Background: an optimization exercise with open tools, aiming at small area, a short achievable clock period and few clock cycles. Do not read the settings as production practice.
Where RTL was checked, it was by simulation tests only, not by an equivalence proof against the original.
The series may have gaps, and a smaller design here may also do less where the tests do not look.
For run 4, only the layout was checked, not whether the RTL still works.
No activity file was given, so power comes from the tool's default toggle rates.

===== flow/design.v =====
`timescale 1ns / 1ps
`timescale 1ns / 1ps
`timescale 1ns / 1ps
module  pipereg (
        input clk,
        input rst,
        input flush,
        input stall,
        input [WIDTH-1:0] in,
        output reg [WIDTH-1:0] out
    );
    parameter WIDTH = 32;
    always @(posedge clk)
    begin
    if(rst)
       out <= {WIDTH{1'b0}};
    else 
       out <= (stall == 1'b1) ?    out :
              (flush == 1'b1) ?    {WIDTH{1'b0}}  :
                                   in  ;
    end
endmodule
`timescale 1ns / 1ps
module ROM(
    input Clk,
    input Rst,
    input En,
    input [31:0] Addr,
    output [31:0] Data,
    output Imiss,
    output [31:0] MemAddr,
    input [31:0] MemData
);
wire [31:0] o_rom;
assign MemAddr = Addr;
assign o_rom = MemData;
assign Data =   (Rst)     ?     32'b0:  
                                o_rom;
assign Imiss = 0;                          
endmodule
`timescale 1ns / 1ps
module InstrFetch(
    input Clk,
    input Rst,
    input [31:0] InstrAddr,
    input IF_ID_Flush,
    input IF_ID_Stall,
    output [31:0] IR,
    output Imiss,
    output [31:0] IMemAddr,
    input [31:0] IMemData
    );
     ROM inst_mem(
      .Clk(Clk),                                                   
      .Rst(Rst),                                                    
      .En(~(IF_ID_Flush | IF_ID_Stall)),                                                  
      .Addr(InstrAddr),                                                    
      .Data(IR),
      .Imiss(Imiss),
      .MemAddr(IMemAddr),
      .MemData(IMemData)                                                         
    );
endmodule
`timescale 1ns / 1ps
module PCUpdate(
    input Clk,
    input Rst,
    output reg [31:0] PC,
    output reg [31:0] InstrAddr,  
    input FlushPipeandPC,
    input PCStall,
    input [31:0] Predict,
    input PCSource,
    input [31:0] JmpAddr
    );
    wire [31:0]    new_InstrAddr;
    assign new_InstrAddr = (Rst)            ?  32'b0:
                           (FlushPipeandPC) ?  JmpAddr:
                           (PCStall)        ?  InstrAddr:                           
                           (PCSource)       ?  Predict:
                                               PC;
    always@ (posedge Clk)
    begin
    if(Rst)
    begin
            PC <= 32'b0;
            InstrAddr <= 32'b0;
    end
    else
    begin
            InstrAddr <= new_InstrAddr; 
            PC <=  new_InstrAddr + 32'd4;
    end
    end  
endmodule
`timescale 1ns / 1ps
module PredictCache(
    input Rst,
    input Clk,
    input [31:0] RAddr,          
    input [31:0] WAddr,          
    input WE,                    
    input [1:0] Instr_new_CB,    
    input [31:0] Data,           
    output wire [33:0] PPC_CB,   
    output PC_Source             
    );
reg [(32 + 32 + 2 + 1)-1:0] cache [32-1:0];    
wire [(32 + 32 + 2 + 1)-1:0] RcacheLine;                
assign RcacheLine = cache[RAddr[6:2]];      
assign PC_Source = ((RAddr == RcacheLine[66:35]) && ((RcacheLine[2:1] == 2'b10) || (RcacheLine[2:1] == 2'b11)) && (RcacheLine[0]));
assign PPC_CB = {RcacheLine[34:3],RcacheLine[2:1]};
integer i;
always@(posedge Clk) begin
    if(Rst)
        begin
            for (i=0; i<32;i=i+1)
                cache[i] <= {(32 + 32 + 2 + 1){1'd0}};
        end
    else if (WE)
        cache[WAddr[6:2]] <= {WAddr,Data,Instr_new_CB,1'b1}; 
end
endmodule
`timescale 1ns / 1ps
module fetchLogic(
    input Clk,
    input Rst,
    input FlushPipeandPC,
    input PCStall,
    input IF_ID_Flush,
    input IF_ID_Stall,
    input WriteEnable,
    input [1:0] CB_o,
    output Imiss,
    input [31:0] JmpAddr,
    input [31:0] JmpInstrAddr,
    input [31:0] JmpTarget,
    output [31:0] IMemAddr,
    input [31:0] IMemData,
    output [31:0] IR,
    output [31:0] PC,
    output [31:0] InstrAddr,
    output PCSource,
    output [31:0] Predict,
    output [1:0] CB
    );
   PCUpdate pcupdate(
       .Clk(Clk),
       .Rst(Rst),
       .PC(PC),
       .InstrAddr(InstrAddr),
       .FlushPipeandPC(FlushPipeandPC),
       .PCStall(PCStall),
       .Predict(Predict),
       .PCSource(PCSource),
       .JmpAddr(JmpAddr)
    );
    InstrFetch instfetch(
       .Clk(Clk),
       .Rst(Rst),
       .InstrAddr(InstrAddr),
       .IF_ID_Flush(IF_ID_Flush),
       .IF_ID_Stall(IF_ID_Stall),
       .IR(IR),
       .Imiss(Imiss),
       .IMemAddr(IMemAddr),
       .IMemData(IMemData)
    );
    wire [33:0] PPC_CB;
    PredictCache predictcache(
        .Rst(Rst),
        .Clk(Clk),
        .RAddr(InstrAddr),  
        .WAddr(JmpInstrAddr), 
        .WE(WriteEnable),
        .Instr_new_CB(CB_o),
        .PPC_CB(PPC_CB),
        .Data(JmpTarget),
        .PC_Source(PCSource)
    );
   assign CB=PPC_CB[1:0];
   assign Predict=PPC_CB[33:2];
endmodule
`timescale 1ns / 1ps
 `timescale 1ns / 1ps
module IF(
    input Clk,
    input Rst,
    input FlushPipeandPC,
    input WriteEnable,
    input [1:0] CB_o,
    input PCStall,    
    input IF_ID_Stall,
    input IF_ID_Flush,
    output Imiss,
    input [31:0] JmpAddr,
    input [31:0] JmpInstrAddr,
    input [31:0] JmpTarget,
    output [31:0] IMemAddr,
    input [31:0] IMemData,
    output [31:0] IR,
    output [31:0] PC,
    output [31:0] InstrAddr,
    output PCSource,
    output [33:0] PPCCB
);
    wire [31:0] IR_w, PC_w, InstrAddr_w, Predict_w;
    wire PCSource_w;
    wire [1:0] CB_w;
    fetchLogic fetchlogic(
        .Clk(Clk),               
        .Rst(Rst),               
        .FlushPipeandPC(FlushPipeandPC),
        .PCStall(PCStall),   
        .IF_ID_Flush(IF_ID_Flush),              
        .IF_ID_Stall(IF_ID_Stall),      
        .WriteEnable(WriteEnable),   
        .CB_o(CB_o),          
        .Imiss(Imiss),         
        .JmpAddr(JmpAddr),       
        .JmpInstrAddr(JmpInstrAddr),
        .JmpTarget(JmpTarget),
        .IMemAddr(IMemAddr),
        .IMemData(IMemData),        
        .IR(IR_w),            
        .PC(PC_w),            
        .InstrAddr(InstrAddr_w),         
        .PCSource(PCSource_w),      
        .Predict(Predict_w),       
        .CB(CB_w)            
    );
    wire [(32 + 1 + 32 + 34 + 32)-1:0]in;
    assign in = (Rst)          ?      {(32 + 1 + 32 + 34 + 32){1'b0}}:
                                      {InstrAddr_w,CB_w,Predict_w,PC_w,PCSource_w,IR_w};
    wire [(32 + 1 + 32 + 34 + 32)-1:0]out;
    assign IR = (Rst)          ?      32'b0:
                                      out[(32 - 1 + (0)) : (0)];
    assign PC = (Rst)          ?      32'b0:
                                      out[(32 - 1 + ((1 - 1 + ((32 - 1 + (0)) + 1)) + 1)) : ((1 - 1 + ((32 - 1 + (0)) + 1)) + 1)];
    assign InstrAddr = (Rst)   ?      32'b0:
                                      out[(32 - 1 + ((34 - 1 + ((32 - 1 + ((1 - 1 + ((32 - 1 + (0)) + 1)) + 1)) + 1)) + 1)) : ((34 - 1 + ((32 - 1 + ((1 - 1 + ((32 - 1 + (0)) + 1)) + 1)) + 1)) + 1)];
    assign PPCCB = (Rst)       ?      34'b0:                 
                                      out[(34 - 1 + ((32 - 1 + ((1 - 1 + ((32 - 1 + (0)) + 1)) + 1)) + 1)) : ((32 - 1 + ((1 - 1 + ((32 - 1 + (0)) + 1)) + 1)) + 1)];
    assign PCSource = (Rst)    ?      1'b0:   
                                      out[(1 - 1 + ((32 - 1 + (0)) + 1)) : ((32 - 1 + (0)) + 1)];
    pipereg #((32 + 1 + 32 + 34 + 32)) IFIDreg(
        .clk(Clk),                
        .rst(Rst),                
        .flush(IF_ID_Flush),              
        .stall(IF_ID_Stall),              
        .in(in),     
        .out(out)  
    );
endmodule
`timescale 1ns / 1ps
 `timescale 1ns / 1ps
module signExtend(
    input [1:0] msb,
    input [22:0] imm_i,
    output [31:0] imm_o
    );
    assign imm_o =  (msb == 2'b00)     ?       {{(31-15){imm_i[15]}},imm_i[15:0]} : 
                    (msb == 2'b01)     ?       {{(31-16){imm_i[16]}},imm_i[16:0]} :
                    (msb == 2'b10)     ?       {{(31-21){imm_i[21]}},imm_i[21:0]} : 
                    (msb == 2'b11)     ?       {{(31-22){imm_i[22]}},imm_i[22:0]} : 
                                                                0;
endmodule
`timescale 1ns / 1ps
module registerFile(
    input [4:0] oRAddr1,
    input [4:0] oRAddr2,
    output [31:0] oData1,
    output [31:0] oData2,
    input [4:0] iWAddr,
    input [31:0] iWData,
    input we,
    input clk,
    input reset
    );
	reg [31:0] buff[31:0];
	assign oData1 = (we && (iWAddr == oRAddr1)) ? iWData : buff[oRAddr1];
	assign oData2 = (we && (iWAddr == oRAddr2)) ? iWData : buff[oRAddr2];
always@ (posedge clk) 
begin
    if(reset) begin
        buff[ 0] <= 0;                                                                                                                                                                                                                  
        buff[ 1] <= 0;                                                                                                                                                                                                                  
        buff[ 2] <= 0;                                                                                                                                                                                                                  
        buff[ 3] <= 0;                                                                                                                                                                                                                  
        buff[ 4] <= 0;                                                                                                                                                                                                                  
        buff[ 5] <= 0;                                                                                                                                                                                                                  
        buff[ 6] <= 0;                                                                                                                                                                                                                  
        buff[ 7] <= 0;                                                                                                                                                                                                                  
        buff[ 8] <= 0;                                                                                                                                                                                                                  
        buff[ 9] <= 0;                                                                                                                                                                                                                  
        buff[10] <= 0;                                                                                                                                                                                                                  
        buff[11] <= 0;                                                                                                                                                                                                                  
        buff[12] <= 0;                                                                                                                                                                                                                  
        buff[13] <= 0;                                                                                                                                                                                                                  
        buff[14] <= 0;                                                                                                                                                                                                                  
        buff[15] <= 0;                                                                                                                                                                                                                  
        buff[16] <= 0;                                                                                                                                                                                                                  
        buff[17] <= 0;                                                                                                                                                                                                                  
        buff[18] <= 0;                                                                                                                                                                                                                  
        buff[19] <= 0;                                                                                                                                                                                                                  
        buff[20] <= 0;                                                                                                                                                                                                                  
        buff[21] <= 0;                                                                                                                                                                                                                  
        buff[22] <= 0;                                                                                                                                                                                                                  
        buff[23] <= 0;                                                                                                                                                                                                                  
        buff[24] <= 0;                                                                                                                                                                                                                  
        buff[25] <= 0;                                                                                                                                                                                                                  
        buff[26] <= 0;                                                                                                                                                                                                                  
        buff[27] <= 0;                                                                                                                                                                                                                  
        buff[28] <= 0;                                                                                                                                                                                                                  
        buff[29] <= 0;                                                                                                                                                                                                                  
        buff[30] <= 0;                                                                                                                                                                                                                  
        buff[31] <= 0;
    end
    else if(we) begin
        buff[iWAddr] <= iWData;
    end
end
endmodule
`timescale 1ns / 1ps
 `timescale 1ns / 1ps
 `timescale 1ns / 1ps
module ControlUnit(
        input Clk,
        input reset,
        input [4:0] opcode,
        input bit16,
        input [3:0] CondBits,
        output reg [1:0] SignExt,
        output reg RS2_Sel,
        output reg [14:0] EXStage,
        output reg [1:0] MAStage,
        output reg [2:0] WBStage
    );
always @(*)
begin
    SignExt =  2'b0;
    RS2_Sel =  1'b0;
    EXStage =  15'b0;
    MAStage =  2'b0;
    WBStage =  3'b0;
    if(!reset)
        case(opcode) 
            5'd0 :
            begin
                SignExt = 2'b0;
                RS2_Sel = 1'b0;
                EXStage[14:11] = 4'b0;
                EXStage[10:8] = 3'b0;
                EXStage[7:6] = 2'b0;
                EXStage[5] = 1'b0;
                EXStage[4] = 1'b0;
                EXStage[3] = 1'b0;
                EXStage[2 ] = 1'b0;
                EXStage[1] = 1'b0;
                EXStage[0] =  1'b0;
                MAStage[1] = 1'b0;
                MAStage[0] = 1'b0;                  
                WBStage[2] = 1'b0;
                WBStage[1:0] = 2'b0;           
            end
            5'd1 : 
            begin
                SignExt = bit16 ? 0 : 2'b0;
                RS2_Sel = 1'b0;
                EXStage[14:11] = 4'b0;
                EXStage[10:8] = 3'b001;
                EXStage[7:6] = 2'b00;
                EXStage[5] = bit16;
                EXStage[4] = 1;
                EXStage[3] = 0;
                EXStage[2 ] = 0;
                EXStage[1] = 1;
                EXStage[0] = !bit16;
                MAStage[1] = 0;
                MAStage[0] = 0;               
                WBStage[2] = 1;
                WBStage[1:0] = 2'b01;           
            end
            5'd2 :
            begin
                SignExt = bit16 ? 0 : 2'b0;
                RS2_Sel = 1'b0;
                EXStage[14:11] = 4'b0;
                EXStage[10:8] = 3'b010;
                EXStage[7:6] = 2'b00;
                EXStage[5] = bit16;
                EXStage[4] = 1;
                EXStage[3] = 0;
                EXStage[2 ] = 0;
                EXStage[1] = 1;
                EXStage[0] = !bit16;
                MAStage[1] = 0; 
                MAStage[0] = 0;               
                WBStage[2] = 1;
                WBStage[1:0] = 2'b01;           
            end
            5'd3  :
            begin
                SignExt = bit16 ? 0 : 2'b0;
                RS2_Sel = 1'b0;
                EXStage[14:11] = 4'b0;
                EXStage[10:8] = 3'b011;
                EXStage[7:6] = 2'b00;
                EXStage[5] = bit16;
                EXStage[4] = 0;
                EXStage[3] = 0;
                EXStage[2] = 0;
                EXStage[1] = 1;
                EXStage[0] = !bit16;
                MAStage[1] = 0;
                MAStage[0] = 0;               
                WBStage[2] = 1;
                WBStage[1:0] = 2'b01;           
            end  
            5'd4 : 
            begin
                SignExt = bit16 ? 0 : 2'b0;
                RS2_Sel = 1'b0;
                EXStage[14:11] = 4'b0;
                EXStage[10:8] = 3'b100;
                EXStage[7:6] = 2'b00;
                EXStage[5] = bit16;
                EXStage[4] = 0;
                EXStage[3] = 0;
                EXStage[2 ] = 0;
                EXStage[1] = 1;
                EXStage[0] = !bit16;
                MAStage[1] = 0;
                MAStage[0] = 0;               
                WBStage[2] = 1;
                WBStage[1:0] = 2'b01; 
            end
            5'd5 :
            begin
                SignExt = 2'b0;
                RS2_Sel = 1'b0;
                EXStage[14:11] = 4'b0;
                EXStage[10:8] = 3'b101;
                EXStage[7:6] = 2'b00;
                EXStage[5] = 1'b0;
                EXStage[4] = 0;
                EXStage[3] = 0;
                EXStage[2 ] = 0;
                EXStage[1] = 1;
                EXStage[0] = 0;
                MAStage[1] = 0; 
                MAStage[0] = 0;               
                WBStage[2] = 1;
                WBStage[1:0] = 2'b01;           
            end
            5'd6 :
            begin
                SignExt = bit16 ? 0 : 2'b0;
                RS2_Sel = 1'b0;
                EXStage[14:11] = 4'b0;
                EXStage[10:8] = 3'b110;
                EXStage[7:6] = 2'b00;
                EXStage[5] = bit16;
                EXStage[4] = 0;
                EXStage[3] = 0;
                EXStage[2] = 0;
                EXStage[1] = 1;
                EXStage[0] = !bit16;
                MAStage[1] = 0;
                MAStage[0] = 0;               
                WBStage[2] = 1;
                WBStage[1:0] = 2'b01; 
            end
            5'd7 :
            begin
                SignExt = bit16 ? 0 : 2'b0;
                RS2_Sel = 1'b0;
                EXStage[14:11] = 4'b0;
                EXStage[10:8] = 3'b010;
                EXStage[7:6] = 2'b00;
                EXStage[5] = bit16;
                EXStage[4] = 1;
                EXStage[3] = 0;
                EXStage[2] = 0;
                EXStage[1] = 1;
                EXStage[0] = !bit16;
                MAStage[1] = 0;
                MAStage[0] = 0;               
                WBStage[2] = 0;
                WBStage[1:0] = 2'b00; 
            end
            5'd8 :
            begin
                SignExt = 2'b11;
                RS2_Sel = 1'b0;
                EXStage[14:11] = CondBits;
                EXStage[10:8] = 3'b001;
                EXStage[7:6] = 2'b01;
                EXStage[5] = 1'b1;
                EXStage[4] = 0;
                EXStage[3] = 0;
                EXStage[2 ] = 1;
                EXStage[1] = 0;
                EXStage[0] = 0;
                MAStage[1] = 0; 
                MAStage[0] = 0;               
                WBStage[2] = 0;
                WBStage[1:0] = 2'b0;           
            end
            5'd9 :
            begin
                SignExt = 2'b00;
                RS2_Sel = 1'b0;
                EXStage[14:11] = 4'b0;
                EXStage[10:8] = 3'b001;
                EXStage[7:6] = 2'b00;
                EXStage[5] = 1'b1;
                EXStage[4] = 0;
                EXStage[3] = 1;
                EXStage[2] = 0;
                EXStage[1] = 1;
                EXStage[0] = 0;
                MAStage[1] = 0;
                MAStage[0] = 0;                     
                WBStage[2] = bit16;
                WBStage[1:0] = (bit16)? 2'b10:2'b0; 
            end
            5'd10 :
            begin
                SignExt = 2'b10;
                RS2_Sel = 1'b0;
                EXStage[14:11] = 4'b0;
                EXStage[10:8] = 3'b001;
                EXStage[7:6] = 2'b10;
                EXStage[5] = 1;
                EXStage[4] = 0;
                EXStage[3] = 0;
                EXStage[2 ] = 0;
                EXStage[1] = 0;
                EXStage[0] = 0;
                MAStage[1] = 0;
                MAStage[0] = 1;               
                WBStage[2] = 1;
                WBStage[1:0] = 2'b00; 
            end
            5'd11 :
            begin
                SignExt = 2'b10;
                RS2_Sel = 1'b0;
                EXStage[14:11] = 4'b0;
                EXStage[10:8] = 3'b001;
                EXStage[7:6] = 2'b10;
                EXStage[5] = 1'b1;
                EXStage[4] = 0;
                EXStage[3] = 0;
                EXStage[2 ] = 0;
                EXStage[1] = 0;
                EXStage[0] = 0;
                MAStage[1] = 0;
                MAStage[0] = 1;               
                WBStage[2] = 1;
                WBStage[1:0] = 2'b01;           
            end
            5'd12 :
            begin
                SignExt = 2'b01;
                RS2_Sel = 1'b0;
                EXStage[14:11] = 4'b0;
                EXStage[10:8] = 3'b001;
                EXStage[7:6] = 2'b00;
                EXStage[5] = 1'b1;
                EXStage[4] = 0;
                EXStage[3] = 0;
                EXStage[2 ] = 0;
                EXStage[1] = 1;
                EXStage[0] = 0;
                MAStage[1] = 0; 
                MAStage[0] = 1;               
                WBStage[2] = 1;
                WBStage[1:0] = 2'b00;
            end
            5'd13 : 
            begin
                SignExt = 2'b10;
                RS2_Sel = 1'b1;
                EXStage[14:11] = 4'b0;
                EXStage[10:8] = 3'b001;
                EXStage[7:6] = 2'b10;
                EXStage[5] = 1'b1;
                EXStage[4] = 0;
                EXStage[3] = 0;
                EXStage[2 ] = 0;
                EXStage[1] = 0;
                EXStage[0] = 1;
                MAStage[1] = 1;
                MAStage[0] = 1;                
                WBStage[2] = 0;
                WBStage[1:0] = 2'b0; 
            end
            5'd14 :
            begin
                SignExt = 2'b01;
                RS2_Sel = 1'b1;
                EXStage[14:11] = 4'b0;
                EXStage[10:8] = 3'b001;
                EXStage[7:6] = 2'b00;
                EXStage[5] = 1'b1;
                EXStage[4] = 0;
                EXStage[3] = 0;
                EXStage[2 ] = 0;
                EXStage[1] = 1;
                EXStage[0] = 1;
                MAStage[1] = 1;
                MAStage[0] = 1;               
                WBStage[2] = 0;
                WBStage[1:0] = 2'b0;           
            end
            5'd31 :
            begin
                SignExt = 2'b0;
                RS2_Sel = 1'b0;
                EXStage[14:11] = 4'b0;
                EXStage[10:8] = 3'b000;
                EXStage[7:6] = 2'b00;
                EXStage[5] = 1'b0;
                EXStage[4] = 0;
                EXStage[3] = 0;
                EXStage[2] = 0;
                EXStage[1] = 0;
                EXStage[0] = 0;
                MAStage[1] = 0;
                MAStage[0] = 0;               
                WBStage[2] = 0;
                WBStage[1:0] = 2'b0; 
            end
            default : ;
        endcase
    end
endmodule
`timescale 1ns / 1ps
 `timescale 1ns / 1ps
 `timescale 1ns / 1ps
module idStage(
    input [32-1:0] iIR,
    input rf_we,
    input [4:0] WAddr,
    input [31:0] WData,
    output [5-1:0] woRdsAddr,
    output [5-1:0] woRs1Addr,
    output [5-1:0] woRs2Addr,
    output [32-1:0] woOP1,
    output [32-1:0] woOP2,
    output [32-1:0] woIMM,
    input clk,
    input reset,
    input iR2Select,
    input [1:0] iSignExtCtrl
    );
    registerFile regF(
        .oRAddr1(woRs1Addr),
        .oRAddr2(woRs2Addr),
        .oData1(woOP1),
        .oData2(woOP2),
        .iWAddr(WAddr),
        .iWData(WData),
        .we(rf_we),
        .clk(clk),
        .reset(reset)
    );
    wire [4:0] Rs2 = iIR[15:11];
    wire [4:0] Rst = iIR[26:22];
    assign woRs1Addr = iIR[21:17];
    assign woRs2Addr = (iR2Select) ? Rst : Rs2;  
    assign woRdsAddr = iIR[26:22];
    signExtend sext(
        .msb(iSignExtCtrl),
        .imm_i(iIR[22:0]),
        .imm_o(woIMM)
    );
endmodule
`timescale 1ns / 1ps
 `timescale 1ns / 1ps
 `timescale 1ns / 1ps
module IDControlUnit(
    input Clk,
    input reset,
    input rf_we,
    input [4:0] WAddr,
    input [31:0] WData,
    input [32-1:0] iIC,
    input [34-1:0] iPPCCB,
    input [32-1:0] iPC, 
    input [1-1:0] iValid,
    input [32-1:0] iIR,
    input stall,
    input flush,
    output [32-1:0] oIC,
    output [34-1:0] oPPCCB,
    output [32-1:0] oPC, 
    output [1-1:0] oValid,
    output [5-1:0] oRDS,
    output [5-1:0] oRS1,
    output [5-1:0] oRS2,
    output [32-1:0] oOP1,
    output [32-1:0] oOP2,
    output [32-1:0] oIM,
    output [15-1:0] oEX,   
    output [2-1:0] oMA,
    output [3-1:0] oWB,
    output [5-1:0] oIDRS1,
    output [5-1:0] oIDRS2,
    output oIDNeedRS1,
    output oIDNeedRS2
    );
    wire [(3 + 2 + 15 + 1 + 32 + 32 + 32 + 5 + 5 + 5 + 32 + 34 + 32)-1:0] idStageOutBus;
    wire [(3 + 2 + 15 + 1 + 32 + 32 + 32 + 5 + 5 + 5 + 32 + 34 + 32)-1:0] oEXStage;
    wire [1:0] iSignExtCtrl;
    wire iR2Select;
    ControlUnit cUnit(
    .Clk(Clk),
    .reset(reset),
    .opcode(iIR[31:27]),
    .bit16(iIR[16]),
    .CondBits(iIR[26:23]),
    .SignExt(iSignExtCtrl),
    .RS2_Sel(iR2Select),
    .EXStage(idStageOutBus[(15 - 1 + ((2 - 1 + ((3 - 1 + (0)) + 1)) + 1)) : ((2 - 1 + ((3 - 1 + (0)) + 1)) + 1)]),
    .MAStage(idStageOutBus[(2 - 1 + ((3 - 1 + (0)) + 1)) : ((3 - 1 + (0)) + 1)]),
    .WBStage(idStageOutBus[(3 - 1 + (0)) : (0)])
    );
    idStage idStage(
    .iIR(iIR),
    .rf_we(rf_we),
    .WAddr(WAddr),
    .WData(WData),
    .woRdsAddr(idStageOutBus[(5 - 1 + ((32 - 1 + ((32 - 1 + ((32 - 1 + ((1 - 1 + ((15 - 1 + ((2 - 1 + ((3 - 1 + (0)) + 1)) + 1)) + 1)) + 1)) + 1)) + 1)) + 1)) : ((32 - 1 + ((32 - 1 + ((32 - 1 + ((1 - 1 + ((15 - 1 + ((2 - 1 + ((3 - 1 + (0)) + 1)) + 1)) + 1)) + 1)) + 1)) + 1)) + 1)]),
    .woRs1Addr(idStageOutBus[(5 - 1 + ((5 - 1 + ((32 - 1 + ((32 - 1 + ((32 - 1 + ((1 - 1 + ((15 - 1 + ((2 - 1 + ((3 - 1 + (0)) + 1)) + 1)) + 1)) + 1)) + 1)) + 1)) + 1)) + 1)) : ((5 - 1 + ((32 - 1 + ((32 - 1 + ((32 - 1 + ((1 - 1 + ((15 - 1 + ((2 - 1 + ((3 - 1 + (0)) + 1)) + 1)) + 1)) + 1)) + 1)) + 1)) + 1)) + 1)]),
    .woRs2Addr(idStageOutBus[(5 - 1 + ((5 - 1 + ((5 - 1 + ((32 - 1 + ((32 - 1 + ((32 - 1 + ((1 - 1 + ((15 - 1 + ((2 - 1 + ((3 - 1 + (0)) + 1)) + 1)) + 1)) + 1)) + 1)) + 1)) + 1)) + 1)) + 1)) : ((5 - 1 + ((5 - 1 + ((32 - 1 + ((32 - 1 + ((32 - 1 + ((1 - 1 + ((15 - 1 + ((2 - 1 + ((3 - 1 + (0)) + 1)) + 1)) + 1)) + 1)) + 1)) + 1)) + 1)) + 1)) + 1)]),
    .woOP1(idStageOutBus[(32 - 1 + ((1 - 1 + ((15 - 1 + ((2 - 1 + ((3 - 1 + (0)) + 1)) + 1)) + 1)) + 1)) : ((1 - 1 + ((15 - 1 + ((2 - 1 + ((3 - 1 + (0)) + 1)) + 1)) + 1)) + 1)]),
    .woOP2(idStageOutBus[(32 - 1 + ((32 - 1 + ((1 - 1 + ((15 - 1 + ((2 - 1 + ((3 - 1 + (0)) + 1)) + 1)) + 1)) + 1)) + 1)) : ((32 - 1 + ((1 - 1 + ((15 - 1 + ((2 - 1 + ((3 - 1 + (0)) + 1)) + 1)) + 1)) + 1)) + 1)]),
    .woIMM(idStageOutBus[(32 - 1 + ((32 - 1 + ((32 - 1 + ((1 - 1 + ((15 - 1 + ((2 - 1 + ((3 - 1 + (0)) + 1)) + 1)) + 1)) + 1)) + 1)) + 1)) : ((32 - 1 + ((32 - 1 + ((1 - 1 + ((15 - 1 + ((2 - 1 + ((3 - 1 + (0)) + 1)) + 1)) + 1)) + 1)) + 1)) + 1)]),
    .clk(Clk),
    .reset(reset),
    .iR2Select(iR2Select),
    .iSignExtCtrl(iSignExtCtrl)
    );
    assign idStageOutBus[(1 - 1 + ((15 - 1 + ((2 - 1 + ((3 - 1 + (0)) + 1)) + 1)) + 1)) : ((15 - 1 + ((2 - 1 + ((3 - 1 + (0)) + 1)) + 1)) + 1)] = iValid;
    assign idStageOutBus[(32 - 1 + ((5 - 1 + ((5 - 1 + ((5 - 1 + ((32 - 1 + ((32 - 1 + ((32 - 1 + ((1 - 1 + ((15 - 1 + ((2 - 1 + ((3 - 1 + (0)) + 1)) + 1)) + 1)) + 1)) + 1)) + 1)) + 1)) + 1)) + 1)) + 1)) : ((5 - 1 + ((5 - 1 + ((5 - 1 + ((32 - 1 + ((32 - 1 + ((32 - 1 + ((1 - 1 + ((15 - 1 + ((2 - 1 + ((3 - 1 + (0)) + 1)) + 1)) + 1)) + 1)) + 1)) + 1)) + 1)) + 1)) + 1)) + 1)]    = iPC;
    assign idStageOutBus[(34 - 1 + ((32 - 1 + ((5 - 1 + ((5 - 1 + ((5 - 1 + ((32 - 1 + ((32 - 1 + ((32 - 1 + ((1 - 1 + ((15 - 1 + ((2 - 1 + ((3 - 1 + (0)) + 1)) + 1)) + 1)) + 1)) + 1)) + 1)) + 1)) + 1)) + 1)) + 1)) + 1)) : ((32 - 1 + ((5 - 1 + ((5 - 1 + ((5 - 1 + ((32 - 1 + ((32 - 1 + ((32 - 1 + ((1 - 1 + ((15 - 1 + ((2 - 1 + ((3 - 1 + (0)) + 1)) + 1)) + 1)) + 1)) + 1)) + 1)) + 1)) + 1)) + 1)) + 1)) + 1)] = iPPCCB;
    assign idStageOutBus[(32 - 1 + ((34 - 1 + ((32 - 1 + ((5 - 1 + ((5 - 1 + ((5 - 1 + ((32 - 1 + ((32 - 1 + ((32 - 1 + ((1 - 1 + ((15 - 1 + ((2 - 1 + ((3 - 1 + (0)) + 1)) + 1)) + 1)) + 1)) + 1)) + 1)) + 1)) + 1)) + 1)) + 1)) + 1)) + 1)) : ((34 - 1 + ((32 - 1 + ((5 - 1 + ((5 - 1 + ((5 - 1 + ((32 - 1 + ((32 - 1 + ((32 - 1 + ((1 - 1 + ((15 - 1 + ((2 - 1 + ((3 - 1 + (0)) + 1)) + 1)) + 1)) + 1)) + 1)) + 1)) + 1)) + 1)) + 1)) + 1)) + 1)) + 1)]    = iIC;
    pipereg #(.WIDTH((3 + 2 + 15 + 1 + 32 + 32 + 32 + 5 + 5 + 5 + 32 + 34 + 32))) IDEXRegs(
     .clk(Clk),
     .rst(reset),
     .flush(flush),
     .stall(stall),
     .in(idStageOutBus),
     .out(oEXStage)
    );
    wire [15-1:0] idEX = idStageOutBus[(15 - 1 + ((2 - 1 + ((3 - 1 + (0)) + 1)) + 1)) : ((2 - 1 + ((3 - 1 + (0)) + 1)) + 1)];
    assign oIDRS1     = idStageOutBus[(5 - 1 + ((5 - 1 + ((32 - 1 + ((32 - 1 + ((32 - 1 + ((1 - 1 + ((15 - 1 + ((2 - 1 + ((3 - 1 + (0)) + 1)) + 1)) + 1)) + 1)) + 1)) + 1)) + 1)) + 1)) : ((5 - 1 + ((32 - 1 + ((32 - 1 + ((32 - 1 + ((1 - 1 + ((15 - 1 + ((2 - 1 + ((3 - 1 + (0)) + 1)) + 1)) + 1)) + 1)) + 1)) + 1)) + 1)) + 1)];
    assign oIDRS2     = idStageOutBus[(5 - 1 + ((5 - 1 + ((5 - 1 + ((32 - 1 + ((32 - 1 + ((32 - 1 + ((1 - 1 + ((15 - 1 + ((2 - 1 + ((3 - 1 + (0)) + 1)) + 1)) + 1)) + 1)) + 1)) + 1)) + 1)) + 1)) + 1)) : ((5 - 1 + ((5 - 1 + ((32 - 1 + ((32 - 1 + ((32 - 1 + ((1 - 1 + ((15 - 1 + ((2 - 1 + ((3 - 1 + (0)) + 1)) + 1)) + 1)) + 1)) + 1)) + 1)) + 1)) + 1)) + 1)];
    assign oIDNeedRS1 = idEX[1];
    assign oIDNeedRS2 = idEX[0];
    assign oEX    = oEXStage[(15 - 1 + ((2 - 1 + ((3 - 1 + (0)) + 1)) + 1)) : ((2 - 1 + ((3 - 1 + (0)) + 1)) + 1)];
    assign oMA    = oEXStage[(2 - 1 + ((3 - 1 + (0)) + 1)) : ((3 - 1 + (0)) + 1)];
    assign oWB    = oEXStage[(3 - 1 + (0)) : (0)];
    assign oIC    = oEXStage[(32 - 1 + ((34 - 1 + ((32 - 1 + ((5 - 1 + ((5 - 1 + ((5 - 1 + ((32 - 1 + ((32 - 1 + ((32 - 1 + ((1 - 1 + ((15 - 1 + ((2 - 1 + ((3 - 1 + (0)) + 1)) + 1)) + 1)) + 1)) + 1)) + 1)) + 1)) + 1)) + 1)) + 1)) + 1)) + 1)) : ((34 - 1 + ((32 - 1 + ((5 - 1 + ((5 - 1 + ((5 - 1 + ((32 - 1 + ((32 - 1 + ((32 - 1 + ((1 - 1 + ((15 - 1 + ((2 - 1 + ((3 - 1 + (0)) + 1)) + 1)) + 1)) + 1)) + 1)) + 1)) + 1)) + 1)) + 1)) + 1)) + 1)) + 1)];
    assign oPPCCB = oEXStage[(34 - 1 + ((32 - 1 + ((5 - 1 + ((5 - 1 + ((5 - 1 + ((32 - 1 + ((32 - 1 + ((32 - 1 + ((1 - 1 + ((15 - 1 + ((2 - 1 + ((3 - 1 + (0)) + 1)) + 1)) + 1)) + 1)) + 1)) + 1)) + 1)) + 1)) + 1)) + 1)) + 1)) : ((32 - 1 + ((5 - 1 + ((5 - 1 + ((5 - 1 + ((32 - 1 + ((32 - 1 + ((32 - 1 + ((1 - 1 + ((15 - 1 + ((2 - 1 + ((3 - 1 + (0)) + 1)) + 1)) + 1)) + 1)) + 1)) + 1)) + 1)) + 1)) + 1)) + 1)) + 1)];
    assign oPC    = oEXStage[(32 - 1 + ((5 - 1 + ((5 - 1 + ((5 - 1 + ((32 - 1 + ((32 - 1 + ((32 - 1 + ((1 - 1 + ((15 - 1 + ((2 - 1 + ((3 - 1 + (0)) + 1)) + 1)) + 1)) + 1)) + 1)) + 1)) + 1)) + 1)) + 1)) + 1)) : ((5 - 1 + ((5 - 1 + ((5 - 1 + ((32 - 1 + ((32 - 1 + ((32 - 1 + ((1 - 1 + ((15 - 1 + ((2 - 1 + ((3 - 1 + (0)) + 1)) + 1)) + 1)) + 1)) + 1)) + 1)) + 1)) + 1)) + 1)) + 1)];
    assign oValid = oEXStage[(1 - 1 + ((15 - 1 + ((2 - 1 + ((3 - 1 + (0)) + 1)) + 1)) + 1)) : ((15 - 1 + ((2 - 1 + ((3 - 1 + (0)) + 1)) + 1)) + 1)];
    assign oRDS   = oEXStage[(5 - 1 + ((32 - 1 + ((32 - 1 + ((32 - 1 + ((1 - 1 + ((15 - 1 + ((2 - 1 + ((3 - 1 + (0)) + 1)) + 1)) + 1)) + 1)) + 1)) + 1)) + 1)) : ((32 - 1 + ((32 - 1 + ((32 - 1 + ((1 - 1 + ((15 - 1 + ((2 - 1 + ((3 - 1 + (0)) + 1)) + 1)) + 1)) + 1)) + 1)) + 1)) + 1)];
    assign oRS1   = oEXStage[(5 - 1 + ((5 - 1 + ((32 - 1 + ((32 - 1 + ((32 - 1 + ((1 - 1 + ((15 - 1 + ((2 - 1 + ((3 - 1 + (0)) + 1)) + 1)) + 1)) + 1)) + 1)) + 1)) + 1)) + 1)) : ((5 - 1 + ((32 - 1 + ((32 - 1 + ((32 - 1 + ((1 - 1 + ((15 - 1 + ((2 - 1 + ((3 - 1 + (0)) + 1)) + 1)) + 1)) + 1)) + 1)) + 1)) + 1)) + 1)];    
    assign oRS2   = oEXStage[(5 - 1 + ((5 - 1 + ((5 - 1 + ((32 - 1 + ((32 - 1 + ((32 - 1 + ((1 - 1 + ((15 - 1 + ((2 - 1 + ((3 - 1 + (0)) + 1)) + 1)) + 1)) + 1)) + 1)) + 1)) + 1)) + 1)) + 1)) : ((5 - 1 + ((5 - 1 + ((32 - 1 + ((32 - 1 + ((32 - 1 + ((1 - 1 + ((15 - 1 + ((2 - 1 + ((3 - 1 + (0)) + 1)) + 1)) + 1)) + 1)) + 1)) + 1)) + 1)) + 1)) + 1)];
    assign oOP1   = oEXStage[(32 - 1 + ((1 - 1 + ((15 - 1 + ((2 - 1 + ((3 - 1 + (0)) + 1)) + 1)) + 1)) + 1)) : ((1 - 1 + ((15 - 1 + ((2 - 1 + ((3 - 1 + (0)) + 1)) + 1)) + 1)) + 1)];
    assign oOP2   = oEXStage[(32 - 1 + ((32 - 1 + ((1 - 1 + ((15 - 1 + ((2 - 1 + ((3 - 1 + (0)) + 1)) + 1)) + 1)) + 1)) + 1)) : ((32 - 1 + ((1 - 1 + ((15 - 1 + ((2 - 1 + ((3 - 1 + (0)) + 1)) + 1)) + 1)) + 1)) + 1)];
    assign oIM    = oEXStage[(32 - 1 + ((32 - 1 + ((32 - 1 + ((1 - 1 + ((15 - 1 + ((2 - 1 + ((3 - 1 + (0)) + 1)) + 1)) + 1)) + 1)) + 1)) + 1)) : ((32 - 1 + ((32 - 1 + ((1 - 1 + ((15 - 1 + ((2 - 1 + ((3 - 1 + (0)) + 1)) + 1)) + 1)) + 1)) + 1)) + 1)];
endmodule
`timescale 1ns / 1ps
module ALU(
    input clk,
    input i_Stall,            
    input [32-1:0] i_Op1,
    input [32-1:0] i_Op2,
    input i_CC_WE,            
    input [2:0] i_ALU_Ctrl,  
    input reset,
    output reg [32-1:0] ro_ALU_rslt, 
    output reg [3:0] ro_CCodes
    );
    reg c;  
    wire subt;
    assign subt = (i_ALU_Ctrl == 3'b010)  ?   1'b1:
                                                1'b0;  
    always@(posedge clk)
    begin
        if(reset)
            ro_CCodes <= 4'b0;
        else if(i_CC_WE & ~i_Stall)
        begin
            ro_CCodes[0] <=  ~( |ro_ALU_rslt[32-1:0]);
            ro_CCodes[1] <=  ro_ALU_rslt[32-1];
            ro_CCodes[2] <= c & ((i_ALU_Ctrl == 3'b001) | (i_ALU_Ctrl == 3'b010));
            ro_CCodes[3] <= ((ro_ALU_rslt[32-1] & ~i_Op1[32-1] & ~(subt^i_Op2[32-1])) | (~ro_ALU_rslt[32-1] & i_Op1[32-1] & (subt^i_Op2[32-1])));
        end
    end
    always@(*)
    begin
     c = 1'b0;
     case (i_ALU_Ctrl)
        3'b000: ro_ALU_rslt = 32'b0;
        3'b001: {c,ro_ALU_rslt} = {1'b0,i_Op1} + {1'b0,i_Op2};
        3'b010: {c,ro_ALU_rslt} = {1'b0,i_Op1} - {1'b0,i_Op2};
        3'b011: ro_ALU_rslt = i_Op1 | i_Op2;
        3'b100: ro_ALU_rslt = i_Op1 & i_Op2;
        3'b101: ro_ALU_rslt = ~i_Op1;
        3'b110: ro_ALU_rslt = i_Op1 ^ i_Op2;
        default: ro_ALU_rslt = 32'b0;
     endcase
    end
endmodule
`timescale 1ns / 1ps
module Alu_Op_Selection( 
	input [32-1:0] i_Data_From_MEM,
	input [32-1:0] i_Data_From_WB,  
	input [32-1:0] i_Rs1,
	input [32-1:0] i_Rs2,
	input [32-1:0] i_Immediate,  
	input [32-1:0] i_PC, 
	input [1:0] i_Fwrd_Ctrl1, 
	input [1:0] i_Fwrd_Ctrl2, 
	input [1:0] i_ALU_src1_Ctrl, 
	input i_ALU_src2_Ctrl,
    output reg [32-1:0] o_Op1,
    output [32-1:0] o_Op2,
    output [32-1:0] o_Store_Data
);
reg [32-1:0] r_Alu_Src1; 
reg [32-1:0] r_Alu_Src2;
assign o_Op2 = (i_ALU_src2_Ctrl == 0) ? r_Alu_Src2 : 
                                        i_Immediate;
assign o_Store_Data = r_Alu_Src2;
always @(*)
    begin
        case(i_Fwrd_Ctrl1)
            2'b00   :   r_Alu_Src1 = i_Rs1;
            2'b01   :   r_Alu_Src1 = i_Data_From_WB;
            2'b10   :   r_Alu_Src1 = i_Data_From_MEM;
            default: r_Alu_Src1 = 0;
        endcase
        case(i_Fwrd_Ctrl2)
            2'b00   :   r_Alu_Src2 = i_Rs2;
            2'b01   :   r_Alu_Src2 = i_Data_From_WB;
            2'b10   :   r_Alu_Src2 = i_Data_From_MEM;
            default: r_Alu_Src2 = 0;
        endcase
        case(i_ALU_src1_Ctrl)
            2'b00   :   o_Op1 = r_Alu_Src1;
            2'b01   :   o_Op1 = i_PC;
            2'b10   :   o_Op1 = 0;
            default: o_Op1 = 0;
        endcase
    end
endmodule
`timescale 1ns / 1ps
module PC_Eval(
    	input [32-1:0] i_PC,
    	input [32-1:0] i_ALU_rslt,
    	input [32-1:0] i_PPC,
    	input i_NPC_Ctrl,
    	input i_Predicted,
    	output [32-1:0] o_New_PC,    
    	output o_PPC_Eq
    	);
    assign o_New_PC = (i_NPC_Ctrl == 1) ?   i_PC : 
                                            i_ALU_rslt;
    wire [32-1:0] w_Fetched_Next = i_Predicted ? i_PPC : i_PC;
    assign o_PPC_Eq = (w_Fetched_Next == o_New_PC)     ?   1'b1:   
                                                    1'b0;  
endmodule
`timescale 1ns / 1ps
 `timescale 1ns / 1ps
module EX_Stage(
        input clk,
        input reset,
        input [32-1:0] i_Data_From_WB,         
        input [32-1:0] i_Data_From_MEM,
        input [1:0] i_Fwrd_Ctrl1,       
        input [1:0] i_Fwrd_Ctrl2,      
        input i_EXMA_flush,
        input i_EXMA_stall,
        input i_NPC_Ctrl,
        input i_CC_Stall,
        input [3-1:0] i_WB_Ctrl,
        input [2-1:0] i_MEM_Ctrl,
        input [15-1:0] i_EX_Ctrl,
        input i_PC_Match,   
        input i_Valid_Bit,
        input [32-1:0] i_Rs1,                       
        input [32-1:0] i_Rs2,                      
        input [32-1:0] i_Immediate,     
        input [5-1:0] i_Rs1_addr,
        input [5-1:0] i_Rs2_addr,
        input [5-1:0] i_Rds_addr,
        input [32-1:0] i_PC, 
        input [34-1:0] i_PPCCB,
        input [32-1:0] i_IC,
        output [1:0] o_CB,
        output o_Valid_Bit,
        output o_Jmp_Ctrl,
        output o_Branch_Ctrl,
        output [3:0]o_CondBits,
        output [3:0]o_CCodes,
        output o_PPC_Eq,
        output [32-1:0]o_IC,
        output [32-1:0] o_New_PC,
        output [32-1:0] o_Target,
        output [5-1:0] o_Rs1_addr,
        output [5-1:0] o_Rs2_addr,
        output [5-1:0] o_Rds_addr,
        output o_need_Rs1,
        output o_need_Rs2,
        output [3-1:0] o_EXMA_WB,
        output [2-1:0] o_EXMA_MEM,
        output [32-1:0] o_EXMA_ALU_rslt,
        output [32-1:0] o_EXMA_Rs2_val,
        output [5-1:0] o_EXMA_Rs2_addr,
        output [32-1:0] o_EXMA_PC,
        output [5-1:0] o_EXMA_Rds_addr
    );
wire [1:0] i_ALU_src1_Ctrl ;
wire i_ALU_src2_Ctrl;
wire [2:0] i_ALU_Ctrl;
wire i_CC_WE;
wire[32-1:0] i_PPC = i_PPCCB[34-1:2];
wire [32-1:0] w_ALU_Op1;  
wire [32-1:0] w_ALU_Op2;  
wire [32-1:0] o_ALU_rslt;
wire [32-1:0] o_Store_Data;
wire [(3 + 2 + 32 + 32 +  5 + 32  + 5)-1:0] i_EXMA_indata;      
wire [(3 + 2 + 32 + 32 +  5 + 32  + 5)-1:0] o_EXMA_outdata;     
assign o_Valid_Bit = i_Valid_Bit;
assign o_CB = i_PPCCB[1:0];
assign o_Rds_addr = i_Rds_addr;
assign o_Rs1_addr = i_Rs1_addr;
assign o_Rs2_addr = i_Rs2_addr;
assign o_IC = i_IC;
assign o_need_Rs1 = i_EX_Ctrl[1];
assign o_need_Rs2 = i_EX_Ctrl[0];
assign o_Jmp_Ctrl =  i_EX_Ctrl[3];
assign o_Branch_Ctrl =  i_EX_Ctrl[2];
assign o_CondBits = i_EX_Ctrl[14:11];
assign i_ALU_src1_Ctrl =  i_EX_Ctrl[7:6];
assign i_ALU_src2_Ctrl =  i_EX_Ctrl[5];
assign i_ALU_Ctrl = i_EX_Ctrl[10:8];
assign i_CC_WE = i_EX_Ctrl[4];
assign i_EXMA_indata[(3 - 1 + (0)) : (0)] = i_WB_Ctrl;
assign i_EXMA_indata[(2 - 1 + ((3 - 1 + (0)) + 1)) : ((3 - 1 + (0)) + 1)] = i_MEM_Ctrl;
assign i_EXMA_indata[(32 - 1 + ((2 - 1 + ((3 - 1 + (0)) + 1)) + 1)) : ((2 - 1 + ((3 - 1 + (0)) + 1)) + 1)] = o_ALU_rslt;
assign i_EXMA_indata[(32 - 1 + ((32 - 1 + ((2 - 1 + ((3 - 1 + (0)) + 1)) + 1)) + 1)) : ((32 - 1 + ((2 - 1 + ((3 - 1 + (0)) + 1)) + 1)) + 1)] = o_Store_Data;
assign i_EXMA_indata[(5 - 1 + ((32 - 1 + ((32 - 1 + ((2 - 1 + ((3 - 1 + (0)) + 1)) + 1)) + 1)) + 1)) : ((32 - 1 + ((32 - 1 + ((2 - 1 + ((3 - 1 + (0)) + 1)) + 1)) + 1)) + 1)] = i_Rs2_addr;
assign i_EXMA_indata[(32 - 1 + ((5 - 1 + ((32 - 1 + ((32 - 1 + ((2 - 1 + ((3 - 1 + (0)) + 1)) + 1)) + 1)) + 1)) + 1)) : ((5 - 1 + ((32 - 1 + ((32 - 1 + ((2 - 1 + ((3 - 1 + (0)) + 1)) + 1)) + 1)) + 1)) + 1)] = i_PC;
assign i_EXMA_indata[(5 - 1 + ((32 - 1 + ((5 - 1 + ((32 - 1 + ((32 - 1 + ((2 - 1 + ((3 - 1 + (0)) + 1)) + 1)) + 1)) + 1)) + 1)) + 1)) : ((32 - 1 + ((5 - 1 + ((32 - 1 + ((32 - 1 + ((2 - 1 + ((3 - 1 + (0)) + 1)) + 1)) + 1)) + 1)) + 1)) + 1)] = i_Rds_addr;
assign o_EXMA_WB = o_EXMA_outdata[(3 - 1 + (0)) : (0)];
assign o_EXMA_MEM = o_EXMA_outdata[(2 - 1 + ((3 - 1 + (0)) + 1)) : ((3 - 1 + (0)) + 1)];
assign o_EXMA_ALU_rslt = o_EXMA_outdata[(32 - 1 + ((2 - 1 + ((3 - 1 + (0)) + 1)) + 1)) : ((2 - 1 + ((3 - 1 + (0)) + 1)) + 1)];
assign o_EXMA_Rs2_val = o_EXMA_outdata[(32 - 1 + ((32 - 1 + ((2 - 1 + ((3 - 1 + (0)) + 1)) + 1)) + 1)) : ((32 - 1 + ((2 - 1 + ((3 - 1 + (0)) + 1)) + 1)) + 1)];
assign o_EXMA_Rs2_addr = o_EXMA_outdata[(5 - 1 + ((32 - 1 + ((32 - 1 + ((2 - 1 + ((3 - 1 + (0)) + 1)) + 1)) + 1)) + 1)) : ((32 - 1 + ((32 - 1 + ((2 - 1 + ((3 - 1 + (0)) + 1)) + 1)) + 1)) + 1)];
assign o_EXMA_PC = o_EXMA_outdata[(32 - 1 + ((5 - 1 + ((32 - 1 + ((32 - 1 + ((2 - 1 + ((3 - 1 + (0)) + 1)) + 1)) + 1)) + 1)) + 1)) : ((5 - 1 + ((32 - 1 + ((32 - 1 + ((2 - 1 + ((3 - 1 + (0)) + 1)) + 1)) + 1)) + 1)) + 1)];
assign o_EXMA_Rds_addr = o_EXMA_outdata[(5 - 1 + ((32 - 1 + ((5 - 1 + ((32 - 1 + ((32 - 1 + ((2 - 1 + ((3 - 1 + (0)) + 1)) + 1)) + 1)) + 1)) + 1)) + 1)) : ((32 - 1 + ((5 - 1 + ((32 - 1 + ((32 - 1 + ((2 - 1 + ((3 - 1 + (0)) + 1)) + 1)) + 1)) + 1)) + 1)) + 1)];
Alu_Op_Selection OpSelection(
                .i_Rs1(i_Rs1),
                .i_Rs2(i_Rs2),
                .i_Data_From_WB(i_Data_From_WB),
                .i_Data_From_MEM(i_Data_From_MEM),
                .i_Immediate(i_Immediate),
                .i_PC(i_PC),
                .i_Fwrd_Ctrl1(i_Fwrd_Ctrl1),
                .i_Fwrd_Ctrl2(i_Fwrd_Ctrl2),
                .i_ALU_src1_Ctrl(i_ALU_src1_Ctrl),
                .i_ALU_src2_Ctrl(i_ALU_src2_Ctrl),
                .o_Op1(w_ALU_Op1),
                .o_Op2(w_ALU_Op2),
                .o_Store_Data(o_Store_Data)
    );
assign o_Target = o_ALU_rslt;
ALU alu(
                 .clk(clk),
                 .i_Stall(i_CC_Stall),
                 .i_Op1(w_ALU_Op1),
                 .i_Op2(w_ALU_Op2),
                 .i_CC_WE(i_CC_WE),
                 .i_ALU_Ctrl(i_ALU_Ctrl),
                 .reset(reset),
                 .ro_ALU_rslt(o_ALU_rslt),
                 .ro_CCodes(o_CCodes)
        );
PC_Eval new_pc(
                 .i_PC(i_PC),
                 .i_ALU_rslt(o_ALU_rslt),
                 .i_PPC(i_PPC),
                 .i_NPC_Ctrl(i_NPC_Ctrl),
                 .i_Predicted(i_Valid_Bit),
                 .o_New_PC(o_New_PC),
                 .o_PPC_Eq(o_PPC_Eq)
        );
pipereg #((3 + 2 + 32 + 32 +  5 + 32  + 5)) EX_MA(
                .clk(clk),
                .rst(reset),
                .flush(i_EXMA_flush),
                .stall(i_EXMA_stall),
                .in(i_EXMA_indata),
                .out(o_EXMA_outdata)
                );
endmodule
`timescale 1ns / 1ps
module RAM(
    input Clk, 
    input Rst, 
    input [15:0] address, 
    input [32-1:0] data_in, 
    input rw, 
    input en, 
    output [32-1:0] data_out, 
    output miss, 
    output [15:0] MemAddr,
    output [32-1:0] MemWData,
    output MemWE,
    input [32-1:0] MemRData
    );
    wire [32-1:0] d_out;
    wire enable;
    assign miss = 0;
    assign enable = en && rw;
    assign data_out = (en & ~rw)? d_out : 32'h00000000;
    assign MemAddr = address;
    assign MemWData = data_in;
    assign MemWE = enable;
    assign d_out = MemRData;
endmodule
`timescale 1ns / 1ps
 `timescale 1ns / 1ps
module MemoryAccess(
    input Clk, 
    input Rst, 
    input [2:0]  WB_in, 
    input [1:0]  MA, 
    input [31:0] ALU_rsl_in, 
    input [31:0] Rs2_val,  
    input [4:0] Rs2_address,  
    input [31:0] PC_in,  
    input [4:0] Rdst_in,  
    input [31:0] mux_wb, 
    input OP1_MemS,  
    output[31:0] PC_out,  
    output[4:0] Rdst_out,  
    output [31:0] ALU_rsl_out,  
    output [2:0] WB_out,  
    output [4:0] EX_MEM_Rs2, 
    output [1:0] EX_MEM_MA,
    output miss,  
    output [31:0] mem_out,
    output [15:0] DMemAddr,
    output [31:0] DMemWData,
    output DMemWE,
    input [31:0] DMemRData
);
    wire [31:0] data_in; 
    wire [31:0] data_out; 
    assign WB_out = WB_in;  
    assign PC_out = PC_in;  
    assign Rdst_out = Rdst_in; 
    assign EX_MEM_Rs2 = Rs2_address;  
    assign EX_MEM_MA = MA;
    assign data_in = (~OP1_MemS)? Rs2_val : mux_wb;  
    assign ALU_rsl_out = ALU_rsl_in;  
    assign mem_out = data_out;
    RAM ram( 
        .Clk(Clk), 
        .Rst(Rst), 
        .address(ALU_rsl_in[15:0]), 
        .data_in(data_in), 
        .rw(MA[1]), 
        .en(MA[0]), 
        .data_out(data_out), 
        .MemAddr(DMemAddr),
        .MemWData(DMemWData),
        .MemWE(DMemWE),
        .MemRData(DMemRData),
        .miss(miss) 
    );
endmodule
`timescale 1ns / 1ps
 `timescale 1ns / 1ps
module stageMA(
    input clk, 
    input rst, 
    input [2:0]  i_ma_WB, 
    input [1:0]  i_ma_MA, 
    input [32-1:0] i_ma_ALU_rslt, 
    input [32-1:0] i_ma_Rs2_val,  
    input [4:0] i_ma_Rs2_addr,  
    input [32-1:0] i_ma_PC,  
    input [4:0] i_ma_Rdst,  
    input [32-1:0] i_ma_mux_wb, 
    input i_OP1_MemS,  
    input i_ma_flush,
    input i_ma_stall,
    output [32-1:0] o_ma_PC,  
    output [4:0] o_ma_Rdst,  
    output [32-1:0] o_ma_ALU_rslt,  
    output [2:0] o_ma_WB,  
    output [4:0] o_ma_EX_MEM_Rs2, 
    output [1:0] o_ma_EX_MEM_MA,
    output o_miss,  
    output [32-1:0] o_ma_mem_out,
    output [15:0] DMemAddr,
    output [32-1:0] DMemWData,
    output DMemWE,
    input [32-1:0] DMemRData
    );
    wire[32-1:0] ma_PC;  
    wire[4:0] ma_Rdst;  
    wire [32-1:0] ma_ALU_rslt;  
    wire [32-1:0] mem_data;
    wire [2:0] ma_WB;  
    wire [(3 + 32 + 5 + 32 + 32)-1:0] o_ma;
    MemoryAccess memory_access(
        .Clk(clk),
        .Rst(rst),
        .WB_in(i_ma_WB),
        .MA(i_ma_MA),
        .ALU_rsl_in(i_ma_ALU_rslt),
        .Rs2_val(i_ma_Rs2_val),
        .Rs2_address(i_ma_Rs2_addr),
        .PC_in(i_ma_PC),
        .Rdst_in(i_ma_Rdst),
        .mux_wb(i_ma_mux_wb),
        .OP1_MemS(i_OP1_MemS),
        .PC_out(ma_PC),
        .Rdst_out(ma_Rdst),
        .ALU_rsl_out(ma_ALU_rslt),
        .WB_out(ma_WB),
        .EX_MEM_Rs2(o_ma_EX_MEM_Rs2),
        .EX_MEM_MA(o_ma_EX_MEM_MA),
        .miss(o_miss),
        .mem_out(mem_data),
        .DMemAddr(DMemAddr),
        .DMemWData(DMemWData),
        .DMemWE(DMemWE),
        .DMemRData(DMemRData)
    );
    pipereg #((3 + 32 + 5 + 32 + 32)) MA_WB(
        .clk(clk),
        .rst(rst),
        .flush(i_ma_flush),
        .stall(i_ma_stall),
        .in({ma_Rdst,ma_PC, mem_data, ma_ALU_rslt, ma_WB}),
        .out(o_ma)
    );
    assign o_ma_Rdst = o_ma[(5 - 1 + ((32 - 1 + ((32 - 1 + ((32 - 1 + ((3 - 1 + (0)) + 1)) + 1)) + 1)) + 1)) : ((32 - 1 + ((32 - 1 + ((32 - 1 + ((3 - 1 + (0)) + 1)) + 1)) + 1)) + 1)];
    assign o_ma_PC = o_ma[(32 - 1 + ((32 - 1 + ((32 - 1 + ((3 - 1 + (0)) + 1)) + 1)) + 1)) : ((32 - 1 + ((32 - 1 + ((3 - 1 + (0)) + 1)) + 1)) + 1)];
    assign o_ma_mem_out = o_ma[(32 - 1 + ((32 - 1 + ((3 - 1 + (0)) + 1)) + 1)) : ((32 - 1 + ((3 - 1 + (0)) + 1)) + 1)];
    assign o_ma_ALU_rslt = o_ma[(32 - 1 + ((3 - 1 + (0)) + 1)) : ((3 - 1 + (0)) + 1)];
    assign o_ma_WB = o_ma[(3 - 1 + (0)) : (0)];
endmodule
 `timescale 1ns / 1ps
module stage_wb(
    input clk, 
    input rst, 
    input [32-1:0]i_wb_pc, 
    input [32-1:0]i_wb_data_o_ma,  
    input [32-1:0]i_wb_alu_rslt,  
    input [2:0]i_wb_cntrl, 
    input [4:0]i_wb_rdst, 
    output [4:0]o_wb_rdst, 
    output o_wb_reg_write_rf, 
    output [32-1:0] o_wb_mux, 
    output [1:0]o_wb_reg_dst_s 
);
    wire [1:0]mux_sel = i_wb_cntrl[1:0];
  assign o_wb_mux = mux_sel[1]? ( mux_sel[0]? 32'h00000000 : i_wb_pc ) : 
                                 (mux_sel[0]? i_wb_alu_rslt : i_wb_data_o_ma );
  assign o_wb_reg_write_rf = i_wb_cntrl[2];
  assign o_wb_reg_dst_s = i_wb_cntrl[1:0];
  assign o_wb_rdst = i_wb_rdst;
endmodule
`timescale 1ns / 1ps
module FU(
    input ID__Need_Rs1,
    input ID__Need_Rs2,
    input [4:0] ID__Rs1,
    input [4:0] ID__Rs2,
    input IDex__Load,
    input [4:0] IDex__Rdst,
    input IDex__Need_Rs2,
    input IDex__Need_Rs1,
    input [4:0] IDex__Rs1,
    input [4:0] IDex__Rs2,
    input EXmem__RW_MEM,
    input EXmem__MemEnable,
    input EXmem__R_WE,
    input [4:0] EXmem__Rdst,
    input [1:0] EXmem__RDst_S,
    input [4:0] MEMwb__Rdst,
    input MEMwb__R_WE,
    output [1:0] OP1_ExS,
    output [1:0] OP2_ExS,
    output Need_Stall
    );
    assign OP1_ExS = ( (EXmem__R_WE) && (EXmem__RDst_S!=2'b00) && (IDex__Need_Rs1) && (EXmem__Rdst==IDex__Rs1) )     ?   2'b10:
                     ( (MEMwb__R_WE) && (IDex__Need_Rs1) && (MEMwb__Rdst==IDex__Rs1) )       ?   2'b01:  
                                                                                                                             2'b00;                                                                                
    assign OP2_ExS = ( (EXmem__R_WE) && (EXmem__RDst_S!=2'b00) && (IDex__Need_Rs2) && (EXmem__Rdst==IDex__Rs2) )     ?   2'b10:
                     ( (MEMwb__R_WE) && (IDex__Need_Rs2) && (MEMwb__Rdst==IDex__Rs2) )       ?   2'b01: 
                                                                                                                             2'b00;
    assign Need_Stall =   ( IDex__Load && ( ((ID__Need_Rs1) && (IDex__Rdst==ID__Rs1)) || ((ID__Need_Rs2) && (IDex__Rdst==ID__Rs2)) ))     ?   1'b1:
                                                                                                                                                             1'b0;
endmodule
`timescale 1ns / 1ps
module checkcc(
    input [3:0]cc4,			 
    input [3:0]cond_bits,
    output branch_taken
    );
    assign branch_taken = (cond_bits == 4'b0000)?  1 : 
        (cond_bits == 4'b1000)? 0 : 
        (cond_bits == 4'b0001)? ~cc4[2] :
        (cond_bits == 4'b1001)? cc4[2] :
        (cond_bits == 4'b0010)? ~cc4[3] :
        (cond_bits == 4'b1010)? cc4[3] :
        (cond_bits == 4'b0011)? cc4[0] :
        (cond_bits == 4'b1011)? ~cc4[0] : 
        (cond_bits == 4'b0100)? (~cc4[1] & ~cc4[3]) | (cc4[1] & cc4[3]) :  
        (cond_bits == 4'b1100)? (cc4[1] & ~cc4[3]) | (~cc4[1] & cc4[3]) : 
        (cond_bits == 4'b0101)? ~cc4[0] & ((~cc4[1] & ~cc4[3]) | (cc4[1] & cc4[3])) : 
        (cond_bits == 4'b1101)? cc4[0] | ((cc4[1] & ~cc4[3]) | (~cc4[1] & cc4[3])) : 
        (cond_bits == 4'b0110)? ~cc4[1] :
        (cond_bits == 4'b1110)? cc4[1] : 0;
endmodule
`timescale 1ns / 1ps
module branch_unit(
    input   PcMatchValid,       
    input   JumpTaken,          
    input   BranchInstr,
    input   JumpInstr,
    input   PredicEqRes,        
    input   [1:0] CtrlIn,       
    input   Stall,              
    output  [1:0] CtrlOut,
    output  FlushPipePC,
    output  WriteEnable,
    output  [1:0] NPC
    );
    wire taken = JumpInstr | (BranchInstr & JumpTaken);
    assign NPC = {1'b0, ~taken};
    assign FlushPipePC = (PcMatchValid | BranchInstr | JumpInstr) & ~PredicEqRes & ~Stall;
    assign WriteEnable = (BranchInstr | JumpInstr) & ~Stall;
    assign CtrlOut = taken  ? ((CtrlIn == 2'b11) ? 2'b11 : CtrlIn + 2'b01) :
                              ((CtrlIn == 2'b00) ? 2'b00 : CtrlIn - 2'b01);
endmodule
`timescale 1ns / 1ps
module Stall_Unit(
    input i_Need_Stall,   
    input i_DCache_Miss,  
    input i_ICache_Miss,  
    output o_PC_Stall,    
    output o_IFID_Stall,  
    output o_IDEX_Stall,  
    output o_EXMA_Stall,  
    output o_IFID_Flush,  
    output o_IDEX_Flush,
    output o_EXMA_Flush,  
    output o_MAWB_Flush  
    );
    assign o_PC_Stall = i_Need_Stall | i_DCache_Miss | i_ICache_Miss;
    assign o_IFID_Stall = i_Need_Stall | i_DCache_Miss; 
    assign o_IDEX_Stall = i_DCache_Miss;
    assign o_EXMA_Stall = i_DCache_Miss;  
    assign o_IFID_Flush = i_ICache_Miss & ~i_Need_Stall & ~i_DCache_Miss;
    assign o_EXMA_Flush = 1'b0;
    assign o_MAWB_Flush = i_DCache_Miss;
    assign o_IDEX_Flush = i_Need_Stall & ~i_DCache_Miss;  
endmodule
`timescale 1ns / 1ps
module HazardUnit(
    input ID__Need_Rs1,
    input ID__Need_Rs2,
    input [4:0] ID__Rs1,
    input [4:0] ID__Rs2,
    input IDex__Load,
    input [4:0] IDex__Rdst,
    input IDex__Need_Rs2,
    input IDex__Need_Rs1,
    input [4:0] IDex__Rs1,
    input [4:0] IDex__Rs2,
    input EXmem__RW_MEM,
    input EXmem__MemEnable,
    input EXmem__R_WE,
    input [4:0] EXmem__Rdst,
    input [1:0] EXmem__RDst_S,
    input [4:0] MEMwb__Rdst,
    input MEMwb__R_WE,
    output [1:0] OP1_ExS,
    output [1:0] OP2_ExS,
    input   PcMatchValid,
    input   BranchInstr,
    input   JumpInstr,
    input   PredicEqRes,
    input   [1:0] CtrlIn,
    output  [1:0] CtrlOut,
    output  FlushPipePC,
    output  WriteEnable,
    output  [1:0] NPC,
    input [3:0]cc4,			 
    input [3:0]cond_bits,
    input i_DCache_Miss,  
    input i_ICache_Miss,  
    output o_PC_Stall,    
    output o_IFID_Stall,  
    output o_IDEX_Stall,  
    output o_EXMA_Stall,  
    output o_EXMA_Flush,  
    output o_MAWB_Flush,  
    output Flush_IF_ID,
    output Flush_ID_EX
    );
    wire Need_Stall, branch_taken, o_IFID_Flush, o_IDEX_Flush;
    FU ForwardUnit(
        .ID__Need_Rs1(ID__Need_Rs1),
        .ID__Need_Rs2(ID__Need_Rs2),
        .ID__Rs1(ID__Rs1),
        .ID__Rs2(ID__Rs2),
        .IDex__Load(IDex__Load),
        .IDex__Rdst(IDex__Rdst),
        .IDex__Need_Rs2(IDex__Need_Rs2),
        .IDex__Need_Rs1(IDex__Need_Rs1),
        .IDex__Rs1(IDex__Rs1),
        .IDex__Rs2(IDex__Rs2),
        .EXmem__RW_MEM(EXmem__RW_MEM),   
        .EXmem__MemEnable(EXmem__MemEnable),
        .EXmem__R_WE(EXmem__R_WE),
        .EXmem__Rdst(EXmem__Rdst),
        .EXmem__RDst_S(EXmem__RDst_S),
        .MEMwb__Rdst(MEMwb__Rdst),
        .MEMwb__R_WE(MEMwb__R_WE),
        .OP1_ExS(OP1_ExS),
        .OP2_ExS(OP2_ExS),
        .Need_Stall(Need_Stall)
        );
    branch_unit BranchUnit(
        .PcMatchValid(PcMatchValid),
        .JumpTaken(branch_taken),
        .BranchInstr(BranchInstr),
        .JumpInstr(JumpInstr),
        .PredicEqRes(PredicEqRes),
        .CtrlIn(CtrlIn),
        .Stall(1'b0),
        .CtrlOut(CtrlOut),
        .FlushPipePC(FlushPipePC),
        .WriteEnable(WriteEnable),
        .NPC(NPC)
        );
     checkcc ChechCC(
        .cc4(cc4),             
        .cond_bits(cond_bits),
        .branch_taken(branch_taken)
     );
     Stall_Unit StallUnit(
         .i_Need_Stall(Need_Stall),   
         .i_DCache_Miss(i_DCache_Miss),  
         .i_ICache_Miss(i_ICache_Miss),  
         .o_PC_Stall(o_PC_Stall),    
         .o_IFID_Stall(o_IFID_Stall),  
         .o_IDEX_Stall(o_IDEX_Stall),  
         .o_EXMA_Stall(o_EXMA_Stall),  
         .o_IFID_Flush(o_IFID_Flush),  
         .o_IDEX_Flush(o_IDEX_Flush),
         .o_EXMA_Flush(o_EXMA_Flush),  
         .o_MAWB_Flush(o_MAWB_Flush)  
         );
     assign Flush_IF_ID =  FlushPipePC | o_IFID_Flush;
     assign Flush_ID_EX = FlushPipePC | o_IDEX_Flush;
endmodule
`timescale 1ns / 1ps
 `timescale 1ns / 1ps
module processor(
       input Clk,
       input Rst,
       output [31:0] IMemAddr,
       input  [31:0] IMemData,
       output [15:0] DMemAddr,
       output [31:0] DMemWData,
       output DMemWE,
       input  [31:0] DMemRData
    );
    wire ID_FlushPipeandPC, ID_WriteEnable, PCStall, IF_ID_Stall, IF_ID_Flush, Imiss, ID_PCSrc;
    wire WB_RWE, IDEX_Stall, IDEX_Flush, EX_Valid;
    wire BR_Valid, BR_JmpCtrl, BR_BranchCtrl, PPC_Eq, w_need_Rs1, w_need_Rs2;
    wire EX_EXMA_Flush, EX_EXMA_Stall, MAWB_Flush, Dmiss;
    wire [1:0] ID_CB_o;
    wire [31:0] JMPIC;
    wire [31:0] JMPAddr;
    wire [31:0] JMPTarget;
    wire [31:0] ID_IR;
    wire [31:0] ID_PC;
    wire [31:0] ID_IAddr;
    wire [33:0] ID_PPCCB;
    IF fetch(
         .Clk(Clk),
         .Rst(Rst),
         .FlushPipeandPC(ID_FlushPipeandPC),
         .WriteEnable(ID_WriteEnable),
         .CB_o(ID_CB_o),  
         .PCStall(PCStall),
         .IF_ID_Stall(IF_ID_Stall),
         .IF_ID_Flush(IF_ID_Flush),
         .Imiss(Imiss),
         .JmpAddr(JMPAddr),
         .JmpInstrAddr(JMPIC),
         .JmpTarget(JMPTarget),
         .IMemAddr(IMemAddr),
         .IMemData(IMemData),
         .IR(ID_IR),
         .PC(ID_PC),
         .InstrAddr(ID_IAddr),
         .PCSource(ID_PCSrc),
         .PPCCB(ID_PPCCB)
    );
    wire [4:0] WB_RdsAddr;
    wire [31:0] EX_IC;
    wire [33:0] EX_PPCCB;
    wire [31:0] EX_PC;
    wire [4:0] EX_Rds;
    wire [4:0] EX_Rs1;  
    wire [4:0] EX_Rs2;  
    wire [31:0] EX_Op1;
    wire [31:0] EX_Op2;
    wire [31:0] EX_Im;
    wire [14:0] EX_ExCtrl;
    wire [1:0] EX_MA;
    wire [2:0] EX_WB;
    wire [4:0] ID_Rs1, ID_Rs2;
    wire ID_NeedRs1, ID_NeedRs2;
    wire [31:0] DataFromWB;  
    IDControlUnit decode(
         .Clk(Clk),
         .reset(Rst),
         .rf_we(WB_RWE),
         .WAddr(WB_RdsAddr),
         .WData(DataFromWB),
         .iIC(ID_IAddr),
         .iPPCCB(ID_PPCCB),
         .iPC(ID_PC), 
         .iValid(ID_PCSrc),
         .iIR(ID_IR),
         .stall(IDEX_Stall),
         .flush(IDEX_Flush),
         .oIC(EX_IC),
         .oPPCCB(EX_PPCCB),
         .oPC(EX_PC),
         .oValid(EX_Valid), 
         .oRDS(EX_Rds),
         .oRS1(EX_Rs1),
         .oRS2(EX_Rs2),
         .oOP1(EX_Op1),
         .oOP2(EX_Op2),
         .oIM(EX_Im),
         .oEX(EX_ExCtrl),
         .oMA(EX_MA),
         .oWB(EX_WB),
         .oIDRS1(ID_Rs1),
         .oIDRS2(ID_Rs2),
         .oIDNeedRS1(ID_NeedRs1),
         .oIDNeedRS2(ID_NeedRs2)
    );
        wire [31:0] ALU_Rslt_MA_WB;              
        wire [1:0] EX_Op1_ExS;
        wire [1:0] EX_Op2_ExS;
        wire [1:0] EX_NPC;
        wire [1:0] BR_CBI;        
        wire [3:0] condBits;
        wire [3:0] condCodes;
        wire [4:0] w_Rs1_addr;
        wire [4:0] w_Rs2_addr;
        wire [4:0] w_Rds_addr;     
        wire [2:0] WB_EX_MA;
        wire [1:0] MA_EX_MA;
        wire [31:0] ALUrslt_EX_MA;
        wire [31:0] Rs2val_EX_MA;
        wire [4:0] Rs2addr_EX_MA;  
        wire [31:0] PC_EX_MA;
        wire [4:0] Rdsaddr_EX_MA;
        wire [31:0] MEM_Fwd_Data = (WB_EX_MA[1:0] == 2'b10) ? PC_EX_MA : ALUrslt_EX_MA;
            EX_Stage execute(
        .clk(Clk),
        .reset(Rst),
        .i_Data_From_WB(DataFromWB),
        .i_Data_From_MEM(MEM_Fwd_Data),
        .i_Fwrd_Ctrl1(EX_Op1_ExS),
        .i_Fwrd_Ctrl2(EX_Op2_ExS),
        .i_EXMA_flush(EX_EXMA_Flush),
        .i_EXMA_stall(EX_EXMA_Stall),
        .i_NPC_Ctrl(EX_NPC[0]),
        .i_CC_Stall(IDEX_Stall),
        .i_WB_Ctrl(EX_WB),
        .i_MEM_Ctrl(EX_MA),
        .i_EX_Ctrl(EX_ExCtrl),
        .i_PC_Match(EX_Valid),
        .i_Valid_Bit(EX_Valid),
        .i_Rs1(EX_Op1),              
        .i_Rs2(EX_Op2),              
        .i_Immediate(EX_Im),        
        .i_Rs1_addr(EX_Rs1),
        .i_Rs2_addr(EX_Rs2),
        .i_Rds_addr(EX_Rds),
        .i_PC(EX_PC), 
        .i_PPCCB(EX_PPCCB),
        .i_IC(EX_IC),
        .o_CB(BR_CBI),
        .o_Valid_Bit(BR_Valid),
        .o_Jmp_Ctrl(BR_JmpCtrl),
        .o_Branch_Ctrl(BR_BranchCtrl),
        .o_CondBits(condBits),
        .o_CCodes(condCodes),
        .o_PPC_Eq(PPC_Eq),
        .o_IC(JMPIC),
        .o_New_PC(JMPAddr),
        .o_Target(JMPTarget),
        .o_Rs1_addr(w_Rs1_addr),
        .o_Rs2_addr(w_Rs2_addr),
        .o_Rds_addr(w_Rds_addr),     
        .o_need_Rs1(w_need_Rs1),
        .o_need_Rs2(w_need_Rs2),
        .o_EXMA_WB(WB_EX_MA),
        .o_EXMA_MEM(MA_EX_MA),
        .o_EXMA_ALU_rslt(ALUrslt_EX_MA),
        .o_EXMA_Rs2_val(Rs2val_EX_MA),
        .o_EXMA_Rs2_addr(Rs2addr_EX_MA),  
        .o_EXMA_PC(PC_EX_MA),
        .o_EXMA_Rds_addr(Rdsaddr_EX_MA)
        );
        wire [31:0] PCSrc_MA_WB;
        wire [4:0] RDS_MA_WB;
        wire [2:0] o_ma_WB;
        wire [31:0] Data_Mem_MA_WB;              
        wire [1:0] HU_MEM_RW;  
        wire [2:0] MA_EX_MA2;   
    stageMA MAccesss(
        .clk(Clk), 
        .rst(Rst), 
        .i_ma_WB(WB_EX_MA), 
        .i_ma_MA(MA_EX_MA), 
        .i_ma_ALU_rslt(ALUrslt_EX_MA), 
        .i_ma_Rs2_val(Rs2val_EX_MA),  
        .i_ma_Rs2_addr(Rs2addr_EX_MA),  
        .i_ma_PC(PC_EX_MA),  
        .i_ma_Rdst(Rdsaddr_EX_MA),  
        .i_ma_mux_wb(DataFromWB), 
        .i_OP1_MemS(1'b0),  
        .i_ma_flush(MAWB_Flush),
        .i_ma_stall(1'b0),  
        .DMemAddr(DMemAddr),
        .DMemWData(DMemWData),
        .DMemWE(DMemWE),
        .DMemRData(DMemRData),
        .o_ma_PC(PCSrc_MA_WB),  
        .o_ma_Rdst(RDS_MA_WB),  
        .o_ma_ALU_rslt(ALU_Rslt_MA_WB),  
        .o_ma_WB(o_ma_WB),  
        .o_ma_EX_MEM_Rs2(), 
        .o_ma_EX_MEM_MA(HU_MEM_RW),
        .o_miss(Dmiss),  
        .o_ma_mem_out(Data_Mem_MA_WB)
    );
    stage_wb WBack (
        .clk(Clk),
        .rst(Rst),
        .i_wb_pc(PCSrc_MA_WB),
        .i_wb_data_o_ma(Data_Mem_MA_WB),  
        .i_wb_alu_rslt(ALU_Rslt_MA_WB),  
        .i_wb_cntrl(o_ma_WB), 
        .i_wb_rdst(RDS_MA_WB), 
        .o_wb_rdst(WB_RdsAddr), 
        .o_wb_reg_write_rf(WB_RWE), 
        .o_wb_mux(DataFromWB), 
        .o_wb_reg_dst_s() 
    );
    HazardUnit HazardU(
         .ID__Need_Rs1(ID_NeedRs1),
         .ID__Need_Rs2(ID_NeedRs2),
         .ID__Rs1(ID_Rs1),
         .ID__Rs2(ID_Rs2),
         .IDex__Load(EX_MA[0] & ~EX_MA[1] & EX_WB[2] & (EX_WB[1:0] == 2'b00)),
         .IDex__Rdst(EX_Rds),
         .IDex__Need_Rs2(w_need_Rs2),
         .IDex__Need_Rs1(w_need_Rs1),
         .IDex__Rs1(w_Rs1_addr),
         .IDex__Rs2(w_Rs2_addr),
         .EXmem__RW_MEM(HU_MEM_RW[1]),
         .EXmem__MemEnable(HU_MEM_RW[0]),
         .EXmem__R_WE(WB_EX_MA[2]),
         .EXmem__Rdst(Rdsaddr_EX_MA),
         .EXmem__RDst_S(WB_EX_MA[1:0]),
         .MEMwb__Rdst(WB_RdsAddr),
         .MEMwb__R_WE(WB_RWE),
         .OP1_ExS(EX_Op1_ExS),
         .OP2_ExS(EX_Op2_ExS),
         .PcMatchValid(BR_Valid),
         .BranchInstr(BR_BranchCtrl),
         .JumpInstr(BR_JmpCtrl),
         .PredicEqRes(PPC_Eq),
         .CtrlIn(BR_CBI),
         .CtrlOut(ID_CB_o),
         .FlushPipePC(ID_FlushPipeandPC),
         .WriteEnable(ID_WriteEnable),
         .NPC(EX_NPC),
         .cc4(condCodes),             
         .cond_bits(condBits),
         .i_DCache_Miss(Dmiss),  
         .i_ICache_Miss(Imiss),  
         .o_PC_Stall(PCStall),    
         .o_IFID_Stall(IF_ID_Stall),  
         .o_IDEX_Stall(IDEX_Stall),  
         .o_EXMA_Stall(EX_EXMA_Stall),  
         .o_EXMA_Flush(EX_EXMA_Flush),  
         .o_MAWB_Flush(MAWB_Flush),  
         .Flush_IF_ID(IF_ID_Flush),
         .Flush_ID_EX(IDEX_Flush)
        );
endmodule

===== flow/run.sh =====
#!/bin/bash
# synth_recipe.tcl (not shown) runs the flow's synth.tcl, then flattens the netlist and writes it again
# the make line also repeats each setting of config.mk as NAME=value (left out here)
make -C /OpenROAD-flow-scripts/flow DESIGN_CONFIG=/design/flow/config.mk WORK_HOME=/design/flow/orfs CLKGATE_MAP_FILE= SYNTH_SCRIPT=/design/flow/synth_recipe.tcl finish

===== flow/config.mk =====
export PLATFORM = sky130hd
export DESIGN_NAME = processor
export DESIGN_NICKNAME = processor
export VERILOG_FILES = /design/flow/design.v
export SDC_FILE = /design/flow/constraint.sdc
export NUM_CORES = 4
export LEC_CHECK = 0
export CAP_MARGIN = 20
export CORE_MARGIN = 2
export CORE_UTILIZATION = 40
export SLEW_MARGIN = 20

===== flow/constraint.sdc =====
create_clock -name core_clock -period 12.0 [get_ports {Clk}]
set_input_delay 2.4000 -clock core_clock [delete_from_list [all_inputs] [get_ports {Clk}]]
set_output_delay 2.4000 -clock core_clock [all_outputs]
set_load 0.01 [all_outputs]

==> results_dict.tcl, run 1 <==
set metrics [dict create \
    outcome "complete, no violations" \
    power.total_mw 30.5 \
    stdcell_area_um2 202000 \
    synth_cells 14890 \
    yosysTopAreaCellShare_pct 52.3 \
    via_per_inst 6.22 \
    whs_ns 0.378 \
    initial_core_util_pct 40.1 \
    cts-resized-gates 0 \
    end_kind "flip-flop" \
    post-synth-top-count-cell "edfxtp_1" \
    wl_per_cell_um 33.3 \
    start_kind "flip-flop" \
    path_depth 36 \
    cp_slowest_stage_delay_ns 0.84 \
    yosys-top-cells-count "edfxtp_1, nor2_1, nand2_1, clkbuf_1, and3_1" \
    h-tree-depth 5 \
    cp_max_fo 39 \
    hold-path-cell-count 1 \
    grt_pass1_wl_um 967000 \
    drc 0 \
    nonClockInverterCount 207 \
    io_buffers 146 \
    crit_end "fetch.fetchlogic.pcupdate.PC[28]" \
    grt-ovfl-total 0 \
    period_share_pct 92.0 \
    pre_cts_slack_ns 1.20 \
    r2r_cells 36 \
    design.seq.count 3792 \
    intPower_mw 22.8 \
    min_period_ns 11.03 \
    slew_headroom_pct 10.5 \
    clock_sinks 3792 \
    fmax_mhz 90.6 \
    seqPwrFrac_pct 48.8 \
    crit_path_frequent_cell "o211ai_1" \
    synth-main-ff-cell "edfxtp_1" \
    synth-seq-cells 3792 \
    multi_input_area_share_pct 33.4 \
    synthesis.area_um2 180000 \
    switching_share_pct 25.3 \
    postCtsHoldBufs 0 \
    drt-initial-drc-count 20640 \
    nonClkBufAreaFrac_pct 2.45 \
    worst-slew-pin-transition_ns 1.34 \
    timing.rr.start "MAccesss.MA_WB.out[1]" \
    ios 147 \
    synthDistinctLibCells 117 \
    whs_endpoint "MAccesss.MA_WB.out[19]" \
    multi_input_cells 9450 \
    nets 14578 \
    syn2layout_area_growth_pct 12.1 \
    drive_above_1_share_pct 14.9 \
    synth_edf_count 3136 \
    reg2reg_slack_ns 0.97 \
    cts_made_buffers 404 \
    setup_tns_ns 0 \
    maxCapViolations 0 \
    crit_path_start "MAccesss.MA_WB.out[1]" \
    placed_cells 19963 \
    clkCellAreaFrac_pct 6.52 \
]
[run 1: registers in the layout, indices dropped and copies added, names as in the netlist]
register,cells
MAccesss.MA_WB.out,104
decode.IDEXRegs.out,219
fetch.IFIDreg.out,129
execute.EX_MA.out,106
fetch.fetchlogic.pcupdate.PC,30
fetch.fetchlogic.predictcache.cache,2144
fetch.fetchlogic.pcupdate.InstrAddr,32
decode.idStage.regF.buff,1024
execute.alu.ro_CCodes,4
[run 1: power by group through the flow]
stage / logic [mW] / clock network, mW / registers (mW)
floorplan: 1.79 / 0 / 15.1
global placement: 2.91 / 0 / 15.1
CTS: 2.92 / 12.6 / 14.9
detailed placement: 2.91 / 0 / 15.2
finish: 3.00 / 12.6 / 14.9
global route: 3.11 / 13.1 / 14.9
[run 1: layout by cell type (no fill, tap or decap), types with 29 or more instances in the layout]
cell,n
mux4_2,758
diode_2,249
nand2_2,78
clkbuf_8,62
nor2b_1,154
clkinv_2,79
xnor2_1,108
buf_4,397
dfxtp_1,645
clkbuf_1,107
and2_1,207
a21oi_1,291
nor4_1,29
clkinv_1,41
mux2i_1,605
nand2_4,58
o22ai_1,126
a21o_1,75
a22oi_1,47
clkdlybuf4s50_1,145
o21ai_0,178
clkbuf_16,409
a31oi_1,96
conb_1,80
edfxtp_1,3136
mux2_2,85
xor2_1,66
nor2_1,2473
o211ai_1,39
nand3_1,356
a22o_1,88
a311oi_1,208
inv_1,202
and3_1,1021
nor3_1,81
a211oi_1,99
ha_1,88
nand4_1,51
nand2_1,1376
[run 1: cells by family after synthesis]
| logic type | count (synthesis) | share of synthesized area (%) |
|---|---|---|
| and+or+nand+nor | 6089 | 15.5 |
| DFF | 3792 | 59.6 |
| muxes | 1462 | 13.5 |
| xor gates and xnor gates | 174 | 0.846 |
| AOI/OAI and AO/OA | 1555 | 6.05 |
| buffers and inverters | 1727 | 3.91 |
| other | 1 | 0.00208 |
| adders and majority gates | 90 | 0.634 |
[run 1: metal layers]
metal | global-route usage (%) | vias to the layer above | wire length [µm]
met4 | 16.6 | 10 | 43300
li1 | - | 53667 | -
met2 | 43.2 | 9291 | 299000
met3 | 8.04 | 1627 | 90800
met1 | 40.7 | 65820 | 265000
met5 | 0 | - | 66
run_1/metal_density.png
(0.5 px per µm) 34 x 34 tiles, from dark purple (low) to yellow (high), scaled to the fullest tile. Values are wire area over tile area, all layers added.
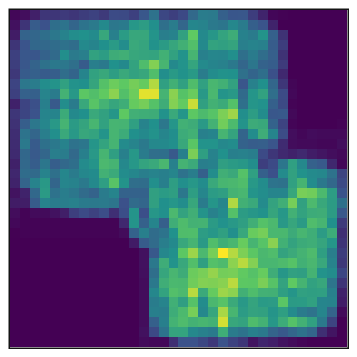
- tiles over half the peak: 37%
- fullest tile: 0.73
- densest ninth of the die: north
- nearly empty tiles: 22%

run_1/wires.png
(1 px per µm)
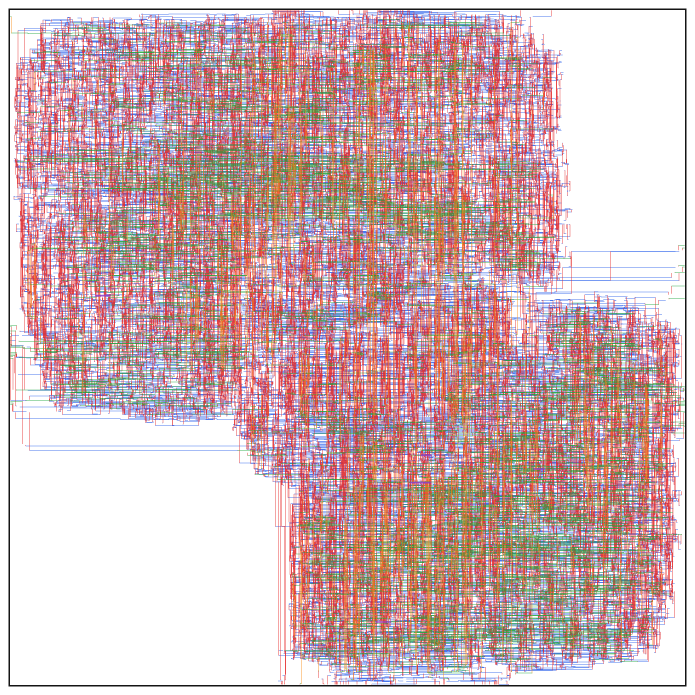
- orange: metal 4 (wire length 43.3 mm)
- blue: metal 1 (wire length 265 mm)
- green: metal 3 (wire length 90.8 mm)
- purple: metal 5 (wire length 66.2 µm)
- red: metal 2 (wire length 299 mm)
final wirelength: 698000 µm
vias: 130415
GRT Overall Usage: 29.9%

run_1/flops_by_reg.png
(1 px per µm) Other sequential cells in the stronger grey, the rest of the logic in the fainter grey.
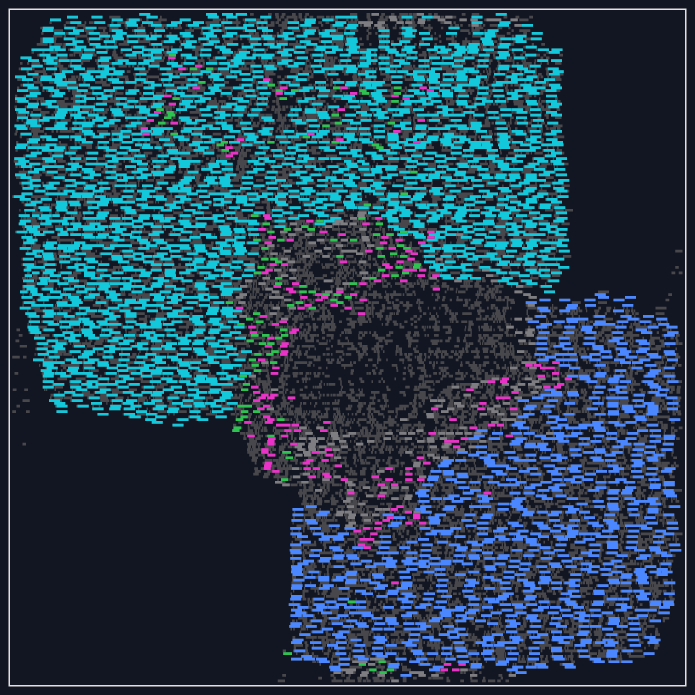
- green: fetch.IFIDreg.out (placed flops 129)
- magenta: decode.IDEXRegs.out (placed flops 219)
- blue: decode.idStage.regF.buff (placed flops 1024)
- cyan: fetch.fetchlogic.predictcache.cache (placed flops 2144)
- not coloured: 276
post-route core utilization: 45.0%
seq pwr: 14.9 mW
fraction of area in registers: 53.2%
storage element area: 107000 µm²

==> run 2: a larger rewrite; changed files in full <==
==> flow/design.v <==
`timescale 1ns / 1ps
module processor(
       input Clk,
       input Rst,
       output [31:0] IMemAddr,
       input  [31:0] IMemData,
       output [15:0] DMemAddr,
       output [31:0] DMemWData,
       output DMemWE,
       input  [31:0] DMemRData
    );
    integer i;
    reg  [9:0]  pc;
    reg  [31:0] ir;
    reg         d_v;
    reg  [10:0] d_pc1;      
    reg         e_we, e_fl, e_st;
    reg         e_add, e_sub, e_or, e_and, e_xor, e_not, e_pb, e_ld;
    reg  [4:0]  e_rd;
    reg  [31:0] e_a, e_b, e_sd;
    reg  [15:0] e_addr;
    reg         fz, fn, fc, fv;
    reg  [31:0] rf [0:31];
    reg  [31:0] rfv;        
    assign IMemAddr  = {20'b0, pc, 2'b00};
    assign DMemAddr  = e_addr;
    assign DMemWData = e_sd;
    assign DMemWE    = e_st;
    wire [31:0] bx  = e_sub ? ~e_b : e_b;
    wire [32:0] sum = {1'b0, e_a} + {1'b0, bx} + {32'b0, e_sub};
    wire al_z = e_sub ? (e_a == e_b) : ((e_a ^ e_b) == {e_a[30:0] | e_b[30:0], 1'b0});
    wire al_n = sum[31];
    wire al_c = sum[32] ^ e_sub;
    wire al_v = (e_a[31] == bx[31]) & (sum[31] != e_a[31]);
    wire [31:0] e_res = ({32{e_add}} & sum[31:0])
                      | ({32{e_or }} & (e_a | e_b))
                      | ({32{e_and}} & (e_a & e_b))
                      | ({32{e_xor}} & (e_a ^ e_b))
                      | ({32{e_not}} & ~e_a)
                      | ({32{e_pb }} & e_b)
                      | ({32{e_ld }} & DMemRData);
    wire [4:0] op   = ir[31:27];
    wire is_add = op == 5'd1;
    wire is_sub = op == 5'd2;
    wire is_or  = op == 5'd3;
    wire is_and = op == 5'd4;
    wire is_not = op == 5'd5;
    wire is_xor = op == 5'd6;
    wire is_cmp = op == 5'd7;
    wire is_b   = op == 5'd8;
    wire is_jmp = op == 5'd9;
    wire is_ld  = op == 5'd10;
    wire is_ldi = op == 5'd11;
    wire is_ldx = op == 5'd12;
    wire is_st  = op == 5'd13;
    wire is_stx = op == 5'd14;
    wire [4:0] rs1 = ir[21:17];
    wire [4:0] rb  = (is_st | is_stx) ? ir[26:22] : ir[15:11];
    wire [31:0] s1 = (32'b1 << rs1) & rfv;
    wire [31:0] s2 = (32'b1 << rb)  & rfv;
    reg  [31:0] r1, r2;
    always @* begin
        r1 = 32'b0;
        r2 = 32'b0;
        for (i = 0; i < 32; i = i + 1) begin
            r1 = r1 | ({32{s1[i]}} & rf[i]);
            r2 = r2 | ({32{s2[i]}} & rf[i]);
        end
    end
    wire byp1 = e_we & (e_rd == rs1);
    wire byp2 = e_we & (e_rd == rb);
    wire [31:0] v1  = byp1 ? e_res : r1;
    wire [31:0] v2  = byp2 ? e_res : r2;
    wire [31:0] v1f = byp1 ? e_b : r1;
    wire stall = d_v & (is_jmp | is_ldx | is_stx) & byp1 & ~e_pb;
    wire z = e_fl ? al_z : fz;
    wire n = e_fl ? al_n : fn;
    wire c = e_fl ? al_c : fc;
    wire v = e_fl ? al_v : fv;
    reg  cbase;
    always @* begin
        case (ir[25:23])
            3'b000: cbase = 1'b1;
            3'b001: cbase = ~c;
            3'b010: cbase = ~v;
            3'b011: cbase = z;
            3'b100: cbase = ~(n ^ v);
            3'b101: cbase = ~z & ~(n ^ v);
            3'b110: cbase = ~n;
            default: cbase = 1'b1;
        endcase
    end
    wire taken = (ir[25:23] != 3'b111) & (cbase ^ ir[26]);
    wire [9:0]  tgt_b = d_pc1[9:0] + ir[11:2];
    wire [11:0] jsum  = v1f[11:0] + ir[11:0];
    wire [9:0]  tgt_j = jsum[11:2];
    wire redir_b = d_v & is_b & taken;
    wire redir_j = d_v & is_jmp & ~stall;
    wire redirect = redir_b | redir_j;
    wire [10:0] pc_inc = {1'b0, pc} + 11'd1;
    wire [9:0]  pc_nxt = redir_j ? tgt_j :
                         redir_b ? tgt_b :
                         stall   ? pc    : pc_inc[9:0];
    wire dv = d_v & ~stall;
    always @(posedge Clk) begin
        if (Rst) begin
            pc  <= 10'b0;
            d_v <= 1'b0;
        end else begin
            pc <= pc_nxt;
            if (!stall)
                d_v <= ~redirect;
        end
        if (!stall) begin
            ir    <= IMemData;
            d_pc1 <= pc_inc;
        end
    end
    always @(posedge Clk) begin
        if (Rst) begin
            e_we <= 1'b0;
            e_fl <= 1'b0;
            e_st <= 1'b0;
        end else begin
            e_we <= dv & (is_add | is_sub | is_or | is_and | is_not | is_xor |
                          is_ld | is_ldi | is_ldx | (is_jmp & ir[16]));
            e_fl <= dv & (is_add | is_sub | is_cmp);
            e_st <= dv & (is_st | is_stx);
        end
        e_add  <= is_add | is_sub | is_cmp;
        e_sub  <= is_sub | is_cmp;
        e_or   <= is_or;
        e_and  <= is_and;
        e_xor  <= is_xor;
        e_not  <= is_not;
        e_pb   <= is_ldi | is_jmp;
        e_ld   <= is_ld | is_ldx;
        e_rd   <= ir[26:22];
        e_a    <= v1;
        e_b    <= is_ldi ? {{10{ir[21]}}, ir[21:0]} :
                  is_jmp ? {19'b0, d_pc1, 2'b00} :
                  ir[16] ? {{16{ir[15]}}, ir[15:0]} : v2;
        e_sd   <= v2;
        e_addr <= ((is_ldx | is_stx) ? v1f[15:0] : 16'b0) + ir[15:0];
    end
    always @(posedge Clk) begin
        if (Rst) begin
            fz <= 1'b0; fn <= 1'b0; fc <= 1'b0; fv <= 1'b0;
        end else if (e_fl) begin
            fz <= al_z; fn <= al_n; fc <= al_c; fv <= al_v;
        end
    end
    always @(posedge Clk) begin
        if (e_we)
            rf[e_rd] <= e_res;
        if (Rst)
            rfv <= 32'b0;
        else if (e_we)
            rfv[e_rd] <= 1'b1;
    end
endmodule
run_2/clocks.png
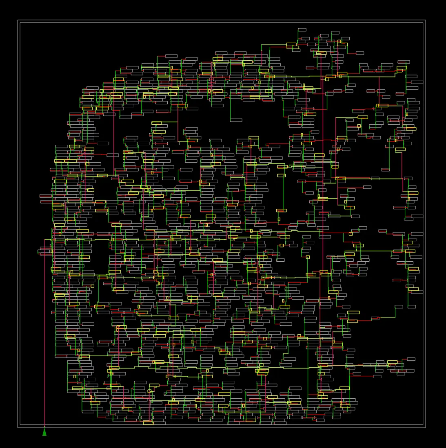
Clock Sink Count: 1242
clock buffer count: 156
Seq cells: 1242
clock latency (worst-skew pair): 0.81 ns

run_2/wires.png
(1 px per µm)
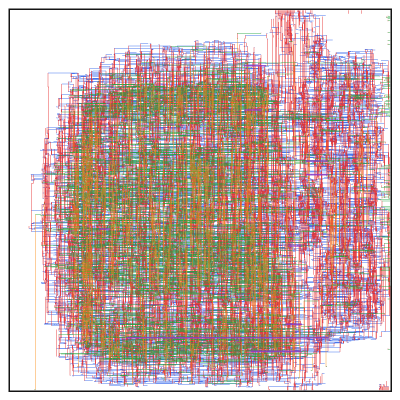
- orange: metal 4 (wire length 19500 µm)
- red: metal 2 (wire length 111 mm)
- purple: metal 5 (wire length 362 µm)
- green: metal 3 (wire length 48.0 mm)
- blue: metal 1 (wire length 96.3 mm)

run_2/metal_density.png
(1 px per µm) 38 x 38 tiles, from dark purple (low) to yellow (high), scaled to the fullest tile. Values are wire area over tile area, all layers added.
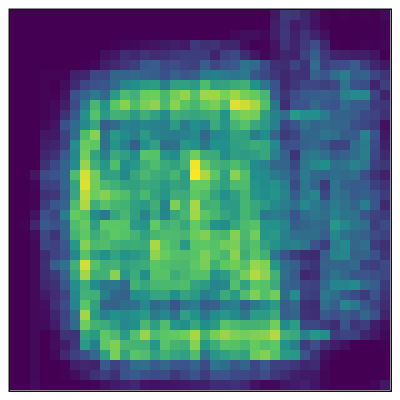
- densest ninth of the die: centre
- nearly empty tiles: 18%
- fullest tile: 1.1
- mean over tiles: 0.36

run_2/io_placement.png
(1 px per µm) Pins as bars across the die edge, other pins in grey.
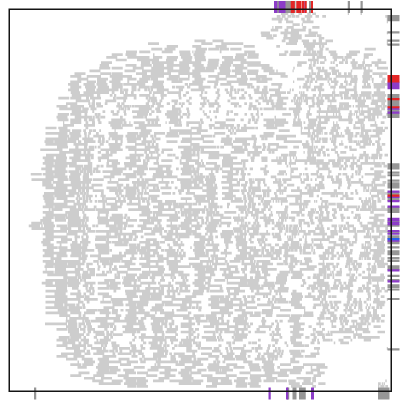
- red: DMemAddr (pins 16; direction output; edge 8 north, 8 east)
- purple: IMemData (pins 32; direction input; edge 20 east, 8 north, 4 south)
- blue: DMemWE (pins 1; direction output; edge east)
- all pins by edge: 91 east, 32 north, 24 south
Die Wd: 380 µm
Die Span Y: 380 µm
IO buf count: 124

==> run 2 against run 1 <==
  * Still clean on timing, DRC and antenna
  * Via count shrank 63%
  * Sequential cell count shrank 2550
  * First-iteration DRC count shrank 46%
  * Worst setup slack gained 4.7 ns
  * Final cell count shrank 69%
  * Register-to-register slack gained 4.7 ns
  * Sequential power shrank 68%
  * Clock power shrank 65%
  * Critical endpoint is now e_addr[15]
  * Largest power group unchanged
  * Highest routed layer unchanged
==> results_dict.tcl, run 2 <==
set metrics [dict create \
    drc 0 \
    drt-initial-drc-count 11198 \
    period_share_pct 53.1 \
    regMostFlops "rf" \
    synthesis.area_um2 56700 \
    nets 4647 \
    synth-seq-cells 1242 \
    yosysTopAreaCellShare_pct 56.5 \
    drive_above_1_share_pct 11.5 \
    synth_cells 4351 \
    via_per_inst 7.47 \
    cp_slowest_stage_delay_ns 0.75 \
    yosys-top-cells-count "edfxtp_1, a22oi_1, a221oi_1, nor2_1, nand4_1" \
    final_common_cell "edfxtp_1" \
    maxCapViolations 0 \
    slew_headroom_pct 9.68 \
    post-synth-top-count-cell "edfxtp_1" \
    outcome "complete, no violations" \
    synth_edf_count 1067 \
    hold-path-cell-count 2 \
    grt-ovfl-total 0 \
    cp_max_fo 19 \
    reg2reg_slack_ns 5.62 \
    fmax_mhz 157 \
    end_kind "flip-flop" \
    r2r_cells 23 \
    dp_hpwl_um 160000 \
    synth-main-ff-cell "edfxtp_1" \
    setup_tns_ns 0 \
    wl_per_cell_um 42.7 \
    min_period_ns 6.38 \
    critPathKind "flip-flop to flip-flop" \
    vias 48244 \
    drt_wl_total_um 275000 \
    h-tree-depth 4 \
    largest_reg_flops 1024 \
    mostFrequentLayoutCells "edfxtp_1, a22oi_1, a221oi_1" \
    start_kind "flip-flop" \
    ios 147 \
    avgSynthCellArea_um2 13.0 \
    cts-resized-gates 0 \
    syn2layout_area_growth_pct 15.1 \
    postCtsHoldBufs 0 \
    synthDistinctLibCells 86 \
    fin_util_pct 46.2 \
    grt_pass1_wl_um 368000 \
]
Testbench counts for the RTL of run 2, summed over its fixed seeds: cycles 123,439.
==> run 2: area by class of cell <==
cell class / count / area, µm²
fillers: 12432 / 75800
diodes: 13 / 32.5
flip-flops and latches: 1242 / 35500
well taps: 1890 / 2360
multi-input cells: 2671 / 19800
clock buffers: 156 / 3560
inverters: 116 / 435
clock inverters: 93 / 1070
repair buffers: 278 / 2390
==> run 2: worst paths after layout <==
path,to,from
max,e_addr[15],ir[17]
min,fc,fc
max reg2reg,e_addr[15],ir[17]
min reg2reg,fc,fc
==> run 2: critical path: cells and delay by family, from the launching register on <==
family,cells,cell delay [ns]
compound gates,11,2.16
fa+ha+maj,1,0.22
simple gates,8,2.34
flops,1,0.68
buf+inv,2,0.69
xor+xnor,1,0.12
==> run 2: cell families (layout without fill, tap and decap cells) <==
| logic type | after synthesis | after routing | share of synthesized area [%] |
|---|---|---|---|
| AO/OA/AOI/OAI | 1471 | 1471 | 19.8 |
| flip-flops | 1242 | 1242 | 62.7 |
| AND/OR/NAND/NOR | 860 | 860 | 8.17 |
| buffers and inverters | 459 | 643 | 3.42 |
| XOR/XNOR | 145 | 145 | 2.24 |
| adder cells (fa/ha/maj) | 137 | 137 | 3.06 |
| multiplexers | 36 | 36 | 0.660 |
| other | 1 | 35 | 0.00661 |
==> run 2: layer usage <==
metal | share of wire, % | GRT usage (%)
met1 | 35 | 46.0
met2 | 40 | 52.0
met3 | 17 | 17.8
met4 | 7.1 | 19.5
met5 | 0.13 | 1.09
==> run 2: stage by stage <==
step	power [mW]	instance area, µm²	hold WS [ns]	instances	worst slack, ns
6_report	9.62	65200	0.486	6459	5.62
5_1_grt	9.82	65200	0.525	6451	5.42
4_1_cts	9.62	65100	0.486	6446	5.93
3_5_place_dp	5.31	60500	0.476	6197	5.96
3_3_place_gp	5.30	60500	0.465	6197	5.85
2_1_floorplan	5.11	56800	0.346	4372	6.95
==> run 2: report_power, final <==
group	switching [mW]	internal, mW	leakage (nW)
logic	0.296	0.132	8.68
registers	0.0486	4.75	11.2
clock network	1.84	2.54	2.25
total	2.19	7.43	22.1
==> run 2 -> run 3 <==
--- a/flow/design.v
+++ b/flow/design.v
@@ -19,6 +19,8 @@
     reg  [4:0]  e_rd;
     reg  [31:0] e_a, e_b, e_sd;
     reg  [15:0] e_addr;
+    reg  [31:0] d_s1, d_s2;   
+    reg         d_b1, d_b2;   
     reg         fz, fn, fc, fv;
     reg  [31:0] rf [0:31];
     reg  [31:0] rfv;        
@@ -26,9 +28,9 @@
     assign DMemAddr  = e_addr;
     assign DMemWData = e_sd;
     assign DMemWE    = e_st;
-    wire [31:0] bx  = e_sub ? ~e_b : e_b;
+    wire [31:0] bx  = e_b;
     wire [32:0] sum = {1'b0, e_a} + {1'b0, bx} + {32'b0, e_sub};
-    wire al_z = e_sub ? (e_a == e_b) : ((e_a ^ e_b) == {e_a[30:0] | e_b[30:0], 1'b0});
+    wire al_z = e_sub ? ((e_a ^ e_b) == 32'hFFFFFFFF) : ((e_a ^ e_b) == {e_a[30:0] | e_b[30:0], 1'b0});
     wire al_n = sum[31];
     wire al_c = sum[32] ^ e_sub;
     wire al_v = (e_a[31] == bx[31]) & (sum[31] != e_a[31]);
@@ -56,8 +58,8 @@
     wire is_stx = op == 5'd14;
     wire [4:0] rs1 = ir[21:17];
     wire [4:0] rb  = (is_st | is_stx) ? ir[26:22] : ir[15:11];
-    wire [31:0] s1 = (32'b1 << rs1) & rfv;
-    wire [31:0] s2 = (32'b1 << rb)  & rfv;
+    wire [31:0] s1 = d_s1 & rfv;
+    wire [31:0] s2 = d_s2 & rfv;
     reg  [31:0] r1, r2;
     always @* begin
         r1 = 32'b0;
@@ -67,8 +69,8 @@
             r2 = r2 | ({32{s2[i]}} & rf[i]);
         end
     end
-    wire byp1 = e_we & (e_rd == rs1);
-    wire byp2 = e_we & (e_rd == rb);
+    wire byp1 = e_we & d_b1;
+    wire byp2 = e_we & d_b2;
     wire [31:0] v1  = byp1 ? e_res : r1;
     wire [31:0] v2  = byp2 ? e_res : r2;
     wire [31:0] v1f = byp1 ? e_b : r1;
@@ -102,6 +104,10 @@
                          redir_b ? tgt_b :
                          stall   ? pc    : pc_inc[9:0];
     wire dv = d_v & ~stall;
+    wire [31:0] nir   = stall ? ir : IMemData;
+    wire        n_sst = (nir[31:27] == 5'd13) | (nir[31:27] == 5'd14);
+    wire [4:0]  n_rs1 = nir[21:17];
+    wire [4:0]  n_rb  = n_sst ? nir[26:22] : nir[15:11];
     always @(posedge Clk) begin
         if (Rst) begin
             pc  <= 10'b0;
@@ -115,6 +121,10 @@
             ir    <= IMemData;
             d_pc1 <= pc_inc;
         end
+        d_s1 <= 32'b1 << n_rs1;
+        d_s2 <= 32'b1 << n_rb;
+        d_b1 <= ir[26:22] == n_rs1;
+        d_b2 <= ir[26:22] == n_rb;
     end
     always @(posedge Clk) begin
         if (Rst) begin
@@ -139,6 +149,7 @@
         e_a    <= v1;
         e_b    <= is_ldi ? {{10{ir[21]}}, ir[21:0]} :
                   is_jmp ? {19'b0, d_pc1, 2'b00} :
+                  (is_sub | is_cmp) ? ~(ir[16] ? {{16{ir[15]}}, ir[15:0]} : v2) :
                   ir[16] ? {{16{ir[15]}}, ir[15:0]} : v2;
         e_sd   <= v2;
         e_addr <= ((is_ldx | is_stx) ? v1f[15:0] : 16'b0) + ir[15:0];
run_3/clocks.png
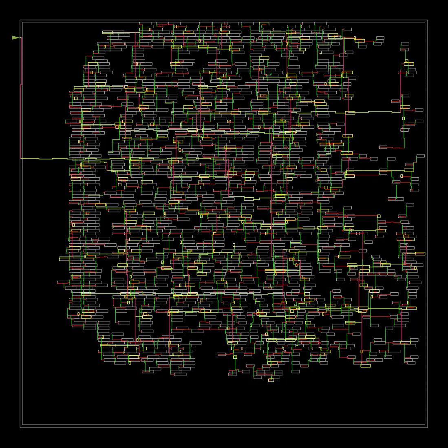
number of buffers created by CTS: 138
Clock Sink Count: 1308
skew final: 0.0372 ns
clock buffer count: 183
Seq cells: 1308

run_3/wires.png
(1 px per µm)
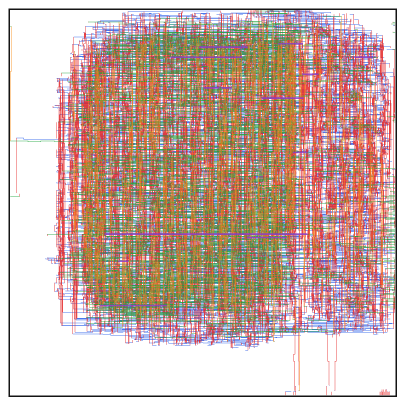
- purple: metal 5 (wire length 561 µm)
- blue: metal 1 (wire length 94.2 mm)
- green: metal 3 (wire length 52.3 mm)
- red: metal 2 (wire length 114 mm)
- orange: metal 4 (wire length 27.9 mm)
final wirelength: 289000 µm
vias: 51203

run_3/metal_density.png
(1 px per µm) 39 x 39 tiles, from dark purple (low) to yellow (high), scaled to the fullest tile. Values are wire area over tile area, all layers added.
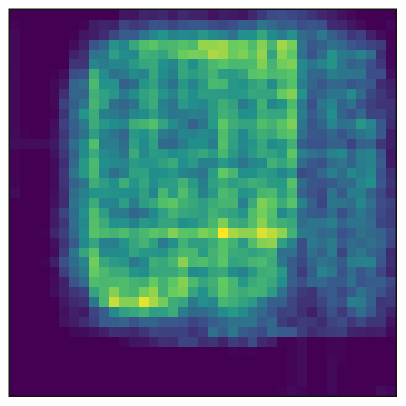
- emptiest ninth of the die: south-west
- nearly empty tiles: 24%
- mean over tiles: 0.38
- fullest tile: 1.2

run_3/io_placement.png
(1 px per µm) Pins as bars across the die edge, other pins in grey.
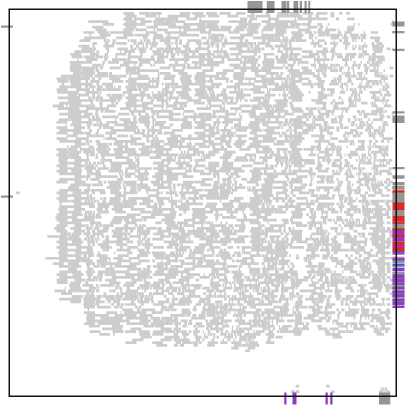
- purple: IMemData (pins 32; direction input; edge 27 east, 5 south)
- red: DMemAddr (pins 16; direction output; edge east)
- blue: DMemWE (pins 1; direction output; edge east)
- all pins by edge: 98 east, 31 north, 16 south, 2 west
Die Wd: 386 µm
Die Span Y: 386 µm

==> run 3 against run 2 <==
  * Global-route usage increased by 1.0 points
  * Sequential power up 4.4%
  * Wire length increased by 5.0%
  * Clock power grew 1%
  * Count of clock-buffer cells in the layout rose by 27
  * Clock skew fell by 0.016 ns
  * Utilization is 0.14 points lower
  * Die area increased by 2.7%
  * Via count rose by 6.1%
  * Final cell count is 4.9% higher
  * Register-to-register slack improved by 0.79 ns
  * Worst setup slack improved by 0.79 ns
==> results_dict.tcl, run 3 <==
set metrics [dict create \
    hold-path-cell-count 0 \
    cp_max_fo 18 \
    ios 147 \
    hp-class "flip-flop to flip-flop" \
    timing.rr.start "rfv[7]" \
    synth_compound_area_share_pct 20.3 \
    synth_edf_count 1047 \
    synth_cells 4626 \
    maxCapViolations 0 \
    synthDistinctLibCells 96 \
    path_clk_slew_ns 0.06 \
    synth_fa_ha_area_share_pct 2.35 \
    yosys-mux-area-fraction_pct 0.909 \
    drive_above_1_share_pct 11.0 \
    power.total_mw 9.92 \
    synthTopCellsByArea "edfxtp_1, dfxtp_1, a22oi_1" \
    setup_ws_ns 6.41 \
    grtUsageMet2_pct 52.9 \
    critPathKind "flip-flop to flip-flop" \
    via_per_inst 7.56 \
    start_kind "flip-flop" \
    ys_seq_area_share_pct 62.9 \
    reg2reg_slack_ns 6.41 \
    p_per_area_nw_per_um2 148 \
    synth-seq-cells 1308 \
    outcome "complete, no violations" \
    row_count 140 \
    post-synth-top-count-cell "edfxtp_1" \
    grt.met1_usage_pct 44.7 \
    slew_headroom_pct 11.7 \
    drt_first_pass_iters 16 \
    period_share_pct 46.6 \
    grt-ovfl-total 0 \
    ir_drop_uv 108 \
    hold_start "ir[22]" \
    end_kind "flip-flop" \
    drt-initial-drc-count 12611 \
    setup_tns_ns 0 \
    cellLeakagePower_nw 23.0 \
    multiInputGateArea_um2 20100 \
    fmax_mhz 179 \
    hold_viol 0 \
    synth-simple-area-share_pct 8.51 \
    synthXorXnorAreaFrac_pct 1.55 \
    drc 0 \
    nets 4890 \
    antenna_found_initial 19 \
    h-tree-depth 4 \
    pre_cts_slack_ns 6.69 \
    whs_ns 0.457 \
    io_buffers 124 \
    rsz0062_at_grt "no" \
    mostFrequentLayoutCells "edfxtp_1, a22oi_1, a221oi_1" \
    cts-resized-gates 0 \
    wl_per_cell_um 42.7 \
    syn2layout_area_growth_pct 14.8 \
    ff_latch_area_um2 36700 \
    grt_pass1_wl_um 386000 \
    slew_violations 0 \
    final_common_cell "edfxtp_1" \
    final-setup-viol-count 0 \
    r2r_cells 19 \
    regMostFlops "rf" \
    grt-busiest-layer "met2" \
    clk_latency_ns 0.79 \
    yosys-top-cells-count "edfxtp_1, a22oi_1, a221oi_1, dfxtp_1, nor2_1" \
    dp_hpwl_um 163000 \
    cts_buffer_depth 3 \
    fill_cells 12868 \
    whs_endpoint "e_rd[0]" \
    postCtsHoldBufs 0 \
    grt_util_met3_pct 19.4 \
    cts_root_buf "clkbuf_16" \
    avgSynthCellArea_um2 12.6 \
    yosysTopAreaCellShare_pct 54.0 \
    critical_path_required_ns 12.65 \
    synthesis.area_um2 58300 \
    synth_top_family_by_area "compound AO/OA/AOI/OAI gates" \
    core_area_um2 145000 \
    min_period_ns 5.59 \
    r2r-end "e_addr[14]" \
    largest_reg_flops 1024 \
    synth-main-ff-cell "edfxtp_1" \
]
Testbench counts for the RTL of run 3, summed over its fixed seeds: cycles 123,439.
run 3: cell count changes after synthesis, sizes merged, moves of 86 or more:
cell   previous run  this run
a22oi           681       503
nand2            89       207
nand3            77       185
nand4           199        97
a21oi           111       202
dfxtp           175       261
run 3: how the worst max path moves through the flow:
stage / start / to / slack, ns / depth (start not counted)
final: rfv[7] / e_addr[14] / 6.41 / 19
after global routing: rfv[7] / e_addr[14] / 6.06 / 19
after CTS: rfv[0] / e_addr[14] / 6.72 / 21
after detailed placement: DMemRData[17] / e_b[17] / 6.69 / 10
after global placement: DMemRData[12] / rf[1][12] / 6.42 / 5
after floorplan: DMemRData[20] / rf[0][20] / 7.43 / 5
run 3: layout make-up:
type / count / area share, %
diodes: 26 / 0.0973
clock buffers: 183 / 5.77
clock inverters: 73 / 1.20
inverters: 142 / 0.797
multi-input cells: 2848 / 30.1
flip-flops and latches: 1308 / 54.8
well taps: 1917 / 3.59
repair buffers: 279 / 3.59
run 3: kinds of logic after synthesis:
kind of cell | Yosys count
AND/OR/NAND/NOR | 1010
AO/OA/AOI/OAI | 1556
buffers and inverters | 491
flip-flops | 1308
XOR/XNOR | 103
multiplexers | 50
other | 1
adder cells (fa/ha/maj) | 107
run 3: per-layer routing:
metal	routed length (µm)	vias to the layer above
met1	94200	24540
li1	-	18772
met4	27900	27
met5	560	-
met3	52300	1926
met2	114000	5938
run 3: through the flow:
stage / area [µm²] / instances / util (%)
2_1_floorplan: 58300 / 4647 / -
3_3_place_gp: 62100 / 6490 / 42.8
3_5_place_dp: 62100 / 6492 / 42.8
5_1_grt: 66800 / 6750 / 46.1
6_report: 66900 / 6776 / 46.1
4_1_cts: 66800 / 6748 / 46.0
run 3: critical path, stage by stage (launching register included):
cell      delay [ns]
dfxtp_1         0.32
and2_2          0.48
buf_4           0.46
a22o_1          0.29
a221oi_1        0.22
nand3_1         0.14
nor3_1          0.85
a22oi_1         0.26
and2_1          0.26
ha_1            0.31
o21ai_0         0.12
a21boi_0        0.25
o21ai_0         0.15
a21boi_0        0.25
o21ai_0         0.14
a21boi_0        0.26
o21ai_0         0.15
a21oi_1         0.19
nor2_1          0.09
o311ai_0        0.28
run 3: where the power goes:
group,switching [mW],internal (mW),total (mW)
Combinational,0.322,0.141,0.463
Sequential,0.0460,4.96,5.01
Clock,1.90,2.54,4.45
Total,2.27,7.65,9.92
==> run 3 -> run 4 <==
--- a/flow/design.v
+++ b/flow/design.v
@@ -17,7 +17,7 @@
     reg         e_we, e_fl, e_st;
     reg         e_add, e_sub, e_or, e_and, e_xor, e_not, e_pb, e_ld;
     reg  [4:0]  e_rd;
-    reg  [31:0] e_a, e_b, e_sd;
+    reg  [31:0] e_a, e_b;       
     reg  [15:0] e_addr;
     reg  [31:0] d_s1, d_s2;   
     reg         d_b1, d_b2;   
@@ -26,7 +26,7 @@
     reg  [31:0] rfv;        
     assign IMemAddr  = {20'b0, pc, 2'b00};
     assign DMemAddr  = e_addr;
-    assign DMemWData = e_sd;
+    assign DMemWData = e_b;
     assign DMemWE    = e_st;
     wire [31:0] bx  = e_b;
     wire [32:0] sum = {1'b0, e_a} + {1'b0, bx} + {32'b0, e_sub};
@@ -149,9 +149,9 @@
         e_a    <= v1;
         e_b    <= is_ldi ? {{10{ir[21]}}, ir[21:0]} :
                   is_jmp ? {19'b0, d_pc1, 2'b00} :
+                  (is_st | is_stx) ? v2 :
                   (is_sub | is_cmp) ? ~(ir[16] ? {{16{ir[15]}}, ir[15:0]} : v2) :
                   ir[16] ? {{16{ir[15]}}, ir[15:0]} : v2;
-        e_sd   <= v2;
         e_addr <= ((is_ldx | is_stx) ? v1f[15:0] : 16'b0) + ir[15:0];
     end
     always @(posedge Clk) begin
==> flow/flow/run.sh (new file) <==
#!/bin/bash
set -euo pipefail
bash standard.sh SETUP_SLACK_MARGIN=8 TNS_END_PERCENT=100 finish > standard_flow.log 2>&1
==> flow/standard.sh (new file) <==
#!/bin/bash
# synth_recipe.tcl (not shown) runs the flow's synth.tcl, then flattens the netlist and writes it again
# the make line also repeats each setting of config.mk as NAME=value (left out here)
make -C /OpenROAD-flow-scripts/flow DESIGN_CONFIG=/design/flow/config.mk WORK_HOME=/design/flow/orfs CLKGATE_MAP_FILE= SYNTH_SCRIPT=/design/flow/synth_recipe.tcl "${@:-finish}"
--- a/flow/config.mk
+++ b/flow/config.mk
@@ -7,5 +7,5 @@
 export LEC_CHECK = 0
 export CAP_MARGIN = 20
 export CORE_MARGIN = 2
-export CORE_UTILIZATION = 40
+export CORE_UTILIZATION = 30
 export SLEW_MARGIN = 20
removed: flow/run.sh
run_4/flops_by_reg.png
(1 px per µm) Other sequential cells in the stronger grey, the rest of the logic in the fainter grey.
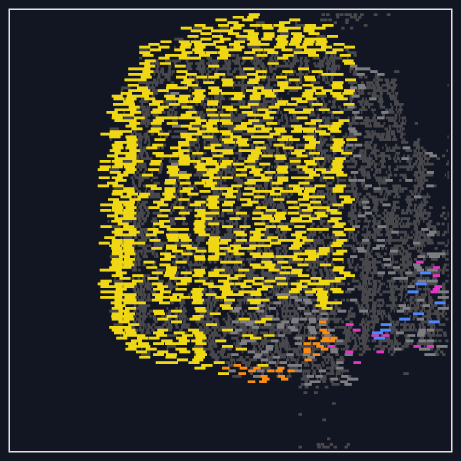
- blue: d_pc1 (placed flops 11)
- orange: d_s2 (placed flops 32)
- magenta: e_addr (placed flops 16; where south-east)
- yellow: rf (placed flops 1024)
- not coloured: 193

run_4/clocks.png
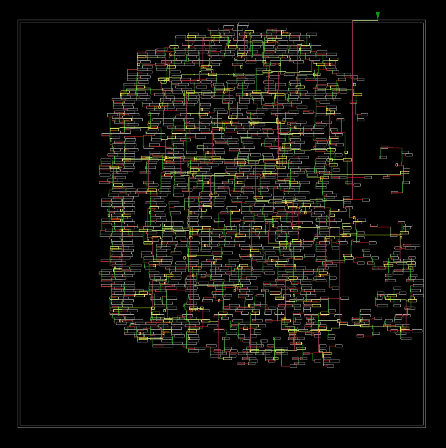
clock latency (worst-skew pair): 0.82 ns
Clock Sink Count: 1276
Seq cells: 1276
total clock network power: 4.15 mW

run_4/metal_density.png
22 x 22 tiles, from dark purple (low) to yellow (high), scaled to the fullest tile. Values are wire area over tile area, all layers added.
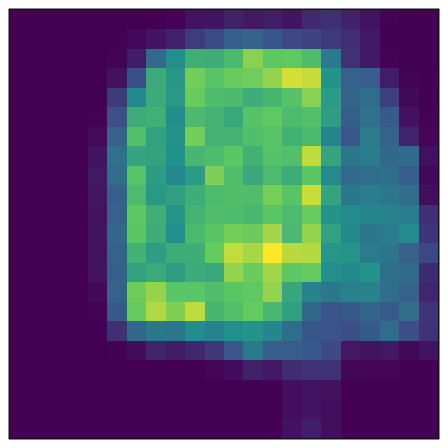
- mean over tiles: 0.30
- tiles over half the peak: 29%
- nearly empty tiles: 36%
- emptiest ninth of the die: south-west
- fullest tile: 1.0
- densest ninth of the die: centre
GRT Overall Usage: 29.5%
WL/cell: 40.2 µm
vias: 52171

run_4/io_placement.png
(1 px per µm) Pins as bars across the die edge, other pins in grey.
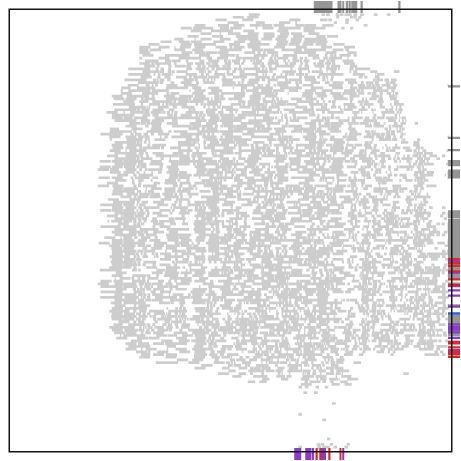
- blue: DMemWE (pins 1; direction output; edge east)
- red: DMemAddr (pins 16; direction output; edge 12 east, 4 south)
- purple: IMemData (pins 32; direction input; edge 17 south, 15 east)
- all pins by edge: 96 east, 30 north, 21 south

==> run 4 against run 3 <==
  * Register-to-register slack gained 1.1 ns
  * Sequential cell count shrank 32
  * Power down 3.6%
  * Wire length grew 3.4%
  * Die area rose by 31%
  * Clock skew shrank 0.0031 ns
  * Hold slack worse by 0.017 ns
  * Fmax up 25%
  * Critical endpoint unchanged
  * Largest cell class unchanged
==> results_dict.tcl, run 4 <==
set metrics [dict create \
    outcome "complete, no violations" \
    hold-path-cell-count 0 \
    nets 4979 \
    io_buffers 124 \
    synthesis.area_um2 57300 \
    n_antenna_cell 21 \
    die_h_um 441 \
    antenna_found_initial 16 \
    critPathKind "flip-flop to flip-flop" \
    min_period_ns 4.45 \
    core_area_um2 190000 \
    n_clock_buffer 190 \
    drt_wl_total_um 299000 \
    clkCellAreaFrac_pct 6.13 \
    cts_made_buffers 135 \
    ios 147 \
    cts_root_buf "clkbuf_16" \
    dp_hpwl_um 168000 \
    yosysTopAreaCellShare_pct 54.9 \
    cts_buffer_depth 3 \
    buffers 443 \
    drc 0 \
    n_tap_cell 2511 \
    crit_path_frequent_cell "a221oi_1" \
    setup_tns_ns 0 \
    grt-ovfl-total 0 \
    cp_slowest_stage_delay_ns 0.97 \
    mostFrequentLayoutCells "edfxtp_1, a22oi_1, a221oi_1" \
    path_cells "buf_4, and2_2, a21oi_1, nand2_1, a221oi_1, nand4_1, nor3_1, a221oi_1, ha_1, or4b_2, o211ai_1, a211o_1" \
    start_kind "flip-flop" \
    avgSynthCellArea_um2 12.6 \
    post-synth-top-count-cell "edfxtp_1" \
    die_w_um 441 \
    drive_above_1_share_pct 17.7 \
    final-setup-viol-count 0 \
    r2r_cells 12 \
    drt-initial-drc-count 12883 \
    seq_share_pct 51.8 \
    fmax_mhz 225 \
    nonClkBufAreaFrac_pct 6.57 \
    synthTopCellsByArea "edfxtp_1, dfxtp_1, a22oi_1" \
    largestClassByArea "flip-flops and latches" \
    hold_viol 0 \
    critical_path_required_ns 12.73 \
    slew_violations 0 \
    yosys-top-cells-count "edfxtp_1, a22oi_1, a221oi_1, clkbuf_1, nor2_1" \
    regMostFlops "rf" \
    ys_seq_area_share_pct 62.9 \
    via_per_inst 7.00 \
    fin_util_pct 36.7 \
    synth-main-ff-cell "edfxtp_1" \
    synthDistinctLibCells 86 \
    hp-class "flip-flop to flip-flop" \
    multi_input_cells 2804 \
    largest_reg_flops 1024 \
    multiInputGateArea_um2 20900 \
    critPathSlowestCell "nor3_1" \
    p_per_area_nw_per_um2 137 \
    ir_drop_uv 166 \
    slew_headroom_pct 8.21 \
    grt_pass1_wl_um 396000 \
]
run 4: worst max-delay path, delay by kind of cell (launching register included):
family / cells / cell delay (ns)
simple gates: 5 / 2.35
compound gates: 5 / 1.08
fa+ha+maj: 1 / 0.41
flops: 1 / 0.34
buf+inv: 1 / 0.19
run 4: worst paths after layout:
check / start / end / slack (ns)
worst max register to register: e_we / e_addr[14] / 7.55
worst min-delay path: ir[22] / e_rd[0] / 0.44
worst max-delay path: e_we / e_addr[14] / 7.55
worst min register to register: ir[22] / e_rd[0] / 0.44
run 4: power by group:
| group | internal, mW | switching, mW |
|---|---|---|
| clock | 2.32 | 1.83 |
| combinational | 0.168 | 0.348 |
| sequential | 4.85 | 0.0531 |
| total | 7.33 | 2.23 |
run 4: layer usage:
metal	track usage [%]	vias up	wire length, µm
li1	-	18911	-
met1	34.3	25023	96500
met2	41.8	6199	119000
met3	14.9	2012	53600
met4	21.1	26	29900
met5	0.0993	-	514
run 4: cell families (layout without fill, tap and decap cells):
| logic type | count (synthesis) | in the layout | share of synthesized area, % |
|---|---|---|---|
| AOI/OAI and AO/OA | 1567 | 1567 | 20.8 |
| xor gates and xnor gates | 99 | 99 | 1.51 |
| adders and majority gates | 107 | 107 | 2.39 |
| buffers and inverters | 489 | 837 | 3.51 |
| DFF | 1276 | 1276 | 62.9 |
| muxes | 37 | 37 | 0.646 |
| other | 1 | 43 | 0.00654 |
| and+or+nand+nor | 971 | 972 | 8.33 |
run 4: repair_timing:
item | CTS | global route
endpoints found under the setup margin | 600 | 202
gates resized for setup | 377 | 138
cloned | 16 | 1
hold buffers | 0 | 0
pin swaps | 59 | 43
hold endpoints to repair | 0 | 0
setup buffers | 105 | 35
run 4: through the flow:
stage / hold WS (ns) / std cells / worst slack, ns / total power [mW] / area, µm²
after floorplan: 0.329 / 4568 / 7.96 / 5.23 / 57500
after global placement: 0.433 / 7016 / 6.32 / 5.45 / 62000
after detailed placement: 0.431 / 7017 / 6.49 / 5.46 / 62000
after CTS: 0.445 / 7386 / 7.77 / 9.50 / 68500
after global routing: 0.445 / 7431 / 7.64 / 9.73 / 69600
final: 0.440 / 7449 / 7.55 / 9.57 / 69700
## Run 5: files that changed since run 4, shown whole
==> flow/design.v <==
`timescale 1ns / 1ps
module pfx_add #(parameter W = 16) (
    input  [W-1:0] a,
    input  [W-1:0] b,
    input          cin,
    output [W-1:0] s,
    output         cout
);
    localparam L = (W + 1 > 32) ? 6 : (W + 1 > 16) ? 5 : (W + 1 > 8) ? 4 : (W + 1 > 4) ? 3 : 2;
    wire [W:0] g [0:L];
    wire [W:0] p [0:L];
    assign g[0] = {a & b, cin};
    assign p[0] = {a ^ b, 1'b0};
    genvar l, k;
    generate
        for (l = 0; l < L; l = l + 1) begin : lv
            for (k = 0; k <= W; k = k + 1) begin : bt
                if (((k >> l) & 1) == 1) begin : cmb
                    localparam integer J = ((k >> l) << l) - 1;
                    assign g[l+1][k] = g[l][k] | (p[l][k] & g[l][J]);
                    assign p[l+1][k] = p[l][k] & p[l][J];
                end else begin : pas
                    assign g[l+1][k] = g[l][k];
                    assign p[l+1][k] = p[l][k];
                end
            end
        end
    endgenerate
    assign s    = (a ^ b) ^ g[L][W-1:0];
    assign cout = g[L][W];
endmodule
`timescale 1ns / 1ps
module processor(
       input Clk,
       input Rst,
       output [31:0] IMemAddr,
       input  [31:0] IMemData,
       output [15:0] DMemAddr,
       output [31:0] DMemWData,
       output DMemWE,
       input  [31:0] DMemRData
    );
    integer i;
    reg  [9:0]  pc;
    reg  [31:0] ir;
    reg         d_v;
    reg  [10:0] d_pc1;      
    reg         d_pt;       
    reg         d_jf;       
    reg         d_jp;       
    reg  [11:0] d_jchk;     
    reg  [9:0]  ras;        
    reg         e_we, e_fl, e_st;
    reg         e_add, e_sub, e_or, e_and, e_xor, e_not, e_pb, e_ld;
    reg  [4:0]  e_rd;
    reg  [31:0] e_a, e_b;       
    reg  [15:0] e_addr;
    reg  [31:0] d_s1, d_s2;   
    reg         d_b1, d_b2;   
    reg         fz, fn, fc, fv;
    reg  [31:0] rf [0:31];
    reg  [31:0] rfv;        
    assign IMemAddr  = {20'b0, pc, 2'b00};
    assign DMemAddr  = e_addr;
    assign DMemWData = e_b;
    assign DMemWE    = e_st;
    wire [31:0] bx  = e_b;
    wire [32:0] sum;
    pfx_add #(32) alu_add (.a(e_a), .b(bx), .cin(e_sub), .s(sum[31:0]), .cout(sum[32]));
    wire al_z = e_sub ? ((e_a ^ e_b) == 32'hFFFFFFFF) : ((e_a ^ e_b) == {e_a[30:0] | e_b[30:0], 1'b0});
    wire al_n = sum[31];
    wire al_c = sum[32] ^ e_sub;
    wire al_v = (e_a[31] == bx[31]) & (sum[31] != e_a[31]);
    wire [31:0] e_res = ({32{e_add}} & sum[31:0])
                      | ({32{e_or }} & (e_a | e_b))
                      | ({32{e_and}} & (e_a & e_b))
                      | ({32{e_xor}} & (e_a ^ e_b))
                      | ({32{e_not}} & ~e_a)
                      | ({32{e_pb }} & e_b)
                      | ({32{e_ld }} & DMemRData);
    wire [4:0] op   = ir[31:27];
    wire is_add = op == 5'd1;
    wire is_sub = op == 5'd2;
    wire is_or  = op == 5'd3;
    wire is_and = op == 5'd4;
    wire is_not = op == 5'd5;
    wire is_xor = op == 5'd6;
    wire is_cmp = op == 5'd7;
    wire is_b   = op == 5'd8;
    wire is_jmp = op == 5'd9;
    wire is_ld  = op == 5'd10;
    wire is_ldi = op == 5'd11;
    wire is_ldx = op == 5'd12;
    wire is_st  = op == 5'd13;
    wire is_stx = op == 5'd14;
    wire [4:0] rs1 = ir[21:17];
    wire [4:0] rb  = (is_st | is_stx) ? ir[26:22] : ir[15:11];
    wire [31:0] s1 = d_s1;
    wire [31:0] s2 = d_s2;
    reg  [31:0] r1, r2;
    always @* begin
        r1 = 32'b0;
        r2 = 32'b0;
        for (i = 0; i < 32; i = i + 1) begin
            r1 = r1 | ({32{s1[i]}} & rf[i]);
            r2 = r2 | ({32{s2[i]}} & rf[i]);
        end
    end
    wire byp1 = e_we & d_b1;
    wire byp2 = e_we & d_b2;
    wire [31:0] v1  = byp1 ? e_res : r1;
    wire [31:0] v2  = byp2 ? e_res : r2;
    wire [31:0] v1f = byp1 ? e_b : r1;
    wire stall = d_v & ((is_jmp & ~d_jf) | is_ldx | is_stx) & byp1 & ~e_pb;
    wire z = e_fl ? al_z : fz;
    wire n = e_fl ? al_n : fn;
    wire c = e_fl ? al_c : fc;
    wire v = e_fl ? al_v : fv;
    reg  cbase;
    always @* begin
        case (ir[25:23])
            3'b000: cbase = 1'b1;
            3'b001: cbase = ~c;
            3'b010: cbase = ~v;
            3'b011: cbase = z;
            3'b100: cbase = ~(n ^ v);
            3'b101: cbase = ~z & ~(n ^ v);
            3'b110: cbase = ~n;
            default: cbase = 1'b1;
        endcase
    end
    wire taken = (ir[25:23] != 3'b111) & (cbase ^ ir[26]);
    wire [9:0]  tgt_b = d_pc1[9:0] + ir[11:2];
    wire [11:0] jsum;
    pfx_add #(12) j_add (.a(v1f[11:0]), .b(ir[11:0]), .cin(1'b0), .s(jsum), .cout());
    wire [9:0]  tgt_j = jsum[11:2];
    wire redir_b = d_v & is_b & (taken ^ d_pt);
    wire jp_ok   = d_jp & (v1f[11:0] == d_jchk);
    wire redir_j = d_v & is_jmp & ~stall & ~d_jf & ~jp_ok;
    wire redirect = redir_b | redir_j;
    wire [10:0] pc_inc = {1'b0, pc} + 11'd1;
    wire       f_bt  = (IMemData[31:27] == 5'd8) & IMemData[22] &
                       (IMemData[25:23] != 3'b111) & (IMemData[26:23] != 4'b1000);
    wire [9:0] f_tgt;
    pfx_add #(10) bt_add (.a(pc), .b(IMemData[11:2]), .cin(1'b1), .s(f_tgt), .cout());
    wire        f_jmp  = IMemData[31:27] == 5'd9;
    wire        f_jf   = f_jmp & d_v & is_ldi & (IMemData[21:17] == ir[26:22]);
    wire        f_jp   = f_jmp & ~f_jf;
    wire [11:0] f_jtgt, f_jchk;
    pfx_add #(12) jf_add (.a(ir[11:0]), .b(IMemData[11:0]), .cin(1'b0), .s(f_jtgt), .cout());
    pfx_add #(12) jc_add (.a({ras, 2'b00}), .b(~IMemData[11:0]), .cin(1'b1), .s(f_jchk), .cout());
    wire [15:0] addr_sum;
    pfx_add #(16) a_add (.a((is_ldx | is_stx) ? v1f[15:0] : 16'b0), .b(ir[15:0]), .cin(1'b0), .s(addr_sum), .cout());
    wire [9:0]  pc_nxt = redir_j ? tgt_j :
                         redir_b ? (d_pt ? d_pc1[9:0] : tgt_b) :
                         stall   ? pc    :
                         f_jf    ? f_jtgt[11:2] :
                         f_jp    ? ras   :
                         f_bt    ? f_tgt : pc_inc[9:0];
    wire dv = d_v & ~stall;
    wire [31:0] nir   = stall ? ir : IMemData;
    wire        n_sst = (nir[31:27] == 5'd13) | (nir[31:27] == 5'd14);
    wire [4:0]  n_rs1 = nir[21:17];
    wire [4:0]  n_rb  = n_sst ? nir[26:22] : nir[15:11];
    wire [31:0] rfv_n = Rst ? 32'b0 : (rfv | ({31'b0, e_we} << e_rd));
    always @(posedge Clk) begin
        if (Rst) begin
            pc  <= 10'b0;
            d_v <= 1'b0;
            ras <= 10'b0;
        end else begin
            if (dv & is_jmp & ir[16])
                ras <= d_pc1[9:0];
            pc <= pc_nxt;
            if (!stall)
                d_v <= ~redirect;
        end
        if (!stall) begin
            ir    <= IMemData;
            d_pc1 <= pc_inc;
            d_pt  <= f_bt;
            d_jf  <= f_jf;
            d_jp  <= f_jp;
            d_jchk <= f_jchk;
        end
        d_s1 <= (32'b1 << n_rs1) & rfv_n;
        d_s2 <= (32'b1 << n_rb)  & rfv_n;
        d_b1 <= ir[26:22] == n_rs1;
        d_b2 <= ir[26:22] == n_rb;
    end
    always @(posedge Clk) begin
        if (Rst) begin
            e_we <= 1'b0;
            e_fl <= 1'b0;
            e_st <= 1'b0;
        end else begin
            e_we <= dv & (is_add | is_sub | is_or | is_and | is_not | is_xor |
                          is_ld | is_ldi | is_ldx | (is_jmp & ir[16]));
            e_fl <= dv & (is_add | is_sub | is_cmp);
            e_st <= dv & (is_st | is_stx);
        end
        e_add  <= is_add | is_sub | is_cmp;
        e_sub  <= is_sub | is_cmp;
        e_or   <= is_or;
        e_and  <= is_and;
        e_xor  <= is_xor;
        e_not  <= is_not;
        e_pb   <= is_ldi | is_jmp;
        e_ld   <= is_ld | is_ldx;
        e_rd   <= ir[26:22];
        e_a    <= v1;
        e_b    <= is_ldi ? {{10{ir[21]}}, ir[21:0]} :
                  is_jmp ? {19'b0, d_pc1, 2'b00} :
                  (is_st | is_stx) ? v2 :
                  (is_sub | is_cmp) ? ~(ir[16] ? {{16{ir[15]}}, ir[15:0]} : v2) :
                  ir[16] ? {{16{ir[15]}}, ir[15:0]} : v2;
        e_addr <= addr_sum;
    end
    always @(posedge Clk) begin
        if (Rst) begin
            fz <= 1'b0; fn <= 1'b0; fc <= 1'b0; fv <= 1'b0;
        end else if (e_fl) begin
            fz <= al_z; fn <= al_n; fc <= al_c; fv <= al_v;
        end
    end
    always @(posedge Clk) begin
        if (e_we)
            rf[e_rd] <= e_res;
        rfv <= rfv_n;
    end
endmodule
==> flow/config.mk <==
export PLATFORM = sky130hd
export DESIGN_NAME = processor
export DESIGN_NICKNAME = processor
export VERILOG_FILES = /design/flow/design.v
export SDC_FILE = /design/flow/constraint.sdc
export NUM_CORES = 4
export LEC_CHECK = 0
export CAP_MARGIN = 20
export CORE_MARGIN = 2
export CORE_UTILIZATION = 30
export PLACE_DENSITY = 0.4
export SLEW_MARGIN = 20
run_5/metal_density.png
22 x 22 tiles, from dark purple (low) to yellow (high), scaled to the fullest tile. Values are wire area over tile area, all layers added.
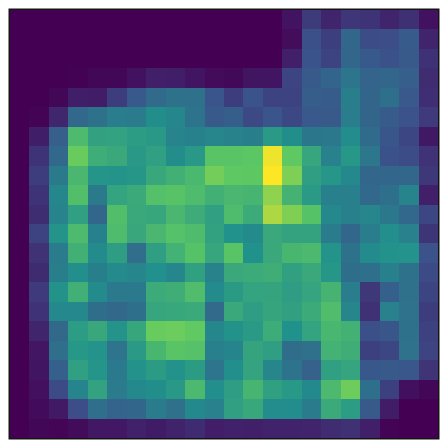
- tiles over half the peak: 32%
- densest ninth of the die: centre
- fullest tile: 0.86
- nearly empty tiles: 16%
- mean over tiles: 0.30
- emptiest ninth of the die: north-west
vias: 50996
WL/cell: 45.4 µm
final wirelength: 344000 µm
GRT Overall Usage: 33.2%

run_5/flops_by_reg.png
(1 px per µm) Other sequential cells in the stronger grey, the rest of the logic in the fainter grey.
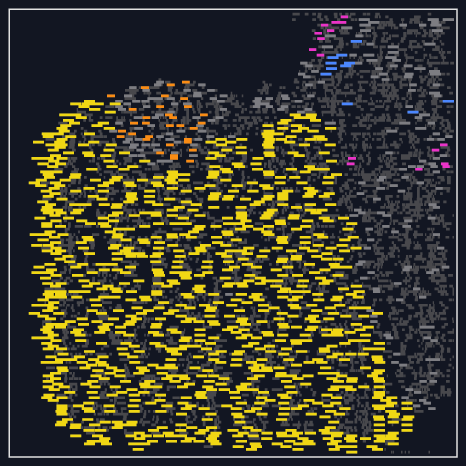
- blue: d_jchk (placed flops 11; where north-east)
- orange: d_s2 (placed flops 32)
- yellow: rf (placed flops 1024)
- magenta: e_addr (placed flops 16; where north-east)
- not coloured: 217
storage element area: 36800 µm²
seq pwr: 5.00 mW
post-route core utilization: 37.2%
fraction of area in registers: 50.8%

run_5/io_placement.png
(1 px per µm) Pins as bars across the die edge, other pins in grey.
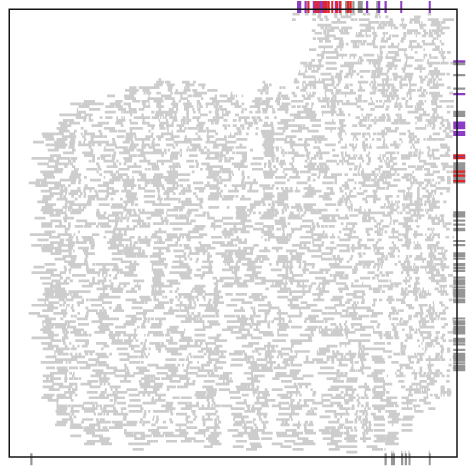
- red: DMemAddr (pins 16; direction output; edge 11 north, 5 east)
- blue: DMemWE (pins 1; direction output; edge east)
- purple: IMemData (pins 32; direction input; edge 22 north, 10 east)
- all pins by edge: 95 east, 44 north, 8 south
Die Span Y: 446 µm
Die Wd: 446 µm

run_5/clocks.png
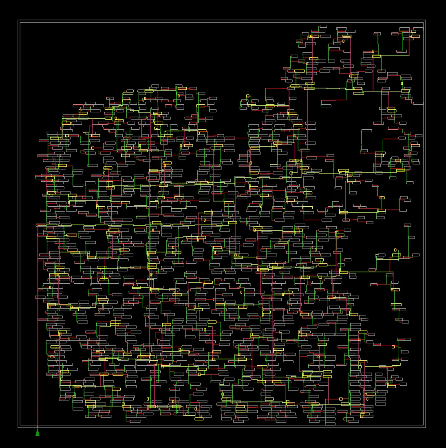
total clock network power: 4.86 mW
skew final: 0.0535 ns
number of buffers created by CTS: 152

==> run 5 against run 4 <==
  * Worst setup slack got worse by 1.1 ns
  * Still clean on timing, DRC and antenna
  * Utilization grew 0.58 points
  * Hold slack improved by 0.031 ns
==> results_dict.tcl, run 5 <==
set metrics [dict create \
    setup_tns_ns 0 \
    timing.rr.start "e_sub" \
    postCtsHoldBufs 0 \
    dp_hpwl_um 200000 \
    synth-simple-area-share_pct 8.38 \
    synth-main-ff-cell "edfxtp_1" \
    ios 147 \
    whs_endpoint "e_rd[0]" \
    drc 0 \
    h-tree-depth 4 \
    synthesis.area_um2 58700 \
    grt_pass1_vias 47460 \
    hold-path-cell-count 0 \
    crit_end "pc[2]" \
    r2r-end "pc[2]" \
    synthTopCellsByArea "edfxtp_1, a22oi_1, dfxtp_1" \
    fmax_mhz 180 \
    hold_viol 0 \
    synthXorXnorAreaFrac_pct 1.88 \
    cts_buffer_depth 3 \
    clock_sinks 1300 \
    power.share.clock_pct 46.2 \
    grt_pass1_wl_um 446000 \
    yosys-mux-area-fraction_pct 1.05 \
    reg2reg_slack_ns 6.44 \
    drt-initial-drc-count 9677 \
    switching_share_pct 24.2 \
    gp_congestion 0.898 \
    start_kind "flip-flop" \
    grt-ovfl-total 0 \
    antenna_found_initial 17 \
    initial_core_util_pct 30.1 \
    yosys-top-cells-count "edfxtp_1, a22oi_1, dfxtp_1, clkbuf_1, nor2_1" \
    mostFrequentLayoutCells "edfxtp_1, a22oi_1, buf_4" \
    cts-resized-gates 272 \
    crit_path_start "e_sub" \
    hp-class "flip-flop to flip-flop" \
    slew_violations 0 \
    r2r_cells 25 \
    synth_compound_area_share_pct 19.6 \
    p_comb_share_pct 6.1 \
    nets 5132 \
    critical_path_required_ns 12.71 \
    yosysTopAreaCellShare_pct 54.3 \
    ir_drop_uv 156 \
    seqPwrFrac_pct 47.6 \
    hold_start "ir[22]" \
    rsz0062_at_grt "yes" \
    largest_reg_flops 1024 \
    avgSynthCellArea_um2 12.8 \
    critPathKind "flip-flop to flip-flop" \
    drt_first_pass_iters 7 \
    power.total_mw 10.5 \
    clk_latency_ns 0.85 \
    cts_setup_buffers 43 \
    io_buffers 124 \
    synth_fa_ha_area_share_pct 3.42 \
    post-synth-top-count-cell "edfxtp_1" \
    synthDistinctLibCells 83 \
    cts_root_buf "clkbuf_16" \
    switchingPower_mw 2.54 \
    intPower_mw 7.96 \
    ys_seq_area_share_pct 62.5 \
    drive_above_1_share_pct 18.8 \
    outcome "complete, no violations" \
    synth_top_family_by_area "compound AO/OA/AOI/OAI gates" \
    p_per_area_nw_per_um2 145 \
    min_period_ns 5.56 \
    final-setup-viol-count 0 \
    regMostFlops "rf" \
    core_area_um2 195000 \
    syn2layout_area_growth_pct 23.5 \
]
Testbench counts for the RTL of run 5, summed over its fixed seeds: cycles 108,459.
==> run 5: changes by cell type after synthesis, sizes merged, moves of 17 or more <==
cell	change
a22oi	+220
a221oi	-130
a22o	-84
and3	+73
nand2	-67
a21oi	-57
and2	-54
nor4	+42
nand3	-28
ha	+26
buf	-21
mux2i	+20
nor3	-19
nor2b	+17
==> run 5: cell families after synthesis <==
kind of cell / count (synthesis)
buf+inv: 463
simple gates: 952
fa+ha+maj: 149
xor+xnor: 126
flops: 1300
mux: 60
other cells: 1
compound gates: 1527
==> run 5: power groups by stage <==
stage	clock network (mW)	logic (mW)	registers, mW
2_1_floorplan	0	0.301	5.08
4_1_cts	4.89	0.597	5.00
5_1_grt	5.05	0.683	5.01
6_report	4.86	0.646	5.00
3_3_place_gp	0	0.576	5.10
3_5_place_dp	0	0.575	5.10
==> run 5: critical path, stage by stage, from the launching register on <==
cell and delay, ns:
dfxtp_4 0.35, buf_12 0.12, fa_2 0.39, a211oi_4 0.31
o21ai_4 0.11, a311oi_4 0.47, nor3_4 0.07, o2111ai_2 0.22
a31oi_2 0.13, o21ai_1 0.19, nand2b_1 0.13, fa_2 0.60
xor2_2 0.10, a31oi_4 0.25, buf_4 0.16, o21ai_4 0.06
o2bb2ai_4 0.19, o21ai_2 0.18, o211ai_4 0.11, buf_12 0.16
mux2i_4 0.20, buf_6 0.16, buf_6 0.12, or4_1 0.49
nand3b_1 0.11, o21ai_1 0.06
==> run 5: layout make-up <==
cell class	count	area [µm²]	share of cell area, %
antenna	9	22.5	0.0311
clock buffer	191	4090	5.64
timing repair inverter	6	45.0	0.0622
multi-input combinational	2837	21900	30.2
tap	2542	3180	4.39
timing repair buffer	471	4770	6.59
inverter	150	598	0.825
clock inverter	85	1020	1.41
sequential	1300	36800	50.8
==> run 5: per-layer routing <==
layer  share of wire, %  up-vias  global-route usage [%]
met1                 38    26358                    43.6
met3                 13      987                    10.4
li1                   -    19293                       -
met2                 43     4348                    49.3
met4                5.7       10                    16.3
met5              0.022        -                       0
==> run 5: through the flow <==
stage,utilization [%],hold slack (ns),cells,instance area (µm²),worst slack (ns)
6_report,37.2,0.471,7591,72500,6.44
5_1_grt,37.2,0.498,7583,72400,6.25
4_1_cts,36.0,0.481,7459,70000,6.70
3_5_place_dp,32.8,0.473,7134,63800,5.49
3_3_place_gp,32.8,0.473,7132,63800,5.58
2_1_floorplan,-,0.326,4599,58900,7.27
==> run 5 -> run 6 <==
--- a/flow/design.v
+++ b/flow/design.v
@@ -53,6 +53,10 @@
     reg         e_we, e_fl, e_st;
     reg         e_add, e_sub, e_or, e_and, e_xor, e_not, e_pb, e_ld;
     reg  [4:0]  e_rd;
+    reg         e_br;       
+    reg         e_pt;       
+    reg  [3:0]  e_cc;
+    reg  [9:0]  e_btgt;     
     reg  [31:0] e_a, e_b;       
     reg  [15:0] e_addr;
     reg  [31:0] d_s1, d_s2;   
@@ -111,32 +115,32 @@
     wire [31:0] v1  = byp1 ? e_res : r1;
     wire [31:0] v2  = byp2 ? e_res : r2;
     wire [31:0] v1f = byp1 ? e_b : r1;
-    wire stall = d_v & ((is_jmp & ~d_jf) | is_ldx | is_stx) & byp1 & ~e_pb;
+    wire stall = d_v & ~e_redir & ((is_jmp & ~d_jf) | is_ldx | is_stx) & byp1 & ~e_pb;
     wire z = e_fl ? al_z : fz;
-    wire n = e_fl ? al_n : fn;
-    wire c = e_fl ? al_c : fc;
-    wire v = e_fl ? al_v : fv;
+    wire bfast = (ir[25:23] == 3'b000) | (ir[25:23] == 3'b011);
+    wire taken = ((ir[25:23] == 3'b000) | z) ^ ir[26];
     reg  cbase;
     always @* begin
-        case (ir[25:23])
+        case (e_cc[2:0])
             3'b000: cbase = 1'b1;
-            3'b001: cbase = ~c;
-            3'b010: cbase = ~v;
-            3'b011: cbase = z;
-            3'b100: cbase = ~(n ^ v);
-            3'b101: cbase = ~z & ~(n ^ v);
-            3'b110: cbase = ~n;
+            3'b001: cbase = ~fc;
+            3'b010: cbase = ~fv;
+            3'b011: cbase = fz;
+            3'b100: cbase = ~(fn ^ fv);
+            3'b101: cbase = ~fz & ~(fn ^ fv);
+            3'b110: cbase = ~fn;
             default: cbase = 1'b1;
         endcase
     end
-    wire taken = (ir[25:23] != 3'b111) & (cbase ^ ir[26]);
+    wire e_taken = (e_cc[2:0] != 3'b111) & (cbase ^ e_cc[3]);
+    wire e_redir = e_br & (e_taken ^ e_pt);
     wire [9:0]  tgt_b = d_pc1[9:0] + ir[11:2];
     wire [11:0] jsum;
     pfx_add #(12) j_add (.a(v1f[11:0]), .b(ir[11:0]), .cin(1'b0), .s(jsum), .cout());
     wire [9:0]  tgt_j = jsum[11:2];
-    wire redir_b = d_v & is_b & (taken ^ d_pt);
+    wire redir_b = d_v & ~e_redir & is_b & bfast & (taken ^ d_pt);
     wire jp_ok   = d_jp & (v1f[11:0] == d_jchk);
-    wire redir_j = d_v & is_jmp & ~stall & ~d_jf & ~jp_ok;
+    wire redir_j = d_v & ~e_redir & is_jmp & ~stall & ~d_jf & ~jp_ok;
     wire redirect = redir_b | redir_j;
     wire [10:0] pc_inc = {1'b0, pc} + 11'd1;
     wire       f_bt  = (IMemData[31:27] == 5'd8) & IMemData[22] &
@@ -151,13 +155,14 @@
     pfx_add #(12) jc_add (.a({ras, 2'b00}), .b(~IMemData[11:0]), .cin(1'b1), .s(f_jchk), .cout());
     wire [15:0] addr_sum;
     pfx_add #(16) a_add (.a((is_ldx | is_stx) ? v1f[15:0] : 16'b0), .b(ir[15:0]), .cin(1'b0), .s(addr_sum), .cout());
-    wire [9:0]  pc_nxt = redir_j ? tgt_j :
+    wire [9:0]  pc_nxt = e_redir ? e_btgt :
+                         redir_j ? tgt_j :
                          redir_b ? (d_pt ? d_pc1[9:0] : tgt_b) :
                          stall   ? pc    :
                          f_jf    ? f_jtgt[11:2] :
                          f_jp    ? ras   :
                          f_bt    ? f_tgt : pc_inc[9:0];
-    wire dv = d_v & ~stall;
+    wire dv = d_v & ~stall & ~e_redir;
     wire [31:0] nir   = stall ? ir : IMemData;
     wire        n_sst = (nir[31:27] == 5'd13) | (nir[31:27] == 5'd14);
     wire [4:0]  n_rs1 = nir[21:17];
@@ -172,7 +177,9 @@
             if (dv & is_jmp & ir[16])
                 ras <= d_pc1[9:0];
             pc <= pc_nxt;
-            if (!stall)
+            if (e_redir)
+                d_v <= 1'b0;
+            else if (!stall)
                 d_v <= ~redirect;
         end
         if (!stall) begin
@@ -193,7 +200,9 @@
             e_we <= 1'b0;
             e_fl <= 1'b0;
             e_st <= 1'b0;
+            e_br <= 1'b0;
         end else begin
+            e_br <= dv & is_b & ~bfast;
             e_we <= dv & (is_add | is_sub | is_or | is_and | is_not | is_xor |
                           is_ld | is_ldi | is_ldx | (is_jmp & ir[16]));
             e_fl <= dv & (is_add | is_sub | is_cmp);
@@ -208,6 +217,9 @@
         e_pb   <= is_ldi | is_jmp;
         e_ld   <= is_ld | is_ldx;
         e_rd   <= ir[26:22];
+        e_cc   <= ir[26:23];
+        e_pt   <= d_pt;
+        e_btgt <= d_pt ? d_pc1[9:0] : tgt_b;
         e_a    <= v1;
         e_b    <= is_ldi ? {{10{ir[21]}}, ir[21:0]} :
                   is_jmp ? {19'b0, d_pc1, 2'b00} :
run_6/metal_density.png
22 x 22 tiles, from dark purple (low) to yellow (high), scaled to the fullest tile. Values are wire area over tile area, all layers added.
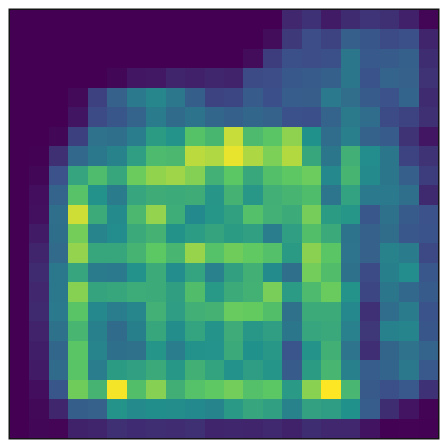
- nearly empty tiles: 16%
- tiles over half the peak: 35%
- densest ninth of the die: centre
- emptiest ninth of the die: north-west

run_6/clocks.png
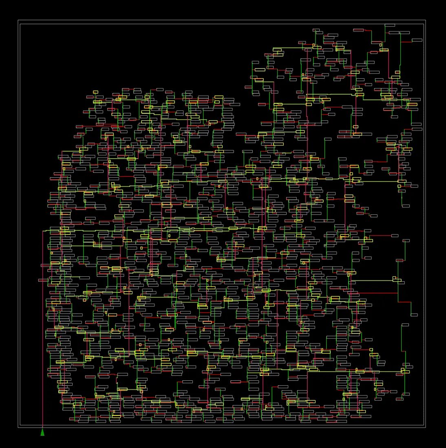
Seq cells: 1312
clock buffer count: 193
clock latency (worst-skew pair): 0.84 ns
total clock network power: 4.97 mW

run_6/io_placement.png
(1 px per µm) Pins as bars across the die edge, other pins in grey.
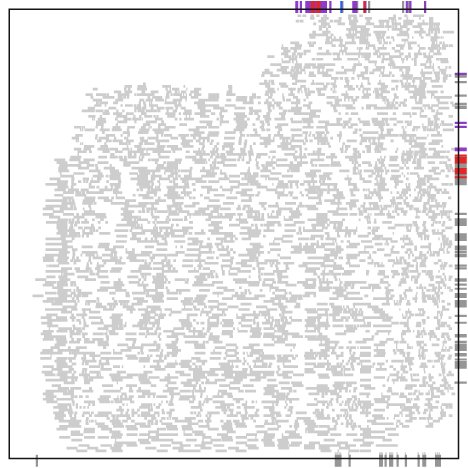
- red: DMemAddr (pins 16; direction output; edge 10 east, 6 north)
- blue: DMemWE (pins 1; direction output; edge north)
- purple: IMemData (pins 32; direction input; edge 27 north, 5 east)
Die Span Y: 448 µm
Die Wd: 448 µm

run_6/flops_by_reg.png
(1 px per µm) Other sequential cells in the stronger grey, the rest of the logic in the fainter grey.
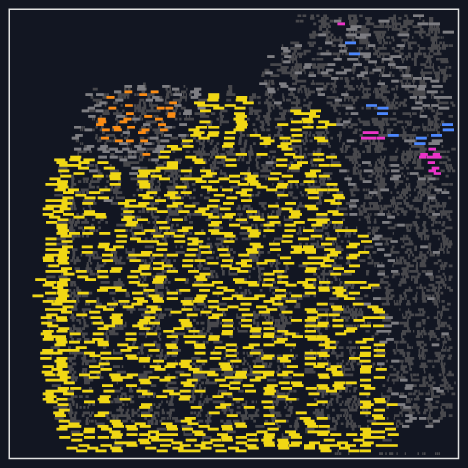
- blue: d_jchk (placed flops 11; where north-east)
- magenta: e_addr (placed flops 16)
- yellow: rf (placed flops 1024)
- orange: d_s2 (placed flops 32; where north-west)
fraction of area in registers: 50.9%
seq pwr: 5.06 mW
storage element area: 37100 µm²
post-route core utilization: 37.3%

==> run 6 against run 5 <==
  * Non-clock buffer count fell by 36
  * Register-to-register slack better by 1.0 ns
  * Worst setup slack better by 1.0 ns
  * Count of clock-buffer cells in the layout up 2
  * Die area up 0.69%
  * Area after synthesis is 0.69% higher
  * Fmax rose by 23%
  * Synthesized cell count rose by 1.6%
  * Clock skew shrank 0.0083 ns
  * Combinational power about the same
  * Final area grew 0.57%
  * Critical endpoint is now e_b[31]
==> results_dict.tcl, run 6 <==
set metrics [dict create \
    r2r_cells 18 \
    yosys-top-cells-count "edfxtp_1, a22oi_1, dfxtp_1, clkbuf_1, nor2_1" \
    largest_reg_flops 1024 \
    cts_root_buf "clkbuf_16" \
    drt_wl_total_um 347000 \
    ir_drop_uv 155 \
    io_buffers 124 \
    antenna_found_initial 23 \
    wl_met2_um 148000 \
    dp_hpwl_um 200000 \
    power.total_mw 10.7 \
    fmax_mhz 221 \
    synthTopCellsByArea "edfxtp_1, a22oi_1, dfxtp_1" \
    start_kind "flip-flop" \
    postPlaceCellArea_um2 64300 \
    h-tree-depth 4 \
    pre_cts_slack_ns 6.44 \
    synth-main-ff-cell "edfxtp_1" \
    synthDistinctLibCells 94 \
    finish.cell_count_without_fillers 7727 \
    grt_util_all_layers_pct 33.5 \
    critPathBufInv 2 \
    slew_violations 0 \
    grt_pass1_wl_um 451000 \
    yosysTopAreaCellShare_pct 53.9 \
    ys_seq_area_share_pct 62.4 \
    min_period_ns 4.53 \
    setup_tns_ns 0 \
    hp-class "flip-flop to flip-flop" \
    drive_above_1_share_pct 18.9 \
    rsz0062_at_grt "yes" \
    syn2layout_area_growth_pct 23.4 \
    drc 0 \
    outcome "complete, no violations" \
    p_comb_share_pct 6.0 \
    r2r-end "e_b[31]" \
    intPower_mw 8.11 \
    stdcell_area_um2 72900 \
    hold_viol 0 \
    initial_core_util_pct 30.2 \
    skew_ns 0.0452 \
    whs_endpoint "e_rd[0]" \
]
Testbench counts for the RTL of run 6, summed over its fixed seeds: cycles 110,310.
==> run 6: cell count changes in the layout (fill, tap and decap cells not counted), moves of 16 or more <==
| cell | before | now |
|---|---|---|
| nand2_1 | 128 | 150 |
| buf_4 | 254 | 232 |
| a221oi_1 | 139 | 112 |
| a22oi_1 | 707 | 779 |
| a22o_1 | 121 | 88 |
| nand4_1 | 118 | 140 |
| mux2i_1 | 54 | 38 |
| o22ai_1 | 9 | 25 |
| o21ai_0 | 59 | 88 |
| ha_1 | 114 | 98 |
| a21oi_1 | 117 | 143 |
==> run 6: timing repair <==
item | in CTS | in global routing
setup buffers | 102 | 34
cloned | 16 | 8
endpoints found under the setup margin | 421 | 406
gates resized for setup | 427 | 132
pin swaps | 51 | 51
hold buffers | 0 | 0
==> run 6: layout make-up <==
class | count | area (µm²) | area share (%)
diodes | 14 | 35.0 | 0.0481
flip-flops and latches | 1312 | 37100 | 50.9
well taps | 2624 | 3280 | 4.50
clock inverters | 90 | 1090 | 1.49
repair buffers | 435 | 4480 | 6.14
multi-input cells | 2894 | 22000 | 30.2
inverters | 154 | 644 | 0.884
clock buffers | 193 | 4140 | 5.68
repair inverters | 11 | 101 | 0.139
==> run 6: worst max-delay path by stage <==
stage | cells after the start | end | from
CTS | 18 | e_b[31] | e_b[4]
global route | 18 | e_b[31] | e_b[4]
floorplan | 13 | pc[7] | IMemData[3]
finish | 18 | e_b[31] | e_b[5]
global placement | 15 | pc[8] | IMemData[3]
detailed placement | 14 | pc[7] | IMemData[3]
==> run 6: cells by family after synthesis <==
| family | synth area share, % |
|---|---|
| compound gates | 19.5 |
| xor+xnor | 1.81 |
| fa+ha+maj | 3.38 |
| buf+inv | 3.17 |
| flops | 62.4 |
| mux | 1.15 |
| other cells | 0.00635 |
| simple gates | 8.59 |
==> run 6: power by group through the flow <==
stage                     clock, mW  combinational, mW  sequential (mW)
after floorplan                   0              0.309             5.13
after global placement            0              0.564             5.16
after detailed placement          0              0.562             5.16
after CTS                      4.99              0.598             5.06
after global routing           5.16              0.685             5.06
final                          4.97              0.645             5.06
==> run 6: metal layers <==
layer  vias to the layer above  track usage [%]
met5                         -                0
met4                         8             18.9
met3                      1286             11.1
met2                      4721             50.0
met1                     26128             42.5
li1                      19473                -
==> run 6 -> run 7 <==
==> flow/flow/run.sh (replaced) <==
#!/bin/bash
set -euo pipefail
bash standard.sh SETUP_SLACK_MARGIN=7.5 finish > standard_flow.log 2>&1
run_7/metal_density.png
22 x 22 tiles, from dark purple (low) to yellow (high), scaled to the fullest tile. Values are wire area over tile area, all layers added.
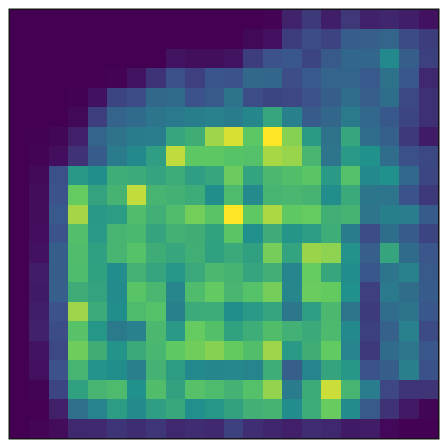
- tiles over half the peak: 37%
- emptiest ninth of the die: north-west
- densest ninth of the die: centre

run_7/clocks.png
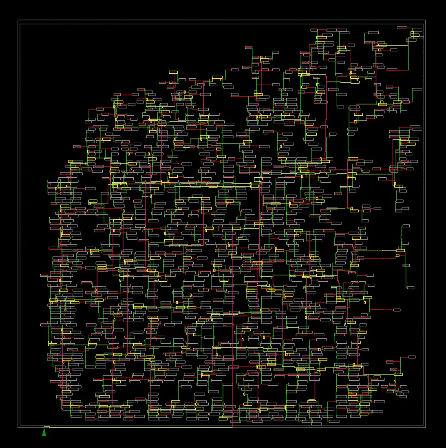
clock latency (worst-skew pair): 0.86 ns
clock buffer count: 201

run_7/flops_by_reg.png
(1 px per µm) Other sequential cells in the stronger grey, the rest of the logic in the fainter grey.
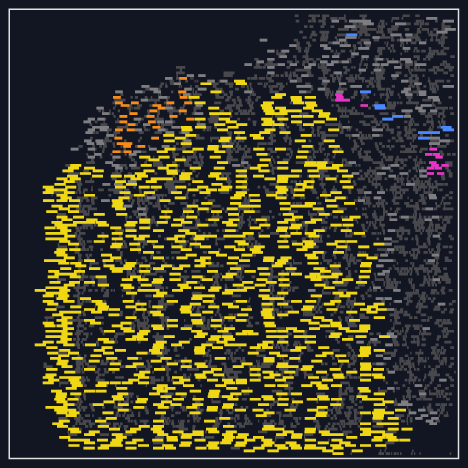
- blue: d_jchk (placed flops 11; where north-east)
- orange: d_s2 (placed flops 32)
- yellow: rf (placed flops 1024)
- magenta: e_addr (placed flops 16)
- not coloured: 229

run_7/wires.png
(1 px per µm)
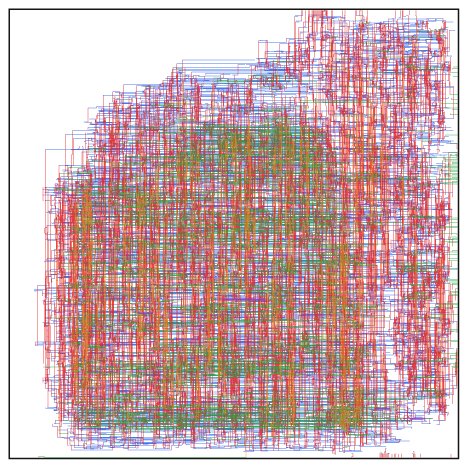
- blue: metal 1 (wire length 132 mm)
- purple: metal 5 (wire length 125 µm)
- orange: metal 4 (wire length 20.7 mm)
- green: metal 3 (wire length 45.7 mm)
- red: metal 2 (wire length 147 mm)
final wirelength: 346000 µm
GRT Overall Usage: 33.3%

==> run 7 against run 6 <==
  * Register-to-register slack better by 0.03 ns
  * First-iteration DRC count fell by 5.5%
  * Final cell count shrank 1.0%
  * Clock skew increased by 0.010 ns
  * Largest power group unchanged
  * Worst setup slack better by 0.031 ns
  * Final area is 2.9% lower
  * Utilization fell by 1.1 points
  * Die area unchanged
  * Synthesized cell count is the same
  * Via count fell by 0.97%
==> results_dict.tcl, run 7 <==
set metrics [dict create \
    outcome "complete, no violations" \
    p_per_area_nw_per_um2 147 \
    die_h_um 448 \
    antenna_found_initial 21 \
    yosysTopAreaCellShare_pct 53.9 \
    skew_ns 0.0554 \
    fin_util_pct 36.2 \
    grtUsageMet2_pct 49.6 \
    cts_tree "yes" \
    cp_max_fo 23 \
    grt_util_met3_pct 10.7 \
    hp-class "flip-flop to flip-flop" \
    die_w_um 448 \
    io_buffers 124 \
    yosys-top-cells-count "edfxtp_1, a22oi_1, dfxtp_1, clkbuf_1, nor2_1" \
    via_per_inst 6.68 \
    path_clk_slew_ns 0.06 \
    setup_tns_ns 0 \
    ys_seq_area_share_pct 62.4 \
    grt-busiest-layer "met2" \
    async_reset_ff_share_pct 0 \
    critical_path_required_ns 12.74 \
    cts_buffer_depth 3 \
    hold_viol 0 \
    synthesis.area_um2 59100 \
    die-area_um2 200000 \
    vias 51116 \
    start_kind "flip-flop" \
    avgSynthCellArea_um2 12.7 \
    dp_hpwl_um 201000 \
    synth-main-ff-cell "edfxtp_1" \
    pre_cts_slack_ns 6.41 \
    ir_drop_uv 145 \
    synthTopCellsByArea "edfxtp_1, a22oi_1, dfxtp_1" \
    end_kind "flip-flop" \
    initial_core_util_pct 30.2 \
    critPathKind "flip-flop to flip-flop" \
    rsz0062_at_grt "yes" \
    gp_congestion 0.938 \
    cts_root_buf "clkbuf_16" \
    drc 0 \
    grt.met1_usage_pct 43.4 \
    drt_first_pass_iters 12 \
    synth_cells 4653 \
    nets 5096 \
    ant_nets 0 \
    critPathBufInv 2 \
    maxCapViolations 0 \
    cp_slowest_stage_delay_ns 0.49 \
    postCtsHoldBufs 0 \
    cellLeakagePower_nw 24.4 \
    ios 147 \
    syn2layout_area_growth_pct 19.8 \
    post-synth-top-count-cell "edfxtp_1" \
    largest_reg_flops 1024 \
    fmax_mhz 222 \
    core_area_um2 195000 \
    grt_pass1_wl_um 448000 \
    synth_edf_count 1061 \
    synth-seq-cells 1312 \
    slew_headroom_pct 12.4 \
    synthDistinctLibCells 94 \
    drive_above_1_share_pct 14.7 \
    h-tree-depth 4 \
    slew_violations 0 \
    min_period_ns 4.50 \
    synth_top_area_cell "edfxtp_1" \
]
[run 7: cell counts after synthesis]
Identical to the previous run, type by type.
[run 7: logic make-up after synthesis]
| family | synth area share, % |
|---|---|
| compound gates | 19.5 |
| simple gates | 8.59 |
| mux | 1.15 |
| other cells | 0.00635 |
| xor+xnor | 1.81 |
| flops | 62.4 |
| fa+ha+maj | 3.38 |
| buf+inv | 3.17 |
[run 7: final timing paths]
| path | startpoint | to | slack, ns | cells after the start |
|---|---|---|---|---|
| max | d_s1[25] | e_addr[13] | 7.50 | 18 |
| min | ir[22] | e_rd[0] | 0.49 | 0 |
| max reg2reg | d_s1[25] | e_addr[13] | 7.50 | 18 |
| min reg2reg | ir[22] | e_rd[0] | 0.49 | 0 |
[run 7: power by group]
group          internal [mW]  total (mW)  leakage [nW]  switching [mW]
registers               4.99        5.06          12.1          0.0631
logic                  0.204       0.601          9.86           0.397
clock network           2.66        4.72          2.39            2.05
[run 7: layer usage]
layer	wire length (µm)	vias up
met5	125	-
met1	132000	26155
met2	147000	4569
met3	45700	1074
met4	20700	14
li1	-	19304
[run 7: per-stage QoR]
stage | hold slack, ns | area, µm² | std cells | power (mW)
3_5_place_dp | 0.471 | 64100 | 7275 | 5.71
3_3_place_gp | 0.479 | 64100 | 7275 | 5.71
6_report | 0.493 | 70800 | 7647 | 10.4
4_1_cts | 0.492 | 69800 | 7581 | 10.4
2_1_floorplan | 0.329 | 59200 | 4674 | 5.43
5_1_grt | 0.513 | 70800 | 7634 | 10.6
[run 7: repair_timing]
action | in CTS | in global routing
pin swaps | 25 | 16
gates resized for setup | 132 | 118
hold endpoints to repair | 0 | 0
setup buffers | 26 | 40
gates cloned | 1 | 8
setup endpoints to repair | 157 | 145
[run 7: layout make-up]
cell class	instances	area, µm²	share of cell area [%]
timing repair buffer	368	3570	5.04
clock inverter	78	815	1.15
sequential	1312	37000	52.3
inverter	154	593	0.838
tap	2624	3280	4.64
multi-input combinational	2893	21300	30.1
antenna	15	37.5	0.0530
clock buffer	201	4100	5.79
timing repair inverter	2	22.5	0.0318
==> run 7 -> run 8 <==
==> flow/flow/run.sh (replaced) <==
#!/bin/bash
set -euo pipefail
bash standard.sh SETUP_SLACK_MARGIN=8 finish > standard_flow.log 2>&1
--- a/flow/config.mk
+++ b/flow/config.mk
@@ -10,3 +10,5 @@
 export CORE_UTILIZATION = 30
 export PLACE_DENSITY = 0.4
 export SLEW_MARGIN = 20
+export SYNTH_HIERARCHICAL = 1
+export SYNTH_MINIMUM_KEEP_SIZE = 0
run_8/wires.png
(1 px per µm)
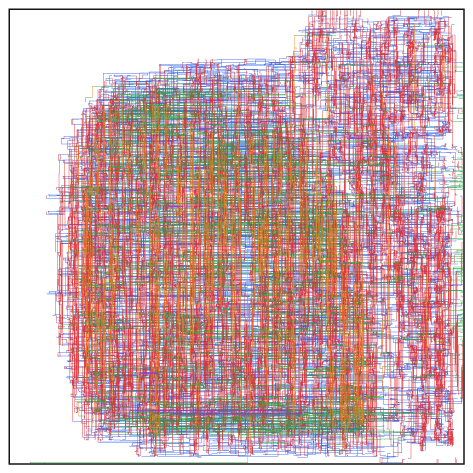
- orange: metal 4 (wire length 24.0 mm)
- blue: metal 1 (wire length 132 mm)
- red: metal 2 (wire length 150 mm)
- green: metal 3 (wire length 43.9 mm)
- purple: metal 5 (wire length 336 µm)
GRT Overall Usage: 33.0%
WL/cell: 44.5 µm

run_8/clocks.png
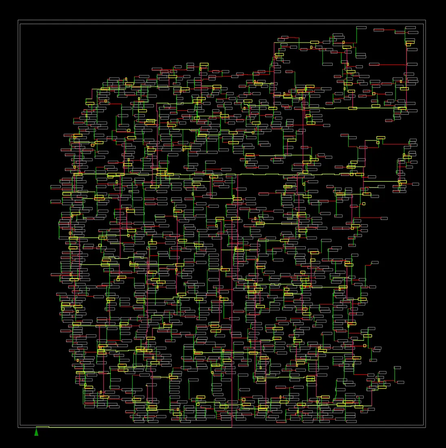
Seq cells: 1313
clock latency (worst-skew pair): 0.84 ns
Clock Sink Count: 1313
number of buffers created by CTS: 149
skew final: 0.0337 ns

run_8/metal_density.png
23 x 23 tiles, from dark purple (low) to yellow (high), scaled to the fullest tile. Values are wire area over tile area, all layers added.
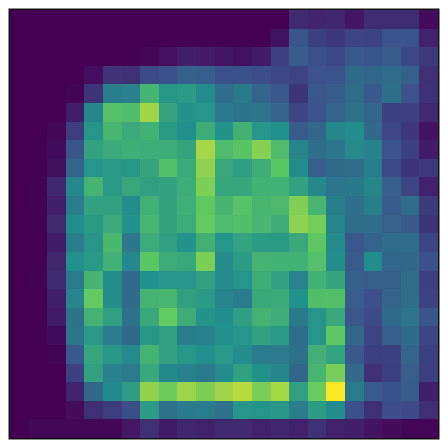
- fullest tile: 0.88
- tiles over half the peak: 32%
- nearly empty tiles: 18%
- emptiest ninth of the die: north-west

run_8/io_placement.png
(1 px per µm) Pins as bars across the die edge, other pins in grey.
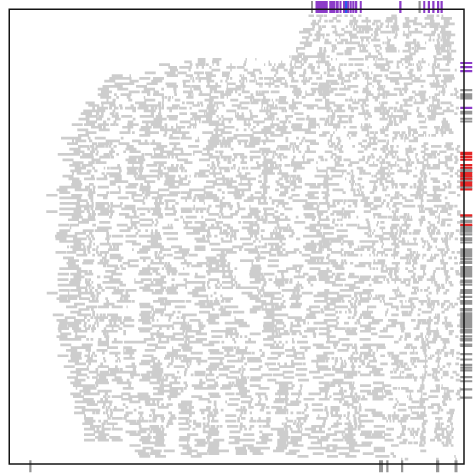
- blue: DMemWE (pins 1; direction output; edge north)
- purple: IMemData (pins 32; direction input; edge 28 north, 4 east)
- red: DMemAddr (pins 16; direction output; edge east)

==> run 8 against run 7 <==
  * Sequential share of layout area decreased by 2.3 points
  * First-iteration DRC count decreased by 2.6%
  * Highest routed layer unchanged
  * Critical path type unchanged
  * Fmax increased by 6.4%
  * Register-to-register slack improved by 0.27 ns
  * Count of clock-buffer cells in the layout shrank 7
  * Wire length is 1.3% higher
  * Still clean
==> results_dict.tcl, run 8 <==
set metrics [dict create \
    dp_hpwl_um 203000 \
    via_per_inst 6.64 \
    antenna_found_initial 13 \
    vias 52239 \
    die_w_um 453 \
    cts_root_buf "clkbuf_16" \
    grt_max_degree 61 \
    yosysWarnings 11 \
    core_area_um2 200000 \
    critPathKind "flip-flop to flip-flop" \
    critPathBufInv 2 \
    postCtsHoldBufs 0 \
    path_clk_slew_ns 0.06 \
    multiInputGateArea_um2 23200 \
    regMostFlops "rf" \
    gp_congestion 0.899 \
    fill_cells 19271 \
    p_per_area_nw_per_um2 139 \
    setup_tns_ns 0 \
    drt_wl_total_um 350000 \
    io_buffers 124 \
    die-area_um2 205000 \
    min_period_ns 4.23 \
    whs_ns 0.453 \
    initial_core_util_pct 30.3 \
    fin_util_pct 37.2 \
    grt_pass1_wl_um 457000 \
    ant_nets 0 \
    drt-initial-drc-count 9795 \
    path_cells "buf_6, buf_6, a22o_1, a221oi_1, and3_2, a31oi_4, ha_1, a21o_1, a311oi_2, nor2_1, a221o_1, xor2_1, a2111o_1, a31o_1" \
    end_kind "flip-flop" \
    avgSynthCellArea_um2 12.7 \
    synthesis.area_um2 60500 \
    syn2layout_area_growth_pct 22.8 \
    ff_latch_area_um2 37200 \
    grt-ovfl-total 0 \
    fmax_mhz 237 \
    period_share_pct 35.2 \
    drt_first_pass_iters 10 \
    cts_tree "yes" \
    cp_max_fo 17 \
    die_h_um 453 \
    hold_viol 0 \
    ir_drop_uv 145 \
    ios 147 \
    cellLeakagePower_nw 26.1 \
    slew_headroom_pct 16.1 \
    nets 5338 \
    h-tree-depth 4 \
    cp_slowest_stage_delay_ns 0.44 \
    grt_pass1_vias 48961 \
    row_count 164 \
    hp-class "flip-flop to flip-flop" \
    cts_buffer_depth 3 \
    mostFrequentLayoutCells "edfxtp_1, a22oi_1, buf_4" \
    synth_cells 4761 \
    largest_reg_flops 1024 \
    maxCapViolations 0 \
    slew_violations 0 \
    outcome "complete, no violations" \
    final-setup-viol-count 0 \
    crit_path_frequent_cell "buf_6" \
    crit_family "compound AO/OA/AOI/OAI gates" \
    worst-slew-pin-transition_ns 1.26 \
    drive_above_1_share_pct 19.7 \
    start_kind "flip-flop" \
    critical_path_required_ns 12.70 \
    rsz0062_at_grt "yes" \
    drc 0 \
]
## run 8: timing repair
item	4_1_cts	5_1_grt
gates resized for setup	497	166
setup endpoints to repair	834	545
cloned	17	6
buffers inserted	114	46
pin swaps	50	80
## run 8: stage by stage
step           std cells  setup WS (ns)  cell area (µm²)  total power [mW]
2_1_floorplan       4789           7.20            60900              5.47
3_3_place_gp        7398           6.31            65600              5.75
3_5_place_dp        7403           6.33            65700              5.75
4_1_cts             7809           7.81            73200              10.3
5_1_grt             7865           7.75            74300              10.6
6_report            7872           7.77            74300              10.3
## run 8: metal layers
metal	global-route usage, %	routed length (µm)	up-vias
met4	18.4	24000	12
met1	42.0	132000	26581
met3	10.5	43900	1141
met5	0	335	-
li1	-	-	19927
met2	49.5	150000	4578
## run 8: layout make-up
class	instances	area share [%]
diodes	8	0.0269
inverters	224	1.21
well taps	2656	4.47
repair inverters	11	0.111
clock buffers	194	5.42
multi-input cells	2931	31.2
flip-flops and latches	1313	50.0
clock inverters	81	1.09
repair buffers	454	6.49
## run 8: final timing paths
path	from	end	slack, ns	depth (start not counted)
max	d_s1[14]	pc[9]	7.77	14
min	e_btgt[8]	pc[8]	0.45	2
max reg2reg	d_s1[14]	pc[9]	7.77	14
min reg2reg	e_btgt[8]	pc[8]	0.45	2
## run 8: worst reg2reg max path, stage by stage, from the launching register on
cell and delay (ns):
dfxtp_2 0.32, buf_6 0.37, buf_6 0.47, a22o_1 0.23, a221oi_1 0.05, and3_2 0.25, a31oi_4 0.36, ha_1 0.38
a21o_1 0.23, a311oi_2 0.27, nor2_1 0.09, a221o_1 0.36, xor2_1 0.15, a2111o_1 0.37, a31o_1 0.21
## run 8: power breakdown
group          total [mW]  switching (mW)  internal (mW)
Sequential           5.07          0.0768           4.99
Combinational       0.637           0.412          0.226
Clock                4.63            2.04           2.59
Total                10.3            2.53           7.81
==> run 8 -> run 9 <==
==> flow/flow/run.sh (replaced) <==
#!/bin/bash
set -euo pipefail
bash standard.sh SETUP_SLACK_MARGIN=7.8 finish > standard_flow.log 2>&1
run_9/io_placement.png
(1 px per µm) Pins as bars across the die edge, other pins in grey.
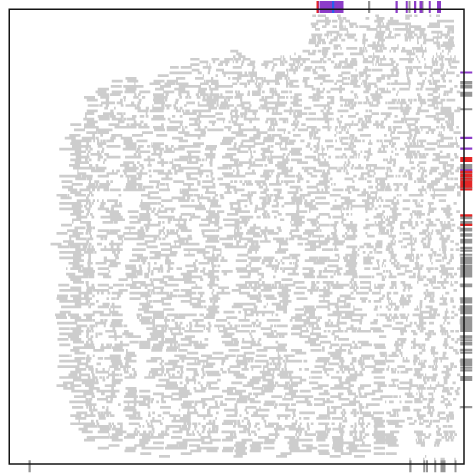
- blue: DMemWE (pins 1; direction output; edge north)
- red: DMemAddr (pins 16; direction output; edge 15 east, 1 north)
- purple: IMemData (pins 32; direction input; edge 28 north, 4 east)

run_9/flops_by_reg.png
(1 px per µm) Other sequential cells in the stronger grey, the rest of the logic in the fainter grey.
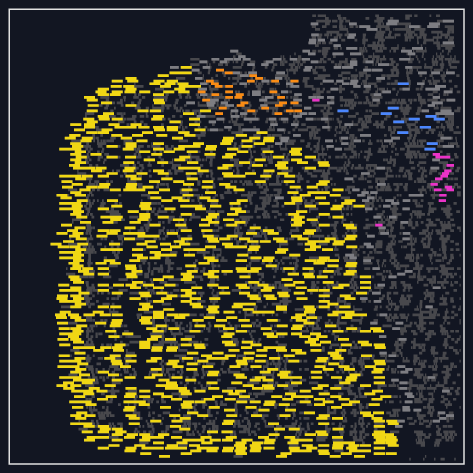
- yellow: rf (placed flops 1024)
- orange: d_s2 (placed flops 32; where north)
- magenta: e_addr (placed flops 16)
- blue: d_jchk (placed flops 12; where north-east)
- not coloured: 229

run_9/clocks.png
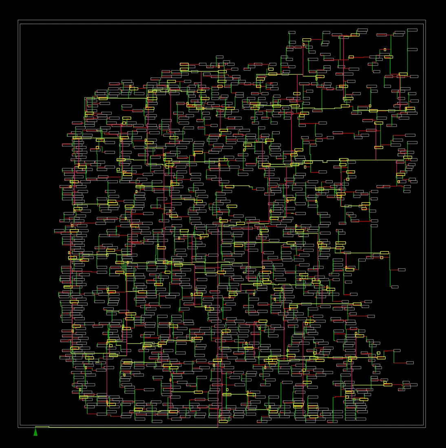
total clock network power: 4.60 mW
clock buffer count: 197
skew final: 0.0320 ns

run_9/wires.png
(1 px per µm)
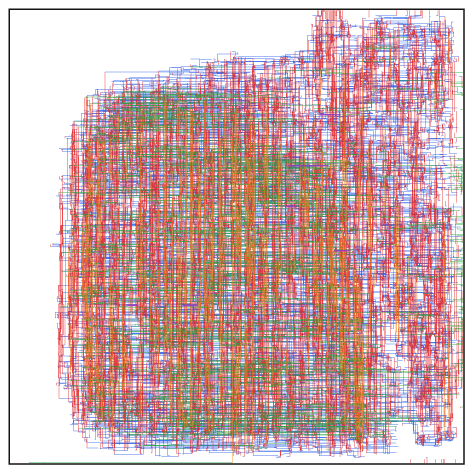
- purple: metal 5 (wire length 104 µm)
- green: metal 3 (wire length 44.0 mm)
- red: metal 2 (wire length 148 mm)
- blue: metal 1 (wire length 131 mm)
- orange: metal 4 (wire length 25.8 mm)
WL/cell: 44.7 µm
final wirelength: 349000 µm
GRT Overall Usage: 32.8%
vias: 51771

==> run 9 against run 8 <==
  * Largest cell class unchanged
  * Fmax is 3.2% lower
  * Worst setup slack got worse by 0.14 ns
  * Sequential share of layout area grew 0.91 points
  * Still clean on timing, DRC and antenna
  * Clock power about the same
  * Sequential power about the same
  * Largest power group unchanged
==> results_dict.tcl, run 9 <==
set metrics [dict create \
    outcome "complete, no violations" \
    hold-path-cell-count 2 \
    die_h_um 453 \
    drive_above_1_share_pct 16.7 \
    drc 0 \
    grt_max_degree 79 \
    cts_made_buffers 149 \
    regMostFlops "rf" \
    p_per_area_nw_per_um2 141 \
    reg2reg_slack_ns 7.66 \
    io_buffers 124 \
    avgSynthCellArea_um2 12.7 \
    slew_headroom_pct 5.27 \
    antenna_found_initial 16 \
    drt_first_pass_iters 10 \
    cts-resized-gates 321 \
    die_w_um 453 \
    pg_comb_mw 0.607 \
    drt-initial-drc-count 9798 \
    syn2layout_area_growth_pct 20.6 \
    die-area_um2 205000 \
    ir_drop_uv 97.2 \
    initial_core_util_pct 30.3 \
    ios 147 \
    grt_pass1_vias 48324 \
    mostFrequentLayoutCells "edfxtp_1, a22oi_1, inv_1" \
    fmax_mhz 229 \
    yosysWarnings 11 \
    cellLeakagePower_nw 25.8 \
    nets 5282 \
    p_comb_share_pct 5.9 \
    hold_start "e_btgt[6]" \
    worst-slew-pin-transition_ns 1.42 \
    maxCapViolations 0 \
    whs_endpoint "pc[6]" \
    synthesis.area_um2 60500 \
    rsz0062_at_grt "yes" \
    postCtsHoldBufs 0 \
    r2r-end "pc[9]" \
    period_share_pct 36.4 \
    cts_root_buf "clkbuf_16" \
    fill_cells 19302 \
    critPathKind "input pin to flip-flop" \
    switching_share_pct 24.4 \
    cp_max_fo 4 \
    seqPwrFrac_pct 49.3 \
    timing.rr.start "d_s1[25]" \
    grt_pass1_wl_um 454000 \
    cts_setup_buffers 67 \
    start_kind "input pin" \
    gp_congestion 0.918 \
    final-setup-viol-count 0 \
]
==> run 9: cell count changes in the layout (fill, tap and decap cells not counted), moves of 13 or more <==
cell,before,now
clkdlybuf4s50_1,39,68
ha_1,131,147
clkinvlp_4,32,15
buf_4,236,209
buf_12,36,21
ha_4,24,11
dlygate4sd2_1,61,44
==> run 9: layer usage <==
layer | routed length [µm] | vias up | track usage (%)
li1 | - | 19803 | -
met1 | 131000 | 26437 | 41.7
met2 | 148000 | 4445 | 49.2
met3 | 44000 | 1074 | 9.87
met4 | 25800 | 12 | 19.4
met5 | 103 | - | 0.140
==> run 9: per-stage QoR <==
stage | hold WS, ns | worst slack, ns | instances | power (mW) | utilization, %
after global placement | 0.455 | 6.33 | 7397 | 5.74 | 32.7
after CTS | 0.456 | 7.59 | 7749 | 10.3 | 36.0
after global routing | 0.482 | 7.53 | 7802 | 10.5 | 36.5
after floorplan | 0.329 | 7.20 | 4789 | 5.46 | -
final | 0.459 | 7.63 | 7809 | 10.3 | 36.5
after detailed placement | 0.457 | 6.33 | 7402 | 5.74 | 32.8
==> run 9: worst max path at each step <==
stage | start | endpoint | slack (ns) | cells past startpoint
6_report | IMemData[10] | pc[9] | 7.63 | 11
5_1_grt | IMemData[10] | pc[9] | 7.53 | 11
4_1_cts | IMemData[9] | pc[9] | 7.59 | 11
3_5_place_dp | IMemData[3] | pc[8] | 6.33 | 14
3_3_place_gp | IMemData[3] | pc[8] | 6.33 | 14
2_1_floorplan | IMemData[3] | pc[7] | 7.20 | 11
==> run 9: worst max-delay path: stages <==
cell             delay [ns]
clkdlybuf4s50_1        0.48
ha_1                   0.36
a2111o_1               0.40
nor3_1                 0.15
o211ai_1               0.12
or2_2                  0.31
o211ai_1               0.10
nand2_1                0.09
o211a_1                0.12
a2111o_1               0.34
a31o_1                 0.20
==> run 9: cell type report <==
| cell class | instances | area [µm²] | area share [%] |
|---|---|---|---|
| multi-input combinational | 2933 | 22600 | 31.0 |
| sequential | 1313 | 37200 | 50.9 |
| antenna | 8 | 20.0 | 0.0274 |
| tap | 2656 | 3320 | 4.55 |
| clock inverter | 71 | 693 | 0.950 |
| timing repair inverter | 5 | 35.0 | 0.0480 |
| timing repair buffer | 402 | 4150 | 5.69 |
| inverter | 224 | 876 | 1.20 |
| clock buffer | 197 | 4070 | 5.58 |
==> run 9 -> run 10 <==
==> flow/flow/run.sh (replaced) <==
#!/bin/bash
set -euo pipefail
bash standard.sh SETUP_SLACK_MARGIN=8.3 finish > standard_flow.log 2>&1
run_10/io_placement.png
(1 px per µm) Pins as bars across the die edge, other pins in grey.
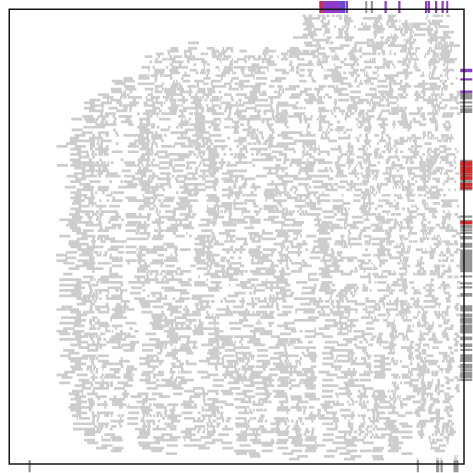
- red: DMemAddr (pins 16; direction output; edge 15 east, 1 north)
- purple: IMemData (pins 32; direction input; edge 28 north, 4 east)
- blue: DMemWE (pins 1; direction output; edge north)
Die Span Y: 453 µm
Die Wd: 453 µm

run_10/clocks.png
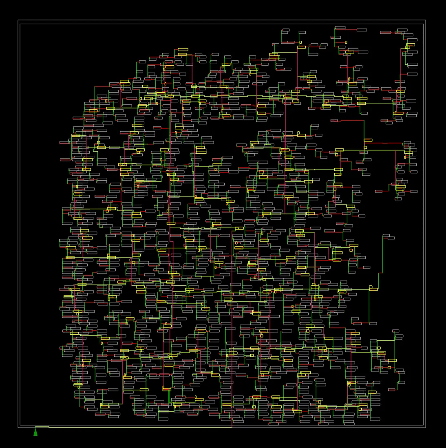
clock buffer count: 190
number of buffers created by CTS: 148
total clock network power: 4.86 mW

run_10/flops_by_reg.png
(1 px per µm) Other sequential cells in the stronger grey, the rest of the logic in the fainter grey.
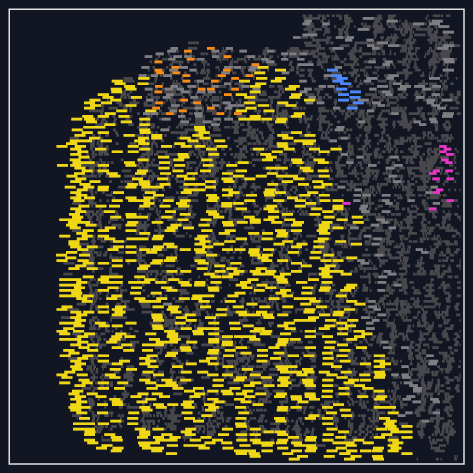
- blue: d_jchk (placed flops 12; where north-east)
- orange: d_s2 (placed flops 32; where north)
- magenta: e_addr (placed flops 16)
- yellow: rf (placed flops 1024)
- not coloured: 229

run_10/wires.png
(1 px per µm)
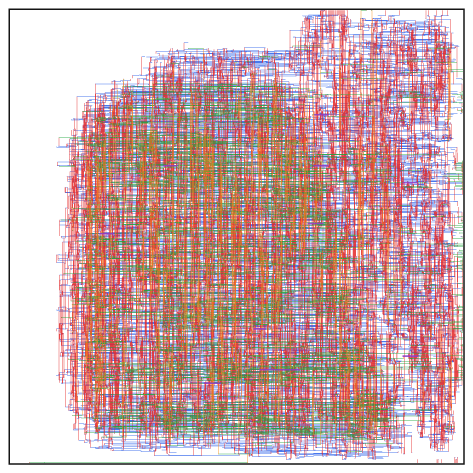
- green: metal 3 (wire length 45.8 mm)
- purple: metal 5 (wire length 161 µm)
- red: metal 2 (wire length 154 mm)
- blue: metal 1 (wire length 135 mm)
- orange: metal 4 (wire length 25.4 mm)

==> run 10 against run 9 <==
  * Wire length is 3.3% higher
  * Utilization is 2.3 points higher
  * Synthesized cell count stayed put
  * Power is 3.8% higher
  * Still clean on timing, DRC and antenna
  * Via count is 3.9% higher
  * Clock power is 5.7% higher
  * Sequential cell count stayed put
  * Die area stayed put
==> results_dict.tcl, run 10 <==
set metrics [dict create \
    grt-busiest-layer "met2" \
    p_comb_share_pct 6.9 \
    via_per_inst 6.68 \
    multiInputGateArea_um2 24000 \
    cp_slowest_stage_delay_ns 0.45 \
    drive_above_1_share_pct 26.1 \
    fill_cells 18901 \
    cts_root_buf "clkbuf_16" \
    drt_first_pass_iters 7 \
    p_per_area_nw_per_um2 137 \
    grt_pass1_vias 50165 \
    synth_cells 4761 \
    setup_tns_ns 0 \
    grt.met1_usage_pct 43.3 \
    wl_per_cell_um 44.7 \
    ff_latch_area_um2 37200 \
    min_period_ns 4.16 \
    antenna_found_initial 26 \
    row_count 164 \
    start_kind "input pin" \
    skew_ns 0.0317 \
    gp_congestion 0.898 \
    fin_util_pct 38.8 \
    grt_util_all_layers_pct 33.9 \
    slew_headroom_pct 11.7 \
    grt_max_degree 61 \
    grt-ovfl-total 0 \
    switching_share_pct 24.0 \
    h-tree-depth 4 \
    dp_hpwl_um 203000 \
    maxCapViolations 0 \
    mostFrequentLayoutCells "edfxtp_1, a22oi_1, buf_4" \
    path_depth 13 \
    initial_core_util_pct 30.3 \
    clock_sinks 1313 \
    drt_wl_total_um 360000 \
    hold_viol 0 \
    period_share_pct 34.7 \
    cp_max_fo 4 \
    reg2reg_slack_ns 8.00 \
    cts_buffer_depth 3 \
    nets 5520 \
    yosysWarnings 11 \
    core_area_um2 200000 \
    vias 53791 \
    hp-class "flip-flop to flip-flop" \
    critPathKind "input pin to flip-flop" \
    timing.rr.start "e_we" \
    ir_drop_uv 93.3 \
    crit_path_start "IMemData[2]" \
    crit_family "compound AO/OA/AOI/OAI gates" \
    r2r_cells 14 \
    seqPwrFrac_pct 47.5 \
    drc 0 \
    syn2layout_area_growth_pct 28.2 \
    grt_pass1_wl_um 469000 \
    rsz0062_at_grt "yes" \
    crit_end "pc[7]" \
    path_clk_slew_ns 0.06 \
    worst-slew-pin-transition_ns 1.32 \
    die-area_um2 205000 \
    cellLeakagePower_nw 27.3 \
    synthesis.area_um2 60500 \
    cts_tree "yes" \
    path_cells "buf_8, clkinv_4, fa_2, nor2b_4, o2111a_2, o211a_1, or3_4, fa_2, or2_4, o211ai_1, nand2_1, o211ai_1, a311oi_1" \
    grt_util_met3_pct 10.4 \
    ant_nets 0 \
    regMostFlops "rf" \
    io_buffers 124 \
    r2r-end "pc[9]" \
    critPathSlowestCell "fa_2" \
    cp_data_arrival_time_ns 4.82 \
    final-setup-viol-count 0 \
    outcome "complete, no violations" \
    slew_violations 0 \
    largest_reg_flops 1024 \
    fmax_mhz 240 \
    end_kind "flip-flop" \
    avgSynthCellArea_um2 12.7 \
    critPathBufInv 2 \
    power.share.clock_pct 45.6 \
    drt-initial-drc-count 10150 \
    critical_path_required_ns 12.66 \
    clk_latency_ns 0.84 \
    intPower_mw 8.09 \
    final_common_cell "edfxtp_1" \
    ios 147 \
    switchingPower_mw 2.56 \
    grtUsageMet2_pct 50.9 \
]
## run 10: through the flow
step / cells / cell area, µm² / power [mW] / hold WS [ns] / worst slack, ns
2_1_floorplan: 4789 / 60900 / 5.47 / 0.329 / 7.24
3_3_place_gp: 7398 / 65700 / 5.76 / 0.460 / 6.35
3_5_place_dp: 7403 / 65700 / 5.76 / 0.455 / 6.37
4_1_cts: 7961 / 76000 / 10.6 / 0.456 / 7.88
5_1_grt: 8045 / 77600 / 10.9 / 0.475 / 7.73
6_report: 8054 / 77600 / 10.6 / 0.449 / 7.84
## run 10: how the worst min path moves through the flow
stage                     endpoint  cells after the start  slack (ns)  startpoint
final                        pc[5]                      2        0.45   e_btgt[5]
after global placement       pc[0]                      2        0.46   e_btgt[0]
after detailed placement     pc[8]                      2        0.45   e_btgt[8]
after global routing         pc[5]                      2        0.48   e_btgt[5]
after CTS                    pc[5]                      2        0.46   e_btgt[5]
after floorplan            e_cc[0]                      0        0.33      ir[23]
## run 10: cell type report
| class | instances | area share, % |
|---|---|---|
| flip-flops and latches | 1313 | 48.0 |
| multi-input cells | 2932 | 30.9 |
| repair buffers | 619 | 8.78 |
| clock buffers | 190 | 5.23 |
| well taps | 2656 | 4.28 |
| clock inverters | 81 | 1.29 |
| inverters | 224 | 1.22 |
| repair inverters | 28 | 0.271 |
| diodes | 11 | 0.0355 |
## run 10: tightest hold or removal path, delay by kind of cell, from the launching register on
family / cells / cell delay (ns)
flops: 1 / 0.30
simple gates: 1 / 0.05
compound gates: 1 / 0.07
## run 10: power groups by stage
stage | clock, mW | sequential (mW) | combinational [mW]
final | 4.86 | 5.05 | 0.739
after global routing | 5.05 | 5.06 | 0.790
after CTS | 4.89 | 5.05 | 0.677
after detailed placement | 0 | 5.17 | 0.588
after global placement | 0 | 5.17 | 0.587
after floorplan | 0 | 5.13 | 0.340
## run 10: routing by layer
layer  up-vias  routed length, µm  share of wire, %
met5         -                161             0.045
met4        20              25400               7.1
met3      1219              45800                13
met2      4669             154000                43
met1     27545             135000                37
li1      20338                  -                 -
## run 10: timing repair
| action | 4_1_cts | 5_1_grt |
|---|---|---|
| gates cloned | 40 | 12 |
| pin swaps | 141 | 129 |
| endpoints found under the setup margin | 1011 | 714 |
| hold buffers | 0 | 0 |
| resized for setup | 988 | 216 |
| buffers inserted | 247 | 68 |
==> run 10 -> run 11 <==
--- a/flow/design.v
+++ b/flow/design.v
@@ -61,27 +61,33 @@
     reg  [15:0] e_addr;
     reg  [31:0] d_s1, d_s2;   
     reg         d_b1, d_b2;   
+    reg         d_w1, d_w2;   
+    reg         e_fa, e_fb;   
+    reg         w_we;
+    reg  [4:0]  w_rd;
+    reg  [31:0] w_res;
     reg         fz, fn, fc, fv;
     reg  [31:0] rf [0:31];
     reg  [31:0] rfv;        
     assign IMemAddr  = {20'b0, pc, 2'b00};
     assign DMemAddr  = e_addr;
-    assign DMemWData = e_b;
+    assign DMemWData = eb;
     assign DMemWE    = e_st;
-    wire [31:0] bx  = e_b;
+    wire [31:0] ea  = e_fa ? w_res : e_a;
+    wire [31:0] eb  = e_fb ? (e_sub ? ~w_res : w_res) : e_b;
     wire [32:0] sum;
-    pfx_add #(32) alu_add (.a(e_a), .b(bx), .cin(e_sub), .s(sum[31:0]), .cout(sum[32]));
-    wire al_z = e_sub ? ((e_a ^ e_b) == 32'hFFFFFFFF) : ((e_a ^ e_b) == {e_a[30:0] | e_b[30:0], 1'b0});
+    pfx_add #(32) alu_add (.a(ea), .b(eb), .cin(e_sub), .s(sum[31:0]), .cout(sum[32]));
+    wire al_z = e_sub ? ((ea ^ eb) == 32'hFFFFFFFF) : ((ea ^ eb) == {ea[30:0] | eb[30:0], 1'b0});
     wire al_n = sum[31];
     wire al_c = sum[32] ^ e_sub;
-    wire al_v = (e_a[31] == bx[31]) & (sum[31] != e_a[31]);
-    wire [31:0] e_res = ({32{e_add}} & sum[31:0])
-                      | ({32{e_or }} & (e_a | e_b))
-                      | ({32{e_and}} & (e_a & e_b))
-                      | ({32{e_xor}} & (e_a ^ e_b))
-                      | ({32{e_not}} & ~e_a)
-                      | ({32{e_pb }} & e_b)
-                      | ({32{e_ld }} & DMemRData);
+    wire al_v = (ea[31] == eb[31]) & (sum[31] != ea[31]);
+    wire [31:0] e_alu = ({32{e_add}} & sum[31:0])
+                      | ({32{e_or }} & (ea | eb))
+                      | ({32{e_and}} & (ea & eb))
+                      | ({32{e_xor}} & (ea ^ eb))
+                      | ({32{e_not}} & ~ea)
+                      | ({32{e_pb }} & eb);
+    wire [31:0] e_res = e_ld ? DMemRData : e_alu;
     wire [4:0] op   = ir[31:27];
     wire is_add = op == 5'd1;
     wire is_sub = op == 5'd2;
@@ -112,9 +118,11 @@
     end
     wire byp1 = e_we & d_b1;
     wire byp2 = e_we & d_b2;
-    wire [31:0] v1  = byp1 ? e_res : r1;
-    wire [31:0] v2  = byp2 ? e_res : r2;
-    wire [31:0] v1f = byp1 ? e_b : r1;
+    wire wb1 = w_we & d_w1;
+    wire wb2 = w_we & d_w2;
+    wire [31:0] v1d = wb1 ? w_res : r1;
+    wire [31:0] v2d = wb2 ? w_res : r2;
+    wire [31:0] v1f = byp1 ? e_b : v1d;
     wire stall = d_v & ~e_redir & ((is_jmp & ~d_jf) | is_ldx | is_stx) & byp1 & ~e_pb;
     wire z = e_fl ? al_z : fz;
     wire bfast = (ir[25:23] == 3'b000) | (ir[25:23] == 3'b011);
@@ -163,11 +171,17 @@
                          f_jp    ? ras   :
                          f_bt    ? f_tgt : pc_inc[9:0];
     wire dv = d_v & ~stall & ~e_redir;
+    wire        b_reg = ~is_ldi & ~is_jmp & (is_st | is_stx | ~ir[16]);
+    wire        b_inv = is_sub | is_cmp;
+    wire [31:0] sx16  = {{16{ir[15]}}, ir[15:0]};
+    wire [31:0] b_imm = is_ldi ? {{10{ir[21]}}, ir[21:0]} :
+                        is_jmp ? {19'b0, d_pc1, 2'b00} :
+                        b_inv  ? ~sx16 : sx16;
     wire [31:0] nir   = stall ? ir : IMemData;
     wire        n_sst = (nir[31:27] == 5'd13) | (nir[31:27] == 5'd14);
     wire [4:0]  n_rs1 = nir[21:17];
     wire [4:0]  n_rb  = n_sst ? nir[26:22] : nir[15:11];
-    wire [31:0] rfv_n = Rst ? 32'b0 : (rfv | ({31'b0, e_we} << e_rd));
+    wire [31:0] rfv_n = Rst ? 32'b0 : (rfv | ({31'b0, w_we} << w_rd));
     always @(posedge Clk) begin
         if (Rst) begin
             pc  <= 10'b0;
@@ -194,6 +208,8 @@
         d_s2 <= (32'b1 << n_rb)  & rfv_n;
         d_b1 <= ir[26:22] == n_rs1;
         d_b2 <= ir[26:22] == n_rb;
+        d_w1 <= e_rd == n_rs1;
+        d_w2 <= e_rd == n_rb;
     end
     always @(posedge Clk) begin
         if (Rst) begin
@@ -220,12 +236,10 @@
         e_cc   <= ir[26:23];
         e_pt   <= d_pt;
         e_btgt <= d_pt ? d_pc1[9:0] : tgt_b;
-        e_a    <= v1;
-        e_b    <= is_ldi ? {{10{ir[21]}}, ir[21:0]} :
-                  is_jmp ? {19'b0, d_pc1, 2'b00} :
-                  (is_st | is_stx) ? v2 :
-                  (is_sub | is_cmp) ? ~(ir[16] ? {{16{ir[15]}}, ir[15:0]} : v2) :
-                  ir[16] ? {{16{ir[15]}}, ir[15:0]} : v2;
+        e_a    <= v1d;
+        e_fa   <= byp1;
+        e_b    <= b_reg ? (b_inv ? ~v2d : v2d) : b_imm;
+        e_fb   <= byp2 & b_reg;
         e_addr <= addr_sum;
     end
     always @(posedge Clk) begin
@@ -236,8 +250,14 @@
         end
     end
     always @(posedge Clk) begin
-        if (e_we)
-            rf[e_rd] <= e_res;
+        if (Rst)
+            w_we <= 1'b0;
+        else
+            w_we <= e_we;
+        w_rd  <= e_rd;
+        w_res <= e_res;
+        if (w_we)
+            rf[w_rd] <= w_res;
         rfv <= rfv_n;
     end
 endmodule
==> flow/flow/run.sh (replaced) <==
#!/bin/bash
set -euo pipefail
bash standard.sh SETUP_SLACK_MARGIN=8 TNS_END_PERCENT=100 finish > standard_flow.log 2>&1
--- a/flow/config.mk
+++ b/flow/config.mk
@@ -10,5 +10,3 @@
 export CORE_UTILIZATION = 30
 export PLACE_DENSITY = 0.4
 export SLEW_MARGIN = 20
-export SYNTH_HIERARCHICAL = 1
-export SYNTH_MINIMUM_KEEP_SIZE = 0
run_11/wires.png
(1 px per µm)
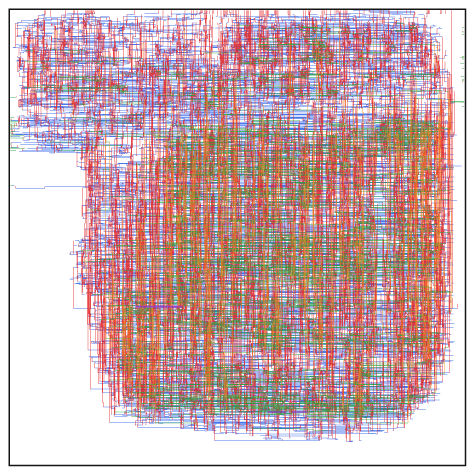
- green: metal 3 (wire length 44.0 mm)
- purple: metal 5 (wire length 76.4 µm)
- orange: metal 4 (wire length 25.7 mm)
- red: metal 2 (wire length 145 mm)
- blue: metal 1 (wire length 142 mm)
vias: 53305
GRT Overall Usage: 33.6%
final wirelength: 357000 µm

run_11/io_placement.png
(1 px per µm) Pins as bars across the die edge, other pins in grey.
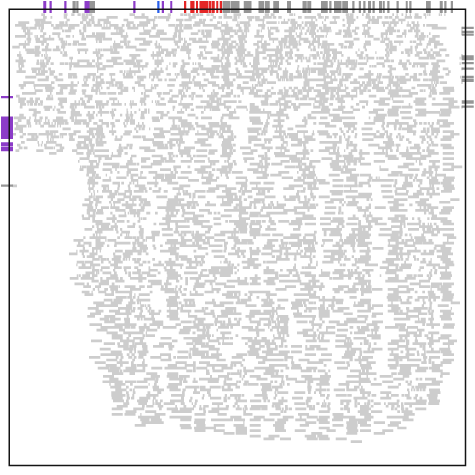
- purple: IMemData (pins 32; direction input; edge 22 west, 10 north)
- blue: DMemWE (pins 1; direction output; edge north)
- red: DMemAddr (pins 16; direction output; edge north)
- all pins by edge: 110 north, 23 west, 14 east

run_11/clocks.png
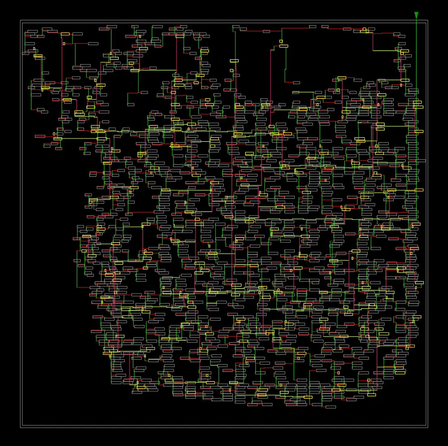
clock buffer count: 209
number of buffers created by CTS: 158
skew final: 0.0460 ns
clock latency (worst-skew pair): 0.87 ns
Clock Sink Count: 1354

run_11/flops_by_reg.png
(1 px per µm) Other sequential cells in the stronger grey, the rest of the logic in the fainter grey.
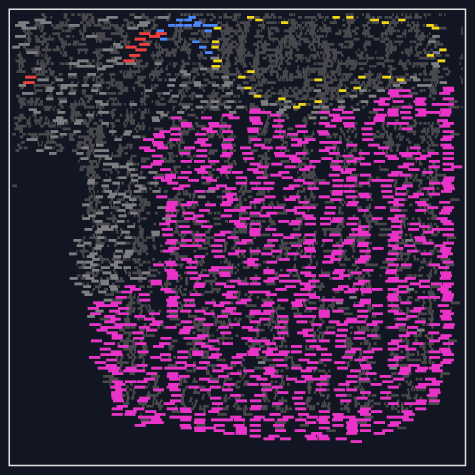
- blue: e_addr (placed flops 16; where north)
- magenta: rf (placed flops 1024)
- red: d_jchk (placed flops 11)
- yellow: w_res (placed flops 32)
- not coloured: 271
storage element area: 37900 µm²
fraction of area in registers: 49.7%

==> run 11 against run 10 <==
  * Critical path type is now flip-flop to output pin
  * Global-route usage fell by 0.30 points
  * Clock skew rose by 0.014 ns
  * First-iteration DRC count rose by 2.7%
  * Non-clock buffer count fell by 72
  * Largest cell class unchanged
  * Wire length fell by 0.91%
  * Critical endpoint is now DMemWData[30]
==> results_dict.tcl, run 11 <==
set metrics [dict create \
    drc 0 \
    slew_violations 0 \
    ios 147 \
    rsz0062_at_grt "yes" \
    ant_nets 0 \
    pg_clk_mw 4.89 \
    regMostFlops "rf" \
    largest_reg_flops 1024 \
    crit_path_start "e_sub" \
    outcome "complete, no violations" \
    crit_end "DMemWData[30]" \
    switchingPower_mw 2.68 \
    stdcell_area_um2 76200 \
    final-setup-viol-count 0 \
    grt_max_degree 63 \
    placed_cells 7581 \
    die_w_um 455 \
    die-area_um2 207000 \
    end_kind "output pin" \
    seqPwrFrac_pct 48.0 \
    top_power_group "sequential cells" \
    r2r_cells 21 \
    core_area_um2 202000 \
    dp_hpwl_um 202000 \
    finish.cell_count_without_fillers 8115 \
    row_count 165 \
    p_seq_mw 5.22 \
    min_period_ns 4.57 \
    fmax_mhz 219 \
    hold_viol 0 \
    drt-initial-drc-count 10424 \
    via_per_inst 6.57 \
    cts_root_buf "clkbuf_16" \
    p_per_area_nw_per_um2 143 \
    critPathKind "flip-flop to output pin" \
    p_comb_share_pct 7.0 \
    reg2reg_slack_ns 7.54 \
    final_common_cell "edfxtp_1" \
    die_h_um 455 \
    power.share.clock_pct 44.9 \
    switching_share_pct 24.7 \
    postPlaceCellArea_um2 66200 \
    setup_tns_ns 0 \
    cts_buffer_depth 3 \
    path_clk_slew_ns 0.06 \
    start_kind "flip-flop" \
    fin_util_pct 37.7 \
    yosysWarnings 5 \
    wl_per_cell_um 44.0 \
    gp_congestion 0.895 \
    ir_drop_uv 164 \
    drive_above_1_share_pct 19.8 \
    io_buffers 124 \
    mostFrequentLayoutCells "edfxtp_1, a22oi_1, buf_4" \
    cellLeakagePower_nw 27.2 \
    cts_tree "yes" \
    intPower_mw 8.19 \
    slew_headroom_pct 12.6 \
    maxCapViolations 0 \
    r2r-end "pc[7]" \
    worst-slew-pin-transition_ns 1.31 \
    period_share_pct 38.1 \
    grt_pass1_vias 50286 \
    hp-class "flip-flop to flip-flop" \
    power.total_mw 10.9 \
    timing.rr.start "e_sub" \
    pg_comb_mw 0.763 \
    nets 5515 \
    syn2layout_area_growth_pct 25.1 \
    synth_cells 4913 \
    critical_path_required_ns 9.60 \
]
Testbench counts for the RTL of run 11, summed over its fixed seeds: cycles 110,310.
[run 11: changes by cell type in the layout (fill, tap and decap cells not counted), sizes merged, moves of 35 or more]
cell	change
dfxtp	+42
a22oi	-153
inv	-35
nand2	+124
buf	-99
nor2	+78
and3	-39
clkinvlp	-59
a21oi	+141
xnor2	+41
o22ai	+47
a221oi	+35
mux2i	+35
o21ai	-62
[run 11: timing repair]
action / in CTS / in global routing
gates resized for setup: 677 / 110
setup buffers: 177 / 32
hold buffers: 0 / 0
pin swaps: 87 / 72
setup endpoints to repair: 176 / 114
gates cloned: 20 / 2
[run 11: routing by layer]
layer / share of wire, % / track usage, % / vias to the layer above
li1: - / - / 20363
met1: 40 / 45.6 / 27168
met2: 41 / 47.5 / 4652
met3: 12 / 9.52 / 1116
met4: 7.2 / 19.7 / 6
met5: 0.021 / 0 / -
[run 11: how the worst min path moves through the flow]
stage,start,to,depth (start not counted)
global route,e_rd[0],w_rd[0],0
detailed placement,e_rd[0],w_rd[0],0
global placement,e_rd[0],w_rd[0],0
floorplan,ir[24],e_cc[1],0
finish,e_rd[0],w_rd[0],0
CTS,e_rd[0],w_rd[0],0
[run 11: cell families after synthesis]
kind of cell | count (synthesis)
other cells | 1
mux | 87
buf+inv | 510
simple gates | 1089
fa+ha+maj | 148
flops | 1354
compound gates | 1551
xor+xnor | 173
[run 11: metrics by stage]
stage	hold slack, ns	setup WS (ns)
final	0.425	7.43
after floorplan	0.329	7.10
after global placement	0.417	5.99
after global routing	0.432	7.41
after CTS	0.425	7.49
after detailed placement	0.420	6.04
[run 11: critical path, stage by stage (launching register included)]
cell and delay [ns]:
dfxtp_4 0.41, buf_6 0.14, buf_12 0.11, buf_16 0.15, xnor2_4 0.13, a21oi_4 0.21, buf_6 0.15
[run 11: layout make-up]
class | count | area (µm²) | area share [%]
Tap cell | 2672 | 3340 | 4.39
Clock inverter | 81 | 840 | 1.10
Sequential cell | 1354 | 37900 | 49.7
Multi-Input combinational cell | 3070 | 23200 | 30.4
Timing Repair Buffer | 547 | 5960 | 7.82
Clock buffer | 209 | 4310 | 5.65
Inverter | 170 | 653 | 0.857
Antenna cell | 12 | 30.0 | 0.0394
==> run 11 -> run 12 <==
--- a/flow/design.v
+++ b/flow/design.v
@@ -76,7 +76,7 @@
     wire [31:0] ea  = e_fa ? w_res : e_a;
     wire [31:0] eb  = e_fb ? (e_sub ? ~w_res : w_res) : e_b;
     wire [32:0] sum;
-    pfx_add #(32) alu_add (.a(ea), .b(eb), .cin(e_sub), .s(sum[31:0]), .cout(sum[32]));
+    assign sum = {1'b0, ea} + {1'b0, eb} + {32'b0, e_sub};
     wire al_z = e_sub ? ((ea ^ eb) == 32'hFFFFFFFF) : ((ea ^ eb) == {ea[30:0] | eb[30:0], 1'b0});
     wire al_n = sum[31];
     wire al_c = sum[32] ^ e_sub;
@@ -162,7 +162,7 @@
     pfx_add #(12) jf_add (.a(ir[11:0]), .b(IMemData[11:0]), .cin(1'b0), .s(f_jtgt), .cout());
     pfx_add #(12) jc_add (.a({ras, 2'b00}), .b(~IMemData[11:0]), .cin(1'b1), .s(f_jchk), .cout());
     wire [15:0] addr_sum;
-    pfx_add #(16) a_add (.a((is_ldx | is_stx) ? v1f[15:0] : 16'b0), .b(ir[15:0]), .cin(1'b0), .s(addr_sum), .cout());
+    assign addr_sum = ((is_ldx | is_stx) ? v1f[15:0] : 16'b0) + ir[15:0];
     wire [9:0]  pc_nxt = e_redir ? e_btgt :
                          redir_j ? tgt_j :
                          redir_b ? (d_pt ? d_pc1[9:0] : tgt_b) :
run_12/clocks.png
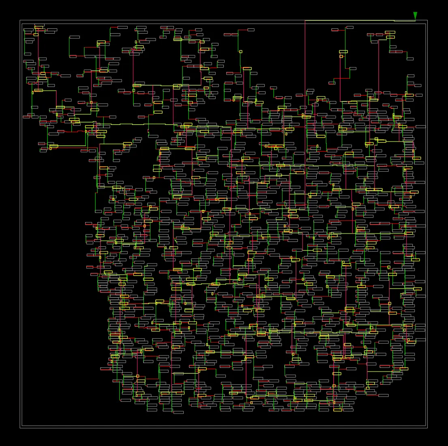
total clock network power: 4.82 mW
Seq cells: 1354
number of buffers created by CTS: 156
clock buffer count: 201
clock latency (worst-skew pair): 0.84 ns

run_12/metal_density.png
23 x 23 tiles, from dark purple (low) to yellow (high), scaled to the fullest tile. Values are wire area over tile area, all layers added.
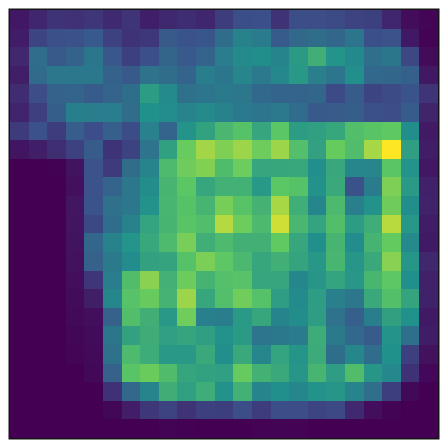
- nearly empty tiles: 15%
- mean over tiles: 0.30
- tiles over half the peak: 35%
- fullest tile: 0.80

run_12/wires.png
(1 px per µm)
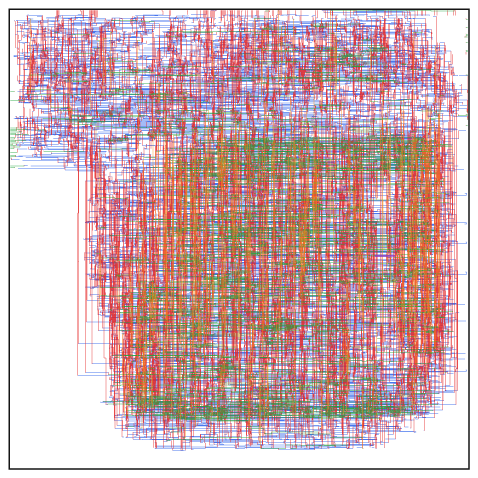
- orange: metal 4 (wire length 24.7 mm)
- green: metal 3 (wire length 42.4 mm)
- red: metal 2 (wire length 149 mm)
- purple: metal 5 (wire length 18.4 µm)
- blue: metal 1 (wire length 141 mm)

run_12/io_placement.png
(1 px per µm) Pins as bars across the die edge, other pins in grey.
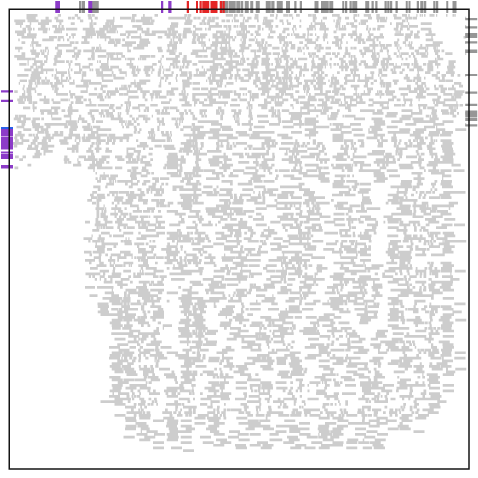
- purple: IMemData (pins 32; direction input; edge 22 west, 10 north)
- blue: DMemWE (pins 1; direction output; edge west)
- red: DMemAddr (pins 16; direction output; edge north)
Die Wd: 458 µm
Die Span Y: 458 µm

==> run 12 against run 11 <==
  * Still clean
  * Hold slack got worse by 0.0071 ns
  * Sequential cell count did not move
  * First-iteration DRC count fell by 0.76%
  * Non-clock buffer count fell by 3
  * Area after synthesis rose by 1.6%
  * Via count rose by 1.6%
  * Count of clock-buffer cells in the layout fell by 8
  * Global-route usage fell by 0.85 points
  * Critical path type unchanged
==> results_dict.tcl, run 12 <==
set metrics [dict create \
    period_share_pct 38.5 \
    outcome "complete, no violations" \
    p_comb_share_pct 7.1 \
    switching_share_pct 24.6 \
    top_power_group "sequential cells" \
    vias 54138 \
    end_kind "output pin" \
    r2r_cells 15 \
    clock_sinks 1354 \
    critPathSlowestCell "dfxtp_4" \
    row_count 166 \
    drc 0 \
    grt_max_degree 74 \
    power.share.clock_pct 44.6 \
    rsz0062_at_grt "yes" \
    switchingPower_mw 2.66 \
    cp_slowest_stage_delay_ns 0.50 \
    worst-slew-pin-transition_ns 1.27 \
    cts_root_buf "clkbuf_16" \
    syn2layout_area_growth_pct 24.3 \
    final_common_cell "edfxtp_1" \
    io_buffers 124 \
    synth_cells 5020 \
    yosysWarnings 3 \
    cellLeakagePower_nw 26.6 \
    drt-initial-drc-count 10345 \
    slew_headroom_pct 14.6 \
    ant_nets 0 \
    min_period_ns 4.62 \
    path_cells "buf_6, buf_16, buf_12, xnor2_4, a21oi_4, buf_6" \
    slew_violations 0 \
    p_seq_mw 5.23 \
    power.total_mw 10.8 \
    multiInputGateArea_um2 24300 \
    hold-path-cell-count 0 \
    die-area_um2 210000 \
    via_per_inst 6.59 \
    final-setup-viol-count 0 \
    regMostFlops "rf" \
    core_area_um2 205000 \
    pg_comb_mw 0.765 \
]
Testbench counts for the RTL of run 12, summed over its fixed seeds: cycles 110,310.
[run 12: per-layer routing]
metal  GRT usage, %  wire length (µm)
met2           47.9            149000
met5              0                18
met3           7.93             42400
met1           44.5            141000
met4           17.6             24700
[run 12: metrics by stage]
stage / setup slack, ns / area [µm²] / hold WS, ns / std cells
6_report: 7.38 / 77000 / 0.418 / 8217
5_1_grt: 7.33 / 77000 / 0.430 / 8214
4_1_cts: 7.37 / 75100 / 0.418 / 8125
3_5_place_dp: 6.05 / 67200 / 0.400 / 7690
3_3_place_gp: 5.98 / 67100 / 0.398 / 7687
2_1_floorplan: 7.18 / 62300 / 0.326 / 5041
[run 12: what timing repair did]
item / CTS / global route
setup buffers: 138 / 81
resized for setup: 535 / 199
cloned: 12 / 4
setup endpoints to repair: 183 / 136
hold buffers: 0 / 0
pin swaps: 72 / 79
[run 12: worst paths after layout]
check | from | end | slack (ns)
max | e_sub | DMemWData[19] | 7.38
min reg2reg | e_rd[0] | w_rd[0] | 0.42
min | e_rd[0] | w_rd[0] | 0.42
max reg2reg | e_sub | pc[8] | 7.39
[run 12: area by class of cell]
class / instances / share of cell area [%]
Inverter: 156 / 0.803
Clock inverter: 84 / 1.13
Tap cell: 2688 / 4.37
Timing Repair Buffer: 544 / 7.36
Antenna cell: 6 / 0.0195
Sequential cell: 1354 / 49.2
Multi-Input combinational cell: 3184 / 31.6
Clock buffer: 201 / 5.46
[run 12: worst max-delay path: cells and delay by family (launching register included)]
family / cells / cell delay [ns]
AOI/OAI and AO/OA: 1 / 0.24
xor gates and xnor gates: 1 / 0.07
buffers and inverters: 4 / 0.58
DFF: 1 / 0.50
[run 12: cells by family (layout without fill, tap and decap cells)]
family | Yosys count | in the layout | share of synthesized area, %
compound gates | 1626 | 1626 | 19.4
flops | 1354 | 1354 | 60.9
simple gates | 1124 | 1125 | 9.15
buf+inv | 505 | 985 | 3.32
xor+xnor | 166 | 166 | 2.35
fa+ha+maj | 142 | 142 | 3.03
mux | 102 | 103 | 1.85
other cells | 1 | 28 | 0.00606
==> run 12 -> run 13 <==
--- a/flow/design.v
+++ b/flow/design.v
@@ -63,6 +63,7 @@
     reg         d_b1, d_b2;   
     reg         d_w1, d_w2;   
     reg         e_fa, e_fb;   
+    reg         e_fbn, e_fbi; 
     reg         w_we;
     reg  [4:0]  w_rd;
     reg  [31:0] w_res;
@@ -74,9 +75,9 @@
     assign DMemWData = eb;
     assign DMemWE    = e_st;
     wire [31:0] ea  = e_fa ? w_res : e_a;
-    wire [31:0] eb  = e_fb ? (e_sub ? ~w_res : w_res) : e_b;
+    wire [31:0] eb  = e_fbn ? w_res : e_fbi ? ~w_res : e_b;
     wire [32:0] sum;
-    assign sum = {1'b0, ea} + {1'b0, eb} + {32'b0, e_sub};
+    pfx_add #(32) alu_add (.a(ea), .b(eb), .cin(e_sub), .s(sum[31:0]), .cout(sum[32]));
     wire al_z = e_sub ? ((ea ^ eb) == 32'hFFFFFFFF) : ((ea ^ eb) == {ea[30:0] | eb[30:0], 1'b0});
     wire al_n = sum[31];
     wire al_c = sum[32] ^ e_sub;
@@ -125,7 +126,8 @@
     wire [31:0] v1f = byp1 ? e_b : v1d;
     wire stall = d_v & ~e_redir & ((is_jmp & ~d_jf) | is_ldx | is_stx) & byp1 & ~e_pb;
     wire z = e_fl ? al_z : fz;
-    wire bfast = (ir[25:23] == 3'b000) | (ir[25:23] == 3'b011);
+    wire bfast = (ir[25:23] == 3'b000) |
+                 ((ir[25:23] == 3'b011) & ~(e_fl & (e_fa | e_fb)));
     wire taken = ((ir[25:23] == 3'b000) | z) ^ ir[26];
     reg  cbase;
     always @* begin
@@ -162,7 +164,7 @@
     pfx_add #(12) jf_add (.a(ir[11:0]), .b(IMemData[11:0]), .cin(1'b0), .s(f_jtgt), .cout());
     pfx_add #(12) jc_add (.a({ras, 2'b00}), .b(~IMemData[11:0]), .cin(1'b1), .s(f_jchk), .cout());
     wire [15:0] addr_sum;
-    assign addr_sum = ((is_ldx | is_stx) ? v1f[15:0] : 16'b0) + ir[15:0];
+    pfx_add #(16) a_add (.a((is_ldx | is_stx) ? v1f[15:0] : 16'b0), .b(ir[15:0]), .cin(1'b0), .s(addr_sum), .cout());
     wire [9:0]  pc_nxt = e_redir ? e_btgt :
                          redir_j ? tgt_j :
                          redir_b ? (d_pt ? d_pc1[9:0] : tgt_b) :
@@ -240,6 +242,8 @@
         e_fa   <= byp1;
         e_b    <= b_reg ? (b_inv ? ~v2d : v2d) : b_imm;
         e_fb   <= byp2 & b_reg;
+        e_fbn  <= byp2 & b_reg & ~b_inv;
+        e_fbi  <= byp2 & b_reg & b_inv;
         e_addr <= addr_sum;
     end
     always @(posedge Clk) begin
run_13/clocks.png
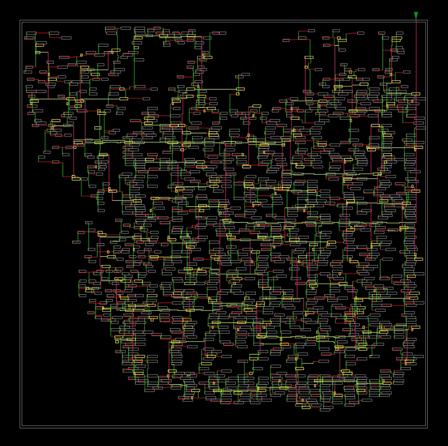
skew final: 0.0487 ns
total clock network power: 5.07 mW

run_13/flops_by_reg.png
(1 px per µm) Other sequential cells in the stronger grey, the rest of the logic in the fainter grey.
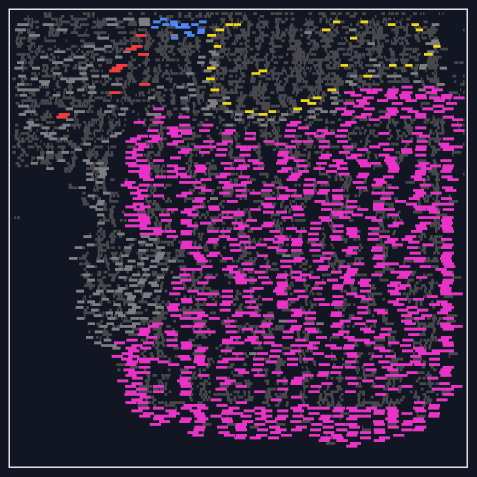
- blue: e_addr (placed flops 16)
- red: d_jchk (placed flops 11; where north-west)
- yellow: w_res (placed flops 32)
- magenta: rf (placed flops 1024)
- not coloured: 273

run_13/wires.png
(1 px per µm)
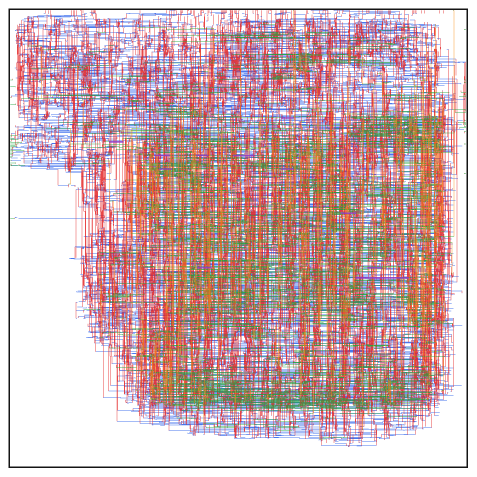
- red: metal 2 (wire length 149 mm)
- blue: metal 1 (wire length 138 mm)
- purple: metal 5 (wire length 182 µm)
- green: metal 3 (wire length 45.0 mm)
- orange: metal 4 (wire length 24.7 mm)
WL/cell: 43.7 µm
GRT Overall Usage: 33.0%
final wirelength: 356000 µm

run_13/metal_density.png
23 x 23 tiles, from dark purple (low) to yellow (high), scaled to the fullest tile. Values are wire area over tile area, all layers added.
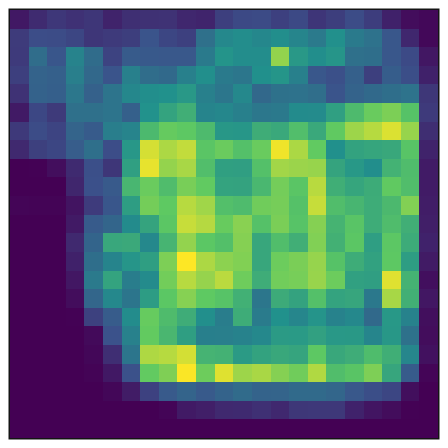
- densest ninth of the die: centre
- tiles over half the peak: 40%
- fullest tile: 0.75
- mean over tiles: 0.30
- nearly empty tiles: 16%
vias: 53327

==> run 13 against run 12 <==
  * Utilization fell by 0.11 points
  * Wire length fell by 0.20%
  * Critical endpoint is now DMemWData[12]
  * Sequential power barely moved
  * Hold slack got worse by 0.013 ns
  * Die area fell by 0.79%
  * Final cell count fell by 0.95%
  * Final area fell by 0.69%
  * Combinational power fell by 9.9%
  * Highest routed layer unchanged
  * Synthesized cell count fell by 2.2%
  * Non-clock buffer count fell by 13
  * Area after synthesis fell by 0.80%
  * Global-route usage rose by 0.26 points
==> results_dict.tcl, run 13 <==
set metrics [dict create \
    outcome "complete, no violations" \
    rsz0062_at_grt "yes" \
    row_count 166 \
    whs_endpoint "w_rd[0]" \
    regMostFlops "rf" \
    reg2reg_slack_ns 7.47 \
    die_w_um 457 \
    path_cells "buf_16, buf_8, mux2i_4, mux2i_4, buf_6, buf_6" \
    synth-simple-area-share_pct 8.49 \
    clock_sinks 1356 \
    end_kind "output pin" \
    final-setup-viol-count 0 \
    slew_violations 0 \
    yosysWarnings 5 \
    postPlaceCellArea_um2 66700 \
    grt_pass1_vias 50676 \
    synth_cells 4910 \
    r2r-end "fv" \
    avgSynthCellArea_um2 12.5 \
    critPathSlowestCell "dfxtp_4" \
    fmax_mhz 216 \
    seqPwrFrac_pct 47.7 \
    hold_start "e_rd[0]" \
    synth_fa_ha_area_share_pct 3.25 \
    io_buffers 124 \
    ant_nets 0 \
    p_comb_share_pct 6.3 \
    multiInputGateArea_um2 23400 \
    path_clk_slew_ns 0.06 \
    cts_made_buffers 160 \
    yosysTopAreaCellShare_pct 51.9 \
    yosys-mux-area-fraction_pct 2.63 \
    ys_seq_area_share_pct 61.5 \
    grt_max_degree 73 \
    power.share.clock_pct 46.0 \
    r2r_cells 21 \
    cp_slowest_stage_delay_ns 0.42 \
    die-area_um2 208000 \
    path_depth 6 \
    h-tree-depth 4 \
    period_share_pct 38.5 \
    switching_share_pct 24.5 \
    via_per_inst 6.55 \
    grt-ovfl-total 0 \
    cellLeakagePower_nw 26.9 \
    syn2layout_area_growth_pct 24.5 \
    synthXorXnorAreaFrac_pct 2.22 \
    critical_path_required_ns 9.60 \
    min_period_ns 4.62 \
    final_common_cell "edfxtp_1" \
    postCtsHoldBufs 0 \
    cts_root_buf "clkbuf_16" \
    stdcell_area_um2 76500 \
    critPathBufInv 4 \
    crit_family "buffers and inverters" \
    clk_latency_ns 0.85 \
    slew_headroom_pct 7.30 \
    switchingPower_mw 2.70 \
    drc 0 \
    synthesis.area_um2 61400 \
    hold-path-cell-count 0 \
    die_h_um 457 \
    timing.rr.start "e_fbi" \
    drt-initial-drc-count 10824 \
    synth_compound_area_share_pct 18.4 \
    worst-slew-pin-transition_ns 1.39 \
    dp_hpwl_um 202000 \
    core_area_um2 204000 \
    synth_top_family_by_area "compound AO/OA/AOI/OAI gates" \
]
Testbench counts for the RTL of run 13, summed over its fixed seeds: cycles 110,505.
[run 13: cell types whose count changed in the layout (fill, tap and decap cells not counted), sizes merged, moves of 17 or more]
cell	change
o211ai	+20
a21oi	-67
xnor2	-25
mux2i	+59
inv	+45
a221oi	-17
diode	+19
a211oi	-23
a22oi	+63
a22o	-26
nor2	-66
[run 13: power groups by stage]
| stage | registers [mW] | clock network (mW) | logic (mW) |
|---|---|---|---|
| floorplan | 5.34 | 0 | 0.305 |
| global placement | 5.38 | 0 | 0.556 |
| finish | 5.26 | 5.07 | 0.689 |
| global route | 5.26 | 5.27 | 0.734 |
| detailed placement | 5.38 | 0 | 0.555 |
| CTS | 5.26 | 5.11 | 0.660 |
[run 13: through the flow]
stage               total power, mW  hold slack (ns)  utilization (%)  setup slack [ns]  cells
finish                         11.0            0.405             37.5              7.38   8139
global route                   11.3            0.424             37.5              7.32   8137
CTS                            11.0            0.417             37.1              7.37   8084
detailed placement             5.93            0.404             32.7              6.31   7573
global placement               5.93            0.408             32.7              6.33   7572
floorplan                      5.64            0.326                -              7.48   4931
[run 13: what timing repair did]
item,4_1_cts,5_1_grt
resized for setup,634,79
gates cloned,17,0
setup endpoints to repair,175,106
setup buffers,196,30
pin swaps,67,32
[run 13: per-layer routing]
metal | GRT usage, % | up-vias | wire length (µm)
met5 | 0 | - | 182
met4 | 18.2 | 22 | 24700
met3 | 8.65 | 1109 | 45000
met2 | 48.3 | 4749 | 149000
met1 | 44.3 | 27029 | 138000
li1 | - | 20418 | -
[run 13: layout make-up]
| cell class | count | area share, % |
|---|---|---|
| Inverter | 200 | 1.03 |
| Clock buffer | 200 | 5.62 |
| Tap cell | 2688 | 4.40 |
| Timing Repair inverter | 1 | 0.00654 |
| Sequential cell | 1356 | 49.7 |
| Clock inverter | 98 | 1.39 |
| Antenna cell | 25 | 0.0818 |
| Timing Repair Buffer | 531 | 7.15 |
| Multi-Input combinational cell | 3040 | 30.6 |
[run 13: worst max-delay path by stage]
| stage | from | to | slack, ns |
|---|---|---|---|
| 4_1_cts | e_fbi | DMemWData[10] | 7.37 |
| 3_5_place_dp | IMemData[3] | pc[7] | 6.31 |
| 5_1_grt | e_fbi | fv | 7.32 |
| 3_3_place_gp | IMemData[3] | pc[7] | 6.33 |
| 2_1_floorplan | IMemData[4] | pc[7] | 7.48 |
| 6_report | e_fbi | DMemWData[12] | 7.38 |

==> gallery <==
Pin placement.
(a)
(1 px per µm) Pins as bars across the die edge, other pins in grey.
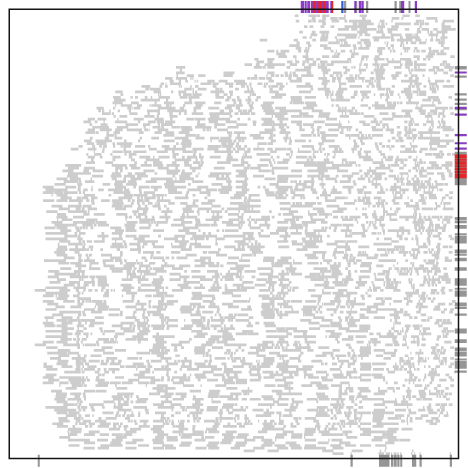
(b)
Pins as bars across the die edge, other pins in grey.
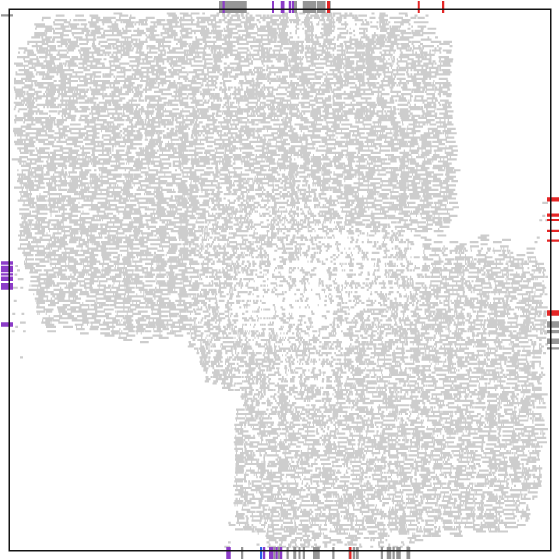
(c)
(1 px per µm) Pins as bars across the die edge, other pins in grey.
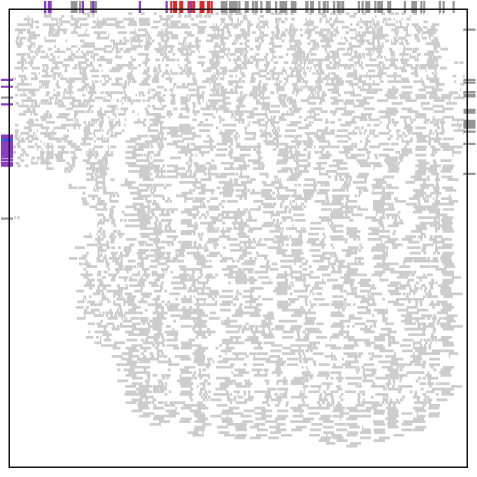
(b): run 1
(c): run 13
(a): run 7
- largest die: (b)

Key to (b):
- purple: IMemData (pins 32; direction input; edge 17 west, 9 south, 6 north)
- red: DMemAddr (pins 16; direction output; edge 11 east, 4 north, 1 south)
- blue: DMemWE (pins 1; direction output; edge south)
- all pins by edge: 67 north, 40 south, 22 east, 18 west


==> layout pictures side by side <==
Routed metal, one colour a layer.
(1 px per µm)
Plate I
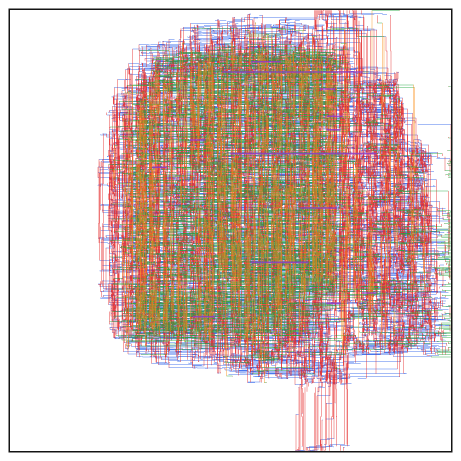
Plate II
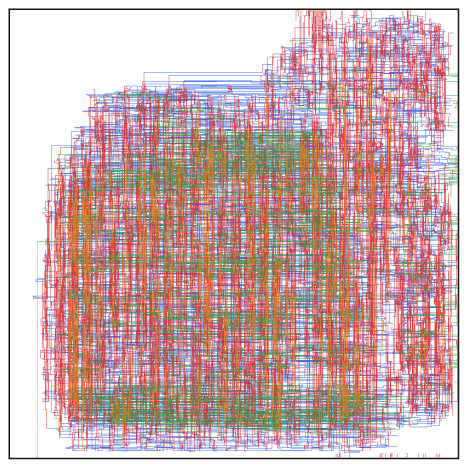
run 4: Plate I
run 6: Plate II
- most wire: Plate II

Key to Plate I:
- red: metal 2 (wire length 119 mm)
- purple: metal 5 (wire length 515 µm)
- orange: metal 4 (wire length 29.9 mm)
- green: metal 3 (wire length 53.6 mm)
- blue: metal 1 (wire length 96.5 mm)

afterwards: timing with drivers on the ports:
In the flow no input, the clock included, has a driving cell. The finished layouts below were timed again as built, in two steps. Step 1, drivers: a clkbuf_16 drives Clk and a buf_2 each remaining input, both assumed. Step 2 times the ports against the registers' clock, not the clock port: input delays grow and output delays shrink by t, the midpoint of the rising clock arrivals with the driver on. Slacks: ideal / step 1 / step 2; pairs: ideal / step 1.
run | shift t [ns] | setup slack, ns | clock arrival spread, ns
run 1 | 1.106 | 0.965 / 0.965 / 0.965 | 0.136 / 0.136
run 2 | 0.877 | 5.622 / 5.622 / 5.622 | 0.069 / 0.069
run 3 | 0.853 | 6.414 / 6.414 / 6.401 | 0.037 / 0.038
run 4 | 0.885 | 7.548 / 7.548 / 7.174 | 0.037 / 0.037
run 5 | 0.921 | 6.443 / 6.443 / 6.443 | 0.054 / 0.054
run 6 | 0.914 | 7.471 / 7.471 / 7.053 | 0.056 / 0.056
run 7 | 0.916 | 7.502 / 7.502 / 6.803 | 0.056 / 0.056
run 8 | 0.913 | 7.773 / 7.773 / 6.981 | 0.040 / 0.040
run 9 | 0.907 | 7.632 / 7.664 / 6.791 | 0.036 / 0.036
run 10 | 0.909 | 7.838 / 7.882 / 6.973 | 0.036 / 0.037
run 11 | 0.936 | 7.428 / 7.342 / 6.768 | 0.048 / 0.048
run 12 | 0.907 | 7.377 / 7.282 / 6.674 | 0.060 / 0.060
run 13 | 0.930 | 7.375 / 7.275 / 6.807 | 0.055 / 0.056
After both steps every run listed still meets setup and hold. For run 10, which loses most, drivers alone change the setup slack by +0.044 ns; drivers and shift together by -0.865 ns.
